This is an optimization exercise on Yosys and OpenROAD, whose aim is small area, a short achievable clock period and few clock cycles, not a production implementation. At most, simulation tests tie the RTL to the original design; equivalence was not proved. Not every run is shown, and edits may drop behaviour that the tests do not exercise. The RTL of runs 2, 6 to 9 and 12 to 14 was laid out without a check of its function. Power and IR drop assume default switching activity.

==> design.v <==
module bmul16(a, b, s, c);
	input [15:0] a, b;
	output [31:0] s, c;
	wire one0 = b[0] ^ 1'b0;
	wire two0 = (b[1] & ~b[0] & ~1'b0) | (~b[1] & b[0] & 1'b0);
	wire neg0 = b[1];
	wire pp0_0 = ((one0 & a[0]) | (two0 & 1'b0)) ^ neg0;
	wire pp0_1 = ((one0 & a[1]) | (two0 & a[0])) ^ neg0;
	wire pp0_2 = ((one0 & a[2]) | (two0 & a[1])) ^ neg0;
	wire pp0_3 = ((one0 & a[3]) | (two0 & a[2])) ^ neg0;
	wire pp0_4 = ((one0 & a[4]) | (two0 & a[3])) ^ neg0;
	wire pp0_5 = ((one0 & a[5]) | (two0 & a[4])) ^ neg0;
	wire pp0_6 = ((one0 & a[6]) | (two0 & a[5])) ^ neg0;
	wire pp0_7 = ((one0 & a[7]) | (two0 & a[6])) ^ neg0;
	wire pp0_8 = ((one0 & a[8]) | (two0 & a[7])) ^ neg0;
	wire pp0_9 = ((one0 & a[9]) | (two0 & a[8])) ^ neg0;
	wire pp0_10 = ((one0 & a[10]) | (two0 & a[9])) ^ neg0;
	wire pp0_11 = ((one0 & a[11]) | (two0 & a[10])) ^ neg0;
	wire pp0_12 = ((one0 & a[12]) | (two0 & a[11])) ^ neg0;
	wire pp0_13 = ((one0 & a[13]) | (two0 & a[12])) ^ neg0;
	wire pp0_14 = ((one0 & a[14]) | (two0 & a[13])) ^ neg0;
	wire pp0_15 = ((one0 & a[15]) | (two0 & a[14])) ^ neg0;
	wire pp0_16 = ((one0 & a[15]) | (two0 & a[15])) ^ neg0;
	wire ne0 = ~pp0_16;
	wire one1 = b[2] ^ b[1];
	wire two1 = (b[3] & ~b[2] & ~b[1]) | (~b[3] & b[2] & b[1]);
	wire neg1 = b[3];
	wire pp1_0 = ((one1 & a[0]) | (two1 & 1'b0)) ^ neg1;
	wire pp1_1 = ((one1 & a[1]) | (two1 & a[0])) ^ neg1;
	wire pp1_2 = ((one1 & a[2]) | (two1 & a[1])) ^ neg1;
	wire pp1_3 = ((one1 & a[3]) | (two1 & a[2])) ^ neg1;
	wire pp1_4 = ((one1 & a[4]) | (two1 & a[3])) ^ neg1;
	wire pp1_5 = ((one1 & a[5]) | (two1 & a[4])) ^ neg1;
	wire pp1_6 = ((one1 & a[6]) | (two1 & a[5])) ^ neg1;
	wire pp1_7 = ((one1 & a[7]) | (two1 & a[6])) ^ neg1;
	wire pp1_8 = ((one1 & a[8]) | (two1 & a[7])) ^ neg1;
	wire pp1_9 = ((one1 & a[9]) | (two1 & a[8])) ^ neg1;
	wire pp1_10 = ((one1 & a[10]) | (two1 & a[9])) ^ neg1;
	wire pp1_11 = ((one1 & a[11]) | (two1 & a[10])) ^ neg1;
	wire pp1_12 = ((one1 & a[12]) | (two1 & a[11])) ^ neg1;
	wire pp1_13 = ((one1 & a[13]) | (two1 & a[12])) ^ neg1;
	wire pp1_14 = ((one1 & a[14]) | (two1 & a[13])) ^ neg1;
	wire pp1_15 = ((one1 & a[15]) | (two1 & a[14])) ^ neg1;
	wire pp1_16 = ((one1 & a[15]) | (two1 & a[15])) ^ neg1;
	wire ne1 = ~pp1_16;
	wire one2 = b[4] ^ b[3];
	wire two2 = (b[5] & ~b[4] & ~b[3]) | (~b[5] & b[4] & b[3]);
	wire neg2 = b[5];
	wire pp2_0 = ((one2 & a[0]) | (two2 & 1'b0)) ^ neg2;
	wire pp2_1 = ((one2 & a[1]) | (two2 & a[0])) ^ neg2;
	wire pp2_2 = ((one2 & a[2]) | (two2 & a[1])) ^ neg2;
	wire pp2_3 = ((one2 & a[3]) | (two2 & a[2])) ^ neg2;
	wire pp2_4 = ((one2 & a[4]) | (two2 & a[3])) ^ neg2;
	wire pp2_5 = ((one2 & a[5]) | (two2 & a[4])) ^ neg2;
	wire pp2_6 = ((one2 & a[6]) | (two2 & a[5])) ^ neg2;
	wire pp2_7 = ((one2 & a[7]) | (two2 & a[6])) ^ neg2;
	wire pp2_8 = ((one2 & a[8]) | (two2 & a[7])) ^ neg2;
	wire pp2_9 = ((one2 & a[9]) | (two2 & a[8])) ^ neg2;
	wire pp2_10 = ((one2 & a[10]) | (two2 & a[9])) ^ neg2;
	wire pp2_11 = ((one2 & a[11]) | (two2 & a[10])) ^ neg2;
	wire pp2_12 = ((one2 & a[12]) | (two2 & a[11])) ^ neg2;
	wire pp2_13 = ((one2 & a[13]) | (two2 & a[12])) ^ neg2;
	wire pp2_14 = ((one2 & a[14]) | (two2 & a[13])) ^ neg2;
	wire pp2_15 = ((one2 & a[15]) | (two2 & a[14])) ^ neg2;
	wire pp2_16 = ((one2 & a[15]) | (two2 & a[15])) ^ neg2;
	wire ne2 = ~pp2_16;
	wire one3 = b[6] ^ b[5];
	wire two3 = (b[7] & ~b[6] & ~b[5]) | (~b[7] & b[6] & b[5]);
	wire neg3 = b[7];
	wire pp3_0 = ((one3 & a[0]) | (two3 & 1'b0)) ^ neg3;
	wire pp3_1 = ((one3 & a[1]) | (two3 & a[0])) ^ neg3;
	wire pp3_2 = ((one3 & a[2]) | (two3 & a[1])) ^ neg3;
	wire pp3_3 = ((one3 & a[3]) | (two3 & a[2])) ^ neg3;
	wire pp3_4 = ((one3 & a[4]) | (two3 & a[3])) ^ neg3;
	wire pp3_5 = ((one3 & a[5]) | (two3 & a[4])) ^ neg3;
	wire pp3_6 = ((one3 & a[6]) | (two3 & a[5])) ^ neg3;
	wire pp3_7 = ((one3 & a[7]) | (two3 & a[6])) ^ neg3;
	wire pp3_8 = ((one3 & a[8]) | (two3 & a[7])) ^ neg3;
	wire pp3_9 = ((one3 & a[9]) | (two3 & a[8])) ^ neg3;
	wire pp3_10 = ((one3 & a[10]) | (two3 & a[9])) ^ neg3;
	wire pp3_11 = ((one3 & a[11]) | (two3 & a[10])) ^ neg3;
	wire pp3_12 = ((one3 & a[12]) | (two3 & a[11])) ^ neg3;
	wire pp3_13 = ((one3 & a[13]) | (two3 & a[12])) ^ neg3;
	wire pp3_14 = ((one3 & a[14]) | (two3 & a[13])) ^ neg3;
	wire pp3_15 = ((one3 & a[15]) | (two3 & a[14])) ^ neg3;
	wire pp3_16 = ((one3 & a[15]) | (two3 & a[15])) ^ neg3;
	wire ne3 = ~pp3_16;
	wire one4 = b[8] ^ b[7];
	wire two4 = (b[9] & ~b[8] & ~b[7]) | (~b[9] & b[8] & b[7]);
	wire neg4 = b[9];
	wire pp4_0 = ((one4 & a[0]) | (two4 & 1'b0)) ^ neg4;
	wire pp4_1 = ((one4 & a[1]) | (two4 & a[0])) ^ neg4;
	wire pp4_2 = ((one4 & a[2]) | (two4 & a[1])) ^ neg4;
	wire pp4_3 = ((one4 & a[3]) | (two4 & a[2])) ^ neg4;
	wire pp4_4 = ((one4 & a[4]) | (two4 & a[3])) ^ neg4;
	wire pp4_5 = ((one4 & a[5]) | (two4 & a[4])) ^ neg4;
	wire pp4_6 = ((one4 & a[6]) | (two4 & a[5])) ^ neg4;
	wire pp4_7 = ((one4 & a[7]) | (two4 & a[6])) ^ neg4;
	wire pp4_8 = ((one4 & a[8]) | (two4 & a[7])) ^ neg4;
	wire pp4_9 = ((one4 & a[9]) | (two4 & a[8])) ^ neg4;
	wire pp4_10 = ((one4 & a[10]) | (two4 & a[9])) ^ neg4;
	wire pp4_11 = ((one4 & a[11]) | (two4 & a[10])) ^ neg4;
	wire pp4_12 = ((one4 & a[12]) | (two4 & a[11])) ^ neg4;
	wire pp4_13 = ((one4 & a[13]) | (two4 & a[12])) ^ neg4;
	wire pp4_14 = ((one4 & a[14]) | (two4 & a[13])) ^ neg4;
	wire pp4_15 = ((one4 & a[15]) | (two4 & a[14])) ^ neg4;
	wire pp4_16 = ((one4 & a[15]) | (two4 & a[15])) ^ neg4;
	wire ne4 = ~pp4_16;
	wire one5 = b[10] ^ b[9];
	wire two5 = (b[11] & ~b[10] & ~b[9]) | (~b[11] & b[10] & b[9]);
	wire neg5 = b[11];
	wire pp5_0 = ((one5 & a[0]) | (two5 & 1'b0)) ^ neg5;
	wire pp5_1 = ((one5 & a[1]) | (two5 & a[0])) ^ neg5;
	wire pp5_2 = ((one5 & a[2]) | (two5 & a[1])) ^ neg5;
	wire pp5_3 = ((one5 & a[3]) | (two5 & a[2])) ^ neg5;
	wire pp5_4 = ((one5 & a[4]) | (two5 & a[3])) ^ neg5;
	wire pp5_5 = ((one5 & a[5]) | (two5 & a[4])) ^ neg5;
	wire pp5_6 = ((one5 & a[6]) | (two5 & a[5])) ^ neg5;
	wire pp5_7 = ((one5 & a[7]) | (two5 & a[6])) ^ neg5;
	wire pp5_8 = ((one5 & a[8]) | (two5 & a[7])) ^ neg5;
	wire pp5_9 = ((one5 & a[9]) | (two5 & a[8])) ^ neg5;
	wire pp5_10 = ((one5 & a[10]) | (two5 & a[9])) ^ neg5;
	wire pp5_11 = ((one5 & a[11]) | (two5 & a[10])) ^ neg5;
	wire pp5_12 = ((one5 & a[12]) | (two5 & a[11])) ^ neg5;
	wire pp5_13 = ((one5 & a[13]) | (two5 & a[12])) ^ neg5;
	wire pp5_14 = ((one5 & a[14]) | (two5 & a[13])) ^ neg5;
	wire pp5_15 = ((one5 & a[15]) | (two5 & a[14])) ^ neg5;
	wire pp5_16 = ((one5 & a[15]) | (two5 & a[15])) ^ neg5;
	wire ne5 = ~pp5_16;
	wire one6 = b[12] ^ b[11];
	wire two6 = (b[13] & ~b[12] & ~b[11]) | (~b[13] & b[12] & b[11]);
	wire neg6 = b[13];
	wire pp6_0 = ((one6 & a[0]) | (two6 & 1'b0)) ^ neg6;
	wire pp6_1 = ((one6 & a[1]) | (two6 & a[0])) ^ neg6;
	wire pp6_2 = ((one6 & a[2]) | (two6 & a[1])) ^ neg6;
	wire pp6_3 = ((one6 & a[3]) | (two6 & a[2])) ^ neg6;
	wire pp6_4 = ((one6 & a[4]) | (two6 & a[3])) ^ neg6;
	wire pp6_5 = ((one6 & a[5]) | (two6 & a[4])) ^ neg6;
	wire pp6_6 = ((one6 & a[6]) | (two6 & a[5])) ^ neg6;
	wire pp6_7 = ((one6 & a[7]) | (two6 & a[6])) ^ neg6;
	wire pp6_8 = ((one6 & a[8]) | (two6 & a[7])) ^ neg6;
	wire pp6_9 = ((one6 & a[9]) | (two6 & a[8])) ^ neg6;
	wire pp6_10 = ((one6 & a[10]) | (two6 & a[9])) ^ neg6;
	wire pp6_11 = ((one6 & a[11]) | (two6 & a[10])) ^ neg6;
	wire pp6_12 = ((one6 & a[12]) | (two6 & a[11])) ^ neg6;
	wire pp6_13 = ((one6 & a[13]) | (two6 & a[12])) ^ neg6;
	wire pp6_14 = ((one6 & a[14]) | (two6 & a[13])) ^ neg6;
	wire pp6_15 = ((one6 & a[15]) | (two6 & a[14])) ^ neg6;
	wire pp6_16 = ((one6 & a[15]) | (two6 & a[15])) ^ neg6;
	wire ne6 = ~pp6_16;
	wire one7 = b[14] ^ b[13];
	wire two7 = (b[15] & ~b[14] & ~b[13]) | (~b[15] & b[14] & b[13]);
	wire neg7 = b[15];
	wire pp7_0 = ((one7 & a[0]) | (two7 & 1'b0)) ^ neg7;
	wire pp7_1 = ((one7 & a[1]) | (two7 & a[0])) ^ neg7;
	wire pp7_2 = ((one7 & a[2]) | (two7 & a[1])) ^ neg7;
	wire pp7_3 = ((one7 & a[3]) | (two7 & a[2])) ^ neg7;
	wire pp7_4 = ((one7 & a[4]) | (two7 & a[3])) ^ neg7;
	wire pp7_5 = ((one7 & a[5]) | (two7 & a[4])) ^ neg7;
	wire pp7_6 = ((one7 & a[6]) | (two7 & a[5])) ^ neg7;
	wire pp7_7 = ((one7 & a[7]) | (two7 & a[6])) ^ neg7;
	wire pp7_8 = ((one7 & a[8]) | (two7 & a[7])) ^ neg7;
	wire pp7_9 = ((one7 & a[9]) | (two7 & a[8])) ^ neg7;
	wire pp7_10 = ((one7 & a[10]) | (two7 & a[9])) ^ neg7;
	wire pp7_11 = ((one7 & a[11]) | (two7 & a[10])) ^ neg7;
	wire pp7_12 = ((one7 & a[12]) | (two7 & a[11])) ^ neg7;
	wire pp7_13 = ((one7 & a[13]) | (two7 & a[12])) ^ neg7;
	wire pp7_14 = ((one7 & a[14]) | (two7 & a[13])) ^ neg7;
	wire pp7_15 = ((one7 & a[15]) | (two7 & a[14])) ^ neg7;
	wire pp7_16 = ((one7 & a[15]) | (two7 & a[15])) ^ neg7;
	wire ne7 = ~pp7_16;
	wire s1 = pp0_10 ^ pp1_8;
	wire c2 = pp0_10 & pp1_8;
	wire s3 = pp0_11 ^ pp1_9;
	wire c4 = pp0_11 & pp1_9;
	wire s5 = pp0_12 ^ pp1_10 ^ pp2_8;
	wire c6 = (pp0_12 & pp1_10) | (pp0_12 & pp2_8) | (pp1_10 & pp2_8);
	wire s7 = pp3_6 ^ pp4_4;
	wire c8 = pp3_6 & pp4_4;
	wire s9 = pp0_13 ^ pp1_11 ^ pp2_9;
	wire c10 = (pp0_13 & pp1_11) | (pp0_13 & pp2_9) | (pp1_11 & pp2_9);
	wire s11 = pp3_7 ^ pp4_5;
	wire c12 = pp3_7 & pp4_5;
	wire s13 = pp0_14 ^ pp1_12 ^ pp2_10;
	wire c14 = (pp0_14 & pp1_12) | (pp0_14 & pp2_10) | (pp1_12 & pp2_10);
	wire s15 = pp3_8 ^ pp4_6 ^ pp5_4;
	wire c16 = (pp3_8 & pp4_6) | (pp3_8 & pp5_4) | (pp4_6 & pp5_4);
	wire s17 = pp6_2 ^ pp7_0;
	wire c18 = pp6_2 & pp7_0;
	wire s19 = pp0_15 ^ pp1_13 ^ pp2_11;
	wire c20 = (pp0_15 & pp1_13) | (pp0_15 & pp2_11) | (pp1_13 & pp2_11);
	wire s21 = pp3_9 ^ pp4_7 ^ pp5_5;
	wire c22 = (pp3_9 & pp4_7) | (pp3_9 & pp5_5) | (pp4_7 & pp5_5);
	wire s23 = pp6_3 ^ pp7_1;
	wire c24 = pp6_3 & pp7_1;
	wire s25 = ne0 ^ pp1_14 ^ pp2_12;
	wire c26 = (ne0 & pp1_14) | (ne0 & pp2_12) | (pp1_14 & pp2_12);
	wire s27 = pp3_10 ^ pp4_8 ^ pp5_6;
	wire c28 = (pp3_10 & pp4_8) | (pp3_10 & pp5_6) | (pp4_8 & pp5_6);
	wire s29 = pp6_4 ^ pp7_2 ^ 1'b1;
	wire c30 = (pp6_4 & pp7_2) | (pp6_4 & 1'b1) | (pp7_2 & 1'b1);
	wire s31 = pp1_15 ^ pp2_13 ^ pp3_11;
	wire c32 = (pp1_15 & pp2_13) | (pp1_15 & pp3_11) | (pp2_13 & pp3_11);
	wire s33 = pp4_9 ^ pp5_7 ^ pp6_5;
	wire c34 = (pp4_9 & pp5_7) | (pp4_9 & pp6_5) | (pp5_7 & pp6_5);
	wire s35 = pp7_3 ^ 1'b1;
	wire c36 = pp7_3 & 1'b1;
	wire s37 = ne1 ^ pp2_14 ^ pp3_12;
	wire c38 = (ne1 & pp2_14) | (ne1 & pp3_12) | (pp2_14 & pp3_12);
	wire s39 = pp4_10 ^ pp5_8 ^ pp6_6;
	wire c40 = (pp4_10 & pp5_8) | (pp4_10 & pp6_6) | (pp5_8 & pp6_6);
	wire s41 = pp2_15 ^ pp3_13 ^ pp4_11;
	wire c42 = (pp2_15 & pp3_13) | (pp2_15 & pp4_11) | (pp3_13 & pp4_11);
	wire s43 = pp5_9 ^ pp6_7;
	wire c44 = pp5_9 & pp6_7;
	wire s45 = ne2 ^ pp3_14 ^ pp4_12;
	wire c46 = (ne2 & pp3_14) | (ne2 & pp4_12) | (pp3_14 & pp4_12);
	wire s47 = pp3_15 ^ pp4_13;
	wire c48 = pp3_15 & pp4_13;
	wire s49 = pp0_6 ^ pp1_4;
	wire c50 = pp0_6 & pp1_4;
	wire s51 = pp0_7 ^ pp1_5;
	wire c52 = pp0_7 & pp1_5;
	wire s53 = pp0_8 ^ pp1_6 ^ pp2_4;
	wire c54 = (pp0_8 & pp1_6) | (pp0_8 & pp2_4) | (pp1_6 & pp2_4);
	wire s55 = pp3_2 ^ pp4_0;
	wire c56 = pp3_2 & pp4_0;
	wire s57 = pp0_9 ^ pp1_7 ^ pp2_5;
	wire c58 = (pp0_9 & pp1_7) | (pp0_9 & pp2_5) | (pp1_7 & pp2_5);
	wire s59 = pp3_3 ^ pp4_1;
	wire c60 = pp3_3 & pp4_1;
	wire s61 = s1 ^ pp2_6 ^ pp3_4;
	wire c62 = (s1 & pp2_6) | (s1 & pp3_4) | (pp2_6 & pp3_4);
	wire s63 = pp4_2 ^ pp5_0 ^ neg5;
	wire c64 = (pp4_2 & pp5_0) | (pp4_2 & neg5) | (pp5_0 & neg5);
	wire s65 = c2 ^ s3 ^ pp2_7;
	wire c66 = (c2 & s3) | (c2 & pp2_7) | (s3 & pp2_7);
	wire s67 = pp3_5 ^ pp4_3 ^ pp5_1;
	wire c68 = (pp3_5 & pp4_3) | (pp3_5 & pp5_1) | (pp4_3 & pp5_1);
	wire s69 = c4 ^ s5 ^ s7;
	wire c70 = (c4 & s5) | (c4 & s7) | (s5 & s7);
	wire s71 = pp5_2 ^ pp6_0 ^ neg6;
	wire c72 = (pp5_2 & pp6_0) | (pp5_2 & neg6) | (pp6_0 & neg6);
	wire s73 = c6 ^ c8 ^ s9;
	wire c74 = (c6 & c8) | (c6 & s9) | (c8 & s9);
	wire s75 = s11 ^ pp5_3 ^ pp6_1;
	wire c76 = (s11 & pp5_3) | (s11 & pp6_1) | (pp5_3 & pp6_1);
	wire s77 = c10 ^ c12 ^ s13;
	wire c78 = (c10 & c12) | (c10 & s13) | (c12 & s13);
	wire s79 = s15 ^ s17 ^ neg7;
	wire c80 = (s15 & s17) | (s15 & neg7) | (s17 & neg7);
	wire s81 = c14 ^ c16 ^ c18;
	wire c82 = (c14 & c16) | (c14 & c18) | (c16 & c18);
	wire s83 = s19 ^ s21 ^ s23;
	wire c84 = (s19 & s21) | (s19 & s23) | (s21 & s23);
	wire s85 = c20 ^ c22 ^ c24;
	wire c86 = (c20 & c22) | (c20 & c24) | (c22 & c24);
	wire s87 = s25 ^ s27 ^ s29;
	wire c88 = (s25 & s27) | (s25 & s29) | (s27 & s29);
	wire s89 = c26 ^ c28 ^ c30;
	wire c90 = (c26 & c28) | (c26 & c30) | (c28 & c30);
	wire s91 = s31 ^ s33 ^ s35;
	wire c92 = (s31 & s33) | (s31 & s35) | (s33 & s35);
	wire s93 = c32 ^ c34 ^ c36;
	wire c94 = (c32 & c34) | (c32 & c36) | (c34 & c36);
	wire s95 = s37 ^ s39 ^ pp7_4;
	wire c96 = (s37 & s39) | (s37 & pp7_4) | (s39 & pp7_4);
	wire s97 = c38 ^ c40 ^ s41;
	wire c98 = (c38 & c40) | (c38 & s41) | (c40 & s41);
	wire s99 = s43 ^ pp7_5 ^ 1'b1;
	wire c100 = (s43 & pp7_5) | (s43 & 1'b1) | (pp7_5 & 1'b1);
	wire s101 = c42 ^ c44 ^ s45;
	wire c102 = (c42 & c44) | (c42 & s45) | (c44 & s45);
	wire s103 = pp5_10 ^ pp6_8 ^ pp7_6;
	wire c104 = (pp5_10 & pp6_8) | (pp5_10 & pp7_6) | (pp6_8 & pp7_6);
	wire s105 = c46 ^ s47 ^ pp5_11;
	wire c106 = (c46 & s47) | (c46 & pp5_11) | (s47 & pp5_11);
	wire s107 = pp6_9 ^ pp7_7 ^ 1'b1;
	wire c108 = (pp6_9 & pp7_7) | (pp6_9 & 1'b1) | (pp7_7 & 1'b1);
	wire s109 = c48 ^ ne3 ^ pp4_14;
	wire c110 = (c48 & ne3) | (c48 & pp4_14) | (ne3 & pp4_14);
	wire s111 = pp5_12 ^ pp6_10 ^ pp7_8;
	wire c112 = (pp5_12 & pp6_10) | (pp5_12 & pp7_8) | (pp6_10 & pp7_8);
	wire s113 = pp4_15 ^ pp5_13 ^ pp6_11;
	wire c114 = (pp4_15 & pp5_13) | (pp4_15 & pp6_11) | (pp5_13 & pp6_11);
	wire s115 = pp7_9 ^ 1'b1;
	wire c116 = pp7_9 & 1'b1;
	wire s117 = ne4 ^ pp5_14 ^ pp6_12;
	wire c118 = (ne4 & pp5_14) | (ne4 & pp6_12) | (pp5_14 & pp6_12);
	wire s119 = pp5_15 ^ pp6_13;
	wire c120 = pp5_15 & pp6_13;
	wire s121 = pp0_4 ^ pp1_2;
	wire c122 = pp0_4 & pp1_2;
	wire s123 = pp0_5 ^ pp1_3;
	wire c124 = pp0_5 & pp1_3;
	wire s125 = s49 ^ pp2_2 ^ pp3_0;
	wire c126 = (s49 & pp2_2) | (s49 & pp3_0) | (pp2_2 & pp3_0);
	wire s127 = c50 ^ s51 ^ pp2_3;
	wire c128 = (c50 & s51) | (c50 & pp2_3) | (s51 & pp2_3);
	wire s129 = c52 ^ s53 ^ s55;
	wire c130 = (c52 & s53) | (c52 & s55) | (s53 & s55);
	wire s131 = c54 ^ c56 ^ s57;
	wire c132 = (c54 & c56) | (c54 & s57) | (c56 & s57);
	wire s133 = c58 ^ c60 ^ s61;
	wire c134 = (c58 & c60) | (c58 & s61) | (c60 & s61);
	wire s135 = c62 ^ c64 ^ s65;
	wire c136 = (c62 & c64) | (c62 & s65) | (c64 & s65);
	wire s137 = c66 ^ c68 ^ s69;
	wire c138 = (c66 & c68) | (c66 & s69) | (c68 & s69);
	wire s139 = c70 ^ c72 ^ s73;
	wire c140 = (c70 & c72) | (c70 & s73) | (c72 & s73);
	wire s141 = c74 ^ c76 ^ s77;
	wire c142 = (c74 & c76) | (c74 & s77) | (c76 & s77);
	wire s143 = c78 ^ c80 ^ s81;
	wire c144 = (c78 & c80) | (c78 & s81) | (c80 & s81);
	wire s145 = c82 ^ c84 ^ s85;
	wire c146 = (c82 & c84) | (c82 & s85) | (c84 & s85);
	wire s147 = c86 ^ c88 ^ s89;
	wire c148 = (c86 & c88) | (c86 & s89) | (c88 & s89);
	wire s149 = c90 ^ c92 ^ s93;
	wire c150 = (c90 & c92) | (c90 & s93) | (c92 & s93);
	wire s151 = c94 ^ c96 ^ s97;
	wire c152 = (c94 & c96) | (c94 & s97) | (c96 & s97);
	wire s153 = c98 ^ c100 ^ s101;
	wire c154 = (c98 & c100) | (c98 & s101) | (c100 & s101);
	wire s155 = c102 ^ c104 ^ s105;
	wire c156 = (c102 & c104) | (c102 & s105) | (c104 & s105);
	wire s157 = c106 ^ c108 ^ s109;
	wire c158 = (c106 & c108) | (c106 & s109) | (c108 & s109);
	wire s159 = c110 ^ c112 ^ s113;
	wire c160 = (c110 & c112) | (c110 & s113) | (c112 & s113);
	wire s161 = c114 ^ c116 ^ s117;
	wire c162 = (c114 & c116) | (c114 & s117) | (c116 & s117);
	wire s163 = c118 ^ s119 ^ pp7_11;
	wire c164 = (c118 & s119) | (c118 & pp7_11) | (s119 & pp7_11);
	wire s165 = c120 ^ ne5 ^ pp6_14;
	wire c166 = (c120 & ne5) | (c120 & pp6_14) | (ne5 & pp6_14);
	wire s167 = pp6_15 ^ pp7_13;
	wire c168 = pp6_15 & pp7_13;
	wire s169 = pp0_2 ^ pp1_0;
	wire c170 = pp0_2 & pp1_0;
	wire s171 = pp0_3 ^ pp1_1;
	wire c172 = pp0_3 & pp1_1;
	wire s173 = s121 ^ pp2_0 ^ neg2;
	wire c174 = (s121 & pp2_0) | (s121 & neg2) | (pp2_0 & neg2);
	wire s175 = c122 ^ s123 ^ pp2_1;
	wire c176 = (c122 & s123) | (c122 & pp2_1) | (s123 & pp2_1);
	wire s177 = c124 ^ s125 ^ neg3;
	wire c178 = (c124 & s125) | (c124 & neg3) | (s125 & neg3);
	wire s179 = c126 ^ s127 ^ pp3_1;
	wire c180 = (c126 & s127) | (c126 & pp3_1) | (s127 & pp3_1);
	wire s181 = c128 ^ s129 ^ neg4;
	wire c182 = (c128 & s129) | (c128 & neg4) | (s129 & neg4);
	wire s183 = c130 ^ s131 ^ s59;
	wire c184 = (c130 & s131) | (c130 & s59) | (s131 & s59);
	wire s185 = c132 ^ s133 ^ s63;
	wire c186 = (c132 & s133) | (c132 & s63) | (s133 & s63);
	wire s187 = c134 ^ s135 ^ s67;
	wire c188 = (c134 & s135) | (c134 & s67) | (s135 & s67);
	wire s189 = c136 ^ s137 ^ s71;
	wire c190 = (c136 & s137) | (c136 & s71) | (s137 & s71);
	wire s191 = c138 ^ s139 ^ s75;
	wire c192 = (c138 & s139) | (c138 & s75) | (s139 & s75);
	wire s193 = c140 ^ s141 ^ s79;
	wire c194 = (c140 & s141) | (c140 & s79) | (s141 & s79);
	wire s195 = c142 ^ s143 ^ s83;
	wire c196 = (c142 & s143) | (c142 & s83) | (s143 & s83);
	wire s197 = c144 ^ s145 ^ s87;
	wire c198 = (c144 & s145) | (c144 & s87) | (s145 & s87);
	wire s199 = c146 ^ s147 ^ s91;
	wire c200 = (c146 & s147) | (c146 & s91) | (s147 & s91);
	wire s201 = c148 ^ s149 ^ s95;
	wire c202 = (c148 & s149) | (c148 & s95) | (s149 & s95);
	wire s203 = c150 ^ s151 ^ s99;
	wire c204 = (c150 & s151) | (c150 & s99) | (s151 & s99);
	wire s205 = c152 ^ s153 ^ s103;
	wire c206 = (c152 & s153) | (c152 & s103) | (s153 & s103);
	wire s207 = c154 ^ s155 ^ s107;
	wire c208 = (c154 & s155) | (c154 & s107) | (s155 & s107);
	wire s209 = c156 ^ s157 ^ s111;
	wire c210 = (c156 & s157) | (c156 & s111) | (s157 & s111);
	wire s211 = c158 ^ s159 ^ s115;
	wire c212 = (c158 & s159) | (c158 & s115) | (s159 & s115);
	wire s213 = c160 ^ s161 ^ pp7_10;
	wire c214 = (c160 & s161) | (c160 & pp7_10) | (s161 & pp7_10);
	wire s215 = c162 ^ s163 ^ 1'b1;
	wire c216 = (c162 & s163) | (c162 & 1'b1) | (s163 & 1'b1);
	wire s217 = c164 ^ s165 ^ pp7_12;
	wire c218 = (c164 & s165) | (c164 & pp7_12) | (s165 & pp7_12);
	wire s219 = c166 ^ s167 ^ 1'b1;
	wire c220 = (c166 & s167) | (c166 & 1'b1) | (s167 & 1'b1);
	wire s221 = c168 ^ ne6 ^ pp7_14;
	wire c222 = (c168 & ne6) | (c168 & pp7_14) | (ne6 & pp7_14);
	wire s223 = pp7_15 ^ 1'b1;
	wire c224 = pp7_15 & 1'b1;
	assign s = {1'b1, c224, c222, c220, c218, c216, c214, c212, c210, c208, c206, c204, c202, c200, c198, c196, c194, c192, c190, c188, c186, c184, c182, c180, c178, c176, c174, c172, c170, s169, pp0_1, pp0_0};
	assign c = {1'b0, ne7, s223, s221, s219, s217, s215, s213, s211, s209, s207, s205, s203, s201, s199, s197, s195, s193, s191, s189, s187, s185, s183, s181, s179, s177, s175, s173, s171, neg1, 1'b0, neg0};
endmodule
`timescale 1ns / 1ps
module levinson_top(clock, reset, start, done,
	scratch_mem_read_addr, scratch_mem_in,
	scratch_mem_write_addr, scratch_mem_out, scratch_mem_write_en);
	input clock, reset, start;
	output done;
	output [11:0] scratch_mem_read_addr;
	input [31:0] scratch_mem_in;
	output [11:0] scratch_mem_write_addr;
	output [31:0] scratch_mem_out;
	output scratch_mem_write_en;
	localparam [31:0] MAX32 = 32'h7fff_ffff;
	localparam [31:0] MIN32 = 32'h8000_0000;
	localparam [2:0] T_NONE = 3'd0, T_KK = 3'd1, T_AL = 3'd2, T_I1 = 3'd3,
	                 T_I2 = 3'd4, T_FI = 3'd5, T_U = 3'd6, T_S = 3'd7;
	localparam [2:0] C_NONE = 3'd0, C_AL = 3'd2, C_I1 = 3'd3, C_I2 = 3'd4,
	                 C_FI = 3'd5, C_NXT = 3'd6;
	localparam [1:0] M_IDLE = 2'd0, M_RUN = 2'd1, M_RST = 2'd2;
	function [31:0] sadd;    
		input [31:0] a, b;
		reg [31:0] s;
		begin
			s = a + b;
			if (a[31] == b[31] && s[31] != a[31])
				sadd = a[31] ? MIN32 : MAX32;
			else
				sadd = s;
		end
	endfunction
	function [31:0] fmt;     
		input [31:0] x;
		fmt = {x[31:16], 1'b0, x[15:1]};
	endfunction
	function [31:0] comp;    
		input [31:0] x;
		comp = {x[31:16], x[14:0], 1'b0};
	endfunction
	function [4:0] nrm;      
		input [31:0] x;
		reg [31:0] v;
		reg [15:0] a1;  reg [15:0] c1;         
		reg [7:0] a2;   reg [15:0] c2;         
		reg [3:0] a3;   reg [11:0] c3;         
		reg [1:0] a4;   reg [7:0] c4;          
		integer i;
		begin
			v = {x[31:1] ^ x[30:0], 1'b1};
			for (i = 0; i < 16; i = i + 1) begin
				a1[i] = v[2*i+1] | v[2*i];
				c1[i] = ~v[2*i+1];
			end
			for (i = 0; i < 8; i = i + 1) begin
				a2[i] = a1[2*i+1] | a1[2*i];
				c2[2*i +: 2] = a1[2*i+1] ? {1'b0, c1[2*i+1]} : {1'b1, c1[2*i]};
			end
			for (i = 0; i < 4; i = i + 1) begin
				a3[i] = a2[2*i+1] | a2[2*i];
				c3[3*i +: 3] = a2[2*i+1] ? {1'b0, c2[4*i+2 +: 2]} : {1'b1, c2[4*i +: 2]};
			end
			for (i = 0; i < 2; i = i + 1) begin
				a4[i] = a3[2*i+1] | a3[2*i];
				c4[4*i +: 4] = a3[2*i+1] ? {1'b0, c3[6*i+3 +: 3]} : {1'b1, c3[6*i +: 3]};
			end
			nrm = a4[1] ? {1'b0, c4[7:4]} : {1'b1, c4[3:0]};
			if (x == 32'd0) nrm = 5'd0;
		end
	endfunction
	function [4:0] shl4s;    
		input [31:0] x;
		begin
			if (x[31] != x[30]) shl4s = 5'b00001;
			else if (x[31] != x[29]) shl4s = 5'b00010;
			else if (x[31] != x[28]) shl4s = 5'b00100;
			else if (x[31] != x[27]) shl4s = 5'b01000;
			else shl4s = 5'b10000;
		end
	endfunction
	function [11:0] bufa;    
		input b;
		input [3:0] idx;
		bufa = {4'h1, b ? 4'h5 : 4'h3, idx};
	endfunction
	reg [1:0] mode;
	reg p0, p1, p2;
	reg ma_lo, mb_lo, t_lm, a_ld, sh_k, ng_k, ng_s;
	reg pro;                  
	reg [3:0] it;             
	reg lit;                  
	reg [2:0] jat, jbt, jct;
	reg [3:0] jak, jbk, jck, jrk;
	reg ja_l, jb_l, jc_l;     
	reg r_u, r_s, r_s0, r_sl, r_al, r_i2, r_fi;
	reg [2:0] ch;             
	reg [2:0] chw;            
	reg [3:0] nu, ns;         
	reg [3:0] ul, sl;         
	reg [3:0] du;             
	reg sfirst;
	reg uf1, uf2, uf3, sf1, sf2;
	reg young;                
	reg f1, f2, f3, f4;       
	reg t1, t2;               
	reg unst;
	reg [3:0] dcnt;           
	reg [15:0] rem;
	reg [16:0] d3;            
	reg [5:0] ec;             
	reg [3:0] rcn;            
	reg [3:0] wm;
	reg rnd;
	reg [4:0] s4;
	reg sa_acc, sa_sum, sa_sh4, sa_r1, sa_r0, sb_ad, sb_acc, sb_mi, sb_r;
	reg [31:0] X, Y, H, AD, acc, sum, K, alp, inv, MI;
	reg [31:0] ms, mc, T;
	reg [4:0] ex;
	reg [11:0] ra, wa;
	reg [31:0] wd;
	reg we, done_r;
	assign scratch_mem_read_addr = ra;
	assign scratch_mem_write_addr = wa;
	assign scratch_mem_out = wd;
	assign scratch_mem_write_en = we;
	assign done = done_r;
	wire [15:0] ma = ma_lo ? X[15:0] : X[31:16];
	wire [15:0] mb = mb_lo ? Y[15:0] : Y[31:16];
	wire [31:0] mps, mpc;
	bmul16 i_mul(.a(ma), .b(mb), .s(mps), .c(mpc));
	wire [31:0] P = ms + mc;
	wire p_big = (P == 32'h4000_0000);
	wire p_small = (P[31:3] == 29'd0) && (P[2:0] != 3'd0);
	wire [15:0] mq = p_small ? P[15:0] : (p_big ? 16'h7fff : P[30:15]);
	wire [31:0] t_next = t_lm ? (p_big ? MAX32 : {P[30:0], 1'b0}) : {{15{mq[15]}}, mq, 1'b0};
	wire [31:0] acc_next = a_ld ? T : sadd(acc, T);
	wire [31:0] sh_in = sh_k ? K : acc;
	wire [4:0] sh_n = sh_k ? ex : (r_fi ? 5'd2 : 5'd31);
	wire [4:0] sh_norm = nrm(sh_in);
	wire [4:0] sh_s = (sh_n < sh_norm) ? sh_n : sh_norm;
	wire [31:0] sh_out = sh_in << sh_s;
	wire [31:0] ng_in = ng_k ? K : (ng_s ? sum : acc);
	wire [31:0] ng_out = (ng_in == MIN32) ? MAX32 : (~ng_in + 32'd1);
	wire [31:0] sh4 = ({32{s4[0]}} & sum) | ({32{s4[1]}} & {sum[30:0], 1'b0}) |
	                  ({32{s4[2]}} & {sum[29:0], 2'b0}) | ({32{s4[3]}} & {sum[28:0], 3'b0}) |
	                  ({32{s4[4]}} & {sum[27:0], 4'b0});
	wire [31:0] oa = ({32{sa_acc}} & acc) | ({32{sa_sum}} & sum) | ({32{sa_sh4}} & sh4) |
	                 ({32{sa_r1}} & {sum[30:1], 2'b00}) | ({32{sa_r0}} & {sum[31:1], 1'b0});
	wire [31:0] ob = ({32{sb_ad}} & comp(AD)) | ({32{sb_acc}} & acc) | ({32{sb_mi}} & comp(MI)) |
	                 {16'd0, sb_r, 15'd0};
	wire [31:0] o_sum = sadd(oa, ob);
	wire [31:0] kk_post = {1'b0, ~(acc[31] ? ng_out[30:0] : acc[30:0])};    
	wire [31:0] i1_post = (acc == MIN32) ? 32'hffff_ffff :
	                      (acc[31] ? MAX32 : {1'b0, ~acc[30:0]});           
	wire u_avail = (ul != 4'd0);
	wire s_avail = (sl != 4'd0);
	wire [1:0] recent = {1'b0, uf1} + {1'b0, uf2} + {1'b0, uf3};
	wire s_ready = s_avail && (sfirst ? !young : (du >= {2'b0, recent}));
	wire fin_ok = !s_avail && !sf1 && !sf2;
	reg [2:0] dt;
	reg [3:0] dk;
	always @(*) begin
		dt = T_NONE;
		dk = 4'd0;
		if (ch == C_NXT) begin
			if (chw == 3'd0)
				dt = (it == 4'd9) ? T_U : T_KK;
		end else if (ch != C_NONE && chw == 3'd0 && (ch != C_FI || fin_ok)) begin
			dt = ch;
		end else if (u_avail && du < 4'd3) begin
			dt = T_U; dk = nu;
		end else if (s_ready) begin
			dt = T_S; dk = ns;
		end else if (u_avail) begin
			dt = T_U; dk = nu;
		end
	end
	wire signed [15:0] kh = K[31:16];
	wire k_unst = (kh > 16'sd32750) || (kh < -16'sd32750);
	wire [15:0] den = alp[31:16];
	wire [17:0] rb = {rem, 2'b00};                          
	wire [18:0] q1t = {1'b0, rb} - {3'b0, den};
	wire [18:0] q2t = {1'b0, rb} - {2'b0, den, 1'b0};
	wire [18:0] q3t = {1'b0, rb} - {2'b0, d3};
	wire [16:0] r2t = {rem, 1'b0} - {1'b0, den};            
	wire [3:0] um = it - 4'd1 - jck;    
	wire [3:0] rm = it - 4'd1 - jrk;    
	always @(posedge clock) begin
		ms <= mps;
		mc <= mpc;
		T <= t_next;
		acc <= acc_next;
		MI <= scratch_mem_in;
		we <= 1'b0;
		done_r <= 1'b0;
		if (dcnt != 4'd0) begin
			dcnt <= dcnt - 4'd1;
			if (dcnt == 4'd8) begin
				d3 <= {1'b0, den} + {den, 1'b0};
				rem <= r2t[16] ? {rem[14:0], 1'b0} : r2t[15:0];
				inv <= {15'd0, ~r2t[16], 16'd0};
			end else begin
				if (!q3t[18]) rem <= q3t[15:0];
				else if (!q2t[18]) rem <= q2t[15:0];
				else if (!q1t[18]) rem <= q1t[15:0];
				else rem <= rb[15:0];
				inv[31:16] <= {inv[29:16], !q3t[18] || !q2t[18], !q3t[18] || (q2t[18] && !q1t[18])};
			end
		end
		case (mode)
		M_IDLE: begin
			ra <= start ? 12'd273 : 12'd272;    
			mode <= start ? M_RUN : M_IDLE;
			pro <= start;
			p0 <= 1'b0; p1 <= 1'b1; p2 <= 1'b0;
			ma_lo <= 1'b0; mb_lo <= 1'b1; t_lm <= 1'b1; a_ld <= 1'b0;
			sh_k <= 1'b1; ng_k <= 1'b0; ng_s <= 1'b1;
			it <= 4'd0;
			lit <= 1'b0;
			ch <= C_I1;
			chw <= 3'd1;
			nu <= 4'd0; ns <= 4'd0; ul <= 4'd0; sl <= 4'd0; du <= 4'd0;
			sfirst <= 1'b1;
			uf1 <= 1'b0; uf2 <= 1'b0; uf3 <= 1'b0; sf1 <= 1'b0; sf2 <= 1'b0;
			young <= 1'b0;
			jat <= T_NONE; jbt <= T_NONE; jct <= T_NONE;
			r_u <= 1'b0; r_s <= 1'b0; r_s0 <= 1'b0; r_sl <= 1'b0;
			r_al <= 1'b0; r_i2 <= 1'b0; r_fi <= 1'b0;
			f1 <= 1'b0; f2 <= 1'b0; f3 <= 1'b0; f4 <= 1'b0;
			t1 <= 1'b0; t2 <= 1'b0;
			ec <= 6'd0;
			rnd <= 1'b0;
			sa_acc <= 1'b0; sa_sum <= 1'b0; sa_sh4 <= 1'b0; sa_r1 <= 1'b0; sa_r0 <= 1'b0;
			sb_ad <= 1'b0; sb_acc <= 1'b0; sb_mi <= 1'b0; sb_r <= 1'b0;
		end
		M_RST: begin
			rcn <= rcn + 4'd1;
			if (rcn < 4'd10) ra <= 12'd321 + {8'd0, rcn};
			else ra <= 12'd358 + {8'd0, rcn};      
			if (rcn == 4'd0) begin
				we <= 1'b1; wa <= 12'd784; wd <= 32'd4096;
			end else if (rcn >= 4'd3 && rcn <= 4'd12) begin
				we <= 1'b1; wa <= 12'd782 + {8'd0, rcn}; wd <= MI;
			end else if (rcn >= 4'd13) begin
				we <= 1'b1; wa <= 12'd339 + {8'd0, rcn}; wd <= MI;
			end
			if (rcn == 4'd14) done_r <= 1'b1;
			if (rcn == 4'd15) begin
				mode <= M_IDLE;
				ra <= 12'd272;
			end
		end
		default: begin    
			p0 <= p2; p1 <= p0; p2 <= p1;
			ma_lo <= ~(p0 | p2); a_ld <= p1 & ~p0;
			mb_lo <= ~(p1 | p2); t_lm <= p0 & ~p2; sh_k <= p0 & ~p1;
			ng_s <= p0 | (p1 & p2); ng_k <= ~(p0 | p1);
			if (lit) ec <= ec + 6'd1;
			sa_acc <= p1 & r_u;
			sa_sum <= p1 & r_s & ~r_s0;
			sb_ad <= p1 & r_u;
			sb_acc <= p1 & r_s;
			sa_sh4 <= p2 & ~lit;
			sb_mi <= p2 & ~lit;
			sb_r <= p2 & lit;
			sa_r1 <= p2 & lit & ((lit && ec == 6'd6) || (r_u ? (o_sum[31] == o_sum[30]) : (sum[31] == sum[30])));
			sa_r0 <= p2 & lit & ~((lit && ec == 6'd6) || (r_u ? (o_sum[31] == o_sum[30]) : (sum[31] == sum[30])));
			if (p0) begin
				if (jat == T_S) ra <= 12'd273 + {8'd0, jak};
				if (r_sl) ra <= 12'd273 + {8'd0, it};
				if (jbt == T_S) H <= MI;
				if (f1) begin
					if (!sum[31] && sum != 32'd0) K <= ng_out;
					f1 <= 1'b0;
					f2 <= 1'b1;
				end
				if (t1) begin
					sum <= o_sum;
					t1 <= 1'b0;
					t2 <= 1'b1;
				end
				if (f4) begin
					we <= 1'b1;
					wa <= 12'd351 + {8'd0, it};
					wd <= {{16{K[31]}}, K[31:16]};
					f4 <= 1'b0;
					if (unst) begin
						mode <= M_RST;
						rcn <= 4'd0;
						dcnt <= 4'd0;
					end
				end
				if (lit) begin
					if (rnd) sum <= o_sum;
					rnd <= 1'b0;
					if (ec == 6'd7) ra <= 12'd352;
					if (ec == 6'd10) ra <= 12'd353;
					if (ec == 6'd10 || ec == 6'd13) begin
						we <= 1'b1;
						wa <= (ec == 6'd10) ? 12'd368 : 12'd369;
						wd <= MI;
					end
					if (ec == 6'd16) begin
						we <= 1'b1;
						wa <= 12'd784;
						wd <= 32'd4096;
					end
				end
			end
			if (p1) begin
				if (jct == T_U) ra <= bufa(~it[0], um);
				if (r_u) AD <= MI;
				if (t2) begin
					H <= fmt(sum[31] ? ng_out : sum);
					t2 <= 1'b0;
				end
				if (f2) begin
					K <= sh_out;
					f2 <= 1'b0;
					f3 <= 1'b1;
				end
				if (lit && (ec == 6'd8 || (ec >= 6'd14 && ec <= 6'd38))) begin
					we <= 1'b1;
					wa <= {4'h3, 4'h1, wm};       
					wd <= {{16{sum[31]}}, sum[31:16]};
				end
				if (pro) begin
					sum <= 32'd0;
					s4 <= 5'b00001;
					t1 <= 1'b1;
				end
			end
			if (p2) begin
				if (jat == T_U) ra <= bufa(~it[0], jak + 4'd1);
				else if (jat == T_S) ra <= bufa(it[0], it - jak);
				if (r_u) begin
					if (lit) begin
						sum <= o_sum;
						rnd <= 1'b1;
						wm <= 4'd9 - jrk;
					end else begin
						we <= 1'b1;
						wa <= bufa(it[0], rm);
						wd <= fmt(o_sum);
					end
				end
				if (r_s) begin
					sum <= o_sum;
					s4 <= shl4s(o_sum);
					if (r_sl) t1 <= 1'b1;
				end
				if (r_al) begin
					alp <= fmt(sh_out);
					ex <= ({1'b0, ex} + {1'b0, sh_norm} > 6'd31) ? 5'd31 : ex + sh_norm;
					dcnt <= 4'd8;
					rem <= 16'h3fff;
				end
				if (r_i2) inv <= fmt(acc);
				if (r_fi) begin
					K <= sh_out;
					f1 <= 1'b1;
				end
				case (jbt)
				T_KK: begin X <= fmt(K); Y <= fmt(K); end
				T_AL: begin X <= alp; Y <= fmt(kk_post); end
				T_I1: begin X <= alp; Y <= inv; end
				T_I2: begin X <= fmt(i1_post); Y <= inv; end
				T_FI: begin X <= H; Y <= r_i2 ? fmt(acc) : inv; end
				T_U: begin X <= fmt(K); Y <= MI; end
				T_S: begin X <= H; Y <= MI; end
				default: ;
				endcase
				if (f3) begin
					we <= 1'b1;
					wa <= bufa(it[0], it);
					wd <= fmt({{4{K[31]}}, K[31:4]});
					unst <= (it >= 4'd2) && k_unst;
					f3 <= 1'b0;
					f4 <= 1'b1;
				end
				if (pro) begin
					pro <= 1'b0;
					alp <= MI;           
					ex <= 5'd0;
					dcnt <= 4'd8;
					rem <= 16'h3fff;
				end
				if (lit) begin
					if (ec == 6'd6) begin
						sum <= {{4{K[31]}}, K[31:5], 1'b0};
						rnd <= 1'b1;
						wm <= 4'd10;
					end
					if (ec == 6'd9 || (ec >= 6'd15 && ec <= 6'd39)) begin
						we <= 1'b1;
						wa <= {4'h1, 4'h4, wm};       
						wd <= {{16{sum[31]}}, sum[31:16]};
					end
					if (ec == 6'd39) done_r <= 1'b1;
				end
				jrk <= jck;
				r_u <= (jct == T_U);
				r_s <= (jct == T_S);
				r_s0 <= (jct == T_S) && (jck == 4'd0);
				r_sl <= (jct == T_S) && jc_l;
				r_al <= (jct == T_AL);
				r_i2 <= (jct == T_I2);
				r_fi <= (jct == T_FI);
				jct <= jbt; jck <= jbk; jc_l <= jb_l;
				jbt <= jat; jbk <= jak; jb_l <= ja_l;
				jat <= dt; jak <= dk; ja_l <= (dt == T_S) && (sl == 4'd1);
				uf3 <= uf2; uf2 <= uf1; uf1 <= (dt == T_U);
				sf2 <= sf1; sf1 <= (dt == T_S);
				young <= 1'b0;
				if (ch == C_NXT) begin
					if (chw == 3'd0) begin
						it <= it + 4'd1;
						ns <= 4'd0;
						sfirst <= 1'b1;
						young <= 1'b1;
						if (it == 4'd9) begin
							lit <= 1'b1;
							nu <= 4'd1;
							ul <= 4'd8;
							sl <= 4'd0;
							du <= 4'd1;
							ch <= C_NONE;
							ec <= 6'd1;
						end else begin
							nu <= 4'd0;
							ul <= it;
							sl <= it + 4'd1;
							du <= 4'd0;
							ch <= C_AL;
							chw <= 3'd1;
						end
					end else
						chw <= chw - 3'd1;
				end else if (dt == ch && ch != C_NONE) begin
					case (ch)
					C_AL: begin ch <= C_I1; chw <= 3'd4; end
					C_I1: begin ch <= C_I2; chw <= 3'd1; end
					C_I2: begin ch <= C_FI; chw <= 3'd1; end
					default: begin ch <= C_NXT; chw <= 3'd2; end
					endcase
				end else begin
					if (chw != 3'd0) chw <= chw - 3'd1;
					if (dt == T_U) begin
						nu <= nu + 4'd1;
						ul <= ul - 4'd1;
						du <= du + 4'd1;
					end
					if (dt == T_S) begin
						ns <= ns + 4'd1;
						sl <= sl - 4'd1;
						du <= du - 4'd1;
						sfirst <= 1'b0;
					end
				end
				if (lit && ec == 6'd39) begin
					mode <= M_IDLE;
					ra <= 12'd272;
				end
			end
		end
		endcase
		if (reset) begin
			mode <= M_IDLE;
			ra <= 12'd272;
			we <= 1'b0;
			done_r <= 1'b0;
		end
	end
endmodule
==> run.sh <==
#!/bin/bash
# synth_recipe.tcl (not shown) runs the flow's synth.tcl, then flattens the netlist and writes it again
# the make line also repeats each setting of config.mk as NAME=value (left out here)
make -C /OpenROAD-flow-scripts/flow DESIGN_CONFIG=/design/flow/config.mk WORK_HOME=/design/flow/orfs CLKGATE_MAP_FILE= SYNTH_SCRIPT=/design/flow/synth_recipe.tcl finish
==> config.mk <==
export PLATFORM = sky130hd
export DESIGN_NAME = levinson_top
export DESIGN_NICKNAME = levinson_top
export VERILOG_FILES = /design/flow/design.v
export SDC_FILE = /design/flow/constraint.sdc
export NUM_CORES = 8
export LEC_CHECK = 0
export CAP_MARGIN = 20
export CORE_MARGIN = 2
export CORE_UTILIZATION = 30
export PLACE_DENSITY = 0.5
export SLEW_MARGIN = 20
==> constraint.sdc <==
create_clock -name core_clock -period 20.0 [get_ports {clock}]
set_input_delay 4.0000 -clock core_clock [delete_from_list [all_inputs] [get_ports {clock}]]
set_output_delay 4.0000 -clock core_clock [all_outputs]
set_load 0.01 [all_outputs]
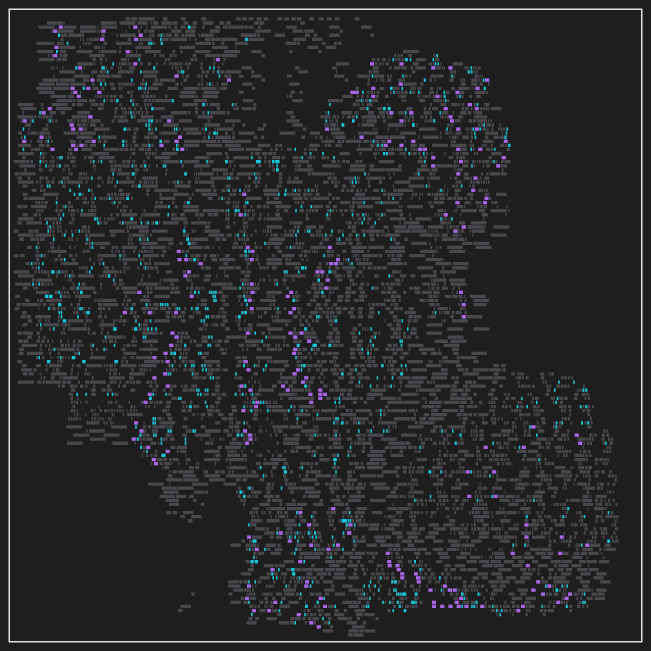
Run 1: selected gate families
Scale: 1.5 px per um.
colour	family	cells	where
cyan	nand cells	703	widely spread
purple	xor and xnor cells	244	widely spread

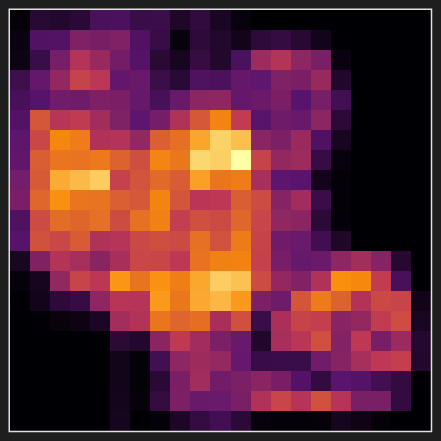
Run 1: signal metal coverage by tile
Scale: 1 px per um. 21 x 21 tiles, from black (low) to pale yellow (high), scaled to the fullest tile. Values are wire area over tile area, all layers added.
mean over tiles	0.21
fullest tile	0.70
densest ninth of the die	centre
tiles over half the peak	26%
nearly empty tiles	23%
emptiest ninth of the die	south-west

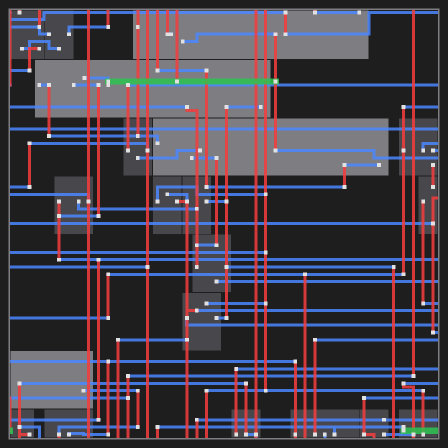
Run 1: layout detail
Region (95, 306) to (115, 326) um. Cells in grey, sequential cells in the stronger grey; small squares are vias.
colour	layer
green	metal 3
red	metal 2
blue	metal 1
most frequent	a21oi_1 (4)
sequential cells in the window	3
cells with their middle in the window	18

==> metrics.cfg, run 1 <==
[setup_path]
cp_cell_sequence=buf_4, a21o_1, or2_2, a221o_1, ha_1, a21o_1, a21oi_1, a31oi_1, o41ai_1, o21ai_0, a211oi_1, o21ai_0, a21o_1, a21oi_1, fa_1, or3_1, a31o_2, a21oi_1, xnor2_1, a211oi_1, nor2b_1
worstRegToRegCells=21
crit_start=sb_mi
r2r_start=sb_mi
crit_end=sa_r1
critPathTopFamily=compound AO/OA/AOI/OAI gates
cp_slowest_cell=o41ai_1
critical_path_required_ps=20500
cp_max_fo=65

[yosys]
synth-compound-area-share_pct=26.6
synthMostInstantiatedCell=a21oi_1
synth_top_area_share_pct=23.5
ys_warn_count=1
synthCells=6225
synthTopCellsByArea=edfxtp_1 (24%), dfxtp_1 (8.6%), ha_1 (5.9%)
synth_commonest_cells=a21oi_1 (571), nor2_1 (566), o21ai_0 (539)
synth_seq_cells=632
yosys.cell_types.count=95
synth_top_family_by_area=compound AO/OA/AOI/OAI gates
async_reset_ff_share_pct=0
synthMuxAreaShare_pct=6.83
synth-simple-area-share_pct=14.5

[floorplanning]
start_util_pct=30.3
core_area_um2=172000
rows=152
die_area_um2=177000
io_pins=93
taps=2310
die_x_um=421

[finish]
final_cell_mix=a21oi_1 (570), nor2_1 (559), o21ai_0 (538)
register_area_um2=16700
nonClkBufAreaFrac_pct=3.89
layout-drive-gt1-share_pct=8.30
dominant_cells=multi-input gates
n_all_buffers=270
final_cells=8432
fillerInstances=17900
inverters=336
finish.instance_area_um2=58300
fin_util_pct=33.8
nMultiInputCombCells=4728
clkbuf_count=102
area_delta_synth_final_pct=11.8
final-clk-cell-share_pct=4.87
multi_input_area_um2=32300
n_sequential_cell=632
seq_share_pct=28.7

[sta]
hold_viol=0
skew_ps=67.1
fin_crit_ps=8170
rsz0062_at_grt=no
worst_slack_ps=11830
fin_tns_setup_ps=0
setup_viol=0
slew_viol_final=0
max_freq_mhz=122
worst_slew_pin_slew_ps=1180

[flow_run]
drv_cap=0

[power_and_ir_drop]
power.group.top=combinational cells
peakVddDrop_v=0.0000907
powerClk_w=0.00158
p_clk_share_pct=19.1
totalPowerFinal_w=0.00827
p_sw_share_pct=47.5
p_switching_w=0.00393
powerDensity_nw_per_um2=142
p_comb_share_pct=57.4
seq_power_w=0.00194

[placement]
placed_area_um2=55400
dp.cells=8275
pre_cts_ws_ps=11980
post-dp-hpwl_um=159000
portBuffers=92

[clocking]
cts_sinks=632
cts-htree-levels=3
clockBufferDepth=3
cts_made_buffers=82
cts-root-buf=clkbuf_16

[routing]
firstDrtPassIters=11
highest_layer=met5
met2_length_um=96500
vias=50100
route.detailed.drc=0
antenna_left=0
wl_met3_um=20800

[min_path]
hold_end=jck[3]
whs_path_depth=0
hold_path.startpoint=jbk[3]

[grt]
gr-usage-met2_pct=37.2
use_met1_pct=33.4
overflow=0
globalRouteTotalUtil_pct=24.4
grt_util_met3_pct=4.68
grt_max_degree=75
grt_pass1_vias=46900

[run_status]
outcome=finished clean

Testbench counts for the RTL of run 1, summed over its fixed seeds: cycles 1,370,400.
Run 1, nets reached from selected ports:
Scale: 1 px per um.
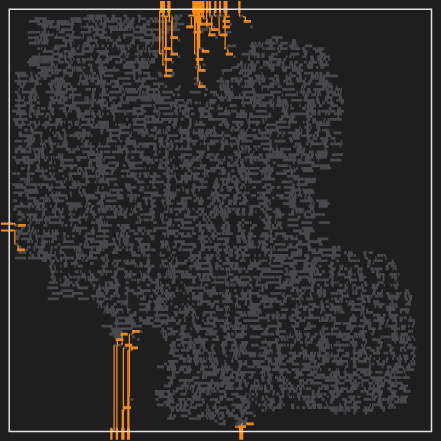

--- run 2 (diff from run 1) ---
--- a/design.v
+++ b/design.v
@@ -482,3 +482,5 @@
 	reg p0, p1, p2;
-	reg ma_lo, mb_lo, t_lm, a_ld, sh_k, ng_k, ng_s;
+	reg ma_lo, mb_lo, t_lm, a_ld, sh_k, ng_k, ng_s, lz_k;
+	reg [4:0] amtk;           
+	reg t0pos;                
 	reg pro;                  
@@ -531,7 +533,7 @@
 	wire [31:0] acc_next = a_ld ? T : sadd(acc, T);
-	wire [31:0] sh_in = sh_k ? K : acc;
-	wire [4:0] sh_n = sh_k ? ex : (r_fi ? 5'd2 : 5'd31);
-	wire [4:0] sh_norm = nrm(sh_in);
-	wire [4:0] sh_s = (sh_n < sh_norm) ? sh_n : sh_norm;
-	wire [31:0] sh_out = sh_in << sh_s;
+	wire [31:0] kneg = t0pos ? ng_out : K;
+	wire [4:0] lz = nrm(lz_k ? kneg : acc);
+	wire [31:0] sh_out = (sh_k ? K : acc) << (sh_k ? amtk : lz);
+	wire [31:0] shl2_acc = (acc[31] != acc[30]) ? acc :
+	                       ((acc[31] != acc[29]) ? {acc[30:0], 1'b0} : {acc[29:0], 2'b0});
 	wire [31:0] ng_in = ng_k ? K : (ng_s ? sum : acc);
@@ -611,3 +613,3 @@
 			ma_lo <= 1'b0; mb_lo <= 1'b1; t_lm <= 1'b1; a_ld <= 1'b0;
-			sh_k <= 1'b1; ng_k <= 1'b0; ng_s <= 1'b1;
+			sh_k <= 1'b1; ng_k <= 1'b0; ng_s <= 1'b1; lz_k <= 1'b0;
 			it <= 4'd0;
@@ -651,3 +653,3 @@
 			mb_lo <= ~(p1 | p2); t_lm <= p0 & ~p2; sh_k <= p0 & ~p1;
-			ng_s <= p0 | (p1 & p2); ng_k <= ~(p0 | p1);
+			ng_s <= p0 | (p1 & p2); ng_k <= ~(p0 | p1); lz_k <= p2 & ~p1;
 			if (lit) ec <= ec + 6'd1;
@@ -667,3 +669,4 @@
 				if (f1) begin
-					if (!sum[31] && sum != 32'd0) K <= ng_out;
+					K <= kneg;
+					amtk <= (ex < lz) ? ex : lz;
 					f1 <= 1'b0;
@@ -673,2 +676,3 @@
 					sum <= o_sum;
+					t0pos <= !o_sum[31] && (o_sum != 32'd0);
 					t1 <= 1'b0;
@@ -748,3 +752,3 @@
 					alp <= fmt(sh_out);
-					ex <= ({1'b0, ex} + {1'b0, sh_norm} > 6'd31) ? 5'd31 : ex + sh_norm;
+					ex <= ({1'b0, ex} + {1'b0, lz} > 6'd31) ? 5'd31 : ex + lz;
 					dcnt <= 4'd8;
@@ -754,3 +758,3 @@
 				if (r_fi) begin
-					K <= sh_out;
+					K <= shl2_acc;
 					f1 <= 1'b1;
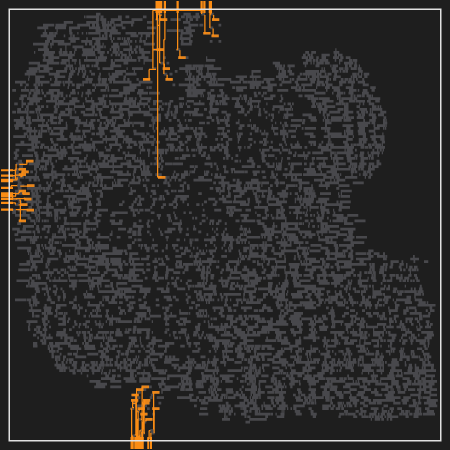
Run 2: nets reached from selected ports
Scale: 1 px per um.
colour	port	bits	direction	edge	end cells	wire
orange	scratch_mem_in	32	input	11 west, 11 south, 10 north	32	1190 um

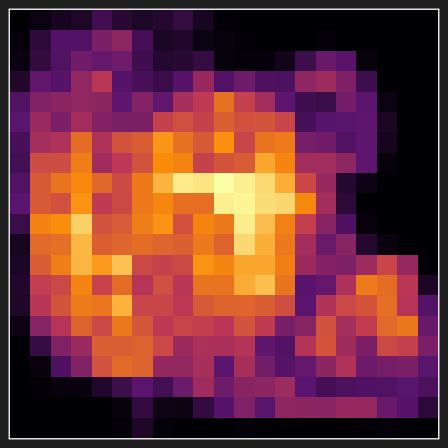
Run 2: signal metal coverage by tile
21 x 21 tiles, from black (low) to pale yellow (high), scaled to the fullest tile. Values are wire area over tile area, all layers added.
nearly empty tiles	19%
densest ninth of the die	centre
emptiest ninth of the die	north-east

==> metrics.cfg, run 2 <==
[run_status]
outcome=finished clean

[floorplanning]
start_util_pct=30.1  ; -0.14 points
rows=156  ; +2.6%
core_area_um2=181000  ; +4.9%
die_x_um=430  ; +2.2%

[finish]
clkbuf_count=112  ; +9.8%
fin_util_pct=33.8  ; about the same
area_delta_synth_final_pct=12.3
seq_share_pct=27.7  ; -1.0 points
final-clk-cell-share_pct=4.78  ; -0.086 points
multi_input_area_um2=34100  ; +5.8%
nMultiInputCombCells=5084  ; +7.5%
final_cells=8966  ; +6.3%
n_all_buffers=338  ; +25%
layout-drive-gt1-share_pct=8.99  ; +0.68 points
dominant_cells=multi-input gates
fillerInstances=18800  ; +4.9%

[yosys]
ys_warn_count=1  ; unchanged
synthCells=6671  ; +7.2%
synth_top_family_by_area=compound AO/OA/AOI/OAI gates
synth_seq_cells=639  ; +1.1%
synth_commonest_cells=a21oi_1 (666), nand2_1 (628), nor2_1 (608)
synth-compound-area-share_pct=28.3  ; +1.7 points
synthTopCellsByArea=edfxtp_1 (23%), dfxtp_1 (8.2%), a21oi_1 (6.1%)
synthMostInstantiatedCell=a21oi_1

[sta]
skew_ps=33.2  ; -33.9 ps
worst_slew_pin_slew_ps=1180  ; -5.83 ps
worst_slack_ps=10690  ; -1140 ps
slew_viol_final=0  ; unchanged
setup_viol=0  ; unchanged

[power_and_ir_drop]
powerClk_w=0.00164  ; +4%
power.group.top=combinational cells
totalPowerFinal_w=0.00859  ; +3.8%
p_sw_share_pct=49.2  ; +1.7 points
p_clk_share_pct=19.1  ; about the same
p_comb_share_pct=58.1  ; +0.7 points

[min_path]
whs_path_depth=0  ; unchanged
hold_path.startpoint=jbk[3]

[setup_path]
crit_end=K[29]
critical_path_required_ps=20480  ; -20 ps
r2r_start=ng_k
critPathTopFamily=compound AO/OA/AOI/OAI gates

[placement]
portBuffers=92  ; unchanged
dp.cells=8797  ; +6.3%
pre_cts_ws_ps=10810  ; -1170 ps

[clocking]
cts_made_buffers=86  ; +4.9%
cts_sinks=639  ; +1.1%
clockBufferDepth=3  ; unchanged

[routing]
vias=55700  ; +11%
firstDrtPassIters=13  ; +2
highest_layer=met5
met2_length_um=117000  ; +21%
route.detailed.drc=0  ; unchanged

[grt]
grt_max_degree=77  ; +2.7%
overflow=0  ; unchanged
gr-usage-met2_pct=42.5  ; +5.4 points
globalRouteTotalUtil_pct=28.7  ; +4.3 points
grt_util_met3_pct=6.43  ; +1.8 points

Run 2, layout detail:
Region (97, 312) to (117, 332) um. Cells in grey, sequential cells in the stronger grey; small squares are vias.
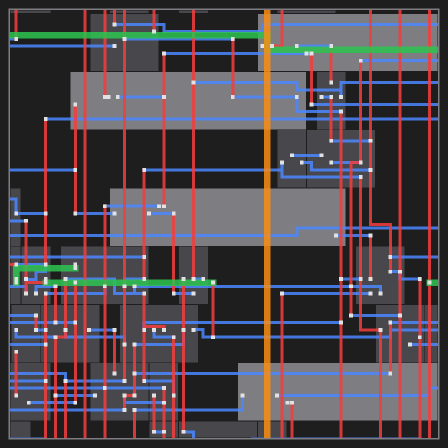

--- run 3 (diff from run 2) ---
--- a/design.v
+++ b/design.v
@@ -509,5 +509,4 @@
 	reg [3:0] wm;
-	reg rnd;
 	reg [4:0] s4;
-	reg sa_acc, sa_sum, sa_sh4, sa_r1, sa_r0, sb_ad, sb_acc, sb_mi, sb_r;
+	reg sa_acc, sa_sum, sa_sh4, sb_ad, sb_acc, sb_mi;
 	reg [31:0] X, Y, H, AD, acc, sum, K, alp, inv, MI;
@@ -533,4 +532,3 @@
 	wire [31:0] acc_next = a_ld ? T : sadd(acc, T);
-	wire [31:0] kneg = t0pos ? ng_out : K;
-	wire [4:0] lz = nrm(lz_k ? kneg : acc);
+	wire [4:0] lz = nrm(lz_k ? K : acc);
 	wire [31:0] sh_out = (sh_k ? K : acc) << (sh_k ? amtk : lz);
@@ -538,3 +536,3 @@
 	                       ((acc[31] != acc[29]) ? {acc[30:0], 1'b0} : {acc[29:0], 2'b0});
-	wire [31:0] ng_in = ng_k ? K : (ng_s ? sum : acc);
+	wire [31:0] ng_in = ng_s ? sum : (r_fi ? shl2_acc : acc);
 	wire [31:0] ng_out = (ng_in == MIN32) ? MAX32 : (~ng_in + 32'd1);
@@ -543,7 +541,9 @@
 	                  ({32{s4[4]}} & {sum[27:0], 4'b0});
-	wire [31:0] oa = ({32{sa_acc}} & acc) | ({32{sa_sum}} & sum) | ({32{sa_sh4}} & sh4) |
-	                 ({32{sa_r1}} & {sum[30:1], 2'b00}) | ({32{sa_r0}} & {sum[31:1], 1'b0});
-	wire [31:0] ob = ({32{sb_ad}} & comp(AD)) | ({32{sb_acc}} & acc) | ({32{sb_mi}} & comp(MI)) |
-	                 {16'd0, sb_r, 15'd0};
-	wire [31:0] o_sum = sadd(oa, ob);
+	wire [31:0] oa = ({32{sa_acc}} & acc) | ({32{sa_sum}} & sum) | ({32{sa_sh4}} & sh4);
+	wire [31:0] ob = ({32{sb_ad}} & comp(AD)) | ({32{sb_acc}} & acc) | ({32{sb_mi}} & comp(MI));
+	wire [31:0] o_raw = oa + ob;
+	wire o_ovf = (oa[31] == ob[31]) && (o_raw[31] != oa[31]);
+	wire [31:0] o_sum = o_ovf ? (oa[31] ? MIN32 : MAX32) : o_raw;
+	wire [16:0] rnd_y = (sum[31] == sum[30]) ? sum[30:14] : sum[31:15];    
+	wire [15:0] rnd_hi = (rnd_y[16:1] == 16'h7fff && rnd_y[0]) ? 16'h7fff : rnd_y[16:1] + {15'd0, rnd_y[0]};
 	wire [31:0] kk_post = {1'b0, ~(acc[31] ? ng_out[30:0] : acc[30:0])};    
@@ -628,5 +628,4 @@
 			ec <= 6'd0;
-			rnd <= 1'b0;
-			sa_acc <= 1'b0; sa_sum <= 1'b0; sa_sh4 <= 1'b0; sa_r1 <= 1'b0; sa_r0 <= 1'b0;
-			sb_ad <= 1'b0; sb_acc <= 1'b0; sb_mi <= 1'b0; sb_r <= 1'b0;
+			sa_acc <= 1'b0; sa_sum <= 1'b0; sa_sh4 <= 1'b0;
+			sb_ad <= 1'b0; sb_acc <= 1'b0; sb_mi <= 1'b0;
 		end
@@ -661,5 +660,2 @@
 			sb_mi <= p2 & ~lit;
-			sb_r <= p2 & lit;
-			sa_r1 <= p2 & lit & ((lit && ec == 6'd6) || (r_u ? (o_sum[31] == o_sum[30]) : (sum[31] == sum[30])));
-			sa_r0 <= p2 & lit & ~((lit && ec == 6'd6) || (r_u ? (o_sum[31] == o_sum[30]) : (sum[31] == sum[30])));
 			if (p0) begin
@@ -669,3 +665,2 @@
 				if (f1) begin
-					K <= kneg;
 					amtk <= (ex < lz) ? ex : lz;
@@ -676,3 +671,2 @@
 					sum <= o_sum;
-					t0pos <= !o_sum[31] && (o_sum != 32'd0);
 					t1 <= 1'b0;
@@ -692,4 +686,2 @@
 				if (lit) begin
-					if (rnd) sum <= o_sum;
-					rnd <= 1'b0;
 					if (ec == 6'd7) ra <= 12'd352;
@@ -713,2 +705,3 @@
 					H <= fmt(sum[31] ? ng_out : sum);
+					t0pos <= !sum[31] && (sum != 32'd0);
 					t2 <= 1'b0;
@@ -723,3 +716,3 @@
 					wa <= {4'h3, 4'h1, wm};       
-					wd <= {{16{sum[31]}}, sum[31:16]};
+					wd <= {{16{rnd_hi[15]}}, rnd_hi};
 				end
@@ -737,3 +730,2 @@
 						sum <= o_sum;
-						rnd <= 1'b1;
 						wm <= 4'd9 - jrk;
@@ -747,3 +739,3 @@
 					sum <= o_sum;
-					s4 <= shl4s(o_sum);
+					s4 <= o_ovf ? 5'b00001 : shl4s(o_raw);
 					if (r_sl) t1 <= 1'b1;
@@ -758,3 +750,3 @@
 				if (r_fi) begin
-					K <= shl2_acc;
+					K <= t0pos ? ng_out : shl2_acc;
 					f1 <= 1'b1;
@@ -789,3 +781,2 @@
 						sum <= {{4{K[31]}}, K[31:5], 1'b0};
-						rnd <= 1'b1;
 						wm <= 4'd10;
@@ -795,3 +786,3 @@
 						wa <= {4'h1, 4'h4, wm};       
-						wd <= {{16{sum[31]}}, sum[31:16]};
+						wd <= {{16{rnd_hi[15]}}, rnd_hi};
 					end
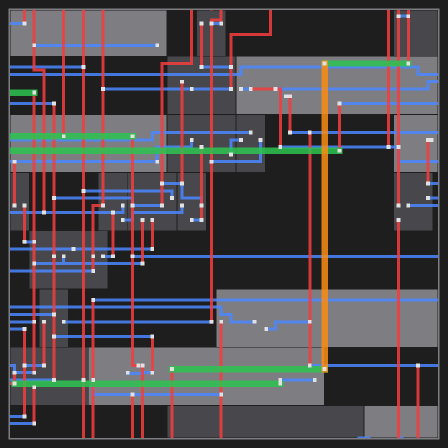
Run 3: layout detail
Region (98, 314) to (118, 334) um. Cells in grey, sequential cells in the stronger grey; small squares are vias.
colour	layer
orange	metal 4
green	metal 3
blue	metal 1
red	metal 2
cells with their middle in the window	17
most frequent	edfxtp_1 (5), nor2_1 (4)
sequential cells in the window	5
netlist names of flops here include	ec (3)

==> metrics.cfg, run 3 <==
[finish]
n_all_buffers=301  ; -11%
fillerInstances=19200  ; +2.1%
final_cell_mix=a21oi_1 (694), nand2_1 (650), nor2_1 (565)
multi_input_area_um2=34900  ; +2.2%
register_area_um2=16800
clkbuf_count=111  ; -0.89%
dominant_cells=multi-input gates
inverters=359
final_cells=8993  ; +0.30%
n_sequential_cell=634
fin_util_pct=33.6  ; -0.24 points
seq_share_pct=27.4  ; -0.37 points
layout-drive-gt1-share_pct=8.49  ; -0.50 points
finish.instance_area_um2=61400
area_delta_synth_final_pct=11.5
nMultiInputCombCells=5159  ; +1.5%
final-clk-cell-share_pct=4.70  ; -0.077 points
multi_input_area_share_pct=56.8

[placement]
portBuffers=92  ; unchanged
post-dp-hpwl_um=178000
gp_congestion=0.962
dp.cells=8837  ; +0.45%
pre_cts_ws_ps=13850  ; +3040 ps
placed_area_um2=58500

[floorplanning]
die_x_um=432  ; +0.57%
die_area_um2=187000
rows=157  ; +0.64%
core_area_um2=183000  ; +1.2%
start_util_pct=30.1  ; about the same

[sta]
fin_hold_ws_ps=415
fin_crit_ps=6220
setup_viol=0  ; unchanged
max_freq_mhz=161
slew_viol_final=0  ; unchanged
skew_ps=81.2  ; +48.0 ps
worst_slack_ps=13780  ; +3090 ps
slew_headroom_pct=20.1
worst_slew_pin_slew_ps=1200  ; +21.1 ps
fin_tns_setup_ps=0

[clocking]
clock_latency_ps=740
cts-htree-levels=3
cts_sinks=634  ; -0.78%
cts_made_buffers=82  ; -4.7%
cts_tree=built
clockBufferDepth=3  ; unchanged
cts-root-buf=clkbuf_16

[yosys]
synthMuxAreaShare_pct=6.05
synthCells=6731  ; +0.90%
yosysSeqAreaShare_pct=30.5
synth_seq_cells=634  ; -0.78%
synthesis.area_um2=55000
synth_top_family_by_area=compound AO/OA/AOI/OAI gates
synth_commonest_cells=a21oi_1 (696), nand2_1 (651), nor2_1 (572)
synthTopCellsByArea=edfxtp_1 (22%), dfxtp_1 (8.1%), a21oi_1 (6.3%)
synth-xor-area-share_pct=4.02
yosys.cell_types.count=104
synthAdderAreaFrac_pct=9.13
ys_warn_count=1  ; unchanged
synth-compound-area-share_pct=28.6  ; +0.33 points
avgSynthCellArea_um2=8.18
synthMostInstantiatedCell=a21oi_1

[setup_path]
crit_cells=16
start_kind=flip-flop
path_buf_inv=2
crit_end=alp[31]
cp_max_fo=63
critical_path_required_ps=20450  ; -30 ps
critPathArrivalTime_ps=6680
critical_path.max_stage_delay_ps=920
r2r_start=lz_k
r2r_slack_ps=13780
critPathTopFamily=compound AO/OA/AOI/OAI gates

[min_path]
hold_end=jck[2]
whs_path_depth=0  ; unchanged
hold_path.startpoint=jbk[2]

[power_and_ir_drop]
power.group.top=combinational cells
p_switching_w=0.00415
p_clk_share_pct=18.5  ; -0.6 points
p_sw_share_pct=48.2  ; -0.95 points
powerClk_w=0.00159  ; -3%
p_comb_share_pct=58.8  ; +0.7 points
comb_power_w=0.00505

[grt]
use_met1_pct=34.1
grt_max_degree=68  ; -12%
grt-busiest-layer=met2
overflow=0  ; unchanged
grt_util_met3_pct=4.93  ; -1.5 points
grt_pass1_vias=50900
gr-usage-met2_pct=39.1  ; -3.4 points
globalRouteTotalUtil_pct=25.6  ; -3.2 points

[routing]
highest_layer=met5
vias=54400  ; -2.2%
routed_wl_um=247000
wl_met1_um=104000
wl_met3_um=21700
wl_per_cell_um=27.5
met2_length_um=107000  ; -8.3%
via_per_inst=6.05
antenna_left=0
route.detailed.drc=0  ; unchanged
drt_iter0_markers=6572
firstDrtPassIters=9  ; -4

[flow_run]
drv_cap=0

[run_status]
outcome=finished clean

Testbench counts for the RTL of run 3, summed over its fixed seeds: cycles 1,370,400.
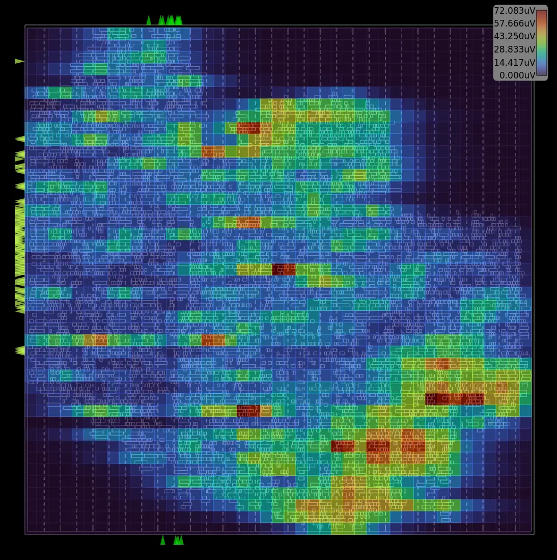
Run 3: IR drop map
Pwr Total: 0.00860 W
Internal Dissipation: 0.00445 W

Run 3, signal metal coverage by tile:
22 x 22 tiles, from black (low) to pale yellow (high), scaled to the fullest tile. Values are wire area over tile area, all layers added.
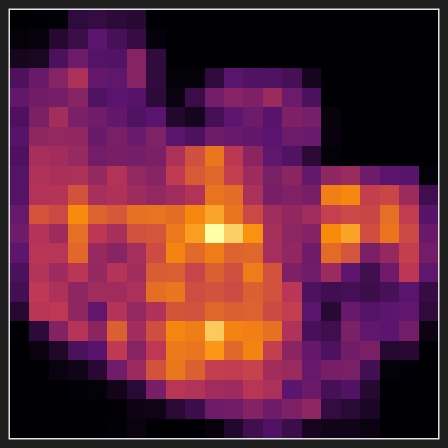

--- run 4 (diff from run 3) ---
--- a/config.mk
+++ b/config.mk
@@ -7,6 +7,7 @@
 export LEC_CHECK = 0
+export ABC_AREA = 1
 export CAP_MARGIN = 20
 export CORE_MARGIN = 2
-export CORE_UTILIZATION = 30
-export PLACE_DENSITY = 0.5
+export CORE_UTILIZATION = 50
+export PLACE_DENSITY = 0.7
 export SLEW_MARGIN = 20
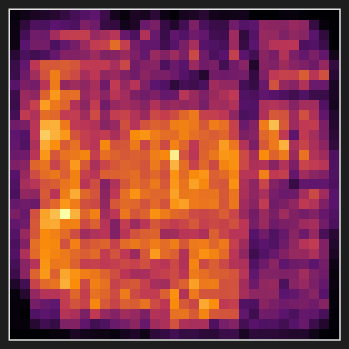
Run 4: signal metal coverage by tile
Scale: 1 px per um. 33 x 33 tiles, from black (low) to pale yellow (high), scaled to the fullest tile. Values are wire area over tile area, all layers added.
nearly empty tiles	3.0%
densest ninth of the die	centre
fullest tile	0.91

==> metrics.cfg, run 4 <==
[run_status]
outcome=finished clean

[power_and_ir_drop]
p_comb_share_pct=59.2  ; +0.4 points
p_clk_share_pct=18.0  ; -0.5 points
totalPowerFinal_w=0.00887  ; +3.1%
power.group.top=combinational cells

[placement]
gp_congestion=1.08  ; +12%
post-dp-hpwl_um=177000  ; -0.21%
portBuffers=92  ; unchanged

[yosys]
synthMostInstantiatedCell=nand2_1
synthTopCellsByArea=edfxtp_1 (23%), nand2_1 (12%), dfxtp_1 (8.5%)
synth_commonest_cells=nand2_1 (1699), inv_1 (767), o21ai_0 (746)
ys_warn_count=1  ; unchanged
yosysSeqAreaShare_pct=31.7  ; +1.2 points
yosys.cell_types.count=72  ; -31%
synthesis.area_um2=52900  ; -3.9%
synth-compound-area-share_pct=22.3  ; -6.3 points
synthAdderAreaFrac_pct=9.50  ; +0.37 points
synthCells=7356  ; +9.3%
synth_top_family_by_area=simple AND/OR/NAND/NOR gates

[finish]
n_all_buffers=220  ; -27%
nMultiInputCombCells=5541  ; +7.4%
multi_input_area_share_pct=54.6  ; -2.2 points
area_delta_synth_final_pct=9.38
final_cells=8732  ; -2.9%
inverters=795  ; +120%
n_sequential_cell=634  ; unchanged
fillerInstances=10300  ; -46%
final-clk-cell-share_pct=4.84  ; +0.14 points
fin_util_pct=55.1  ; +21 points
seq_share_pct=29.0  ; +1.7 points

[floorplanning]
die_x_um=329  ; -24%
rows=119  ; -24%
core_area_um2=105000  ; -42%
die_area_um2=108000  ; -42%

[sta]
worst_slew_pin_slew_ps=1190  ; -12.4 ps
fin_tns_setup_ps=0  ; unchanged
worst_slack_ps=14100  ; +319 ps
skew_ps=32.6  ; -48.6 ps
fin_crit_ps=5900  ; -319 ps
setup_viol=0  ; unchanged
slew_viol_final=0  ; unchanged
max_freq_mhz=169  ; +5.4%
fin_hold_ws_ps=420  ; +5.39 ps

[setup_path]
start_kind=flip-flop
critical_path_required_ps=16000  ; -4450 ps
path_buf_inv=1  ; -1
r2r_slack_ps=14300  ; +520 ps
critPathTopFamily=buffers and inverters
cp_max_fo=2  ; -97%
r2r_start=sum[31]
crit_cells=1  ; -15
critPathArrivalTime_ps=1900  ; -4780 ps

[routing]
routed_wl_um=236000  ; -4.7%
wl_met3_um=29900  ; +37%
route.detailed.drc=0  ; unchanged
wl_met1_um=89600  ; -14%
drt_iter0_markers=8436  ; +28%
highest_layer=met5
vias=56500  ; +3.9%
antenna_left=0  ; unchanged
via_per_inst=6.48  ; +7.0%

[flow_run]
drv_cap=0  ; unchanged

[clocking]
cts_made_buffers=79  ; -3.7%
clockBufferDepth=3  ; unchanged
cts_tree=built
cts-htree-levels=3  ; unchanged
clock_latency_ps=690  ; -50 ps

[grt]
use_met1_pct=55.7  ; +22 points
gr-usage-met2_pct=62.9  ; +24 points
grt_pass1_vias=52600  ; +3.2%
grt_util_met3_pct=10.1  ; +5.2 points
globalRouteTotalUtil_pct=42.4  ; +17 points

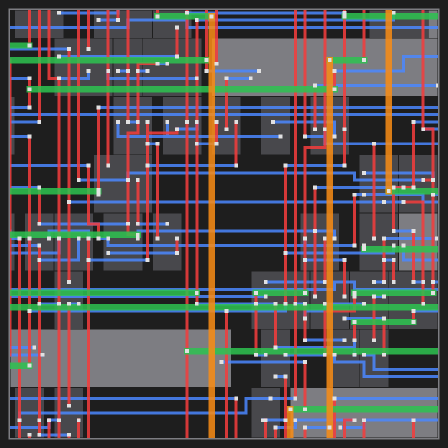
Run 4: layout detail
Region (72, 237) to (92, 257) um. Cells in grey, sequential cells in the stronger grey; small squares are vias.
colour	layer
red	metal 2
green	metal 3
blue	metal 1
orange	metal 4
most frequent	nand2_1 (9), o21ai_0 (5)
cells with their middle in the window	31
netlist names of flops here include	sum (2), s4 (1)
sequential cells in the window	3

Run 4, IR drop map:
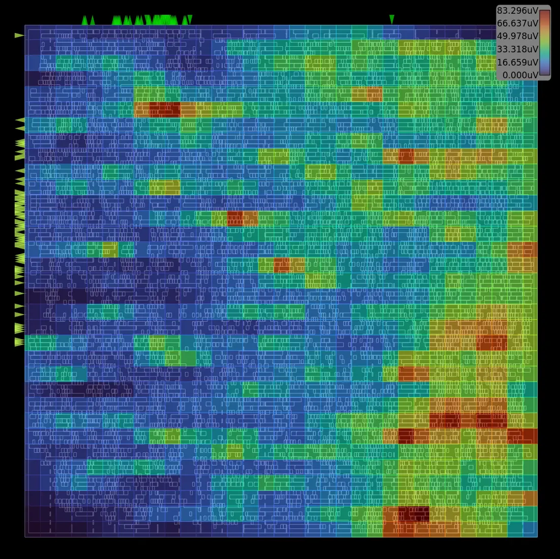

--- run 5 (diff from run 4) ---
--- a/config.mk
+++ b/config.mk
@@ -10,4 +10,4 @@
 export CORE_MARGIN = 2
-export CORE_UTILIZATION = 50
-export PLACE_DENSITY = 0.7
+export CORE_UTILIZATION = 40
+export PLACE_DENSITY = 0.6
 export SLEW_MARGIN = 20
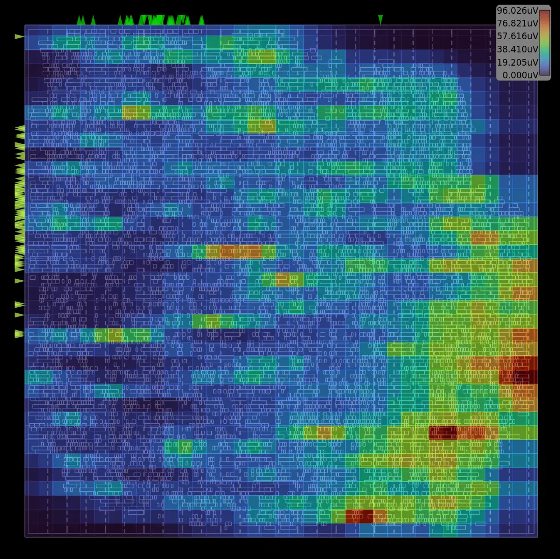
Run 5: IR drop map
Pwr Total: 0.00890 W
PD cells: 152 nW/um^2
net switching power: 0.00451 W

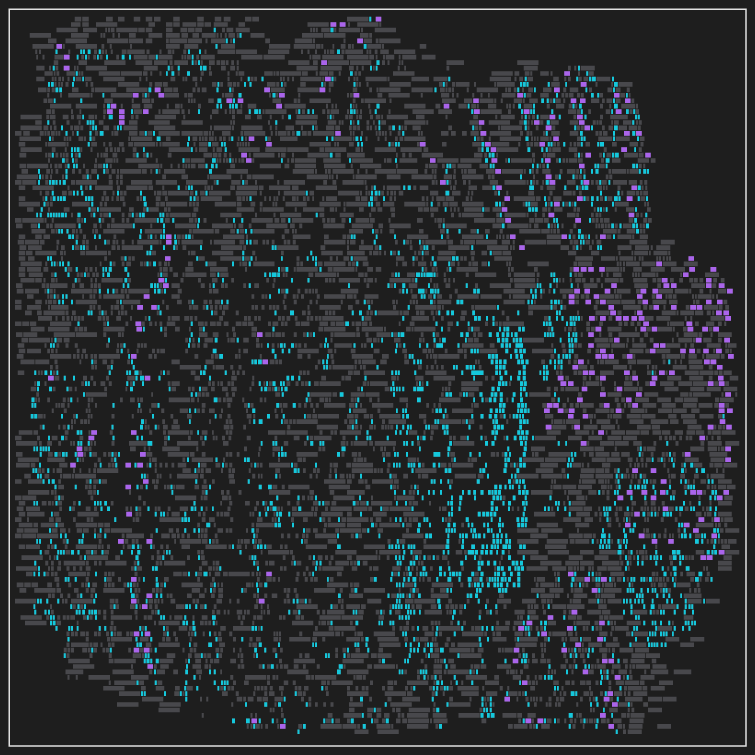
Run 5: selected gate families
Scale: 2 px per um.
colour	family	cells	where
cyan	nand cells	2232	widely spread
purple	xor and xnor cells	307	widely spread

==> metrics.cfg, run 5 <==
[run_status]
outcome=finished clean

[finish]
final-clk-cell-share_pct=4.85  ; +0.0050 points
dominant_cells=multi-input gates
final_cells=9123  ; +4.5%
multi_input_area_um2=31600
n_sequential_cell=634  ; unchanged
fillerInstances=13500  ; +32%
multi_input_area_share_pct=54.1  ; -0.51 points
final_common_cell=nand2_1
nMultiInputCombCells=5541  ; unchanged
n_all_buffers=237  ; +7.7%
fin_util_pct=44.5  ; -11 points
area_delta_synth_final_pct=10.5
seq_share_pct=28.7  ; -0.29 points
inverters=795  ; unchanged

[placement]
dp.cells=8961
post-dp-hpwl_um=184000  ; +3.9%
gp_congestion=1.02  ; -5.1%
portBuffers=92  ; unchanged

[routing]
highest_layer=met5
vias=55600  ; -1.6%
route.detailed.drc=0  ; unchanged
routed_wl_um=241000  ; +2.5%
wl_met1_um=97000  ; +8.2%
via_per_inst=6.10  ; -5.9%
drt_iter0_markers=7458  ; -12%
wl_met3_um=24600  ; -18%
wl_per_cell_um=26.5
antenna_left=0  ; unchanged

[yosys]
yosysSeqAreaShare_pct=31.7  ; unchanged
synth-xor-area-share_pct=5.08
synth_top_family_by_area=simple AND/OR/NAND/NOR gates
async_reset_ff_share_pct=0
synthesis.area_um2=52900  ; unchanged
synth_commonest_cells=nand2_1 (1699), inv_1 (767), o21ai_0 (746)
avgSynthCellArea_um2=7.19
synth-main-ff-cell=edfxtp_1
synth-simple-area-share_pct=22.5
synthMostInstantiatedCell=nand2_1
synth-compound-area-share_pct=22.3  ; unchanged
yosys.cell_types.count=72  ; unchanged
ys_warn_count=1  ; unchanged
synthAdderAreaFrac_pct=9.50  ; unchanged
synthCells=7356  ; unchanged
synthTopCellsByArea=edfxtp_1 (23%), nand2_1 (12%), dfxtp_1 (8.5%)

[power_and_ir_drop]
power.group.top=combinational cells
comb_power_w=0.00531
p_clk_share_pct=17.9  ; about the same
peakVddDrop_v=0.0000787
p_comb_share_pct=59.6  ; +0.4 points
pwr-share-seq_pct=22.5

[clocking]
cts_tree=built
clock_latency_ps=730  ; +40 ps
cts_made_buffers=82  ; +3.8%
cts-htree-levels=3  ; unchanged
cts_resized=0
clockBufferDepth=3  ; unchanged

[sta]
worst_slew_pin_slew_ps=1110  ; -72.1 ps
skew_ps=67.3  ; +34.7 ps
fin_tns_setup_ps=0  ; unchanged
hold_viol=0
slew_viol_final=0  ; unchanged
fin_hold_ws_ps=422  ; +2.27 ps
max_freq_mhz=170  ; +0.39%
fin_crit_ps=5880  ; -23.3 ps
setup_viol=0  ; unchanged
worst_slack_ps=14120  ; +23.3 ps

[setup_path]
crit_cells=1  ; unchanged
cp_cell_sequence=clkdlybuf4s50_1
r2r_start=sum[31]
critical_path_required_ps=16000  ; about the same
critPathArrivalTime_ps=1880  ; -20 ps
start_kind=flip-flop
critical_path.max_stage_delay_ps=620
worstRegToRegCells=21
critPathTopFamily=buffers and inverters
cp_max_fo=2  ; unchanged
path_buf_inv=1  ; unchanged
r2r_slack_ps=14410  ; +110 ps

[flow_run]
drv_cap=0  ; unchanged

[floorplanning]
die_area_um2=135000  ; +25%
die_x_um=368  ; +12%
rows=133  ; +12%
core_area_um2=131000  ; +25%
io_pins=93
taps=1755

[grt]
grt_pass1_vias=52000  ; -1.0%
antenna_found_initial=10
overflow=0
grt_util_met3_pct=7.69  ; -2.4 points
globalRouteTotalUtil_pct=34.5  ; -7.9 points
gr-usage-met2_pct=53.0  ; -10 points
use_met1_pct=45.1  ; -11 points

[min_path]
whs_path_depth=0

Run 5, signal metal coverage by tile:
Scale: 1 px per um. 37 x 37 tiles, from black (low) to pale yellow (high), scaled to the fullest tile. Values are wire area over tile area, all layers added.
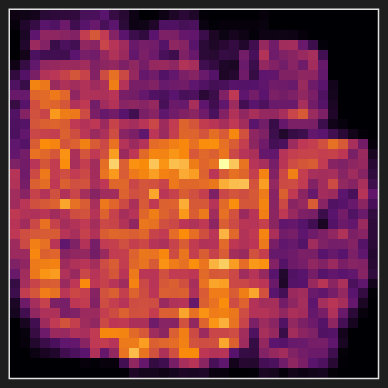

--- run 6 (diff from run 5) ---
--- a/design.v
+++ b/design.v
@@ -482,3 +482,3 @@
 	reg p0, p1, p2;
-	reg ma_lo, mb_lo, t_lm, a_ld, sh_k, ng_k, ng_s, lz_k;
+	reg ma_lo, mb_lo, t_lm, a_ld, sh_k, ng_s, lz_k;
 	reg [4:0] amtk;           
@@ -546,2 +546,6 @@
 	wire [31:0] o_sum = o_ovf ? (oa[31] ? MIN32 : MAX32) : o_raw;
+	wire [31:0] wd_v = f3 ? {{4{K[31]}}, K[31:4]} : o_sum;
+	wire [31:0] wd_f = fmt(wd_v);
+	wire [15:0] wd_hv = lit ? rnd_hi : K[31:16];
+	wire [31:0] wd_h = {{16{wd_hv[15]}}, wd_hv};
 	wire [16:0] rnd_y = (sum[31] == sum[30]) ? sum[30:14] : sum[31:15];    
@@ -613,3 +617,3 @@
 			ma_lo <= 1'b0; mb_lo <= 1'b1; t_lm <= 1'b1; a_ld <= 1'b0;
-			sh_k <= 1'b1; ng_k <= 1'b0; ng_s <= 1'b1; lz_k <= 1'b0;
+			sh_k <= 1'b1; ng_s <= 1'b1; lz_k <= 1'b0;
 			it <= 4'd0;
@@ -652,3 +656,3 @@
 			mb_lo <= ~(p1 | p2); t_lm <= p0 & ~p2; sh_k <= p0 & ~p1;
-			ng_s <= p0 | (p1 & p2); ng_k <= ~(p0 | p1); lz_k <= p2 & ~p1;
+			ng_s <= p0 | (p1 & p2); lz_k <= p2 & ~p1;
 			if (lit) ec <= ec + 6'd1;
@@ -677,3 +681,3 @@
 					wa <= 12'd351 + {8'd0, it};
-					wd <= {{16{K[31]}}, K[31:16]};
+					wd <= wd_h;
 					f4 <= 1'b0;
@@ -716,3 +720,3 @@
 					wa <= {4'h3, 4'h1, wm};       
-					wd <= {{16{rnd_hi[15]}}, rnd_hi};
+					wd <= wd_h;
 				end
@@ -734,3 +738,3 @@
 						wa <= bufa(it[0], rm);
-						wd <= fmt(o_sum);
+						wd <= wd_f;
 					end
@@ -766,3 +770,3 @@
 					wa <= bufa(it[0], it);
-					wd <= fmt({{4{K[31]}}, K[31:4]});
+					wd <= wd_f;
 					unst <= (it >= 4'd2) && k_unst;
@@ -786,3 +790,3 @@
 						wa <= {4'h1, 4'h4, wm};       
-						wd <= {{16{rnd_hi[15]}}, rnd_hi};
+						wd <= wd_h;
 					end
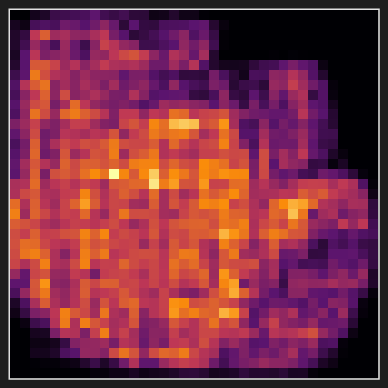
Run 6: signal metal coverage by tile
Scale: 1 px per um. 37 x 37 tiles, from black (low) to pale yellow (high), scaled to the fullest tile. Values are wire area over tile area, all layers added.
emptiest ninth of the die	north-east
mean over tiles	0.29
densest ninth of the die	centre
fullest tile	0.80
nearly empty tiles	13%
tiles over half the peak	31%

==> metrics.cfg, run 6 <==
[floorplanning]
die_x_um=368  ; +0.18%
core_area_um2=132000  ; +0.25%

[grt]
use_met1_pct=44.1  ; -1.0 points
globalRouteTotalUtil_pct=32.9  ; -1.6 points
gr-usage-met2_pct=49.7  ; -3.2 points
overflow=0  ; unchanged

[finish]
fin_util_pct=44.5  ; -0.063 points
fillerInstances=13600  ; +0.21%
final_common_cell=nand2_1
final_cells=9109  ; -0.15%
seq_share_pct=28.7  ; -0.032 points
n_all_buffers=218  ; -8.0%

[placement]
gp_congestion=1.02  ; about the same
dp.cells=8946  ; -0.17%
portBuffers=92  ; unchanged

[clocking]
cts_resized=0  ; unchanged
cts-htree-levels=3  ; unchanged
clockBufferDepth=3  ; unchanged
cts_tree=built

[routing]
routed_wl_um=230000  ; -4.5%
highest_layer=met5

[yosys]
synth-main-ff-cell=edfxtp_1
yosysSeqAreaShare_pct=31.6  ; -0.11 points
synth-compound-area-share_pct=22.6  ; +0.27 points
synth-xor-area-share_pct=5.00  ; -0.084 points
synthCells=7382  ; +0.35%
async_reset_ff_share_pct=0  ; unchanged
avgSynthCellArea_um2=7.19  ; about the same
synth_top_family_by_area=compound AO/OA/AOI/OAI gates
synthesis.area_um2=53100  ; +0.36%

[setup_path]
critPathArrivalTime_ps=1830  ; -50 ps
cp_max_fo=3  ; +1
worstRegToRegCells=20  ; -4.8%
cp_cell_sequence=clkdlybuf4s50_1
r2r_slack_ps=14220  ; -190 ps

[run_status]
outcome=finished clean

[sta]
skew_ps=48.9  ; -18.4 ps
fin_tns_setup_ps=0  ; unchanged
hold_viol=0  ; unchanged
setup_viol=0  ; unchanged
worst_slack_ps=14170  ; +53.1 ps

[power_and_ir_drop]
powerDensity_nw_per_um2=147  ; -3.3%
p_comb_share_pct=58.3  ; -1.3 points
peakVddDrop_v=0.0000738  ; -6.2%
pwr-share-seq_pct=22.8  ; +0.3 points
comb_power_w=0.00502  ; -5.5%

[flow_run]
drv_cap=0  ; unchanged

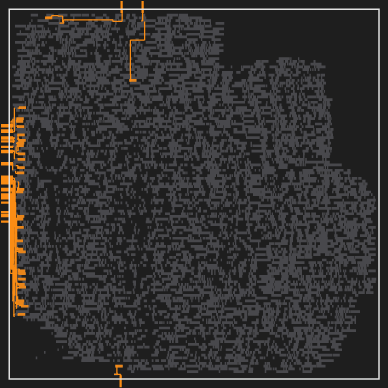
Run 6: nets reached from selected ports
Scale: 1 px per um.
colour	port	bits	direction	edge	end cells	wire
orange	scratch_mem_in	32	input	29 west, 2 north, 1 south	32	1560 um

Run 6, IR drop map:
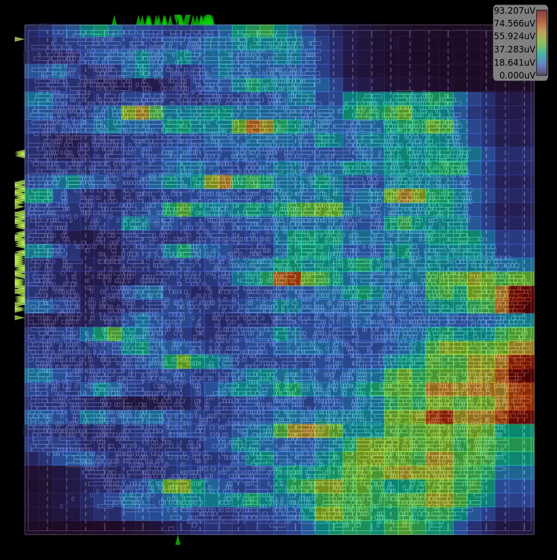

--- run 7 (diff from run 6) ---
--- a/design.v
+++ b/design.v
@@ -507,2 +507,4 @@
 	reg [5:0] ec;             
+	wire [5:0] ecn = ec + 6'd1;
+	reg e6, e7, e10, e13, e16, e39, ew1, ew2;
 	reg [3:0] rcn;            
@@ -548,3 +550,3 @@
 	wire [31:0] wd_f = fmt(wd_v);
-	wire [15:0] wd_hv = lit ? rnd_hi : K[31:16];
+	wire [15:0] wd_hv = lit ? inv[15:0] : K[31:16];
 	wire [31:0] wd_h = {{16{wd_hv[15]}}, wd_hv};
@@ -594,4 +596,13 @@
 		MI <= scratch_mem_in;
+		AD <= MI;                 
 		we <= 1'b0;
 		done_r <= 1'b0;
+		wd <= wd_f;
+		wa <= bufa(it[0], rm);
+		ra <= bufa(~it[0], um);
+		if (dcnt == 4'd8) rem <= r2t[16] ? {rem[14:0], 1'b0} : r2t[15:0];
+		else if (!q3t[18]) rem <= q3t[15:0];
+		else if (!q2t[18]) rem <= q2t[15:0];
+		else if (!q1t[18]) rem <= q1t[15:0];
+		else rem <= rb[15:0];
 		if (dcnt != 4'd0) begin
@@ -600,9 +611,4 @@
 				d3 <= {1'b0, den} + {den, 1'b0};
-				rem <= r2t[16] ? {rem[14:0], 1'b0} : r2t[15:0];
 				inv <= {15'd0, ~r2t[16], 16'd0};
 			end else begin
-				if (!q3t[18]) rem <= q3t[15:0];
-				else if (!q2t[18]) rem <= q2t[15:0];
-				else if (!q1t[18]) rem <= q1t[15:0];
-				else rem <= rb[15:0];
 				inv[31:16] <= {inv[29:16], !q3t[18] || !q2t[18], !q3t[18] || (q2t[18] && !q1t[18])};
@@ -632,2 +638,4 @@
 			ec <= 6'd0;
+			e6 <= 1'b0; e7 <= 1'b0; e10 <= 1'b0; e13 <= 1'b0; e16 <= 1'b0; e39 <= 1'b0;
+			ew1 <= 1'b0; ew2 <= 1'b0;
 			sa_acc <= 1'b0; sa_sum <= 1'b0; sa_sh4 <= 1'b0;
@@ -657,3 +665,11 @@
 			ng_s <= p0 | (p1 & p2); lz_k <= p2 & ~p1;
-			if (lit) ec <= ec + 6'd1;
+			if (lit) ec <= ecn;
+			e6 <= lit && ecn == 6'd6;
+			e7 <= lit && ecn == 6'd7;
+			e10 <= lit && ecn == 6'd10;
+			e13 <= lit && ecn == 6'd13;
+			e16 <= lit && ecn == 6'd16;
+			e39 <= lit && ecn == 6'd39;
+			ew1 <= lit && (ecn == 6'd8 || (ecn >= 6'd14 && ecn <= 6'd38));
+			ew2 <= lit && (ecn == 6'd9 || (ecn >= 6'd15 && ecn <= 6'd39));
 			sa_acc <= p1 & r_u;
@@ -690,10 +706,11 @@
 				if (lit) begin
-					if (ec == 6'd7) ra <= 12'd352;
-					if (ec == 6'd10) ra <= 12'd353;
-					if (ec == 6'd10 || ec == 6'd13) begin
+					inv[15:0] <= rnd_hi;     
+					if (e7) ra <= 12'd352;
+					if (e10) ra <= 12'd353;
+					if (e10 || e13) begin
 						we <= 1'b1;
-						wa <= (ec == 6'd10) ? 12'd368 : 12'd369;
+						wa <= e10 ? 12'd368 : 12'd369;
 						wd <= MI;
 					end
-					if (ec == 6'd16) begin
+					if (e16) begin
 						we <= 1'b1;
@@ -706,5 +723,4 @@
 				if (jct == T_U) ra <= bufa(~it[0], um);
-				if (r_u) AD <= MI;
 				if (t2) begin
-					H <= fmt(sum[31] ? ng_out : sum);
+					sum <= fmt(sum[31] ? ng_out : sum);
 					t0pos <= !sum[31] && (sum != 32'd0);
@@ -717,3 +733,3 @@
 				end
-				if (lit && (ec == 6'd8 || (ec >= 6'd14 && ec <= 6'd38))) begin
+				if (lit && ew1) begin
 					we <= 1'b1;
@@ -762,3 +778,3 @@
 				T_I2: begin X <= fmt(i1_post); Y <= inv; end
-				T_FI: begin X <= H; Y <= r_i2 ? fmt(acc) : inv; end
+				T_FI: begin X <= sum; Y <= r_i2 ? fmt(acc) : inv; end
 				T_U: begin X <= fmt(K); Y <= MI; end
@@ -783,3 +799,3 @@
 				if (lit) begin
-					if (ec == 6'd6) begin
+					if (e6) begin
 						sum <= {{4{K[31]}}, K[31:5], 1'b0};
@@ -787,3 +803,3 @@
 					end
-					if (ec == 6'd9 || (ec >= 6'd15 && ec <= 6'd39)) begin
+					if (ew2) begin
 						we <= 1'b1;
@@ -792,3 +808,3 @@
 					end
-					if (ec == 6'd39) done_r <= 1'b1;
+					if (e39) done_r <= 1'b1;
 				end
@@ -853,3 +869,3 @@
 				end
-				if (lit && ec == 6'd39) begin
+				if (lit && e39) begin
 					mode <= M_IDLE;
--- a/config.mk
+++ b/config.mk
@@ -11,2 +11,4 @@
 export CORE_UTILIZATION = 40
+export CTS_CLUSTER_DIAMETER = 120
+export CTS_CLUSTER_SIZE = 20
 export PLACE_DENSITY = 0.6
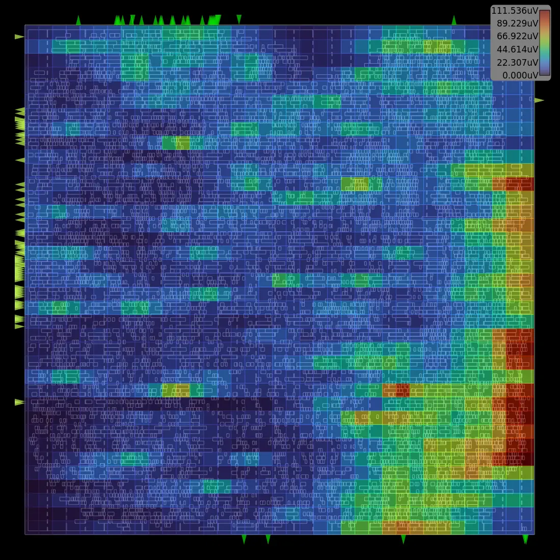
Run 7: IR drop map
Internal Dissipation: 0.00384 W
Pwr Total: 0.00862 W
net switching power: 0.00478 W
PD cells: 149 nW/um^2

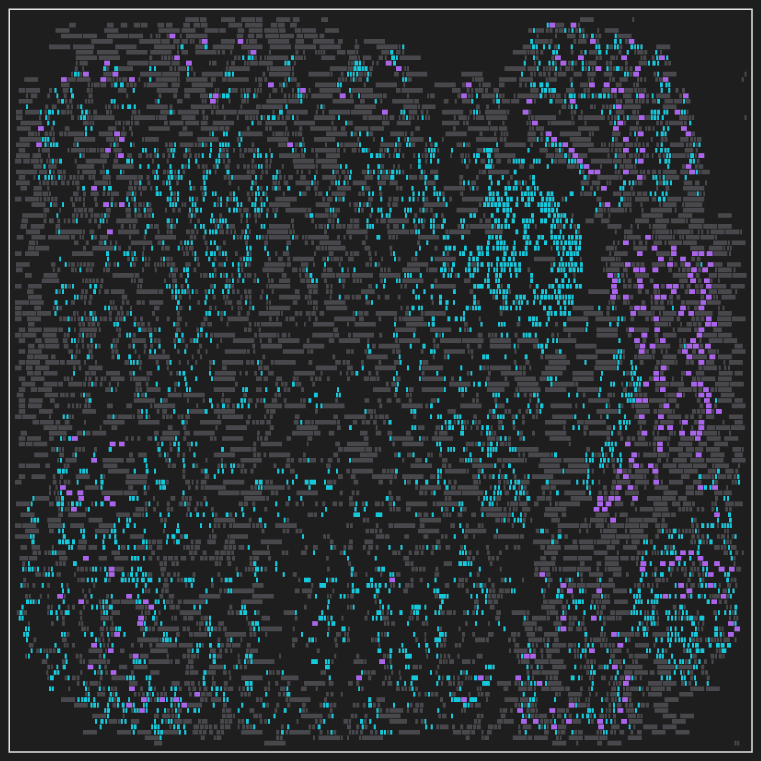
Run 7: selected gate families
Scale: 2 px per um.
colour	family	cells	where
purple	xor and xnor cells	307	widely spread
cyan	nand cells	2553	widely spread

==> metrics.cfg, run 7 <==
[run_status]
outcome=finished clean

[finish]
inverters=813
seq_share_pct=27.9  ; -0.83 points
final_cells=9434  ; +3.6%
final_common_cell=nand2_1
fin_util_pct=43.3  ; -1.2 points
clkbuf_count=63
fillerInstances=14100  ; +4.1%

[sta]
worst_slack_ps=13570  ; -604 ps
fin_tns_setup_ps=0  ; unchanged
skew_ps=44.4  ; -4.49 ps

[grt]
gr-usage-met2_pct=58.5  ; +8.8 points
use_met1_pct=50.6  ; +6.5 points
overflow=0  ; unchanged
globalRouteTotalUtil_pct=40.5  ; +7.7 points

[placement]
portBuffers=83  ; -9.8%
gp_congestion=1.12  ; +9.6%
dp.cells=9322  ; +4.2%

[yosys]
synthCells=7728  ; +4.7%
async_reset_ff_share_pct=0  ; unchanged
synth_top_family_by_area=simple AND/OR/NAND/NOR gates
avgSynthCellArea_um2=6.96  ; -3.2%
synth_seq_cells=633
synthesis.area_um2=53800  ; +1.3%
synth-compound-area-share_pct=21.6  ; -1.0 points
yosysSeqAreaShare_pct=29.9  ; -1.7 points
synth-main-ff-cell=edfxtp_1

[setup_path]
cp_max_fo=24  ; +21
cp_slowest_cell=a221oi_1
r2r_slack_ps=13570  ; -650 ps
critPathArrivalTime_ps=6840  ; +5010 ps
worstRegToRegCells=17  ; -15%

[clocking]
cts-htree-levels=2  ; -1
cts_tree=built
cts_resized=0  ; unchanged
clockBufferDepth=3  ; unchanged

[floorplanning]
die_x_um=371  ; +0.64%
core_area_um2=133000  ; +1.4%

[power_and_ir_drop]
p_comb_share_pct=65.7  ; +7.4 points
pwr-share-seq_pct=23.0  ; +0.2 points
seq_power_w=0.00199

[routing]
highest_layer=met5
wl_met1_um=109000

[flow_run]
drv_cap=0  ; unchanged

Run 7, layout detail:
Region (83, 268) to (103, 288) um. Cells in grey, sequential cells in the stronger grey; small squares are vias.
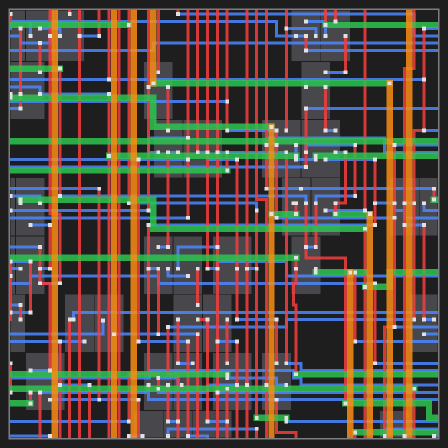

--- run 8 (diff from run 7) ---
--- a/config.mk
+++ b/config.mk
@@ -11,4 +11,2 @@
 export CORE_UTILIZATION = 40
-export CTS_CLUSTER_DIAMETER = 120
-export CTS_CLUSTER_SIZE = 20
 export PLACE_DENSITY = 0.6
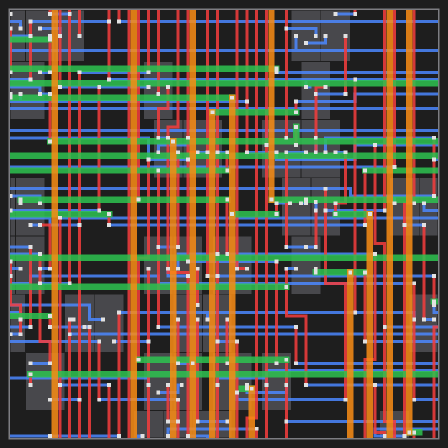
Run 8: layout detail
Region (83, 268) to (103, 288) um. Cells in grey, sequential cells in the stronger grey; small squares are vias.
colour	layer
red	metal 2
blue	metal 1
green	metal 3
orange	metal 4
most frequent	nand2_1 (21), inv_1 (4), a21oi_1 (3)
sequential cells in the window	0
cells with their middle in the window	32

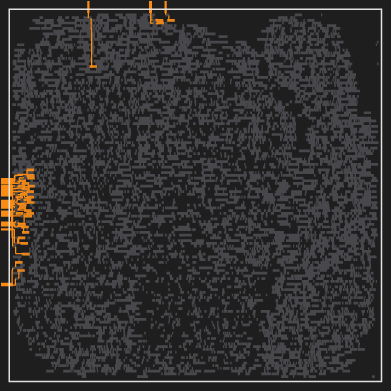
Run 8: nets reached from selected ports
Scale: 1 px per um.
colour	port	bits	direction	edge	end cells	wire
orange	scratch_mem_in	32	input	28 west, 4 north	32	599 um

==> metrics.cfg, run 8 <==
[yosys]
synth_seq_cells=633  ; unchanged
avgSynthCellArea_um2=6.96  ; unchanged
yosysSeqAreaShare_pct=29.9  ; unchanged
synthCells=7728  ; unchanged
synth_top_family_by_area=simple AND/OR/NAND/NOR gates
synth-compound-area-share_pct=21.6  ; unchanged
async_reset_ff_share_pct=0  ; unchanged

[finish]
final_common_cell=nand2_1
final_cells=9507  ; +0.77%
inverters=813  ; unchanged
clkbuf_count=123  ; +95%
fillerInstances=14000  ; -0.92%
fin_util_pct=44.5  ; +1.2 points
seq_share_pct=27.1  ; -0.73 points

[sta]
fin_tns_setup_ps=0  ; unchanged
worst_slack_ps=13550  ; -16.7 ps

[setup_path]
worstRegToRegCells=24  ; +7
cp_slowest_cell=a21oi_1
r2r_slack_ps=13550  ; -20 ps
cp_max_fo=33  ; +38%
critPathArrivalTime_ps=7030  ; +190 ps

[routing]
highest_layer=met5
wl_met1_um=109000  ; about the same

[clocking]
cts_tree=built
cts-htree-levels=3  ; +1
cts_resized=0  ; unchanged
clockBufferDepth=3  ; unchanged

[placement]
gp_congestion=1.12  ; unchanged
portBuffers=83  ; unchanged
dp.cells=9322  ; unchanged

[floorplanning]
core_area_um2=133000  ; unchanged

[power_and_ir_drop]
powerDensity_nw_per_um2=156  ; +4.5%
seq_power_w=0.00199  ; about the same
pwr-share-seq_pct=21.5  ; -1.5 points
p_int_w=0.00434  ; +13%
p_comb_share_pct=61.3  ; -4.4 points

[grt]
overflow=0  ; unchanged
gr-usage-met2_pct=58.4  ; -0.11 points
use_met1_pct=50.7  ; about the same

[flow_run]
drv_cap=0  ; unchanged

[run_status]
outcome=finished clean

Run 8, IR drop map:
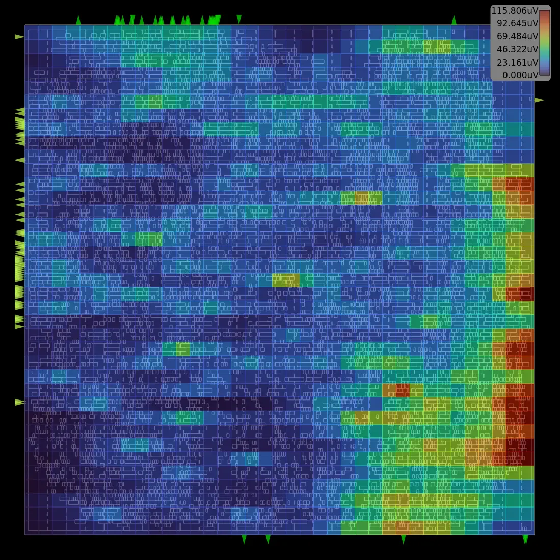

--- run 9 (diff from run 8) ---
--- a/design.v
+++ b/design.v
@@ -505,3 +505,2 @@
 	reg [15:0] rem;
-	reg [16:0] d3;            
 	reg [5:0] ec;             
@@ -586,3 +585,3 @@
 	wire [18:0] q2t = {1'b0, rb} - {2'b0, den, 1'b0};
-	wire [18:0] q3t = {1'b0, rb} - {2'b0, d3};
+	wire [18:0] q3t = q1t - {2'b0, den, 1'b0};             
 	wire [16:0] r2t = {rem, 1'b0} - {1'b0, den};            
@@ -610,3 +609,2 @@
 			if (dcnt == 4'd8) begin
-				d3 <= {1'b0, den} + {den, 1'b0};
 				inv <= {15'd0, ~r2t[16], 16'd0};
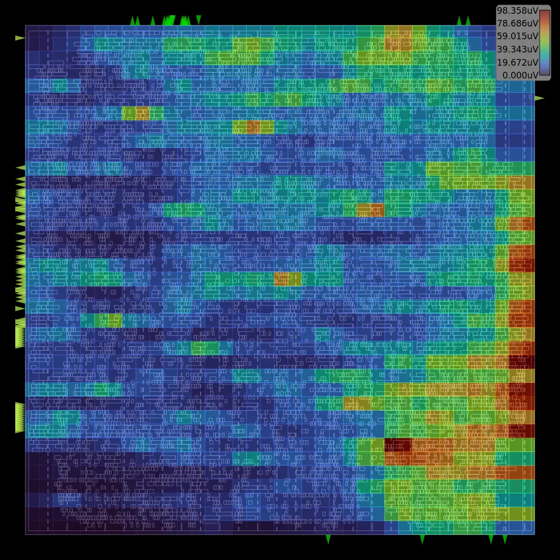
Run 9: IR drop map
net switching power: 0.00507 W
Internal Dissipation: 0.00436 W

==> metrics.cfg, run 9 <==
[run_status]
outcome=finished clean

[finish]
final_common_cell=nand2_1
fin_util_pct=44.6  ; +0.086 points
seq_share_pct=26.6  ; -0.55 points
inverters=855  ; +5.2%
final_cells=9454  ; -0.56%
n_sequential_cell=616
clkbuf_count=104  ; -15%

[power_and_ir_drop]
seq_power_w=0.00193  ; -3%
p_comb_share_pct=63.3  ; +2.0 points
totalPowerFinal_w=0.00943
powerDensity_nw_per_um2=161  ; +3.1%
pwr-share-seq_pct=20.4  ; -1.1 points

[yosys]
avgSynthCellArea_um2=6.92  ; -0.61%
synth_top_family_by_area=simple AND/OR/NAND/NOR gates
synth-compound-area-share_pct=21.5  ; -0.069 points
async_reset_ff_share_pct=0  ; unchanged
yosysSeqAreaShare_pct=29.3  ; -0.60 points
synth_seq_cells=616  ; -2.7%

[placement]
gp_congestion=1.08  ; -3.6%
portBuffers=83  ; unchanged
dp.cells=9278  ; -0.47%

[sta]
fin_tns_setup_ps=0  ; unchanged
worst_slack_ps=13760  ; +206 ps
worst_slew_pin_slew_ps=1260

[grt]
gr-usage-met2_pct=60.2  ; +1.8 points
use_met1_pct=52.0  ; +1.3 points
overflow=0  ; unchanged

[setup_path]
critPathArrivalTime_ps=6700  ; -330 ps
worstRegToRegCells=24  ; unchanged
cp_max_fo=64  ; +94%
cp_slowest_cell=inv_1
r2r_slack_ps=13760  ; +210 ps

[floorplanning]
core_area_um2=132000  ; -1.4%

[clocking]
cts_sinks=616
cts_tree=built
clockBufferDepth=3  ; unchanged
cts-htree-levels=3  ; unchanged

[flow_run]
drv_cap=0  ; unchanged

[routing]
highest_layer=met5

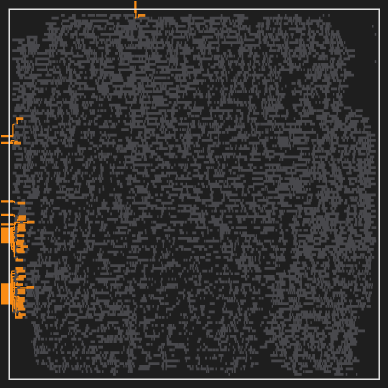
Run 9: nets reached from selected ports
Scale: 1 px per um.
colour	port	bits	direction	edge	end cells	wire
orange	scratch_mem_in	32	input	31 west, 1 north	32	416 um

Run 9, signal metal coverage by tile:
Scale: 1 px per um. 37 x 37 tiles, from black (low) to pale yellow (high), scaled to the fullest tile. Values are wire area over tile area, all layers added.
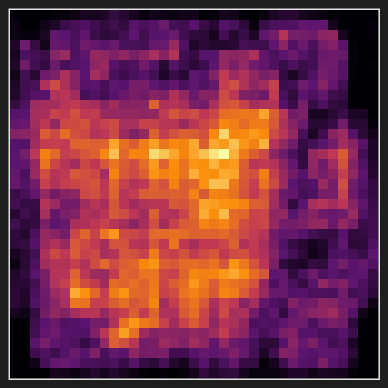

--- run 10 (diff from run 9) ---
--- a/design.v
+++ b/design.v
@@ -482,3 +482,3 @@
 	reg p0, p1, p2;
-	reg ma_lo, mb_lo, t_lm, a_ld, sh_k, ng_s, lz_k;
+	reg ma_lo, mb_lo, t_lm, a_ld, sh_k, ng_s;
 	reg [4:0] amtk;           
@@ -533,3 +533,4 @@
 	wire [31:0] acc_next = a_ld ? T : sadd(acc, T);
-	wire [4:0] lz = nrm(lz_k ? K : acc);
+	wire [4:0] lz = nrm(acc);
+	wire [4:0] lzk = nrm(K);
 	wire [31:0] sh_out = (sh_k ? K : acc) << (sh_k ? amtk : lz);
@@ -547,6 +548,2 @@
 	wire [31:0] o_sum = o_ovf ? (oa[31] ? MIN32 : MAX32) : o_raw;
-	wire [31:0] wd_v = f3 ? {{4{K[31]}}, K[31:4]} : o_sum;
-	wire [31:0] wd_f = fmt(wd_v);
-	wire [15:0] wd_hv = lit ? inv[15:0] : K[31:16];
-	wire [31:0] wd_h = {{16{wd_hv[15]}}, wd_hv};
 	wire [16:0] rnd_y = (sum[31] == sum[30]) ? sum[30:14] : sum[31:15];    
@@ -589,2 +586,45 @@
 	wire [3:0] rm = it - 4'd1 - jrk;    
+	wire run = (mode == M_RUN);
+	wire rst_m = (mode == M_RST);
+	wire w_u = run & p2 & r_u & ~lit;                    
+	wire w_f3 = run & p2 & f3;                           
+	wire w_f4 = run & p0 & f4;                           
+	wire w_lw = run & lit & ((p1 & ew1) | (p2 & ew2));   
+	wire w_mi = (run & p0 & lit & (e10 | e13)) | (rst_m & rcn >= 4'd3);
+	wire w_4k = (run & p0 & lit & e16) | (rst_m & rcn == 4'd0);
+	always @(posedge clock)
+		wd <= ({32{w_u}} & fmt(o_sum)) | ({32{w_f3}} & fmt({{4{K[31]}}, K[31:4]})) |
+		      ({32{w_f4}} & {{16{K[31]}}, K[31:16]}) | ({32{w_lw}} & {{16{inv[15]}}, inv[15:0]}) |
+		      ({32{w_mi}} & MI) | {19'd0, w_4k, 12'd0};
+	wire s_os = run & ((p2 & r_s) | (p0 & t1) | (p2 & r_u & lit));
+	wire s_ab = run & p1 & t2;
+	wire s_10 = run & p2 & lit & e6;
+	wire s_0 = run & p1 & pro;
+	always @(posedge clock)
+		if (s_os | s_ab | s_10 | s_0)
+			sum <= ({32{s_os}} & o_sum) | ({32{s_ab}} & fmt(sum[31] ? ng_out : sum)) |
+			       ({32{s_10}} & {{4{K[31]}}, K[31:5], 1'b0});
+	wire k_fi = run & p2 & r_fi;
+	wire k_f2 = run & p1 & f2;
+	always @(posedge clock)
+		if (k_fi | k_f2)
+			K <= ({32{k_fi}} & (t0pos ? ng_out : shl2_acc)) | ({32{k_f2}} & sh_out);
+	wire ld = run & p2;
+	wire x_k = (jbt == T_KK) | (jbt == T_U);
+	wire x_a = (jbt == T_AL) | (jbt == T_I1);
+	wire x_i = (jbt == T_I2);
+	wire x_s = (jbt == T_FI);
+	wire x_h = (jbt == T_S);
+	wire y_k = (jbt == T_KK);
+	wire y_kk = (jbt == T_AL);
+	wire y_i = (jbt == T_I1) | (jbt == T_I2) | ((jbt == T_FI) & ~r_i2);
+	wire y_a = (jbt == T_FI) & r_i2;
+	wire y_m = (jbt == T_U) | (jbt == T_S);
+	always @(posedge clock)
+		if (ld & (jbt != T_NONE)) begin
+			X <= ({32{x_k}} & fmt(K)) | ({32{x_a}} & alp) | ({32{x_i}} & fmt(i1_post)) |
+			     ({32{x_s}} & sum) | ({32{x_h}} & H);
+			Y <= ({32{y_k}} & fmt(K)) | ({32{y_kk}} & fmt(kk_post)) | ({32{y_i}} & inv) |
+			     ({32{y_a}} & fmt(acc)) | ({32{y_m}} & MI);
+		end
 	always @(posedge clock) begin
@@ -598,3 +638,2 @@
 		done_r <= 1'b0;
-		wd <= wd_f;
 		wa <= bufa(it[0], rm);
@@ -621,3 +660,3 @@
 			ma_lo <= 1'b0; mb_lo <= 1'b1; t_lm <= 1'b1; a_ld <= 1'b0;
-			sh_k <= 1'b1; ng_s <= 1'b1; lz_k <= 1'b0;
+			sh_k <= 1'b1; ng_s <= 1'b1;
 			it <= 4'd0;
@@ -646,7 +685,7 @@
 			if (rcn == 4'd0) begin
-				we <= 1'b1; wa <= 12'd784; wd <= 32'd4096;
+				we <= 1'b1; wa <= 12'd784;
 			end else if (rcn >= 4'd3 && rcn <= 4'd12) begin
-				we <= 1'b1; wa <= 12'd782 + {8'd0, rcn}; wd <= MI;
+				we <= 1'b1; wa <= 12'd782 + {8'd0, rcn};
 			end else if (rcn >= 4'd13) begin
-				we <= 1'b1; wa <= 12'd339 + {8'd0, rcn}; wd <= MI;
+				we <= 1'b1; wa <= 12'd339 + {8'd0, rcn};
 			end
@@ -662,3 +701,3 @@
 			mb_lo <= ~(p1 | p2); t_lm <= p0 & ~p2; sh_k <= p0 & ~p1;
-			ng_s <= p0 | (p1 & p2); lz_k <= p2 & ~p1;
+			ng_s <= p0 | (p1 & p2);
 			if (lit) ec <= ecn;
@@ -683,3 +722,3 @@
 				if (f1) begin
-					amtk <= (ex < lz) ? ex : lz;
+					amtk <= (ex < lzk) ? ex : lzk;
 					f1 <= 1'b0;
@@ -688,3 +727,2 @@
 				if (t1) begin
-					sum <= o_sum;
 					t1 <= 1'b0;
@@ -695,3 +733,2 @@
 					wa <= 12'd351 + {8'd0, it};
-					wd <= wd_h;
 					f4 <= 1'b0;
@@ -710,3 +747,2 @@
 						wa <= e10 ? 12'd368 : 12'd369;
-						wd <= MI;
 					end
@@ -715,3 +751,2 @@
 						wa <= 12'd784;
-						wd <= 32'd4096;
 					end
@@ -722,3 +757,2 @@
 				if (t2) begin
-					sum <= fmt(sum[31] ? ng_out : sum);
 					t0pos <= !sum[31] && (sum != 32'd0);
@@ -727,3 +761,2 @@
 				if (f2) begin
-					K <= sh_out;
 					f2 <= 1'b0;
@@ -734,6 +767,4 @@
 					wa <= {4'h3, 4'h1, wm};       
-					wd <= wd_h;
 				end
 				if (pro) begin
-					sum <= 32'd0;
 					s4 <= 5'b00001;
@@ -747,3 +778,2 @@
 					if (lit) begin
-						sum <= o_sum;
 						wm <= 4'd9 - jrk;
@@ -752,3 +782,2 @@
 						wa <= bufa(it[0], rm);
-						wd <= wd_f;
 					end
@@ -756,3 +785,2 @@
 				if (r_s) begin
-					sum <= o_sum;
 					s4 <= o_ovf ? 5'b00001 : shl4s(o_raw);
@@ -768,15 +796,4 @@
 				if (r_fi) begin
-					K <= t0pos ? ng_out : shl2_acc;
 					f1 <= 1'b1;
 				end
-				case (jbt)
-				T_KK: begin X <= fmt(K); Y <= fmt(K); end
-				T_AL: begin X <= alp; Y <= fmt(kk_post); end
-				T_I1: begin X <= alp; Y <= inv; end
-				T_I2: begin X <= fmt(i1_post); Y <= inv; end
-				T_FI: begin X <= sum; Y <= r_i2 ? fmt(acc) : inv; end
-				T_U: begin X <= fmt(K); Y <= MI; end
-				T_S: begin X <= H; Y <= MI; end
-				default: ;
-				endcase
 				if (f3) begin
@@ -784,3 +801,2 @@
 					wa <= bufa(it[0], it);
-					wd <= wd_f;
 					unst <= (it >= 4'd2) && k_unst;
@@ -798,3 +814,2 @@
 					if (e6) begin
-						sum <= {{4{K[31]}}, K[31:5], 1'b0};
 						wm <= 4'd10;
@@ -804,3 +819,2 @@
 						wa <= {4'h1, 4'h4, wm};       
-						wd <= wd_h;
 					end
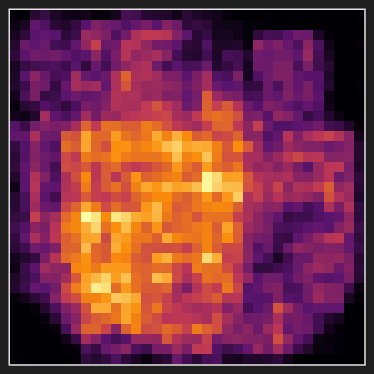
Run 10: signal metal coverage by tile
Scale: 1 px per um. 35 x 35 tiles, from black (low) to pale yellow (high), scaled to the fullest tile. Values are wire area over tile area, all layers added.
nearly empty tiles	9.1%
emptiest ninth of the die	north-east
mean over tiles	0.34
densest ninth of the die	centre
fullest tile	0.92

==> metrics.cfg, run 10 <==
[setup_path]
r2r_end=wd[10]
critPathArrivalTime_ps=7180  ; +480 ps
crit_cells=23
cp_max_fo=33  ; -48%
r2r_start=sb_ad
worstRegToRegCells=23  ; -4.2%
r2r_slack_ps=13390  ; -360 ps
cp_slowest_cell=inv_1
timing_worst_setup_path_type=reg -> reg
critical_path_required_ps=20570

[routing]
highest_layer=met5
via_per_inst=6.13
drt_iter0_markers=7137
met2_length_um=96500
wl_met1_um=94800
wl_met3_um=30500
wl_per_cell_um=28.2
route.detailed.drc=0
firstDrtPassIters=12
vias=52000
routed_wl_um=240000

[yosys]
synth_top_area_share_pct=19.9
synth_seq_cells=615  ; -0.16%
yosysSeqAreaShare_pct=31.7  ; +2.4 points
yosys.area.top_type=edfxtp_1
avgSynthCellArea_um2=7.24  ; +4.7%
ys_warn_count=1
synth-compound-area-share_pct=19.6  ; -1.9 points
synthesis.area_um2=49100
synth_top_family_by_area=simple AND/OR/NAND/NOR gates
synth-xor-area-share_pct=5.14
synth-edff-count=325
synth_commonest_cells=nand2_1 (1588), inv_1 (696), nor2_1 (527)
async_reset_ff_share_pct=0  ; unchanged
synthCells=6782

[power_and_ir_drop]
totalPowerFinal_w=0.00865  ; -8.3%
seq_power_w=0.00186  ; -4%
p_clk_share_pct=16.7
powerDensity_nw_per_um2=159  ; -0.96%
p_comb_share_pct=61.8  ; -1.5 points
peakVddDrop_v=0.0000995
pwr-share-seq_pct=21.5  ; +1.1 points

[grt]
antenna_found_initial=25
use_met1_pct=48.7  ; -3.3 points
grt_pass1_vias=47800
gr-usage-met2_pct=52.4  ; -7.8 points
grt-busiest-layer=met2
grt_util_met3_pct=11.8
overflow=0  ; unchanged

[sta]
slew_viol_final=0
worst_slew_pin_slew_ps=1260  ; +2.07 ps
slew_headroom_pct=15.8
rsz0062_at_grt=no
fin_tns_setup_ps=0  ; unchanged
max_freq_mhz=151
worst_slack_ps=13390  ; -364 ps
fin_crit_ps=6610

[finish]
n_sequential_cell=615  ; -0.16%
nonClkBufAreaFrac_pct=3.26
layout-drive-gt1-share_pct=5.61
register_area_um2=15600
inverters=757  ; -11%
seq_share_pct=28.7  ; +2.1 points
clkbuf_count=99  ; -4.8%
area_delta_synth_final_pct=10.6
final_cells=8481  ; -10%
fin_util_pct=44.6  ; +0.067 points
n_antenna_cell=17
nets=7175
final_cell_mix=nand2_1 (1585), inv_1 (692), nor2_1 (522)
fillerInstances=12600
final_common_cell=nand2_1

[clocking]
cts_tree=built
clockBufferDepth=3  ; unchanged
postCtsHoldBufs=0
cts_setup_buffers=0
cts_sinks=615  ; -0.16%
cts-htree-levels=3  ; unchanged
cts-root-buf=clkbuf_16
clock_latency_ps=710
cts_resized=0

[floorplanning]
taps=1625
core_area_um2=122000  ; -7.5%

[placement]
pre_cts_ws_ps=13550
placed_area_um2=51700
portBuffers=83  ; unchanged
gp_congestion=1.13  ; +4.1%
dp.cells=8323  ; -10%

[min_path]
hold_path.startpoint=MI[3]

[flow_run]
drv_cap=0  ; unchanged

[run_status]
outcome=finished clean

Testbench counts for the RTL of run 10, summed over its fixed seeds: cycles 1,370,400.
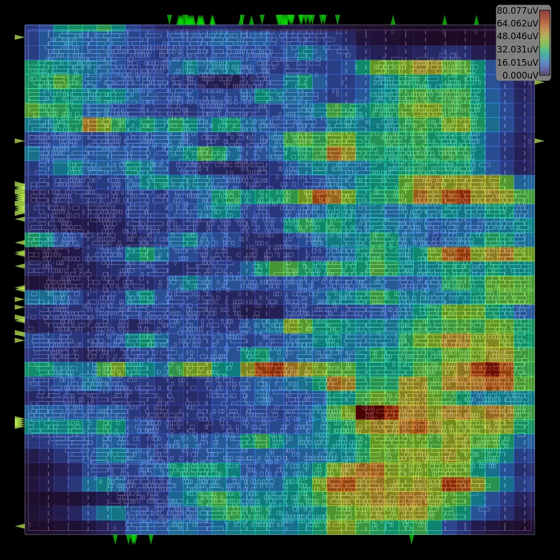
Run 10: IR drop map
Internal Dissipation: 0.00412 W
net switching power: 0.00453 W

Run 10, nets reached from selected ports:
Scale: 1 px per um.
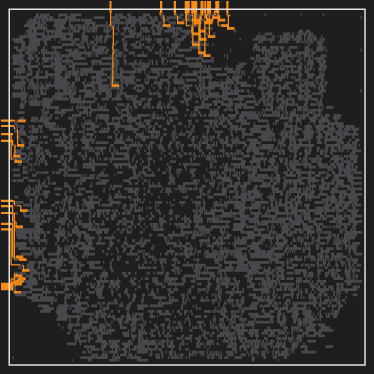

--- run 11 (diff from run 10) ---
==> flow/run.sh (new file) <==
#!/bin/bash
set -euo pipefail
bash standard.sh SETUP_SLACK_MARGIN=15 finish > standard.log 2>&1
==> standard.sh (new file) <==
#!/bin/bash
# synth_recipe.tcl (not shown) runs the flow's synth.tcl, then flattens the netlist and writes it again
# the make line also repeats each setting of config.mk as NAME=value (left out here)
make -C /OpenROAD-flow-scripts/flow DESIGN_CONFIG=/design/flow/config.mk WORK_HOME=/design/flow/orfs CLKGATE_MAP_FILE= SYNTH_SCRIPT=/design/flow/synth_recipe.tcl "${@:-finish}"
removed: run.sh
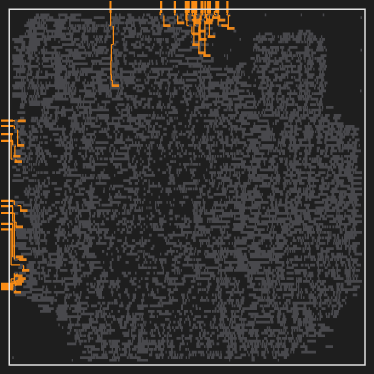
Run 11: nets reached from selected ports
Scale: 1 px per um.
colour	port	bits	direction	edge	end cells	wire
orange	scratch_mem_in	32	input	18 north, 14 west	32	759 um

==> metrics.cfg, run 11 <==
[run_status]
outcome=finished clean

[yosys]
synthesis.area_um2=49100  ; unchanged
synth-compound-area-share_pct=19.6  ; unchanged
yosys.area.top_type=edfxtp_1
ys_warn_count=1  ; unchanged
synth_top_area_share_pct=19.9  ; unchanged
async_reset_ff_share_pct=0  ; unchanged
synthCells=6782  ; unchanged
synth_top_family_by_area=simple AND/OR/NAND/NOR gates
synth-xor-area-share_pct=5.14  ; unchanged
synth_seq_cells=615  ; unchanged
avgSynthCellArea_um2=7.24  ; unchanged
synth-simple-area-share_pct=24.3
synth-edff-count=325  ; unchanged
yosysSeqAreaShare_pct=31.7  ; unchanged
synth_commonest_cells=nand2_1 (1588), inv_1 (696), nor2_1 (527)

[power_and_ir_drop]
p_switching_w=0.00455  ; +0.51%
peakVddDrop_v=0.0000989  ; -0.59%
p_int_w=0.00414  ; +0.48%
p_clk_share_pct=16.6  ; about the same
p_comb_share_pct=62.1  ; +0.3 points
seq_power_w=0.00186  ; about the same
pwr-share-seq_pct=21.3  ; -0.2 points
totalPowerFinal_w=0.00869  ; +0.49%
powerDensity_nw_per_um2=158  ; -0.87%

[routing]
vias=52100  ; +0.31%
via_per_inst=6.12  ; -0.18%
antenna_left=0
wl_per_cell_um=28.3  ; about the same
met2_length_um=97600  ; +1.1%
drt_iter0_markers=7108  ; -0.41%
highest_layer=met5
wl_met1_um=95800  ; +1.1%
route.detailed.drc=0  ; unchanged
firstDrtPassIters=8  ; -4
wl_met3_um=29700  ; -2.6%
routed_wl_um=241000  ; +0.59%

[finish]
final_cells=8523  ; +0.50%
multi_input_area_um2=29700
seq_share_pct=28.5  ; -0.20 points
inverters=760  ; +0.40%
fin_util_pct=45.2  ; +0.61 points
n_antenna_cell=19  ; +2
nonClkBufAreaFrac_pct=3.82  ; +0.56 points
final_common_cell=nand2_1
register_area_um2=15700  ; +0.68%
final_cell_mix=nand2_1 (1579), inv_1 (678), nor2_1 (517)
clkbuf_count=99  ; unchanged
layout-drive-gt1-share_pct=8.11  ; +2.5 points
fillerInstances=12600  ; -0.28%
n_sequential_cell=615  ; unchanged
area_delta_synth_final_pct=12.2
nets=7215  ; +0.56%

[sta]
skew_ps=32.3
fin_tns_setup_ps=0  ; unchanged
rsz0062_at_grt=yes
slew_headroom_pct=18.2  ; +2.4 points
slew_viol_final=0  ; unchanged
worst_slack_ps=14790  ; +1400 ps
fin_crit_ps=5210  ; -1400 ps
worst_slew_pin_slew_ps=1220  ; -36.3 ps

[setup_path]
cp_slowest_cell=dfxtp_4
critical_path_required_ps=16000  ; -4570 ps
worstRegToRegCells=17  ; -26%
path_buf_inv=1
timing_worst_setup_path_type=reg -> out
r2r_end=K[28]
cp_max_fo=1  ; -97%
crit_cells=1  ; -96%
critPathArrivalTime_ps=1210  ; -5970 ps
r2r_start=acc[31]

[grt]
grt-busiest-layer=met2
gr-usage-met2_pct=53.0  ; +0.57 points
grt_pass1_wl_um=340000
use_met1_pct=48.4  ; -0.25 points
grt_pass1_vias=47900  ; +0.23%
overflow=0  ; unchanged
antenna_found_initial=28  ; +12%
grt_util_met3_pct=12.2  ; +0.38 points

[placement]
gp_congestion=1.13  ; unchanged
post-dp-hpwl_um=183000
placed_area_um2=51700  ; unchanged
portBuffers=83  ; unchanged
dp.cells=8323  ; unchanged
pre_cts_ws_ps=13550  ; unchanged

[min_path]
hold_path.startpoint=MI[3]

[clocking]
clockBufferDepth=3  ; unchanged
cts-root-buf=clkbuf_16
postCtsHoldBufs=0  ; unchanged
cts_sinks=615  ; unchanged
cts_setup_buffers=8  ; +8
clock_latency_ps=700  ; about the same
cts-htree-levels=3  ; unchanged
cts_tree=built
cts_resized=330  ; +330

[floorplanning]
taps=1625  ; unchanged
core_area_um2=122000  ; unchanged
die_x_um=354

[flow_run]
drv_cap=0  ; unchanged

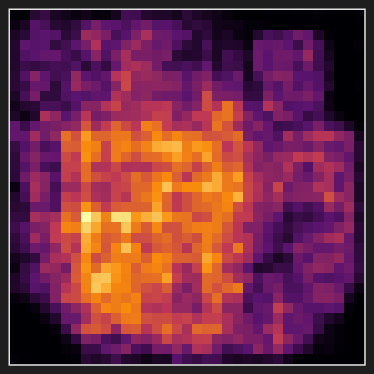
Run 11: signal metal coverage by tile
Scale: 1 px per um. 35 x 35 tiles, from black (low) to pale yellow (high), scaled to the fullest tile. Values are wire area over tile area, all layers added.
nearly empty tiles	9.0%
fullest tile	0.98
mean over tiles	0.34

Run 11, selected gate families:
Scale: 2 px per um.
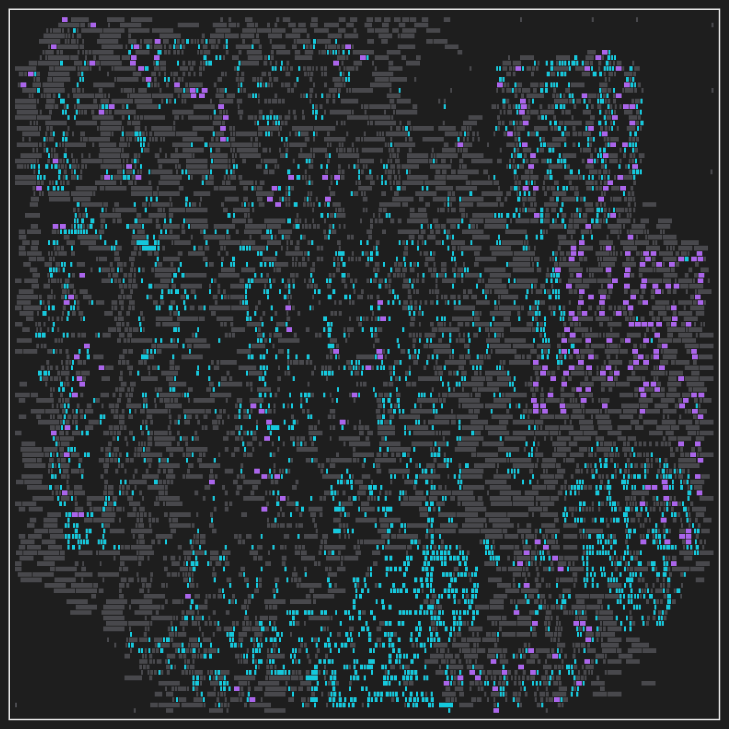

--- run 12 (diff from run 11) ---
--- a/design.v
+++ b/design.v
@@ -579,7 +579,6 @@
 	wire [15:0] den = alp[31:16];
-	wire [17:0] rb = {rem, 2'b00};                          
-	wire [18:0] q1t = {1'b0, rb} - {3'b0, den};
-	wire [18:0] q2t = {1'b0, rb} - {2'b0, den, 1'b0};
-	wire [18:0] q3t = q1t - {2'b0, den, 1'b0};             
-	wire [16:0] r2t = {rem, 1'b0} - {1'b0, den};            
+	wire [16:0] s1t = {rem, 1'b0} - {1'b0, den};
+	wire [15:0] s1r = s1t[16] ? {rem[14:0], 1'b0} : s1t[15:0];
+	wire [16:0] s2t = {s1r, 1'b0} - {1'b0, den};
+	wire [15:0] s2r = s2t[16] ? {s1r[14:0], 1'b0} : s2t[15:0];
 	wire [3:0] um = it - 4'd1 - jck;    
@@ -640,7 +639,3 @@
 		ra <= bufa(~it[0], um);
-		if (dcnt == 4'd8) rem <= r2t[16] ? {rem[14:0], 1'b0} : r2t[15:0];
-		else if (!q3t[18]) rem <= q3t[15:0];
-		else if (!q2t[18]) rem <= q2t[15:0];
-		else if (!q1t[18]) rem <= q1t[15:0];
-		else rem <= rb[15:0];
+		rem <= (dcnt == 4'd8) ? s1r : s2r;
 		if (dcnt != 4'd0) begin
@@ -648,5 +643,5 @@
 			if (dcnt == 4'd8) begin
-				inv <= {15'd0, ~r2t[16], 16'd0};
+				inv <= {15'd0, ~s1t[16], 16'd0};
 			end else begin
-				inv[31:16] <= {inv[29:16], !q3t[18] || !q2t[18], !q3t[18] || (q2t[18] && !q1t[18])};
+				inv[31:16] <= {inv[29:16], ~s1t[16], ~s2t[16]};
 			end
--- a/config.mk
+++ b/config.mk
@@ -11,2 +11,4 @@
 export CORE_UTILIZATION = 40
+export CTS_CLUSTER_DIAMETER = 120
+export CTS_CLUSTER_SIZE = 20
 export PLACE_DENSITY = 0.6
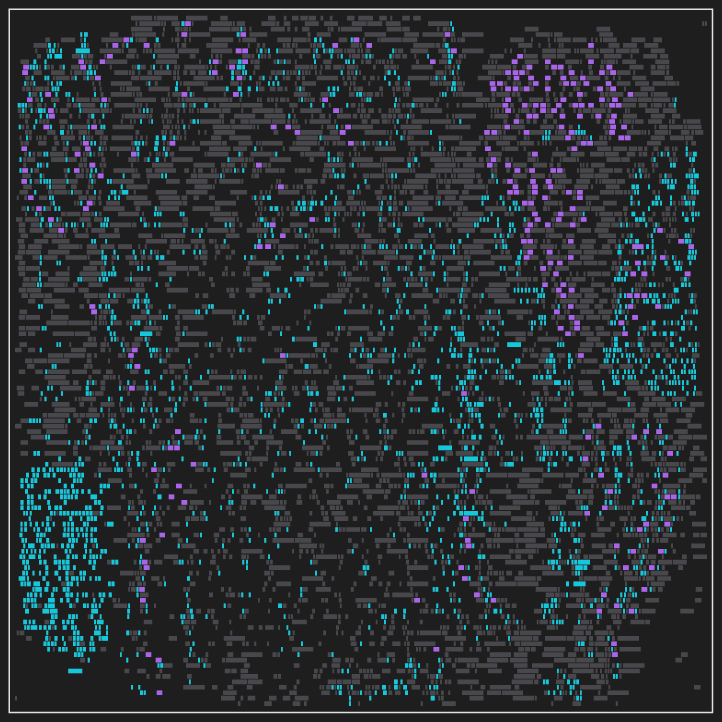
Run 12: selected gate families
Scale: 2 px per um.
colour	family	cells	where
cyan	nand cells	2060	widely spread
purple	xor and xnor cells	284	widely spread

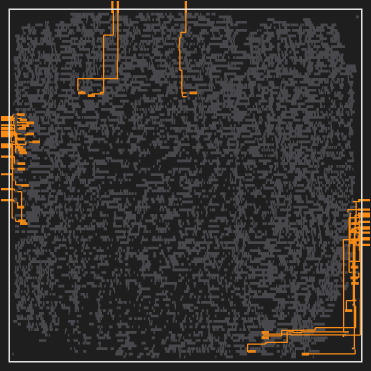
Run 12: nets reached from selected ports
Scale: 1 px per um.
colour	port	bits	direction	edge	end cells	wire
orange	scratch_mem_in	32	input	17 west, 12 east, 3 north	32	1980 um

==> metrics.cfg, run 12 <==
[run_status]
outcome=finished clean

[routing]
route.detailed.drc=0  ; unchanged
wl_per_cell_um=29.6  ; +4.7%
routed_wl_um=243000  ; +0.74%
antenna_left=0  ; unchanged
wl_met3_um=32500  ; +9.7%

[floorplanning]
taps=1612  ; -0.80%

[finish]
nonClkBufAreaFrac_pct=4.01  ; +0.20 points
nets=6932  ; -3.9%
clkbuf_count=61  ; -38%
fillerInstances=12400  ; -1.2%
inverters=721  ; -5.1%
final_common_cell=nand2_1
fin_util_pct=44.2  ; -1.1 points
final_cell_mix=nand2_1 (1501), inv_1 (642), nor2_1 (537)

[sta]
worst_slack_ps=14770  ; -20.2 ps
fin_crit_ps=5230  ; +20.2 ps
slew_headroom_pct=19.9  ; +1.7 points
rsz0062_at_grt=yes
slew_viol_final=0  ; unchanged

[power_and_ir_drop]
powerDensity_nw_per_um2=154  ; -2.5%
seq_power_w=0.00182  ; -2%
p_int_w=0.00374  ; -9.5%
p_clk_share_pct=11.4  ; -5.2 points
peakVddDrop_v=0.000138  ; +39%
p_switching_w=0.00439  ; -3.5%

[yosys]
synth_top_area_share_pct=20.3  ; +0.39 points
ys_warn_count=1  ; unchanged
synth-edff-count=325  ; unchanged
async_reset_ff_share_pct=0  ; unchanged
synth_top_family_by_area=simple AND/OR/NAND/NOR gates
synthesis.area_um2=48100  ; -1.9%
synth-simple-area-share_pct=23.8  ; -0.51 points
synth-compound-area-share_pct=19.8  ; +0.13 points

[placement]
pre_cts_ws_ps=13370  ; -179 ps

[clocking]
postCtsHoldBufs=0  ; unchanged
cts-htree-levels=2  ; -1
cts_resized=339  ; +2.7%
cts_tree=built

[setup_path]
r2r_start=acc[1]
cp_slowest_cell=dfxtp_4
r2r_end=alp[11]
worstRegToRegCells=14  ; -3

[grt]
grt_pass1_vias=45700  ; -4.5%
use_met1_pct=50.8  ; +2.3 points
gr-usage-met2_pct=54.2  ; +1.2 points
grt-busiest-layer=met2

Run 12, IR drop map:
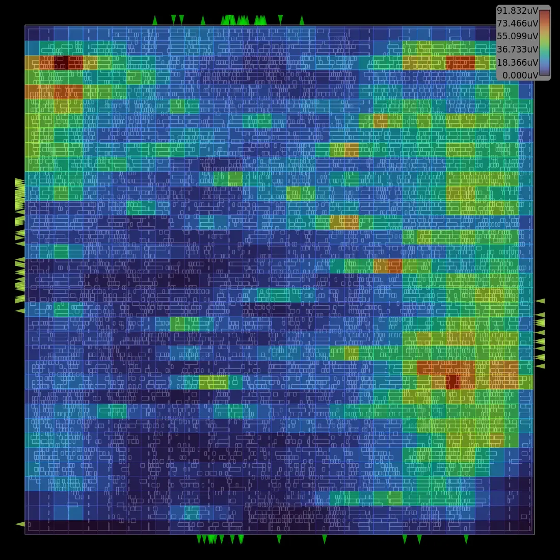

--- run 13 (diff from run 12) ---
--- a/config.mk
+++ b/config.mk
@@ -11,4 +11,4 @@
 export CORE_UTILIZATION = 40
-export CTS_CLUSTER_DIAMETER = 120
-export CTS_CLUSTER_SIZE = 20
+export CTS_CLUSTER_DIAMETER = 110
+export CTS_CLUSTER_SIZE = 18
 export PLACE_DENSITY = 0.6
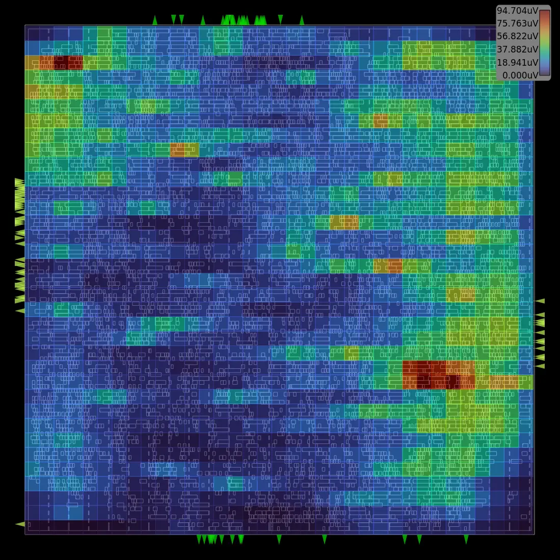
Run 13: IR drop map
Internal Dissipation: 0.00375 W
PD cells: 154 nW/um^2
net switching power: 0.00439 W
Pwr Total: 0.00814 W

==> metrics.cfg, run 13 <==
[finish]
nonClkBufAreaFrac_pct=4.07  ; +0.058 points
area_delta_synth_final_pct=10.0
final_common_cell=nand2_1
seq_share_pct=29.6
n_all_buffers=240
multi_input_area_share_pct=54.8
dominant_cells=multi-input gates
register_area_um2=15700
fillerInstances=12400  ; -0.048%
fin_util_pct=44.3  ; +0.088 points
multi_input_area_um2=29000
final_cell_mix=nand2_1 (1500), inv_1 (642), nor2_1 (537)
n_sequential_cell=615
final-clk-cell-share_pct=2.47
clkbuf_count=67  ; +9.8%
finish.instance_area_um2=53000
inverters=721  ; unchanged
nMultiInputCombCells=4938
nets=6940  ; +0.12%
layout-drive-gt1-share_pct=7.80

[clocking]
cts_resized=341  ; +0.59%
cts_setup_buffers=14
cts-htree-levels=2  ; unchanged
cts_made_buffers=43
clockBufferDepth=3
cts_tree=built
path_clk_slew_ps=110
postCtsHoldBufs=0  ; unchanged
cts_sinks=615
clock_latency_ps=690

[sta]
fin_crit_ps=5250  ; +15.0 ps
setup_viol=0
rsz0062_at_grt=yes
worst_slack_ps=14750  ; -15.0 ps
slew_viol_final=0  ; unchanged
max_freq_mhz=191
slew_headroom_pct=19.5  ; -0.43 points
fin_tns_setup_ps=0
hold_viol=0

[min_path]
whs_path_depth=0
hold_path_class=reg -> reg
hold_path.startpoint=MI[2]

[grt]
antenna_found_initial=17
overflow=0
grt_max_degree=66
globalRouteTotalUtil_pct=38.2
grt_util_met3_pct=14.9
grt_pass1_vias=45900  ; +0.23%
use_met1_pct=50.9  ; +0.11 points
gr-usage-met2_pct=54.4  ; +0.17 points
grt-busiest-layer=met2

[yosys]
yosys.area.top_type=edfxtp_1
synth-xor-area-share_pct=5.18
synthCells=6554
synth-main-ff-cell=edfxtp_1
avgSynthCellArea_um2=7.34
synth_seq_cells=615
ys_warn_count=1  ; unchanged
synthTopCellsByArea=edfxtp_1 (20%), dfxtp_1 (12%), nand2_1 (12%)
synth-simple-area-share_pct=23.8  ; unchanged
synth_top_family_by_area=simple AND/OR/NAND/NOR gates
synth_top_area_share_pct=20.3  ; unchanged
async_reset_ff_share_pct=0  ; unchanged
synth-compound-area-share_pct=19.8  ; unchanged
synthMuxAreaShare_pct=0.166
synth-edff-count=325  ; unchanged
yosysSeqAreaShare_pct=32.3
synthesis.area_um2=48100  ; unchanged
synthMostInstantiatedCell=nand2_1
yosys.cell_types.count=81

[floorplanning]
die_h_um=351
taps=1612  ; unchanged
die_x_um=351
die_area_um2=123000

[setup_path]
worstSetupEndpointType=output port
path_buf_inv=1
worstRegToRegCells=14  ; unchanged
cp_slowest_cell=dfxtp_4
crit_end=scratch_mem_out[13]
critical_path_required_ps=16000
r2r_end=alp[8]
r2r_start=acc[1]
crit_start=wd[13]
cp_cell_sequence=buf_6
r2r_slack_ps=15020
crit_cells=1

[flow_run]
drv_cap=0

[routing]
highest_layer=met5
routed_wl_um=243000  ; about the same
route.detailed.drc=0  ; unchanged
wl_per_cell_um=29.5  ; -0.19%
drt_iter0_markers=6805
antenna_left=0  ; unchanged
wl_met3_um=32800  ; +0.78%
wl_met1_um=98800
met2_length_um=97600

[power_and_ir_drop]
p_sw_share_pct=54.0
comb_power_w=0.00537
peakVddDrop_v=0.000136  ; -1.5%
p_comb_share_pct=65.9
powerClk_w=0.000953
p_clk_share_pct=11.7  ; +0.3 points
seq_power_w=0.00182  ; about the same

[placement]
portBuffers=83
gp_congestion=1.07
pre_cts_ws_ps=13370  ; unchanged
placed_area_um2=50700

[run_status]
outcome=finished clean

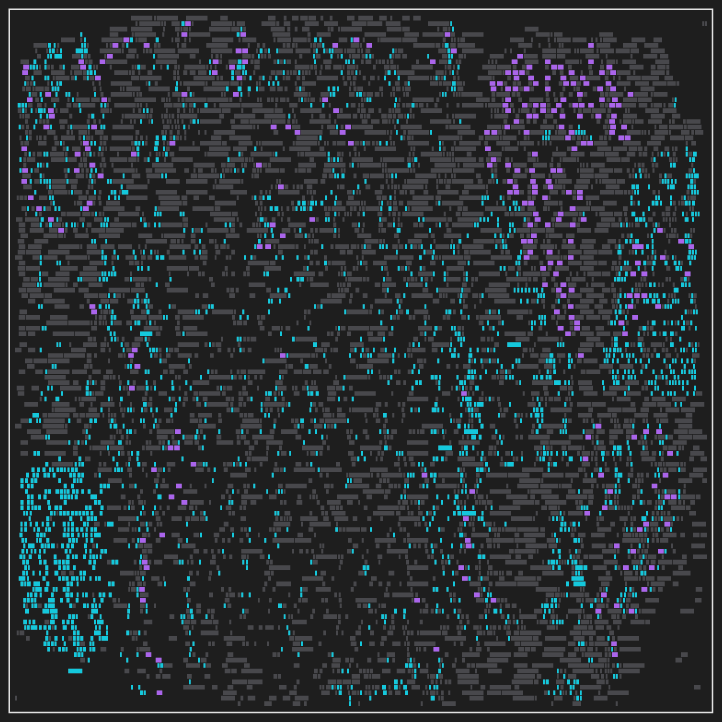
Run 13: selected gate families
Scale: 2 px per um.
colour	family	cells	where
purple	xor and xnor cells	284	widely spread
cyan	nand cells	2060	widely spread

Run 13, nets reached from selected ports:
Scale: 1 px per um.
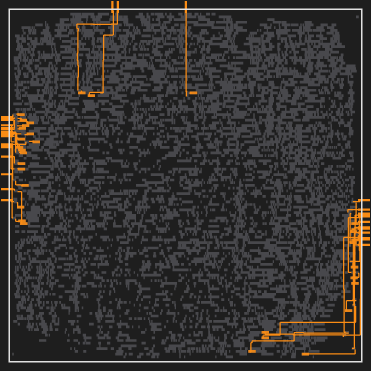

--- run 14 (diff from run 13) ---
--- a/config.mk
+++ b/config.mk
@@ -11,4 +11,4 @@
 export CORE_UTILIZATION = 40
-export CTS_CLUSTER_DIAMETER = 110
-export CTS_CLUSTER_SIZE = 18
+export CTS_CLUSTER_DIAMETER = 100
+export CTS_CLUSTER_SIZE = 16
 export PLACE_DENSITY = 0.6
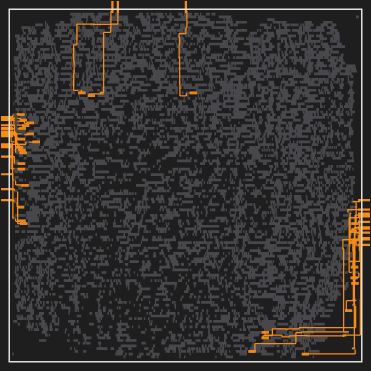
Run 14: nets reached from selected ports
Scale: 1 px per um.
colour	port	bits	direction	edge	end cells	wire
orange	scratch_mem_in	32	input	17 west, 12 east, 3 north	32	1990 um

==> metrics.cfg, run 14 <==
[run_status]
outcome=finished clean

[clocking]
cts_setup_buffers=16  ; +2
clock_latency_ps=700  ; about the same
postCtsHoldBufs=0  ; unchanged
cts_made_buffers=48  ; +12%
cts_sinks=615  ; unchanged
cts_resized=340  ; -0.29%
cts-htree-levels=2  ; unchanged
path_clk_slew_ps=90  ; -20 ps
clockBufferDepth=3  ; unchanged
cts_tree=built

[finish]
register_area_um2=15700  ; unchanged
inverters=721  ; unchanged
fin_util_pct=44.4  ; +0.12 points
n_all_buffers=238  ; -0.83%
clkbuf_count=75  ; +12%
nMultiInputCombCells=4938  ; unchanged
n_sequential_cell=615  ; unchanged
finish.instance_area_um2=53100  ; +0.26%
final_cell_mix=nand2_1 (1502), inv_1 (643), nor2_1 (537)
multi_input_area_share_pct=54.7  ; -0.19 points
final_common_cell=nand2_1
fillerInstances=12400  ; +0.0081%
n_antenna_cell=12
nonClkBufAreaFrac_pct=4.02  ; -0.048 points
nets=6943  ; +0.043%
seq_share_pct=29.5  ; -0.077 points
final-clk-cell-share_pct=2.79  ; +0.32 points
multi_input_area_um2=29000  ; about the same
layout-drive-gt1-share_pct=7.76  ; -0.040 points
area_delta_synth_final_pct=10.3

[setup_path]
worstRegToRegCells=14  ; unchanged
timing_worst_setup_path_type=reg -> out
crit_cells=1  ; unchanged
critical_path_required_ps=16000  ; about the same
path_buf_inv=1  ; unchanged
r2r_slack_ps=14920  ; -100 ps
r2r_start=acc[1]
worstSetupEndpointType=output port
crit_end=scratch_mem_out[12]
cp_slowest_cell=dfxtp_4
crit_start=wd[12]

[sta]
skew_ps=41.0
hold_viol=0  ; unchanged
max_freq_mhz=191  ; +0.35%
fin_crit_ps=5230  ; -18.2 ps
fin_tns_setup_ps=0  ; unchanged
setup_viol=0  ; unchanged
slew_headroom_pct=19.5  ; +0.048 points
rsz0062_at_grt=yes
worst_slack_ps=14770  ; +18.2 ps
slew_viol_final=0  ; unchanged

[floorplanning]
rows=127
die_x_um=351  ; unchanged
die_area_um2=123000  ; unchanged
die_h_um=351  ; unchanged
taps=1612  ; unchanged

[power_and_ir_drop]
p_clk_share_pct=12.5  ; +0.8 points
p_comb_share_pct=65.4  ; -0.5 points
comb_power_w=0.00538  ; about the same
powerClk_w=0.00102  ; +7%
peakVddDrop_v=0.000138  ; +1.5%
p_sw_share_pct=53.6  ; -0.34 points
seq_power_w=0.00182  ; about the same
power.group.top=combinational cells
power.leakage_nw=23.1

[min_path]
hold_end=AD[2]
hold_path.startpoint=MI[2]
hold_path_class=reg -> reg
whs_path_depth=0  ; unchanged

[grt]
globalRouteTotalUtil_pct=38.3  ; about the same
use_met1_pct=50.8  ; -0.078 points
grt-busiest-layer=met2
grt_util_met3_pct=15.3  ; +0.36 points
grt_max_degree=66  ; unchanged
gr-usage-met2_pct=54.0  ; -0.36 points
grt_pass1_vias=45800  ; -0.13%
antenna_found_initial=15  ; -2
overflow=0  ; unchanged

[routing]
drt_iter0_markers=6530  ; -4.0%
route.detailed.drc=0  ; unchanged
wl_met1_um=99300  ; +0.54%
antenna_left=0  ; unchanged
met2_length_um=97400  ; -0.22%
highest_layer=met5
routed_wl_um=243000  ; about the same
wl_per_cell_um=29.5  ; -0.16%
wl_met3_um=32300  ; -1.4%

[yosys]
synth-simple-area-share_pct=23.8  ; unchanged
synth-edff-count=325  ; unchanged
avgSynthCellArea_um2=7.34  ; unchanged
yosys.area.top_type=edfxtp_1
yosys.cell_types.count=81  ; unchanged
synthMuxAreaShare_pct=0.166  ; unchanged
async_reset_ff_share_pct=0  ; unchanged
synth-main-ff-cell=edfxtp_1
ys_warn_count=1  ; unchanged
synthTopCellsByArea=edfxtp_1 (20%), dfxtp_1 (12%), nand2_1 (12%)
yosysSeqAreaShare_pct=32.3  ; unchanged
synth-compound-area-share_pct=19.8  ; unchanged
synth_top_family_by_area=simple AND/OR/NAND/NOR gates
synthMostInstantiatedCell=nand2_1
synthesis.area_um2=48100  ; unchanged
synth_seq_cells=615  ; unchanged

[placement]
pre_cts_ws_ps=13370  ; unchanged
portBuffers=83  ; unchanged
gp_congestion=1.07  ; unchanged
placed_area_um2=50700  ; unchanged

[flow_run]
drv_cap=0  ; unchanged

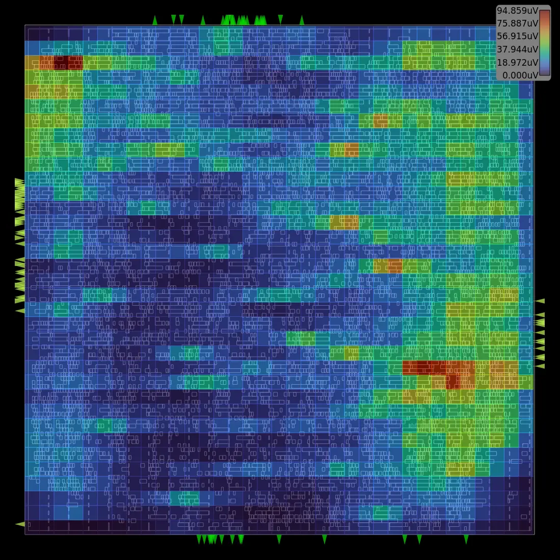
Run 14: IR drop map
Pwr Total: 0.00823 W
PD cells: 155 nW/um^2
Internal Dissipation: 0.00382 W
net switching power: 0.00441 W

Run 14, layout detail:
Region (78, 253) to (98, 273) um. Cells in grey, sequential cells in the stronger grey; small squares are vias.
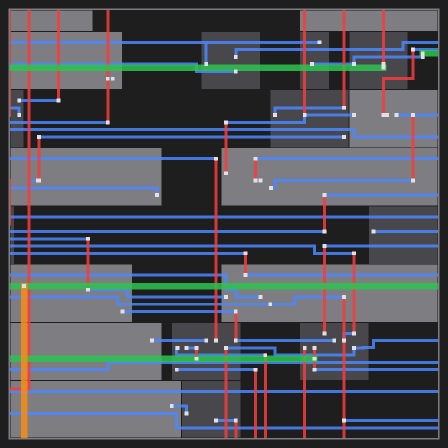

--- run 15 (diff from run 14) ---
--- a/design.v
+++ b/design.v
@@ -538,4 +538,8 @@
 	                       ((acc[31] != acc[29]) ? {acc[30:0], 1'b0} : {acc[29:0], 2'b0});
-	wire [31:0] ng_in = ng_s ? sum : (r_fi ? shl2_acc : acc);
-	wire [31:0] ng_out = (ng_in == MIN32) ? MAX32 : (~ng_in + 32'd1);
+	wire [31:0] ng_in = ng_s ? sum : acc;
+	wire [31:0] ng_raw = ~ng_in + 32'd1;
+	wire [31:0] ng_out = (ng_in == MIN32) ? MAX32 : ng_raw;
+	wire [1:0] s2 = (acc[31] != acc[30]) ? 2'd0 : ((acc[31] != acc[29]) ? 2'd1 : 2'd2);
+	wire [31:0] neg_shl2 = (shl2_acc == MIN32) ? MAX32 :
+	                       ((s2 == 2'd0) ? ng_raw : ((s2 == 2'd1) ? {ng_raw[30:0], 1'b0} : {ng_raw[29:0], 2'b0}));
 	wire [31:0] sh4 = ({32{s4[0]}} & sum) | ({32{s4[1]}} & {sum[30:0], 1'b0}) |
@@ -609,3 +613,3 @@
 		if (k_fi | k_f2)
-			K <= ({32{k_fi}} & (t0pos ? ng_out : shl2_acc)) | ({32{k_f2}} & sh_out);
+			K <= ({32{k_fi}} & (t0pos ? neg_shl2 : shl2_acc)) | ({32{k_f2}} & sh_out);
 	wire ld = run & p2;
==> flow/run.sh (replaced) <==
#!/bin/bash
set -euo pipefail
bash standard.sh SETUP_SLACK_MARGIN=14.8 finish > standard.log 2>&1
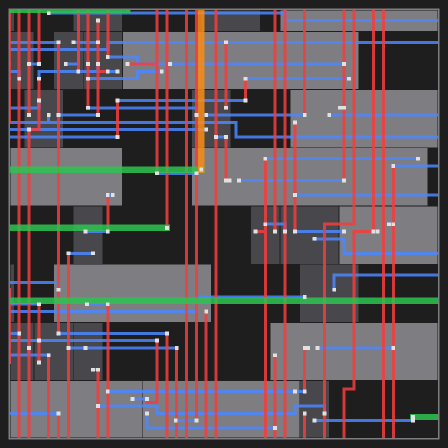
Run 15: layout detail
Region (78, 253) to (98, 273) um. Cells in grey, sequential cells in the stronger grey; small squares are vias.
colour	layer
green	metal 3
blue	metal 1
orange	metal 4
red	metal 2
sequential cells in the window	7
cells with their middle in the window	19
most frequent	edfxtp_1 (5), inv_1 (3)

==> metrics.cfg, run 15 <==
[run_status]
outcome=finished clean

[clocking]
cts_made_buffers=48  ; unchanged
clock_latency_ps=700  ; about the same
clockBufferDepth=3  ; unchanged
cts_setup_buffers=11  ; -5
path_clk_slew_ps=90  ; about the same
cts_tree=built
cts_sinks=615  ; unchanged
cts_resized=253  ; -26%

[sta]
setup_viol=0  ; unchanged
worst_slack_ps=14760  ; -8.80 ps
rsz0062_at_grt=yes
hold_viol=0  ; unchanged
skew_ps=40.8  ; -0.226 ps
fin_tns_setup_ps=0  ; unchanged
slew_headroom_pct=11.6  ; -7.9 points
max_freq_mhz=191  ; -0.17%
slew_viol_final=0  ; unchanged
fin_crit_ps=5240  ; +8.80 ps

[finish]
multi_input_area_share_pct=54.4  ; -0.23 points
fillerInstances=12400  ; +0.34%
finish.instance_area_um2=52700  ; -0.73%
layout-drive-gt1-share_pct=6.80  ; -0.96 points
multi_input_area_um2=28700  ; -1.1%
n_all_buffers=258  ; +8.4%
register_area_um2=15600  ; -0.42%
final_common_cell=nand2_1
area_delta_synth_final_pct=9.63
seq_share_pct=29.6  ; +0.092 points
inverters=747  ; +3.6%
nMultiInputCombCells=4899  ; -0.79%
clkbuf_count=73  ; -2.7%
nonClkBufAreaFrac_pct=3.84  ; -0.18 points
n_sequential_cell=615  ; unchanged

[setup_path]
critical_path_required_ps=20550  ; +4550 ps
crit_start=acc[21]
crit_end=K[22]
crit_cells=17  ; +16
cp_slowest_cell=dfxtp_1
worstRegToRegCells=17  ; +3
timing_worst_setup_path_type=reg -> reg
worstSetupEndpointType=flip-flop
path_buf_inv=2  ; +1

[routing]
routed_wl_um=256000  ; +5.7%
route.detailed.drc=0  ; unchanged
wl_met3_um=24300  ; -25%
drt_iter0_markers=6570  ; +0.61%
met2_length_um=109000  ; +12%
wl_per_cell_um=31.1  ; +5.6%

[power_and_ir_drop]
p_comb_share_pct=66.0  ; +0.6 points
p_clk_share_pct=12.3  ; -0.2 points
powerDensity_nw_per_um2=157  ; +1.5%
comb_power_w=0.00547  ; +2%
seq_power_w=0.00180  ; about the same
p_sw_share_pct=54.2  ; +0.61 points
p_int_w=0.00380  ; -0.57%
power.leakage_nw=23.2  ; +0.42%
p_switching_w=0.00450  ; +1.9%
power.group.top=combinational cells
totalPowerFinal_w=0.00829  ; +0.76%

[grt]
use_met1_pct=50.6  ; -0.17 points
grt-busiest-layer=met2
grt_pass1_vias=46600  ; +1.7%
overflow=0  ; unchanged
gr-usage-met2_pct=61.3  ; +7.3 points
grt_max_degree=71  ; +7.6%
grt_util_met3_pct=8.59  ; -6.7 points

[placement]
pre_cts_ws_ps=12700  ; -668 ps
gp_congestion=1.09  ; +1.9%
portBuffers=83  ; unchanged
placed_area_um2=50900  ; +0.27%

[yosys]
yosysSeqAreaShare_pct=32.4  ; +0.036 points
synthTopCellsByArea=edfxtp_1 (20%), dfxtp_1 (12%), nand2_1 (12%)
synth-simple-area-share_pct=23.7  ; -0.062 points
synthMostInstantiatedCell=nand2_1
synth_top_family_by_area=simple AND/OR/NAND/NOR gates
async_reset_ff_share_pct=0  ; unchanged
synth-edff-count=325  ; unchanged
ys_warn_count=1  ; unchanged
yosys.cell_types.count=76  ; -6.2%
synth_seq_cells=615  ; unchanged
yosys.area.top_type=edfxtp_1
synth-main-ff-cell=edfxtp_1
synthesis.area_um2=48100  ; -0.11%
synth-compound-area-share_pct=19.3  ; -0.46 points

[floorplanning]
die_area_um2=123000  ; -0.11%
taps=1612  ; unchanged
rows=127  ; unchanged
die_x_um=351  ; about the same
die_h_um=351  ; about the same

[min_path]
hold_end=AD[3]
hold_path_class=reg -> reg
whs_path_depth=0  ; unchanged

Testbench counts for the RTL of run 15, summed over its fixed seeds: cycles 1,370,400.
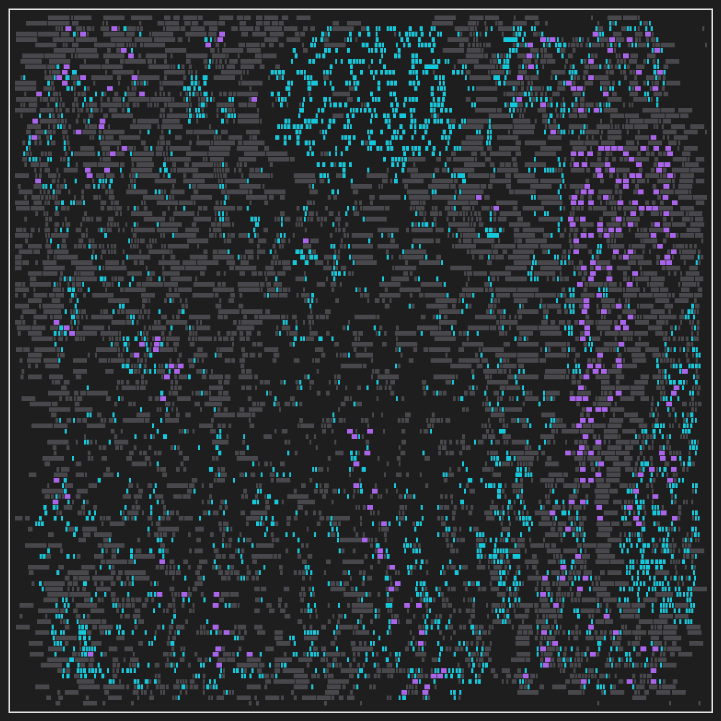
Run 15: selected gate families
Scale: 2 px per um.
colour	family	cells	where
cyan	nand cells	2047	widely spread
purple	xor and xnor cells	295	widely spread

Run 15, signal metal coverage by tile:
Scale: 1 px per um. 35 x 35 tiles, from black (low) to pale yellow (high), scaled to the fullest tile. Values are wire area over tile area, all layers added.
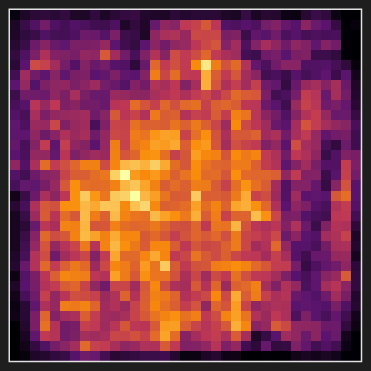

--- run 16 (diff from run 15) ---
==> flow/run.sh (replaced) <==
#!/bin/bash
set -euo pipefail
bash standard.sh SETUP_SLACK_MARGIN=15 finish > standard.log 2>&1
--- a/config.mk
+++ b/config.mk
@@ -15 +15,2 @@
 export SLEW_MARGIN = 20
+export TNS_END_PERCENT = 20
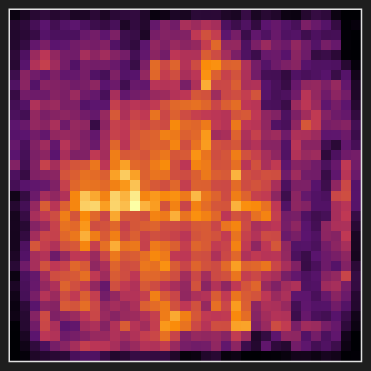
Run 16: signal metal coverage by tile
Scale: 1 px per um. 35 x 35 tiles, from black (low) to pale yellow (high), scaled to the fullest tile. Values are wire area over tile area, all layers added.
nearly empty tiles	2.0%
densest ninth of the die	centre
mean over tiles	0.37
fullest tile	0.91

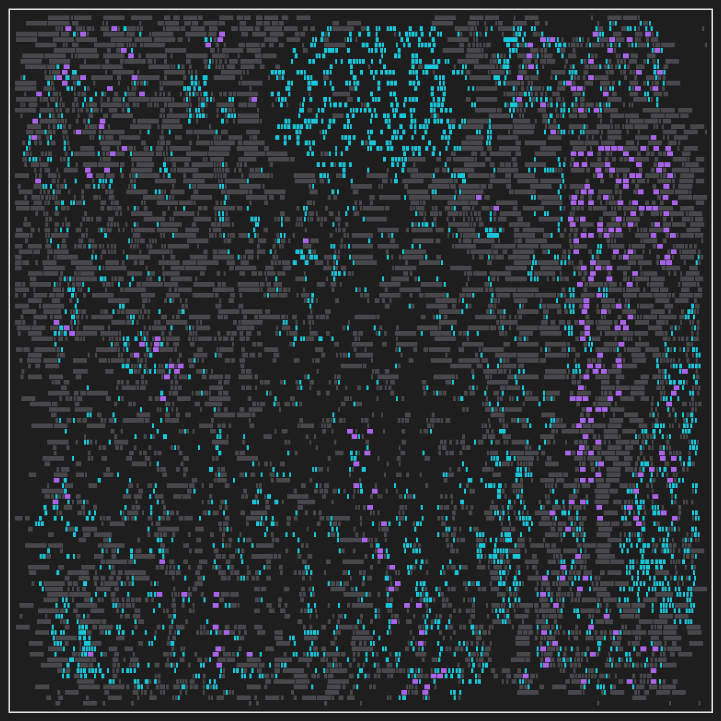
Run 16: selected gate families
Scale: 2 px per um.
colour	family	cells	where
purple	xor and xnor cells	295	widely spread
cyan	nand cells	2047	widely spread

==> metrics.cfg, run 16 <==
[run_status]
outcome=finished clean

[power_and_ir_drop]
powerDensity_nw_per_um2=157  ; about the same
seq_power_w=0.00180  ; about the same
power.group.top=combinational cells
p_clk_share_pct=12.2  ; about the same
power.leakage_nw=23.3  ; +0.25%
comb_power_w=0.00550  ; about the same
p_sw_share_pct=54.2  ; about the same
p_int_w=0.00381  ; +0.33%
totalPowerFinal_w=0.00831  ; +0.27%
p_switching_w=0.00451  ; +0.23%
p_comb_share_pct=66.2  ; +0.2 points

[routing]
wl_met3_um=23800  ; -2.3%
wl_per_cell_um=31.2  ; +0.17%
drt_iter0_markers=6458  ; -1.7%
route.detailed.drc=0  ; unchanged
firstDrtPassIters=14
routed_wl_um=257000  ; +0.30%

[floorplanning]
die_x_um=351  ; unchanged
die_area_um2=123000  ; unchanged
taps=1612  ; unchanged
rows=127  ; unchanged

[clocking]
clockBufferDepth=3  ; unchanged
path_clk_slew_ps=80  ; about the same
cts_sinks=615  ; unchanged
clock_latency_ps=690  ; about the same
cts_setup_buffers=12  ; +1
cts_resized=256  ; +1.2%
cts_tree=built

[setup_path]
worstRegToRegCells=17  ; unchanged
crit_cells=1  ; -16
worstSetupEndpointType=output port
critical_path_required_ps=16000  ; -4550 ps
crit_end=scratch_mem_out[9]
r2r_slack_ps=14840
crit_start=wd[9]
timing_worst_setup_path_type=reg -> out
cp_slowest_cell=dfxtp_4
path_buf_inv=1  ; -1

[min_path]
hold_end=AD[3]
whs_path_depth=0  ; unchanged
hold_path_class=reg -> reg

[finish]
layout-drive-gt1-share_pct=7.24  ; +0.44 points
finish.instance_area_um2=52900  ; +0.29%
area_delta_synth_final_pct=9.95
register_area_um2=15600  ; about the same
clkbuf_count=73  ; unchanged
n_sequential_cell=615  ; unchanged
final_common_cell=nand2_1
fillerInstances=12400  ; -0.088%
multi_input_area_um2=28700  ; +0.12%
seq_share_pct=29.5  ; -0.075 points
nonClkBufAreaFrac_pct=4.08  ; +0.24 points
nMultiInputCombCells=4899  ; unchanged
multi_input_area_share_pct=54.3  ; -0.092 points
inverters=748  ; +0.13%

[yosys]
ys_warn_count=1  ; unchanged
synth-compound-area-share_pct=19.3  ; unchanged
synthTopCellsByArea=edfxtp_1 (20%), dfxtp_1 (12%), nand2_1 (12%)
yosys.area.top_type=edfxtp_1
yosys.cell_types.count=76  ; unchanged
yosysSeqAreaShare_pct=32.4  ; unchanged
synth-edff-count=325  ; unchanged
synthMostInstantiatedCell=nand2_1
synth_top_family_by_area=simple AND/OR/NAND/NOR gates
synth-simple-area-share_pct=23.7  ; unchanged
synth-xor-area-share_pct=5.37
async_reset_ff_share_pct=0  ; unchanged
synth_seq_cells=615  ; unchanged

[sta]
worst_slack_ps=14820  ; +56.1 ps
slew_headroom_pct=14.7  ; +3.0 points
hold_viol=0  ; unchanged
slew_viol_final=0  ; unchanged
rsz0062_at_grt=yes
setup_viol=0  ; unchanged
max_freq_mhz=193  ; +1.1%
skew_ps=34.7  ; -6.07 ps
fin_crit_ps=5180  ; -56.1 ps

[grt]
overflow=0  ; unchanged
grt-busiest-layer=met2
gr-usage-met2_pct=61.0  ; -0.32 points
grt_util_met3_pct=8.89  ; +0.30 points
grt_max_degree=71  ; unchanged
use_met1_pct=50.5  ; -0.15 points
grt_pass1_vias=46600  ; +0.0043%

[placement]
portBuffers=83  ; unchanged
placed_area_um2=50900  ; unchanged
pre_cts_ws_ps=12700  ; unchanged

Run 16, IR drop map:
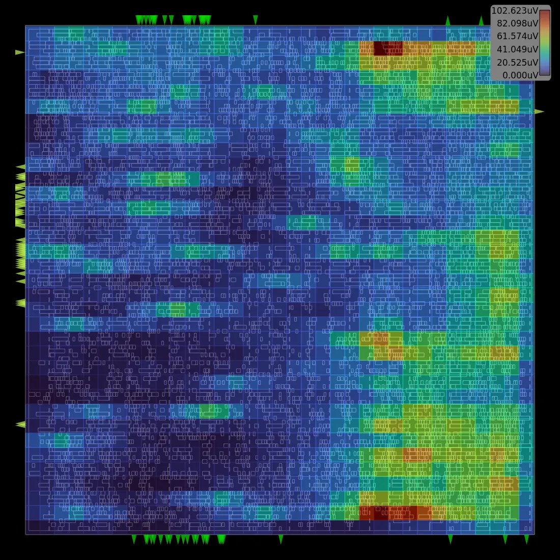

--- run 17 (diff from run 16) ---
--- a/config.mk
+++ b/config.mk
@@ -15,2 +15 @@
 export SLEW_MARGIN = 20
-export TNS_END_PERCENT = 20
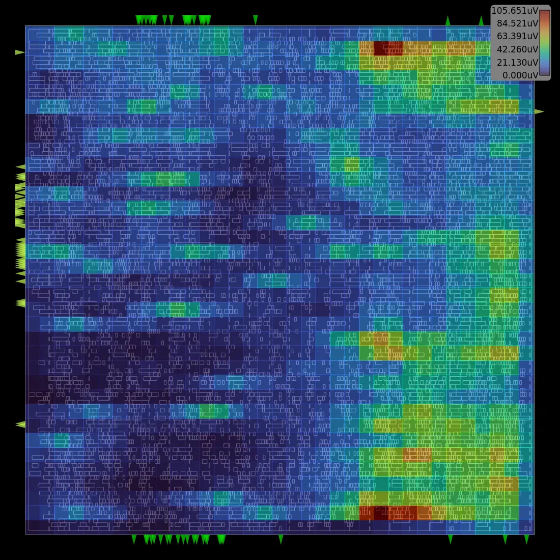
Run 17: IR drop map
net switching power: 0.00451 W
Pwr Total: 0.00832 W
Internal Dissipation: 0.00381 W

==> metrics.cfg, run 17 <==
[run_status]
outcome=finished clean

[grt]
grt_util_met3_pct=9.02  ; +0.13 points
grt_pass1_vias=46600  ; +0.090%
overflow=0  ; unchanged
use_met1_pct=50.6  ; +0.10 points
gr-usage-met2_pct=61.2  ; +0.23 points

[sta]
rsz0062_at_grt=yes
slew_viol_final=0  ; unchanged

[routing]
drt_iter0_markers=6634  ; +2.7%
route.detailed.drc=0  ; unchanged

[yosys]
synth-edff-count=325  ; unchanged
async_reset_ff_share_pct=0  ; unchanged
synth-xor-area-share_pct=5.37  ; unchanged
synth-compound-area-share_pct=19.3  ; unchanged
yosysSeqAreaShare_pct=32.4  ; unchanged
synth_seq_cells=615  ; unchanged
synthMostInstantiatedCell=nand2_1
synth-simple-area-share_pct=23.7  ; unchanged
yosys.area.top_type=edfxtp_1

[floorplanning]
rows=127  ; unchanged
die_area_um2=123000  ; unchanged
die_x_um=351  ; unchanged

[setup_path]
crit_end=scratch_mem_out[9]
r2r_slack_ps=15100  ; +260 ps
critical_path_required_ps=16000  ; about the same
timing_worst_setup_path_type=reg -> out
worstRegToRegCells=15  ; -2
path_buf_inv=1  ; unchanged

[finish]
nonClkBufAreaFrac_pct=4.32  ; +0.24 points
seq_share_pct=29.5  ; -0.039 points
fillerInstances=12400  ; -0.27%
area_delta_synth_final_pct=10.3
register_area_um2=15600  ; +0.19%
final_common_cell=nand2_1
n_sequential_cell=615  ; unchanged
clkbuf_count=73  ; unchanged
layout-drive-gt1-share_pct=7.62  ; +0.38 points
multi_input_area_share_pct=54.2  ; -0.15 points

[placement]
pre_cts_ws_ps=12700  ; unchanged
portBuffers=83  ; unchanged

[clocking]
cts_setup_buffers=13  ; +1
cts_sinks=615  ; unchanged
clockBufferDepth=3  ; unchanged
path_clk_slew_ps=80  ; about the same

[power_and_ir_drop]
power.leakage_nw=23.3  ; about the same
seq_power_w=0.00180  ; about the same
p_clk_share_pct=12.2  ; about the same
powerDensity_nw_per_um2=157  ; -0.29%
power.group.top=combinational cells

[min_path]
whs_path_depth=0  ; unchanged
hold_end=AD[3]

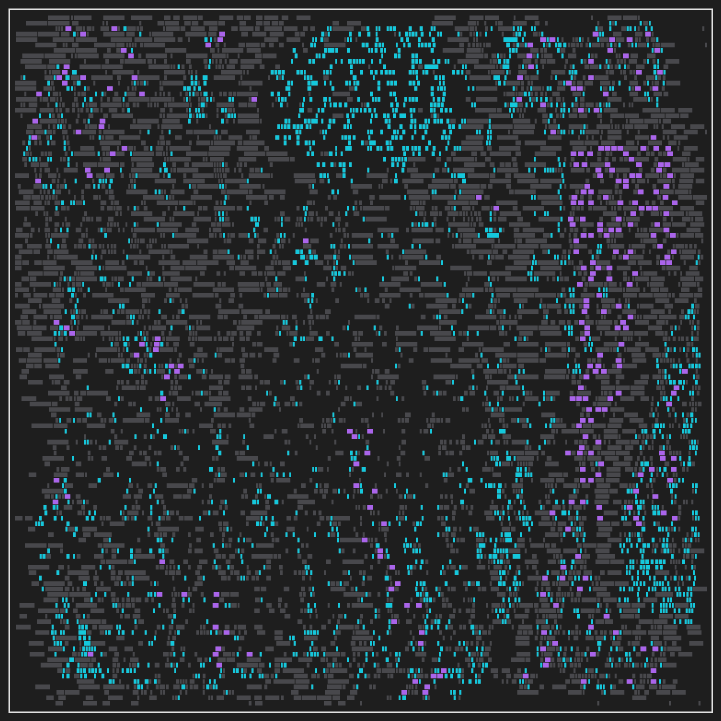
Run 17: selected gate families
Scale: 2 px per um.
colour	family	cells	where
cyan	nand cells	2047	widely spread
purple	xor and xnor cells	295	widely spread

Run 17, nets reached from selected ports:
Scale: 1 px per um.
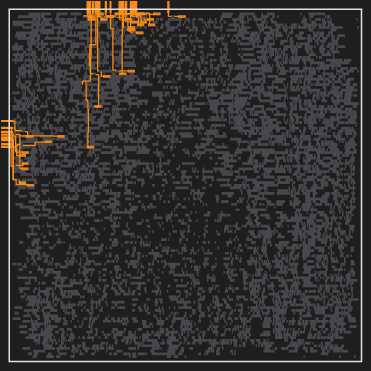

--- run 18 (diff from run 17) ---
--- a/config.mk
+++ b/config.mk
@@ -10,6 +10,6 @@
 export CORE_MARGIN = 2
-export CORE_UTILIZATION = 40
+export CORE_UTILIZATION = 45
 export CTS_CLUSTER_DIAMETER = 100
 export CTS_CLUSTER_SIZE = 16
-export PLACE_DENSITY = 0.6
+export PLACE_DENSITY = 0.65
 export SLEW_MARGIN = 20
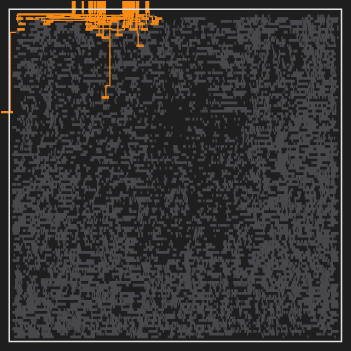
Run 18: nets reached from selected ports
Scale: 1 px per um.
colour	port	bits	direction	edge	end cells	wire
orange	scratch_mem_in	32	input	31 north, 1 west	32	1350 um

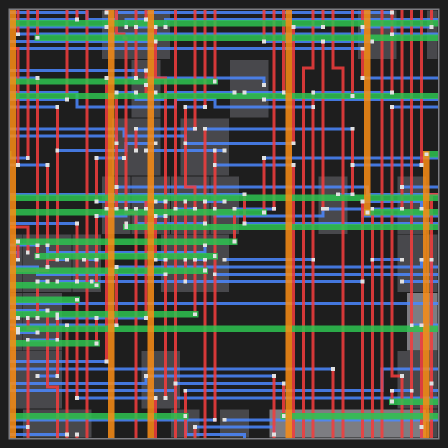
Run 18: layout detail
Region (73, 238) to (93, 258) um. Cells in grey, sequential cells in the stronger grey; small squares are vias.
colour	layer
blue	metal 1
green	metal 3
orange	metal 4
red	metal 2
most frequent	nand2_1 (4), o21ai_0 (4)
netlist names of flops here include	AD (1)
cells with their middle in the window	24
sequential cells in the window	1

==> metrics.cfg, run 18 <==
[run_status]
outcome=finished clean

[floorplanning]
die_x_um=331  ; -5.7%
rows=119  ; -6.3%
die_area_um2=109000  ; -11%

[setup_path]
r2r_slack_ps=14960  ; -140 ps
crit_end=scratch_mem_out[23]
path_buf_inv=1  ; unchanged
worstRegToRegCells=18  ; +3
critical_path_required_ps=16000  ; about the same
timing_worst_setup_path_type=reg -> out

[yosys]
yosysSeqAreaShare_pct=32.4  ; unchanged
yosys.area.top_type=edfxtp_1
synth-simple-area-share_pct=23.7  ; unchanged
synth-edff-count=325  ; unchanged
synthMostInstantiatedCell=nand2_1
synth_seq_cells=615  ; unchanged
synth-xor-area-share_pct=5.37  ; unchanged

[finish]
register_area_um2=15700  ; +0.24%
clkbuf_count=74  ; +1.4%
fillerInstances=10600  ; -15%
layout-drive-gt1-share_pct=7.93  ; +0.31 points
final_common_cell=nand2_1
nonClkBufAreaFrac_pct=4.44  ; +0.12 points
n_sequential_cell=615  ; unchanged
seq_share_pct=29.5  ; +0.057 points

[min_path]
whs_path_depth=0  ; unchanged
hold_end=AD[2]

[power_and_ir_drop]
power.group.top=combinational cells
power.leakage_nw=23.4  ; +0.21%
p_clk_share_pct=12.1  ; about the same
p_switching_w=0.00468  ; +3.7%
totalPowerFinal_w=0.00858  ; +3.1%
powerDensity_nw_per_um2=162  ; +3.1%
seq_power_w=0.00181  ; about the same

[routing]
route.detailed.drc=0  ; unchanged
drt_iter0_markers=7800  ; +18%

[sta]
rsz0062_at_grt=yes

[grt]
grt_util_met3_pct=18.3  ; +9.3 points
grt_pass1_vias=46800  ; +0.43%
overflow=0  ; unchanged
gr-usage-met2_pct=62.7  ; +1.5 points

[clocking]
path_clk_slew_ps=90  ; about the same
cts_setup_buffers=16  ; +3
cts_sinks=615  ; unchanged
clockBufferDepth=3  ; unchanged

[placement]
pre_cts_ws_ps=12950  ; +243 ps

Run 18, IR drop map:
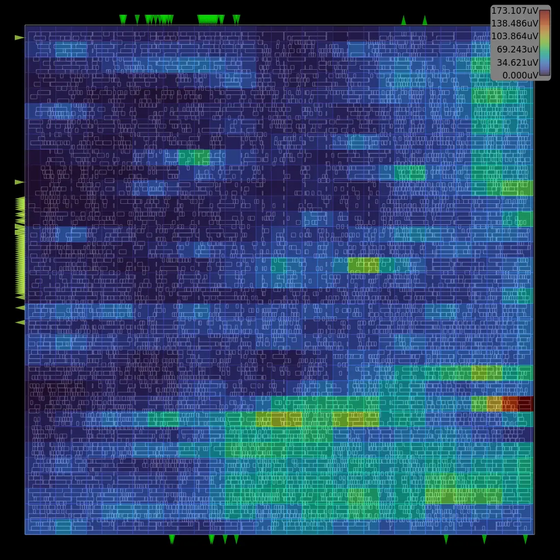

--- run 19 (diff from run 18) ---
--- a/design.v
+++ b/design.v
@@ -562,2 +562,3 @@
 	wire fin_ok = !s_avail && !sf1 && !sf2;
+	wire few_left = (ul == 4'd0 && sl <= 4'd1) || (ul == 4'd1 && sl == 4'd0);
 	reg [2:0] dt;
@@ -570,3 +571,3 @@
 				dt = (it == 4'd9) ? T_U : T_KK;
-		end else if (ch != C_NONE && chw == 3'd0 && (ch != C_FI || fin_ok)) begin
+		end else if (ch != C_NONE && chw == 3'd0 && (ch != C_FI || fin_ok) && (ch != C_I1 || few_left)) begin
 			dt = ch;
==> flow/run.sh (replaced) <==
#!/bin/bash
set -euo pipefail
bash standard.sh SETUP_SLACK_MARGIN=15.2 finish > standard.log 2>&1
--- a/config.mk
+++ b/config.mk
@@ -10,6 +10,6 @@
 export CORE_MARGIN = 2
-export CORE_UTILIZATION = 45
+export CORE_UTILIZATION = 40
 export CTS_CLUSTER_DIAMETER = 100
 export CTS_CLUSTER_SIZE = 16
-export PLACE_DENSITY = 0.65
+export PLACE_DENSITY = 0.6
 export SLEW_MARGIN = 20
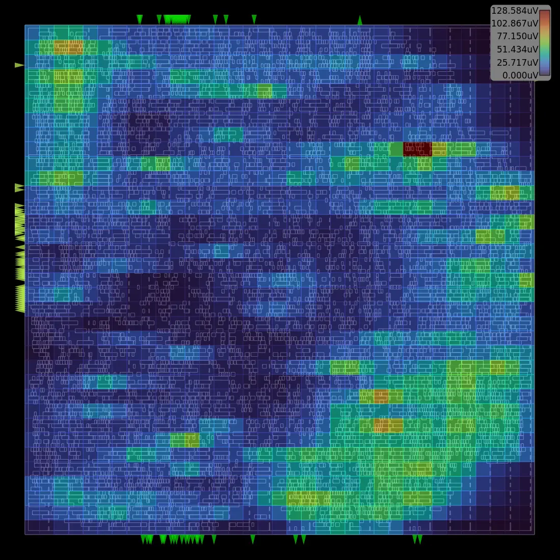
Run 19: IR drop map
Pwr Total: 0.00864 W
net switching power: 0.00470 W
Internal Dissipation: 0.00393 W

==> metrics.cfg, run 19 <==
[run_status]
outcome=finished clean

[finish]
register_area_um2=15700  ; about the same
nMultiInputCombCells=4880
nonClkBufAreaFrac_pct=4.62  ; +0.18 points
layout-drive-gt1-share_pct=8.43  ; +0.50 points
seq_share_pct=29.2  ; -0.28 points
n_sequential_cell=615  ; unchanged
final_common_cell=nand2_1
final_cells=8253
dominant_cells=multi-input gates
n_antenna_cell=19
clkbuf_count=74  ; unchanged
fillerInstances=12300  ; +17%
final-clk-cell-share_pct=3.07

[power_and_ir_drop]
powerDensity_nw_per_um2=161  ; -0.24%
seq_power_w=0.00183  ; about the same
p_clk_share_pct=12.5  ; +0.4 points
power.group.top=combinational cells
power.leakage_nw=23.4  ; +0.18%

[routing]
via_per_inst=6.24
wl_per_cell_um=30.6
routed_wl_um=253000
antenna_left=0
drt_iter0_markers=7622  ; -2.3%
route.detailed.drc=0  ; unchanged

[sta]
rsz0062_at_grt=yes
max_freq_mhz=192

[min_path]
hold_end=AD[11]
whs_path_depth=0  ; unchanged

[yosys]
synth-xor-area-share_pct=5.51  ; +0.14 points
synth-simple-area-share_pct=23.0  ; -0.70 points
synth_commonest_cells=nand2_1 (1453), inv_1 (695), nor2_1 (559)
synthTopCellsByArea=edfxtp_1 (20%), dfxtp_1 (12%), nand2_1 (11%)
yosys.area.top_type=edfxtp_1
yosysSeqAreaShare_pct=32.4  ; +0.076 points
synth_seq_cells=615  ; unchanged
synth-edff-count=325  ; unchanged
synth-compound-area-share_pct=19.9
synthMuxAreaShare_pct=0.167
synthMostInstantiatedCell=nand2_1
synthCells=6526
avgSynthCellArea_um2=7.35
synth_top_area_share_pct=20.3
ys_warn_count=1

[grt]
overflow=0  ; unchanged
grt_util_met3_pct=14.6  ; -3.8 points
grt_pass1_vias=46600  ; -0.50%
gr-usage-met2_pct=56.3  ; -6.4 points
use_met1_pct=50.2

[setup_path]
r2r_slack_ps=15240  ; +280 ps
crit_cells=1
cp_slowest_cell=dfxtp_4
r2r_start=acc[1]
worstRegToRegCells=17  ; -1
timing_worst_setup_path_type=reg -> out
critical_path_required_ps=16000  ; about the same
crit_end=scratch_mem_out[19]
path_buf_inv=1  ; unchanged

[placement]
pre_cts_ws_ps=13460  ; +514 ps
placed_area_um2=50700
dp.cells=8073
gp_congestion=1.12

[clocking]
clock_latency_ps=710
cts_setup_buffers=16  ; unchanged
path_clk_slew_ps=80  ; about the same
cts-htree-levels=2
cts_sinks=615  ; unchanged
clockBufferDepth=3  ; unchanged

[floorplanning]
die_area_um2=123000  ; +12%
taps=1612
rows=127  ; +6.7%
die_x_um=350  ; +5.9%

Testbench counts for the RTL of run 19, summed over its fixed seeds: cycles 1,327,200.
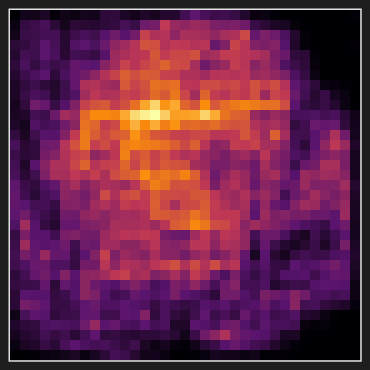
Run 19: signal metal coverage by tile
Scale: 1 px per um. 35 x 35 tiles, from black (low) to pale yellow (high), scaled to the fullest tile. Values are wire area over tile area, all layers added.
nearly empty tiles	7.2%
tiles over half the peak	18%
mean over tiles	0.38
fullest tile	1.2

Run 19, nets reached from selected ports:
Scale: 1 px per um.
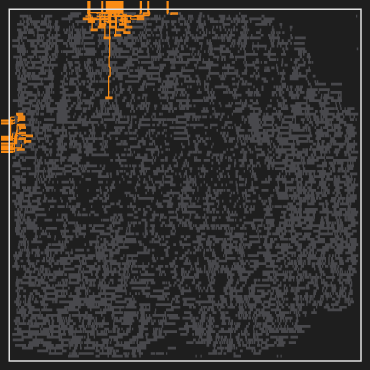

--- run 20 (diff from run 19) ---
==> run.sh (new file) <==
#!/bin/bash
# synth_recipe.tcl (not shown) runs the flow's synth.tcl, then flattens the netlist and writes it again
# the make line also repeats each setting of config.mk as NAME=value (left out here)
make -C /OpenROAD-flow-scripts/flow DESIGN_CONFIG=/design/flow/config.mk WORK_HOME=/design/flow/orfs CLKGATE_MAP_FILE= SYNTH_SCRIPT=/design/flow/synth_recipe.tcl finish
--- a/config.mk
+++ b/config.mk
@@ -7,3 +7,2 @@
 export LEC_CHECK = 0
-export ABC_AREA = 1
 export CAP_MARGIN = 20
@@ -11,4 +10,2 @@
 export CORE_UTILIZATION = 40
-export CTS_CLUSTER_DIAMETER = 100
-export CTS_CLUSTER_SIZE = 16
 export PLACE_DENSITY = 0.6
removed: flow/run.sh
removed: standard.sh
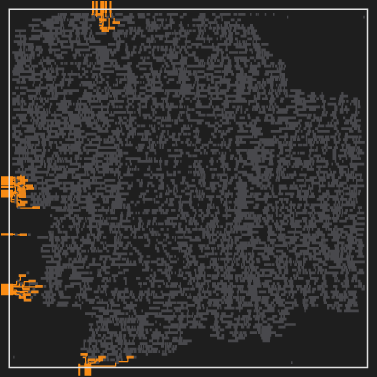
Run 20: nets reached from selected ports
Scale: 1 px per um.
colour	port	bits	direction	edge	end cells	wire
orange	scratch_mem_in	32	input	21 west, 6 north, 5 south	32	534 um

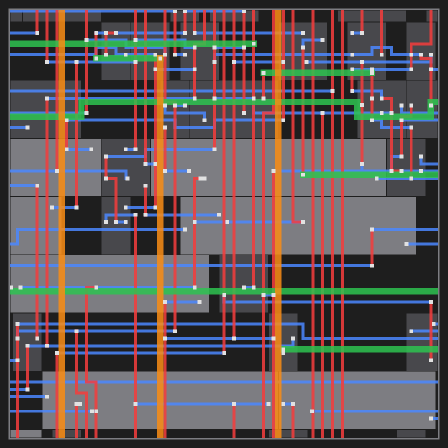
Run 20: layout detail
Region (79, 258) to (99, 278) um. Cells in grey, sequential cells in the stronger grey; small squares are vias.
colour	layer
blue	metal 1
green	metal 3
red	metal 2
orange	metal 4
cells with their middle in the window	22
sequential cells in the window	5
most frequent	edfxtp_1 (4)

==> metrics.cfg, run 20 <==
[finish]
final_common_cell=nand2_1
layout-drive-gt1-share_pct=7.93  ; -0.50 points
clkbuf_count=98  ; +32%
final-clk-cell-share_pct=4.93  ; +1.9 points
register_area_um2=15600  ; -0.57%
fillerInstances=12200  ; -0.89%
final_cells=7524  ; -8.8%
seq_share_pct=28.4  ; -0.85 points
dominant_cells=multi-input gates
n_antenna_cell=9  ; -10

[grt]
gr-usage-met2_pct=50.2  ; -6.2 points

[setup_path]
timing_worst_setup_path_type=reg -> reg
worstRegToRegCells=20  ; +3
cp_slowest_cell=inv_1
crit_cells=20  ; +19
r2r_slack_ps=13020  ; -2220 ps
path_buf_inv=3  ; +2

[placement]
pre_cts_ws_ps=13390  ; -71.6 ps
gp_congestion=1.05  ; -6.3%
placed_area_um2=52100  ; +2.7%

[power_and_ir_drop]
power.group.top=combinational cells
p_switching_w=0.00434  ; -7.7%
power.leakage_nw=22.0  ; -5.9%
totalPowerFinal_w=0.00873  ; +1.1%

[clocking]
cts_sinks=615  ; unchanged
cts_setup_buffers=0  ; -16
cts-htree-levels=3  ; +1

[run_status]
outcome=finished clean

[routing]
route.detailed.drc=0  ; unchanged
wl_per_cell_um=29.8  ; -2.6%
drt_iter0_markers=7915  ; +3.8%
antenna_left=0  ; unchanged

[min_path]
hold_end=jck[1]
whs_path_depth=0  ; unchanged

[yosys]
yosysSeqAreaShare_pct=31.3  ; -1.2 points
synth_top_area_share_pct=19.6  ; -0.73 points
synth-compound-area-share_pct=27.9  ; +8.0 points
synthTopCellsByArea=edfxtp_1 (20%), dfxtp_1 (12%), ha_1 (6.4%)
synthMostInstantiatedCell=nand2_1

[floorplanning]
die_x_um=357  ; +1.8%

[sta]
max_freq_mhz=143  ; -25%

Run 20, selected gate families:
Scale: 2 px per um.
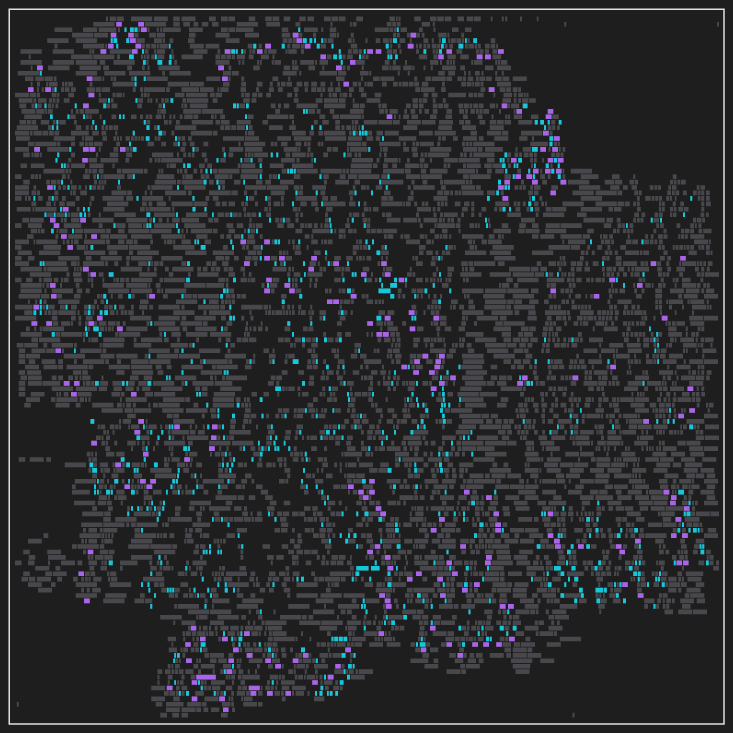

--- run 21 (diff from run 20) ---
--- a/config.mk
+++ b/config.mk
@@ -7,2 +7,3 @@
 export LEC_CHECK = 0
+export ABC_AREA = 1
 export CAP_MARGIN = 20
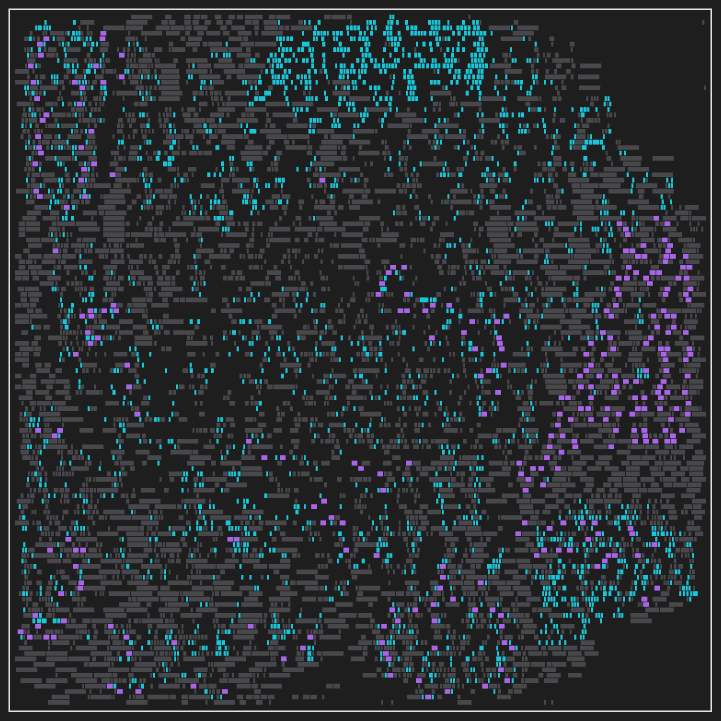
Run 21: selected gate families
Scale: 2 px per um.
colour	family	cells	where
purple	xor and xnor cells	302	widely spread
cyan	nand cells	1958	widely spread

==> metrics.cfg, run 21 <==
[run_status]
outcome=finished clean

[routing]
drt_iter0_markers=7380  ; -6.8%
wl_per_cell_um=30.5  ; +2.3%
route.detailed.drc=0  ; unchanged
antenna_left=0  ; unchanged

[grt]
gr-usage-met2_pct=56.6  ; +6.4 points
grt_pass1_wl_um=348000
grt_max_degree=69
grt_pass1_vias=46700

[clocking]
cts-htree-levels=3  ; unchanged
clock_latency_ps=730
cts_setup_buffers=0  ; unchanged
cts_sinks=615  ; unchanged
postCtsHoldBufs=0

[finish]
multi_input_area_um2=28500
final-clk-cell-share_pct=5.17  ; +0.24 points
dominant_cells=multi-input gates
final_cells=8248  ; +9.6%
fillerInstances=12300  ; +0.49%
clkbuf_count=105  ; +7.1%
multi_input_area_share_pct=53.1
seq_share_pct=29.0  ; +0.65 points
layout-drive-gt1-share_pct=5.78  ; -2.1 points
nMultiInputCombCells=4878
register_area_um2=15600  ; about the same
n_antenna_cell=30  ; +21

[yosys]
synth-edff-count=325
synthesis.area_um2=48000
synth-compound-area-share_pct=19.9  ; -8.0 points
synthMostInstantiatedCell=nand2_1
synth_top_area_share_pct=20.3  ; +0.73 points
synthTopCellsByArea=edfxtp_1 (20%), dfxtp_1 (12%), nand2_1 (11%)
yosys.area.top_type=edfxtp_1
avgSynthCellArea_um2=7.35
yosysSeqAreaShare_pct=32.4  ; +1.2 points

[setup_path]
worstRegToRegCells=18  ; -10%
critical_path.max_stage_delay_ps=810
cp_slowest_cell=a21oi_4
r2r_slack_ps=13210  ; +180 ps
path_buf_inv=2  ; -1
crit_end=sum[14]
timing_worst_setup_path_type=reg -> reg
crit_cells=18  ; -10%
cp_cell_sequence=buf_4, a21oi_4, o221ai_1, ha_1, nand3_1, nand2_1, a21oi_1, o21ai_0, nand3_1, nand3_1, a21o_1, a21oi_1, fa_1, nand3_1, inv_1, nor2_1, a22oi_1, o21ai_0

[placement]
gp_congestion=1.12  ; +6.7%
placed_area_um2=50700  ; -2.7%
pre_cts_ws_ps=13460  ; +71.6 ps

[power_and_ir_drop]
power.group.top=combinational cells
power.leakage_nw=23.5  ; +6.5%

[min_path]
hold_end=AD[2]
whs_path_depth=0  ; unchanged

[floorplanning]
die_x_um=350  ; -1.8%

[sta]
max_freq_mhz=147  ; +2.7%

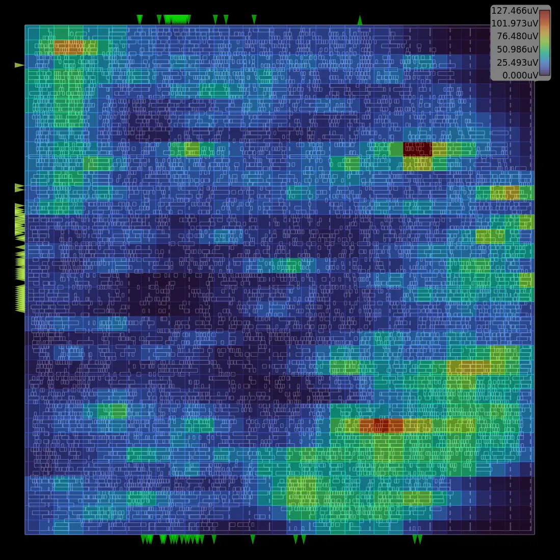
Run 21: IR drop map
Pwr Total: 0.00903 W
net switching power: 0.00475 W
Internal Dissipation: 0.00427 W

Run 21, layout detail:
Region (78, 253) to (98, 273) um. Cells in grey, sequential cells in the stronger grey; small squares are vias.
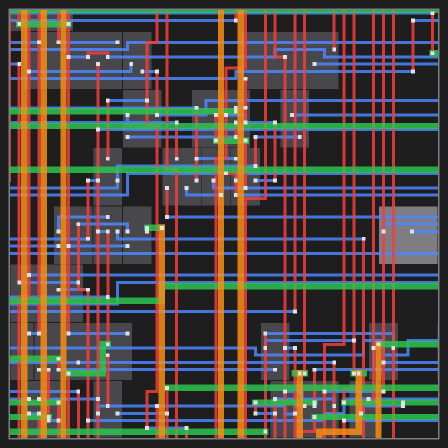

--- run 22 (diff from run 21) ---
==> flow/run.sh (new file) <==
#!/bin/bash
set -euo pipefail
bash standard.sh SETUP_SLACK_MARGIN=15 finish > standard.log 2>&1
==> standard.sh (new file) <==
#!/bin/bash
# synth_recipe.tcl (not shown) runs the flow's synth.tcl, then flattens the netlist and writes it again
# the make line also repeats each setting of config.mk as NAME=value (left out here)
make -C /OpenROAD-flow-scripts/flow DESIGN_CONFIG=/design/flow/config.mk WORK_HOME=/design/flow/orfs CLKGATE_MAP_FILE= SYNTH_SCRIPT=/design/flow/synth_recipe.tcl "${@:-finish}"
--- a/config.mk
+++ b/config.mk
@@ -11,2 +11,4 @@
 export CORE_UTILIZATION = 40
+export CTS_CLUSTER_DIAMETER = 110
+export CTS_CLUSTER_SIZE = 18
 export PLACE_DENSITY = 0.6
removed: run.sh
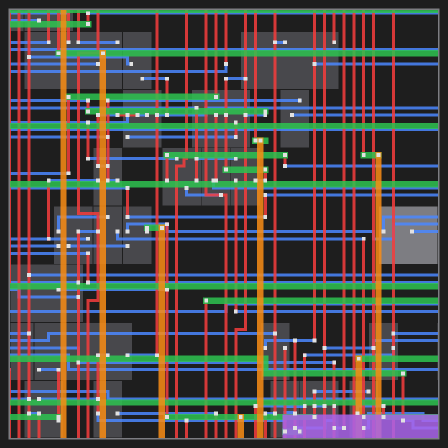
Run 22: layout detail
Region (78, 253) to (98, 273) um. Cells in grey, sequential cells in the stronger grey; small squares are vias.
colour	layer
blue	metal 1
orange	metal 4
red	metal 2
purple	metal 5
green	metal 3
cells with their middle in the window	22
sequential cells in the window	0

==> metrics.cfg, run 22 <==
[run_status]
outcome=finished clean

[finish]
n_sequential_cell=615
dominant_cells=multi-input gates
layout-drive-gt1-share_pct=7.65  ; +1.9 points
seq_share_pct=29.6  ; +0.55 points
nMultiInputCombCells=4879  ; +0.021%
n_antenna_cell=14  ; -53%
multi_input_area_um2=28700  ; +0.81%
multi_input_area_share_pct=54.2  ; +1.1 points
final_cells=8216  ; -0.39%
fillerInstances=12400  ; +0.70%
register_area_um2=15700  ; +0.58%
inverters=750
clkbuf_count=65  ; -38%
final-clk-cell-share_pct=2.52  ; -2.6 points

[yosys]
synthCells=6526
synthesis.area_um2=48000  ; unchanged
synthMostInstantiatedCell=nand2_1
yosys.area.top_type=edfxtp_1
yosysSeqAreaShare_pct=32.4  ; unchanged
synth_top_area_share_pct=20.3  ; unchanged
yosys.cell_types.count=67
synth-edff-count=325  ; unchanged
synthTopCellsByArea=edfxtp_1 (20%), dfxtp_1 (12%), nand2_1 (11%)
avgSynthCellArea_um2=7.35  ; unchanged

[setup_path]
path_buf_inv=1  ; -1
r2r_slack_ps=15040  ; +1830 ps
cp_slowest_cell=dfxtp_4
start_kind=flip-flop
crit_end=scratch_mem_out[22]
cp_cell_sequence=buf_6
timing_worst_setup_path_type=reg -> out
worstRegToRegCells=18  ; unchanged

[power_and_ir_drop]
p_sw_share_pct=54.9
p_int_w=0.00383  ; -10%
power.leakage_nw=23.2  ; -1.3%
totalPowerFinal_w=0.00851  ; -5.7%
p_switching_w=0.00468  ; -1.6%
powerDensity_nw_per_um2=161

[grt]
grt_pass1_wl_um=348000  ; -0.17%
use_met1_pct=50.4
grt_pass1_vias=46500  ; -0.43%
grt_max_degree=69  ; unchanged
gr-usage-met2_pct=56.4  ; -0.19 points

[placement]
gp_congestion=1.12  ; unchanged
placed_area_um2=50700  ; unchanged
pre_cts_ws_ps=13460  ; unchanged

[clocking]
cts_setup_buffers=10  ; +10
postCtsHoldBufs=0  ; unchanged
clock_latency_ps=690  ; -40 ps
cts_sinks=615  ; unchanged

[floorplanning]
die_x_um=350  ; unchanged
core_area_um2=119000
io_pins=93

[sta]
fin_crit_sh_pct=26.1
max_freq_mhz=192  ; +30%

[routing]
route.detailed.drc=0  ; unchanged
wl_per_cell_um=30.7  ; +0.61%
drt_iter0_markers=7200  ; -2.4%
antenna_left=0  ; unchanged

[min_path]
hold_end=AD[11]

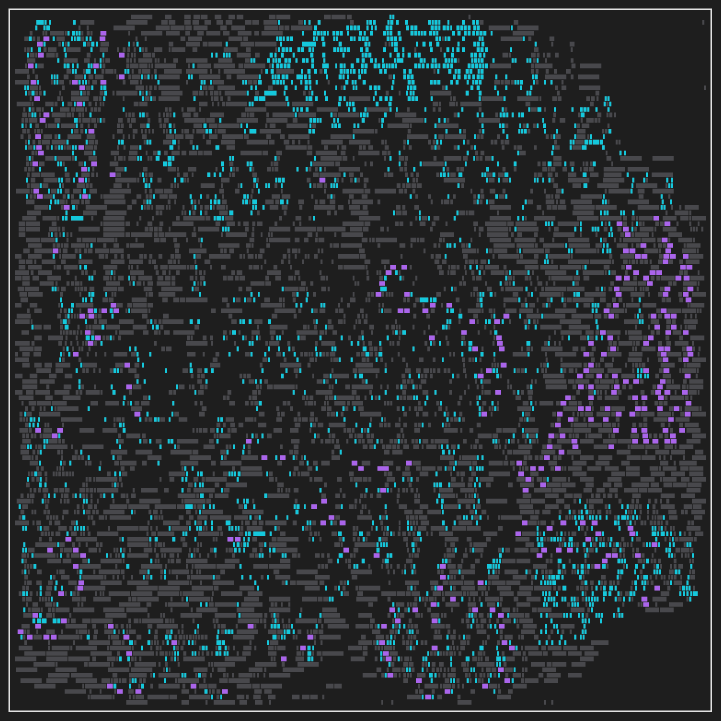
Run 22: selected gate families
Scale: 2 px per um.
colour	family	cells	where
cyan	nand cells	1958	widely spread
purple	xor and xnor cells	302	widely spread

Run 22, nets reached from selected ports:
Scale: 1 px per um.
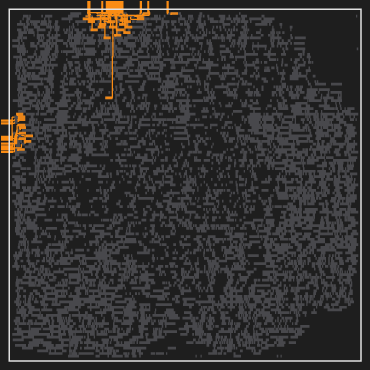

--- run 23 (diff from run 22) ---
--- a/config.mk
+++ b/config.mk
@@ -11,4 +11,4 @@
 export CORE_UTILIZATION = 40
-export CTS_CLUSTER_DIAMETER = 110
-export CTS_CLUSTER_SIZE = 18
+export CTS_CLUSTER_DIAMETER = 100
+export CTS_CLUSTER_SIZE = 16
 export PLACE_DENSITY = 0.6
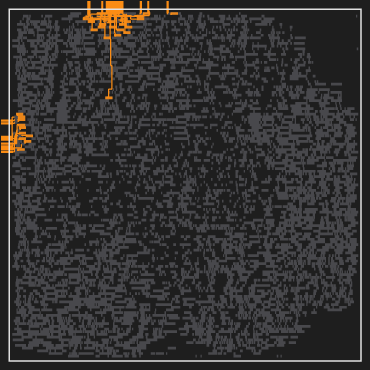
Run 23: nets reached from selected ports
Scale: 1 px per um.
colour	port	bits	direction	edge	end cells	wire
orange	scratch_mem_in	32	input	22 north, 10 west	32	762 um

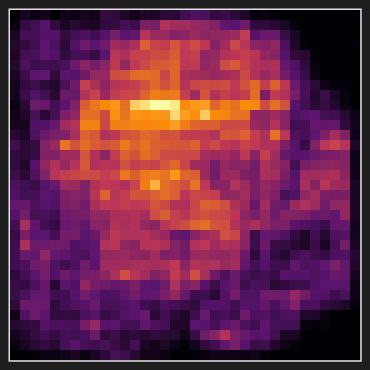
Run 23: signal metal coverage by tile
Scale: 1 px per um. 35 x 35 tiles, from black (low) to pale yellow (high), scaled to the fullest tile. Values are wire area over tile area, all layers added.
tiles over half the peak	19%
emptiest ninth of the die	south-east
nearly empty tiles	7.3%

==> metrics.cfg, run 23 <==
[power_and_ir_drop]
power.leakage_nw=23.2  ; +0.16%
p_int_w=0.00392  ; +2.3%
totalPowerFinal_w=0.00861  ; +1.2%
peakVddDrop_v=0.000189
p_sw_share_pct=54.4  ; -0.49 points
p_switching_w=0.00469  ; +0.30%
comb_power_w=0.00570
powerDensity_nw_per_um2=162  ; +0.84%
p_comb_share_pct=66.2
p_clk_share_pct=12.6
power.group.top=combinational cells

[yosys]
synth-edff-count=325  ; unchanged
synthCells=6526  ; unchanged
synthTopCellsByArea=edfxtp_1 (20%), dfxtp_1 (12%), nand2_1 (11%)
yosysSeqAreaShare_pct=32.4  ; unchanged
synthMostInstantiatedCell=nand2_1
yosys.cell_types.count=67  ; unchanged
ys_warn_count=1
synth_commonest_cells=nand2_1 (1453), inv_1 (695), nor2_1 (559)
synthesis.area_um2=48000  ; unchanged
yosys.area.top_type=edfxtp_1
avgSynthCellArea_um2=7.35  ; unchanged
synth_top_area_share_pct=20.3  ; unchanged

[placement]
portBuffers=83
placed_area_um2=50700  ; unchanged
post-dp-hpwl_um=194000
pre_cts_ws_ps=13460  ; unchanged
gp_congestion=1.12  ; unchanged

[grt]
grt-busiest-layer=met2
grt_pass1_vias=46500  ; +0.037%
use_met1_pct=50.0  ; -0.39 points
grt_pass1_wl_um=348000  ; about the same
grt_max_degree=69  ; unchanged
gr-usage-met2_pct=56.7  ; +0.34 points
globalRouteTotalUtil_pct=39.9
grt_util_met3_pct=15.3

[floorplanning]
die_x_um=350  ; unchanged
start_util_pct=40.1
io_pins=93  ; unchanged
core_area_um2=119000  ; unchanged

[routing]
wl_per_cell_um=30.6  ; -0.20%
firstDrtPassIters=7
antenna_left=0  ; unchanged
route.detailed.drc=0  ; unchanged
routed_wl_um=252000
wl_met1_um=97100
drt_iter0_markers=7359  ; +2.2%

[finish]
n_sequential_cell=615  ; unchanged
fin_util_pct=44.5
nonClkBufAreaFrac_pct=4.09
seq_share_pct=29.5  ; -0.11 points
register_area_um2=15700  ; unchanged
inverters=749  ; -0.13%
final-clk-cell-share_pct=3.10  ; +0.57 points
nMultiInputCombCells=4879  ; unchanged
final_cells=8222  ; +0.073%
multi_input_area_share_pct=54.0  ; -0.21 points
fillerInstances=12400  ; -0.097%
n_all_buffers=249
multi_input_area_um2=28700  ; about the same
finish.instance_area_um2=53100
layout-drive-gt1-share_pct=7.53  ; -0.12 points
clkbuf_count=74  ; +14%
n_antenna_cell=25  ; +11
dominant_cells=multi-input gates

[setup_path]
cp_cell_sequence=buf_6
worstRegToRegCells=14  ; -4
crit_cells=1
r2r_start=sum[30]
crit_start=wd[22]
critical_path_required_ps=16000
timing_worst_setup_path_type=reg -> out
path_buf_inv=1  ; unchanged
worstSetupEndpointType=output port
r2r_slack_ps=14980  ; -60 ps
crit_end=scratch_mem_out[22]
cp_slowest_cell=dfxtp_4
start_kind=flip-flop

[flow_run]
drv_cap=0

[sta]
max_freq_mhz=192  ; -0.14%
slew_viol_final=0
setup_viol=0
fin_crit_sh_pct=26.1  ; +0.037 points

[clocking]
cts_sinks=615  ; unchanged
cts_made_buffers=51
cts_setup_buffers=12  ; +2
clock_latency_ps=710  ; +20 ps
postCtsHoldBufs=0  ; unchanged

[min_path]
hold_end=AD[11]
hold_path_class=reg -> reg

[run_status]
outcome=finished clean

Run 23, selected gate families:
Scale: 2 px per um.
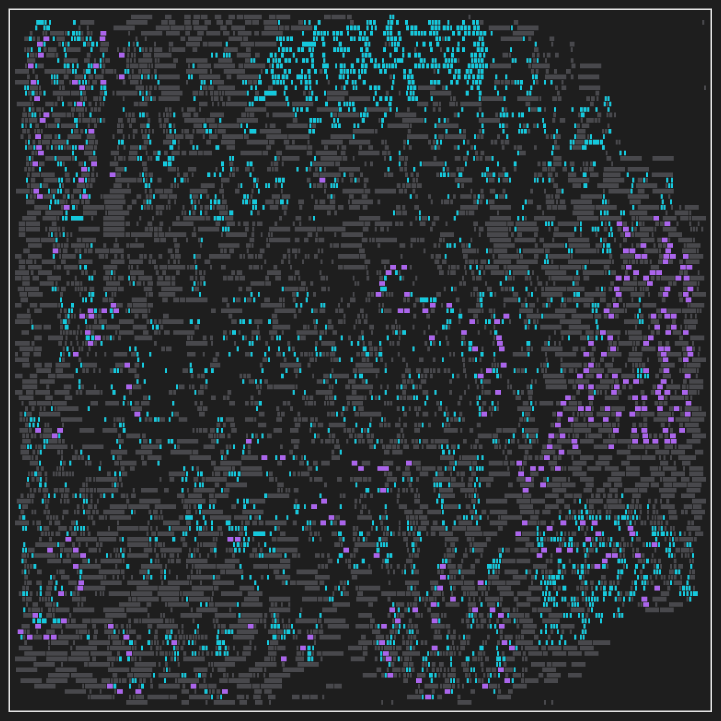

--- run 24 (diff from run 23) ---
--- a/config.mk
+++ b/config.mk
@@ -10,6 +10,6 @@
 export CORE_MARGIN = 2
-export CORE_UTILIZATION = 40
+export CORE_UTILIZATION = 35
 export CTS_CLUSTER_DIAMETER = 100
 export CTS_CLUSTER_SIZE = 16
-export PLACE_DENSITY = 0.6
+export PLACE_DENSITY = 0.55
 export SLEW_MARGIN = 20
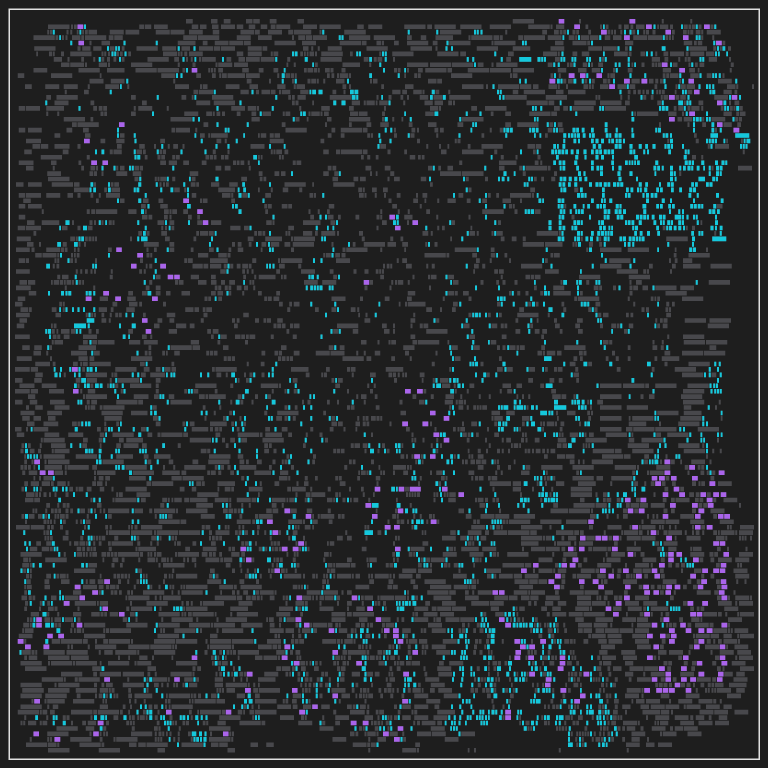
Run 24: selected gate families
Scale: 2 px per um.
colour	family	cells	where
cyan	nand cells	1958	widely spread
purple	xor and xnor cells	302	widely spread

==> metrics.cfg, run 24 <==
[sta]
max_freq_mhz=190  ; -0.60%
fin_crit_sh_pct=26.3  ; +0.16 points
slew_viol_final=0  ; unchanged

[finish]
fillerInstances=14400  ; +17%
seq_share_pct=29.3  ; -0.15 points
final-clk-cell-share_pct=2.94  ; -0.15 points
multi_input_area_um2=28800  ; +0.18%
nonClkBufAreaFrac_pct=4.30  ; +0.22 points
register_area_um2=15700  ; about the same
multi_input_area_share_pct=53.8  ; -0.21 points
n_antenna_cell=14  ; -44%
clkbuf_count=76  ; +2.7%
layout-drive-gt1-share_pct=7.85  ; +0.32 points
final_cells=8390  ; +2.0%
inverters=750  ; +0.13%

[min_path]
hold_path_class=reg -> reg

[power_and_ir_drop]
p_clk_share_pct=12.3  ; -0.3 points
p_switching_w=0.00478  ; +1.8%
power.leakage_nw=23.3  ; +0.31%
peakVddDrop_v=0.000122  ; -35%
comb_power_w=0.00572  ; about the same
totalPowerFinal_w=0.00863  ; +0.25%
p_comb_share_pct=66.3  ; about the same
power.group.top=combinational cells
powerDensity_nw_per_um2=162  ; -0.32%

[flow_run]
drv_cap=0  ; unchanged

[yosys]
synth_commonest_cells=nand2_1 (1453), inv_1 (695), nor2_1 (559)
synth_top_area_share_pct=20.3  ; unchanged
synthTopCellsByArea=edfxtp_1 (20%), dfxtp_1 (12%), nand2_1 (11%)
synthMostInstantiatedCell=nand2_1
synth-edff-count=325  ; unchanged
synthesis.area_um2=48000  ; unchanged

[setup_path]
r2r_start=ng_s
path_buf_inv=1  ; unchanged
worstSetupEndpointType=output port
cp_cell_sequence=buf_6
timing_worst_setup_path_type=reg -> out
worstRegToRegCells=16  ; +2

[run_status]
outcome=finished clean

[placement]
gp_congestion=1.07  ; -4.1%
post-dp-hpwl_um=219000  ; +13%
placed_area_um2=51000  ; +0.57%

[routing]
wl_met1_um=116000  ; +19%
firstDrtPassIters=9  ; +2
wl_per_cell_um=33.8  ; +10%
route.detailed.drc=0  ; unchanged
drt_iter0_markers=7316  ; -0.58%

[clocking]
cts_made_buffers=49  ; -3.9%
clock_latency_ps=710  ; about the same
cts_sinks=615  ; unchanged

[grt]
gr-usage-met2_pct=55.5  ; -1.3 points
globalRouteTotalUtil_pct=39.1  ; -0.75 points
use_met1_pct=52.6  ; +2.6 points
grt_pass1_wl_um=385000  ; +11%
grt_max_degree=65  ; -5.8%

[floorplanning]
core_area_um2=136000  ; +14%

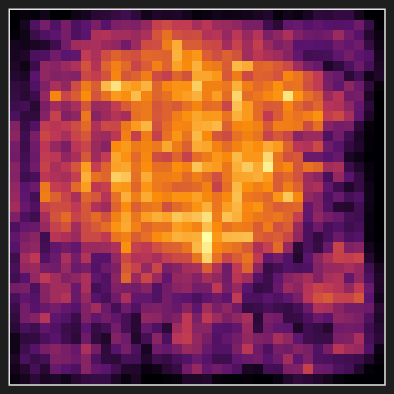
Run 24: signal metal coverage by tile
Scale: 1 px per um. 37 x 37 tiles, from black (low) to pale yellow (high), scaled to the fullest tile. Values are wire area over tile area, all layers added.
densest ninth of the die	centre
mean over tiles	0.36
tiles over half the peak	37%
nearly empty tiles	3.3%


==> screenshots <==
Signal metal coverage by tile.
shot_01.png
Scale: 1 px per um. 35 x 35 tiles, from black (low) to pale yellow (high), scaled to the fullest tile. Values are wire area over tile area, all layers added.
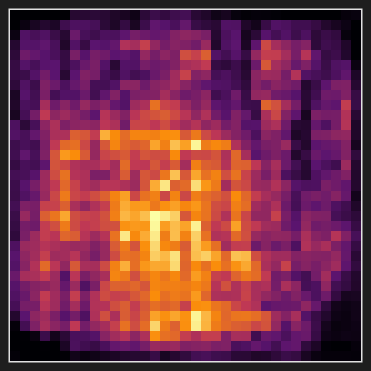
shot_02.png
Scale: 1 px per um. 37 x 37 tiles, from black (low) to pale yellow (high), scaled to the fullest tile. Values are wire area over tile area, all layers added.
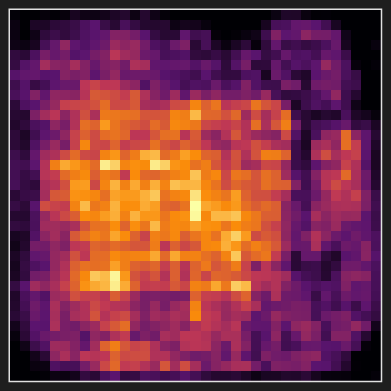
shot_03.png
Scale: 1 px per um. 33 x 33 tiles, from black (low) to pale yellow (high), scaled to the fullest tile. Values are wire area over tile area, all layers added.
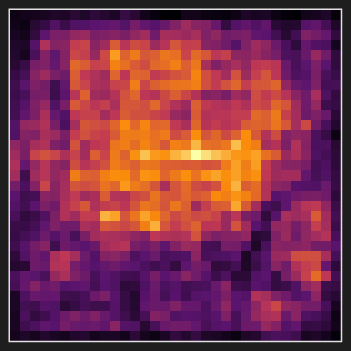
shot_04.png
Scale: 1 px per um. 35 x 35 tiles, from black (low) to pale yellow (high), scaled to the fullest tile. Values are wire area over tile area, all layers added.
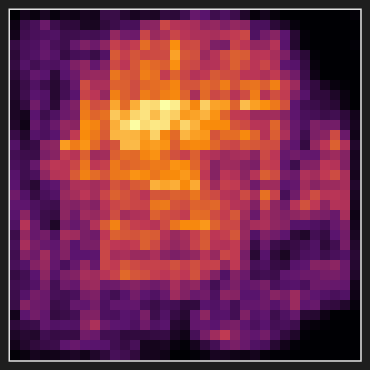
shot_05.png
Scale: 1 px per um. 35 x 35 tiles, from black (low) to pale yellow (high), scaled to the fullest tile. Values are wire area over tile area, all layers added.
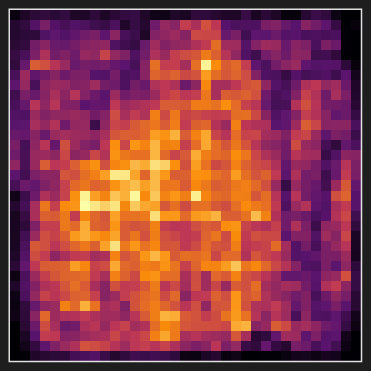
shot_06.png
Scale: 1 px per um. 36 x 36 tiles, from black (low) to pale yellow (high), scaled to the fullest tile. Values are wire area over tile area, all layers added.
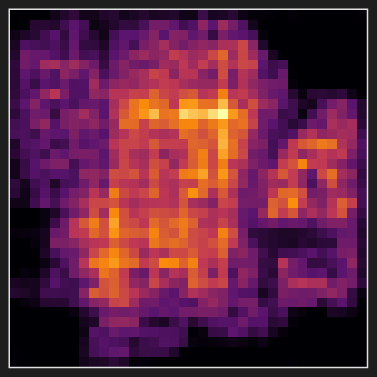
| picture | from |
|---|---|
| shot_06.png | run 20 |
| shot_05.png | run 17 |
| shot_01.png | run 13 |
| shot_03.png | run 18 |
| shot_02.png | run 8 |
| shot_04.png | run 21 |

Key to shot_04.png:
nearly empty tiles	6.7%
tiles over half the peak	28%
emptiest ninth of the die	south-east
fullest tile	1.1
mean over tiles	0.37


==> screenshots <==
Nets reached from selected ports.
Scale: 1 px per um.
image #1
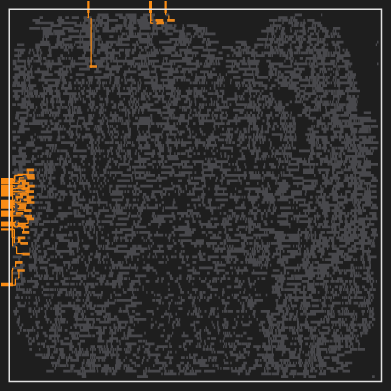
image #2
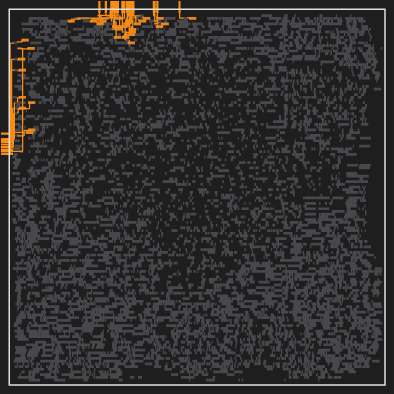
image #3
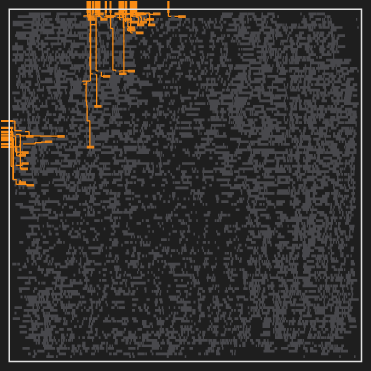
image #4
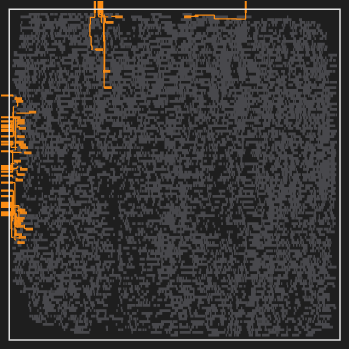
image #5
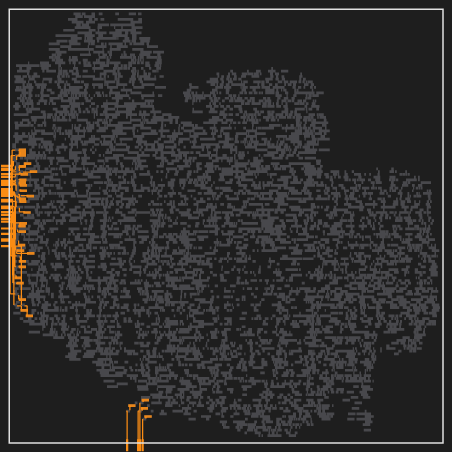
Of these, largest die: image #5
- image #5 = run 3
- image #2 = run 24
- image #4 = run 4
- image #1 = run 7
- image #3 = run 15

Key to image #3:
colour	port	bits	direction	edge	end cells	wire
orange	scratch_mem_in	32	input	23 north, 9 west	32	1180 um

==> afterwards: timing with drivers on the ports <==
In the flow no input, the clock included, has a driving cell. The finished layouts below were timed again as built, in two steps. Step 1: set_driving_cell puts a clkbuf_16 on clock and a buf_2 on each other input, an assumption about the parent block. Step 2 adds t to the input delays and takes it off the output delays; t is the mean of the earliest and latest rising clock arrival at the registers after step 1. Input paths then give back, and output paths get back, about the clock's delay inside the block. a / b / c = no drivers / after step 1 / after step 2; a / b = the first two.
run	shift t [ns]	slack for setup (ns)	worst hold slack (ns)	worst setup path at the end	worst data-port slew with drivers (ns)
run 1	0.802	11.832 / 11.832 / 11.832	0.425 / 0.425 / 0.425	register to register	0.07
run 2	0.803	10.689 / 10.689 / 10.689	0.416 / 0.416 / 0.416	register to register	0.07
run 3	0.793	13.778 / 13.778 / 13.778	0.415 / 0.415 / 0.415	register to register	0.07
run 4	0.760	14.097 / 14.018 / 14.270	0.420 / 0.420 / 0.420	input to register	0.07
run 5	0.785	14.120 / 14.033 / 14.252	0.422 / 0.422 / 0.422	input to register	0.09
run 6	0.779	14.173 / 14.089 / 13.912	0.421 / 0.421 / 0.421	input to register	0.12
run 7	0.762	13.569 / 13.569 / 13.569	0.428 / 0.428 / 0.428	register to register	0.05
run 8	0.795	13.553 / 13.553 / 13.553	0.417 / 0.417 / 0.417	register to register	0.05
run 9	0.799	13.758 / 13.758 / 13.758	0.426 / 0.426 / 0.426	register to register	0.04
run 10	0.776	13.395 / 13.395 / 13.395	0.402 / 0.402 / 0.402	register to register	0.05
run 11	0.761	14.790 / 14.712 / 14.742	0.402 / 0.402 / 0.402	input to register	0.05
run 12	0.752	14.770 / 14.682 / 14.853	0.391 / 0.391 / 0.391	input to register	0.10
run 13	0.746	14.755 / 14.676 / 14.868	0.382 / 0.382 / 0.382	input to register	0.11
run 14	0.765	14.773 / 14.688 / 14.829	0.383 / 0.383 / 0.383	input to register	0.12
run 15	0.762	14.764 / 14.727 / 14.718	0.378 / 0.378 / 0.378	input to register	0.09
run 16	0.758	14.820 / 14.740 / 14.705	0.379 / 0.379 / 0.379	input to register	0.08
run 17	0.764	14.816 / 14.735 / 14.710	0.376 / 0.376 / 0.376	input to register	0.08
run 18	0.754	14.777 / 14.696 / 14.742	0.355 / 0.355 / 0.355	input to register	0.12
run 19	0.770	14.780 / 14.702 / 14.598	0.393 / 0.393 / 0.393	input to register	0.06
run 20	0.781	13.024 / 13.024 / 13.024	0.413 / 0.413 / 0.413	register to register	0.04
run 21	0.782	13.207 / 13.207 / 13.207	0.381 / 0.381 / 0.381	register to register	0.07
run 22	0.738	14.788 / 14.709 / 14.626	0.387 / 0.387 / 0.387	input to register	0.08
run 23	0.770	14.780 / 14.697 / 14.610	0.393 / 0.393 / 0.393	input to register	0.06
run 24	0.764	14.749 / 14.662 / 14.473	0.365 / 0.365 / 0.365	input to register	0.10
After both steps every run listed still meets setup and hold. The setup slack of run 24, which loses most, moves by -0.087 ns with the drivers and by -0.276 ns with both steps.
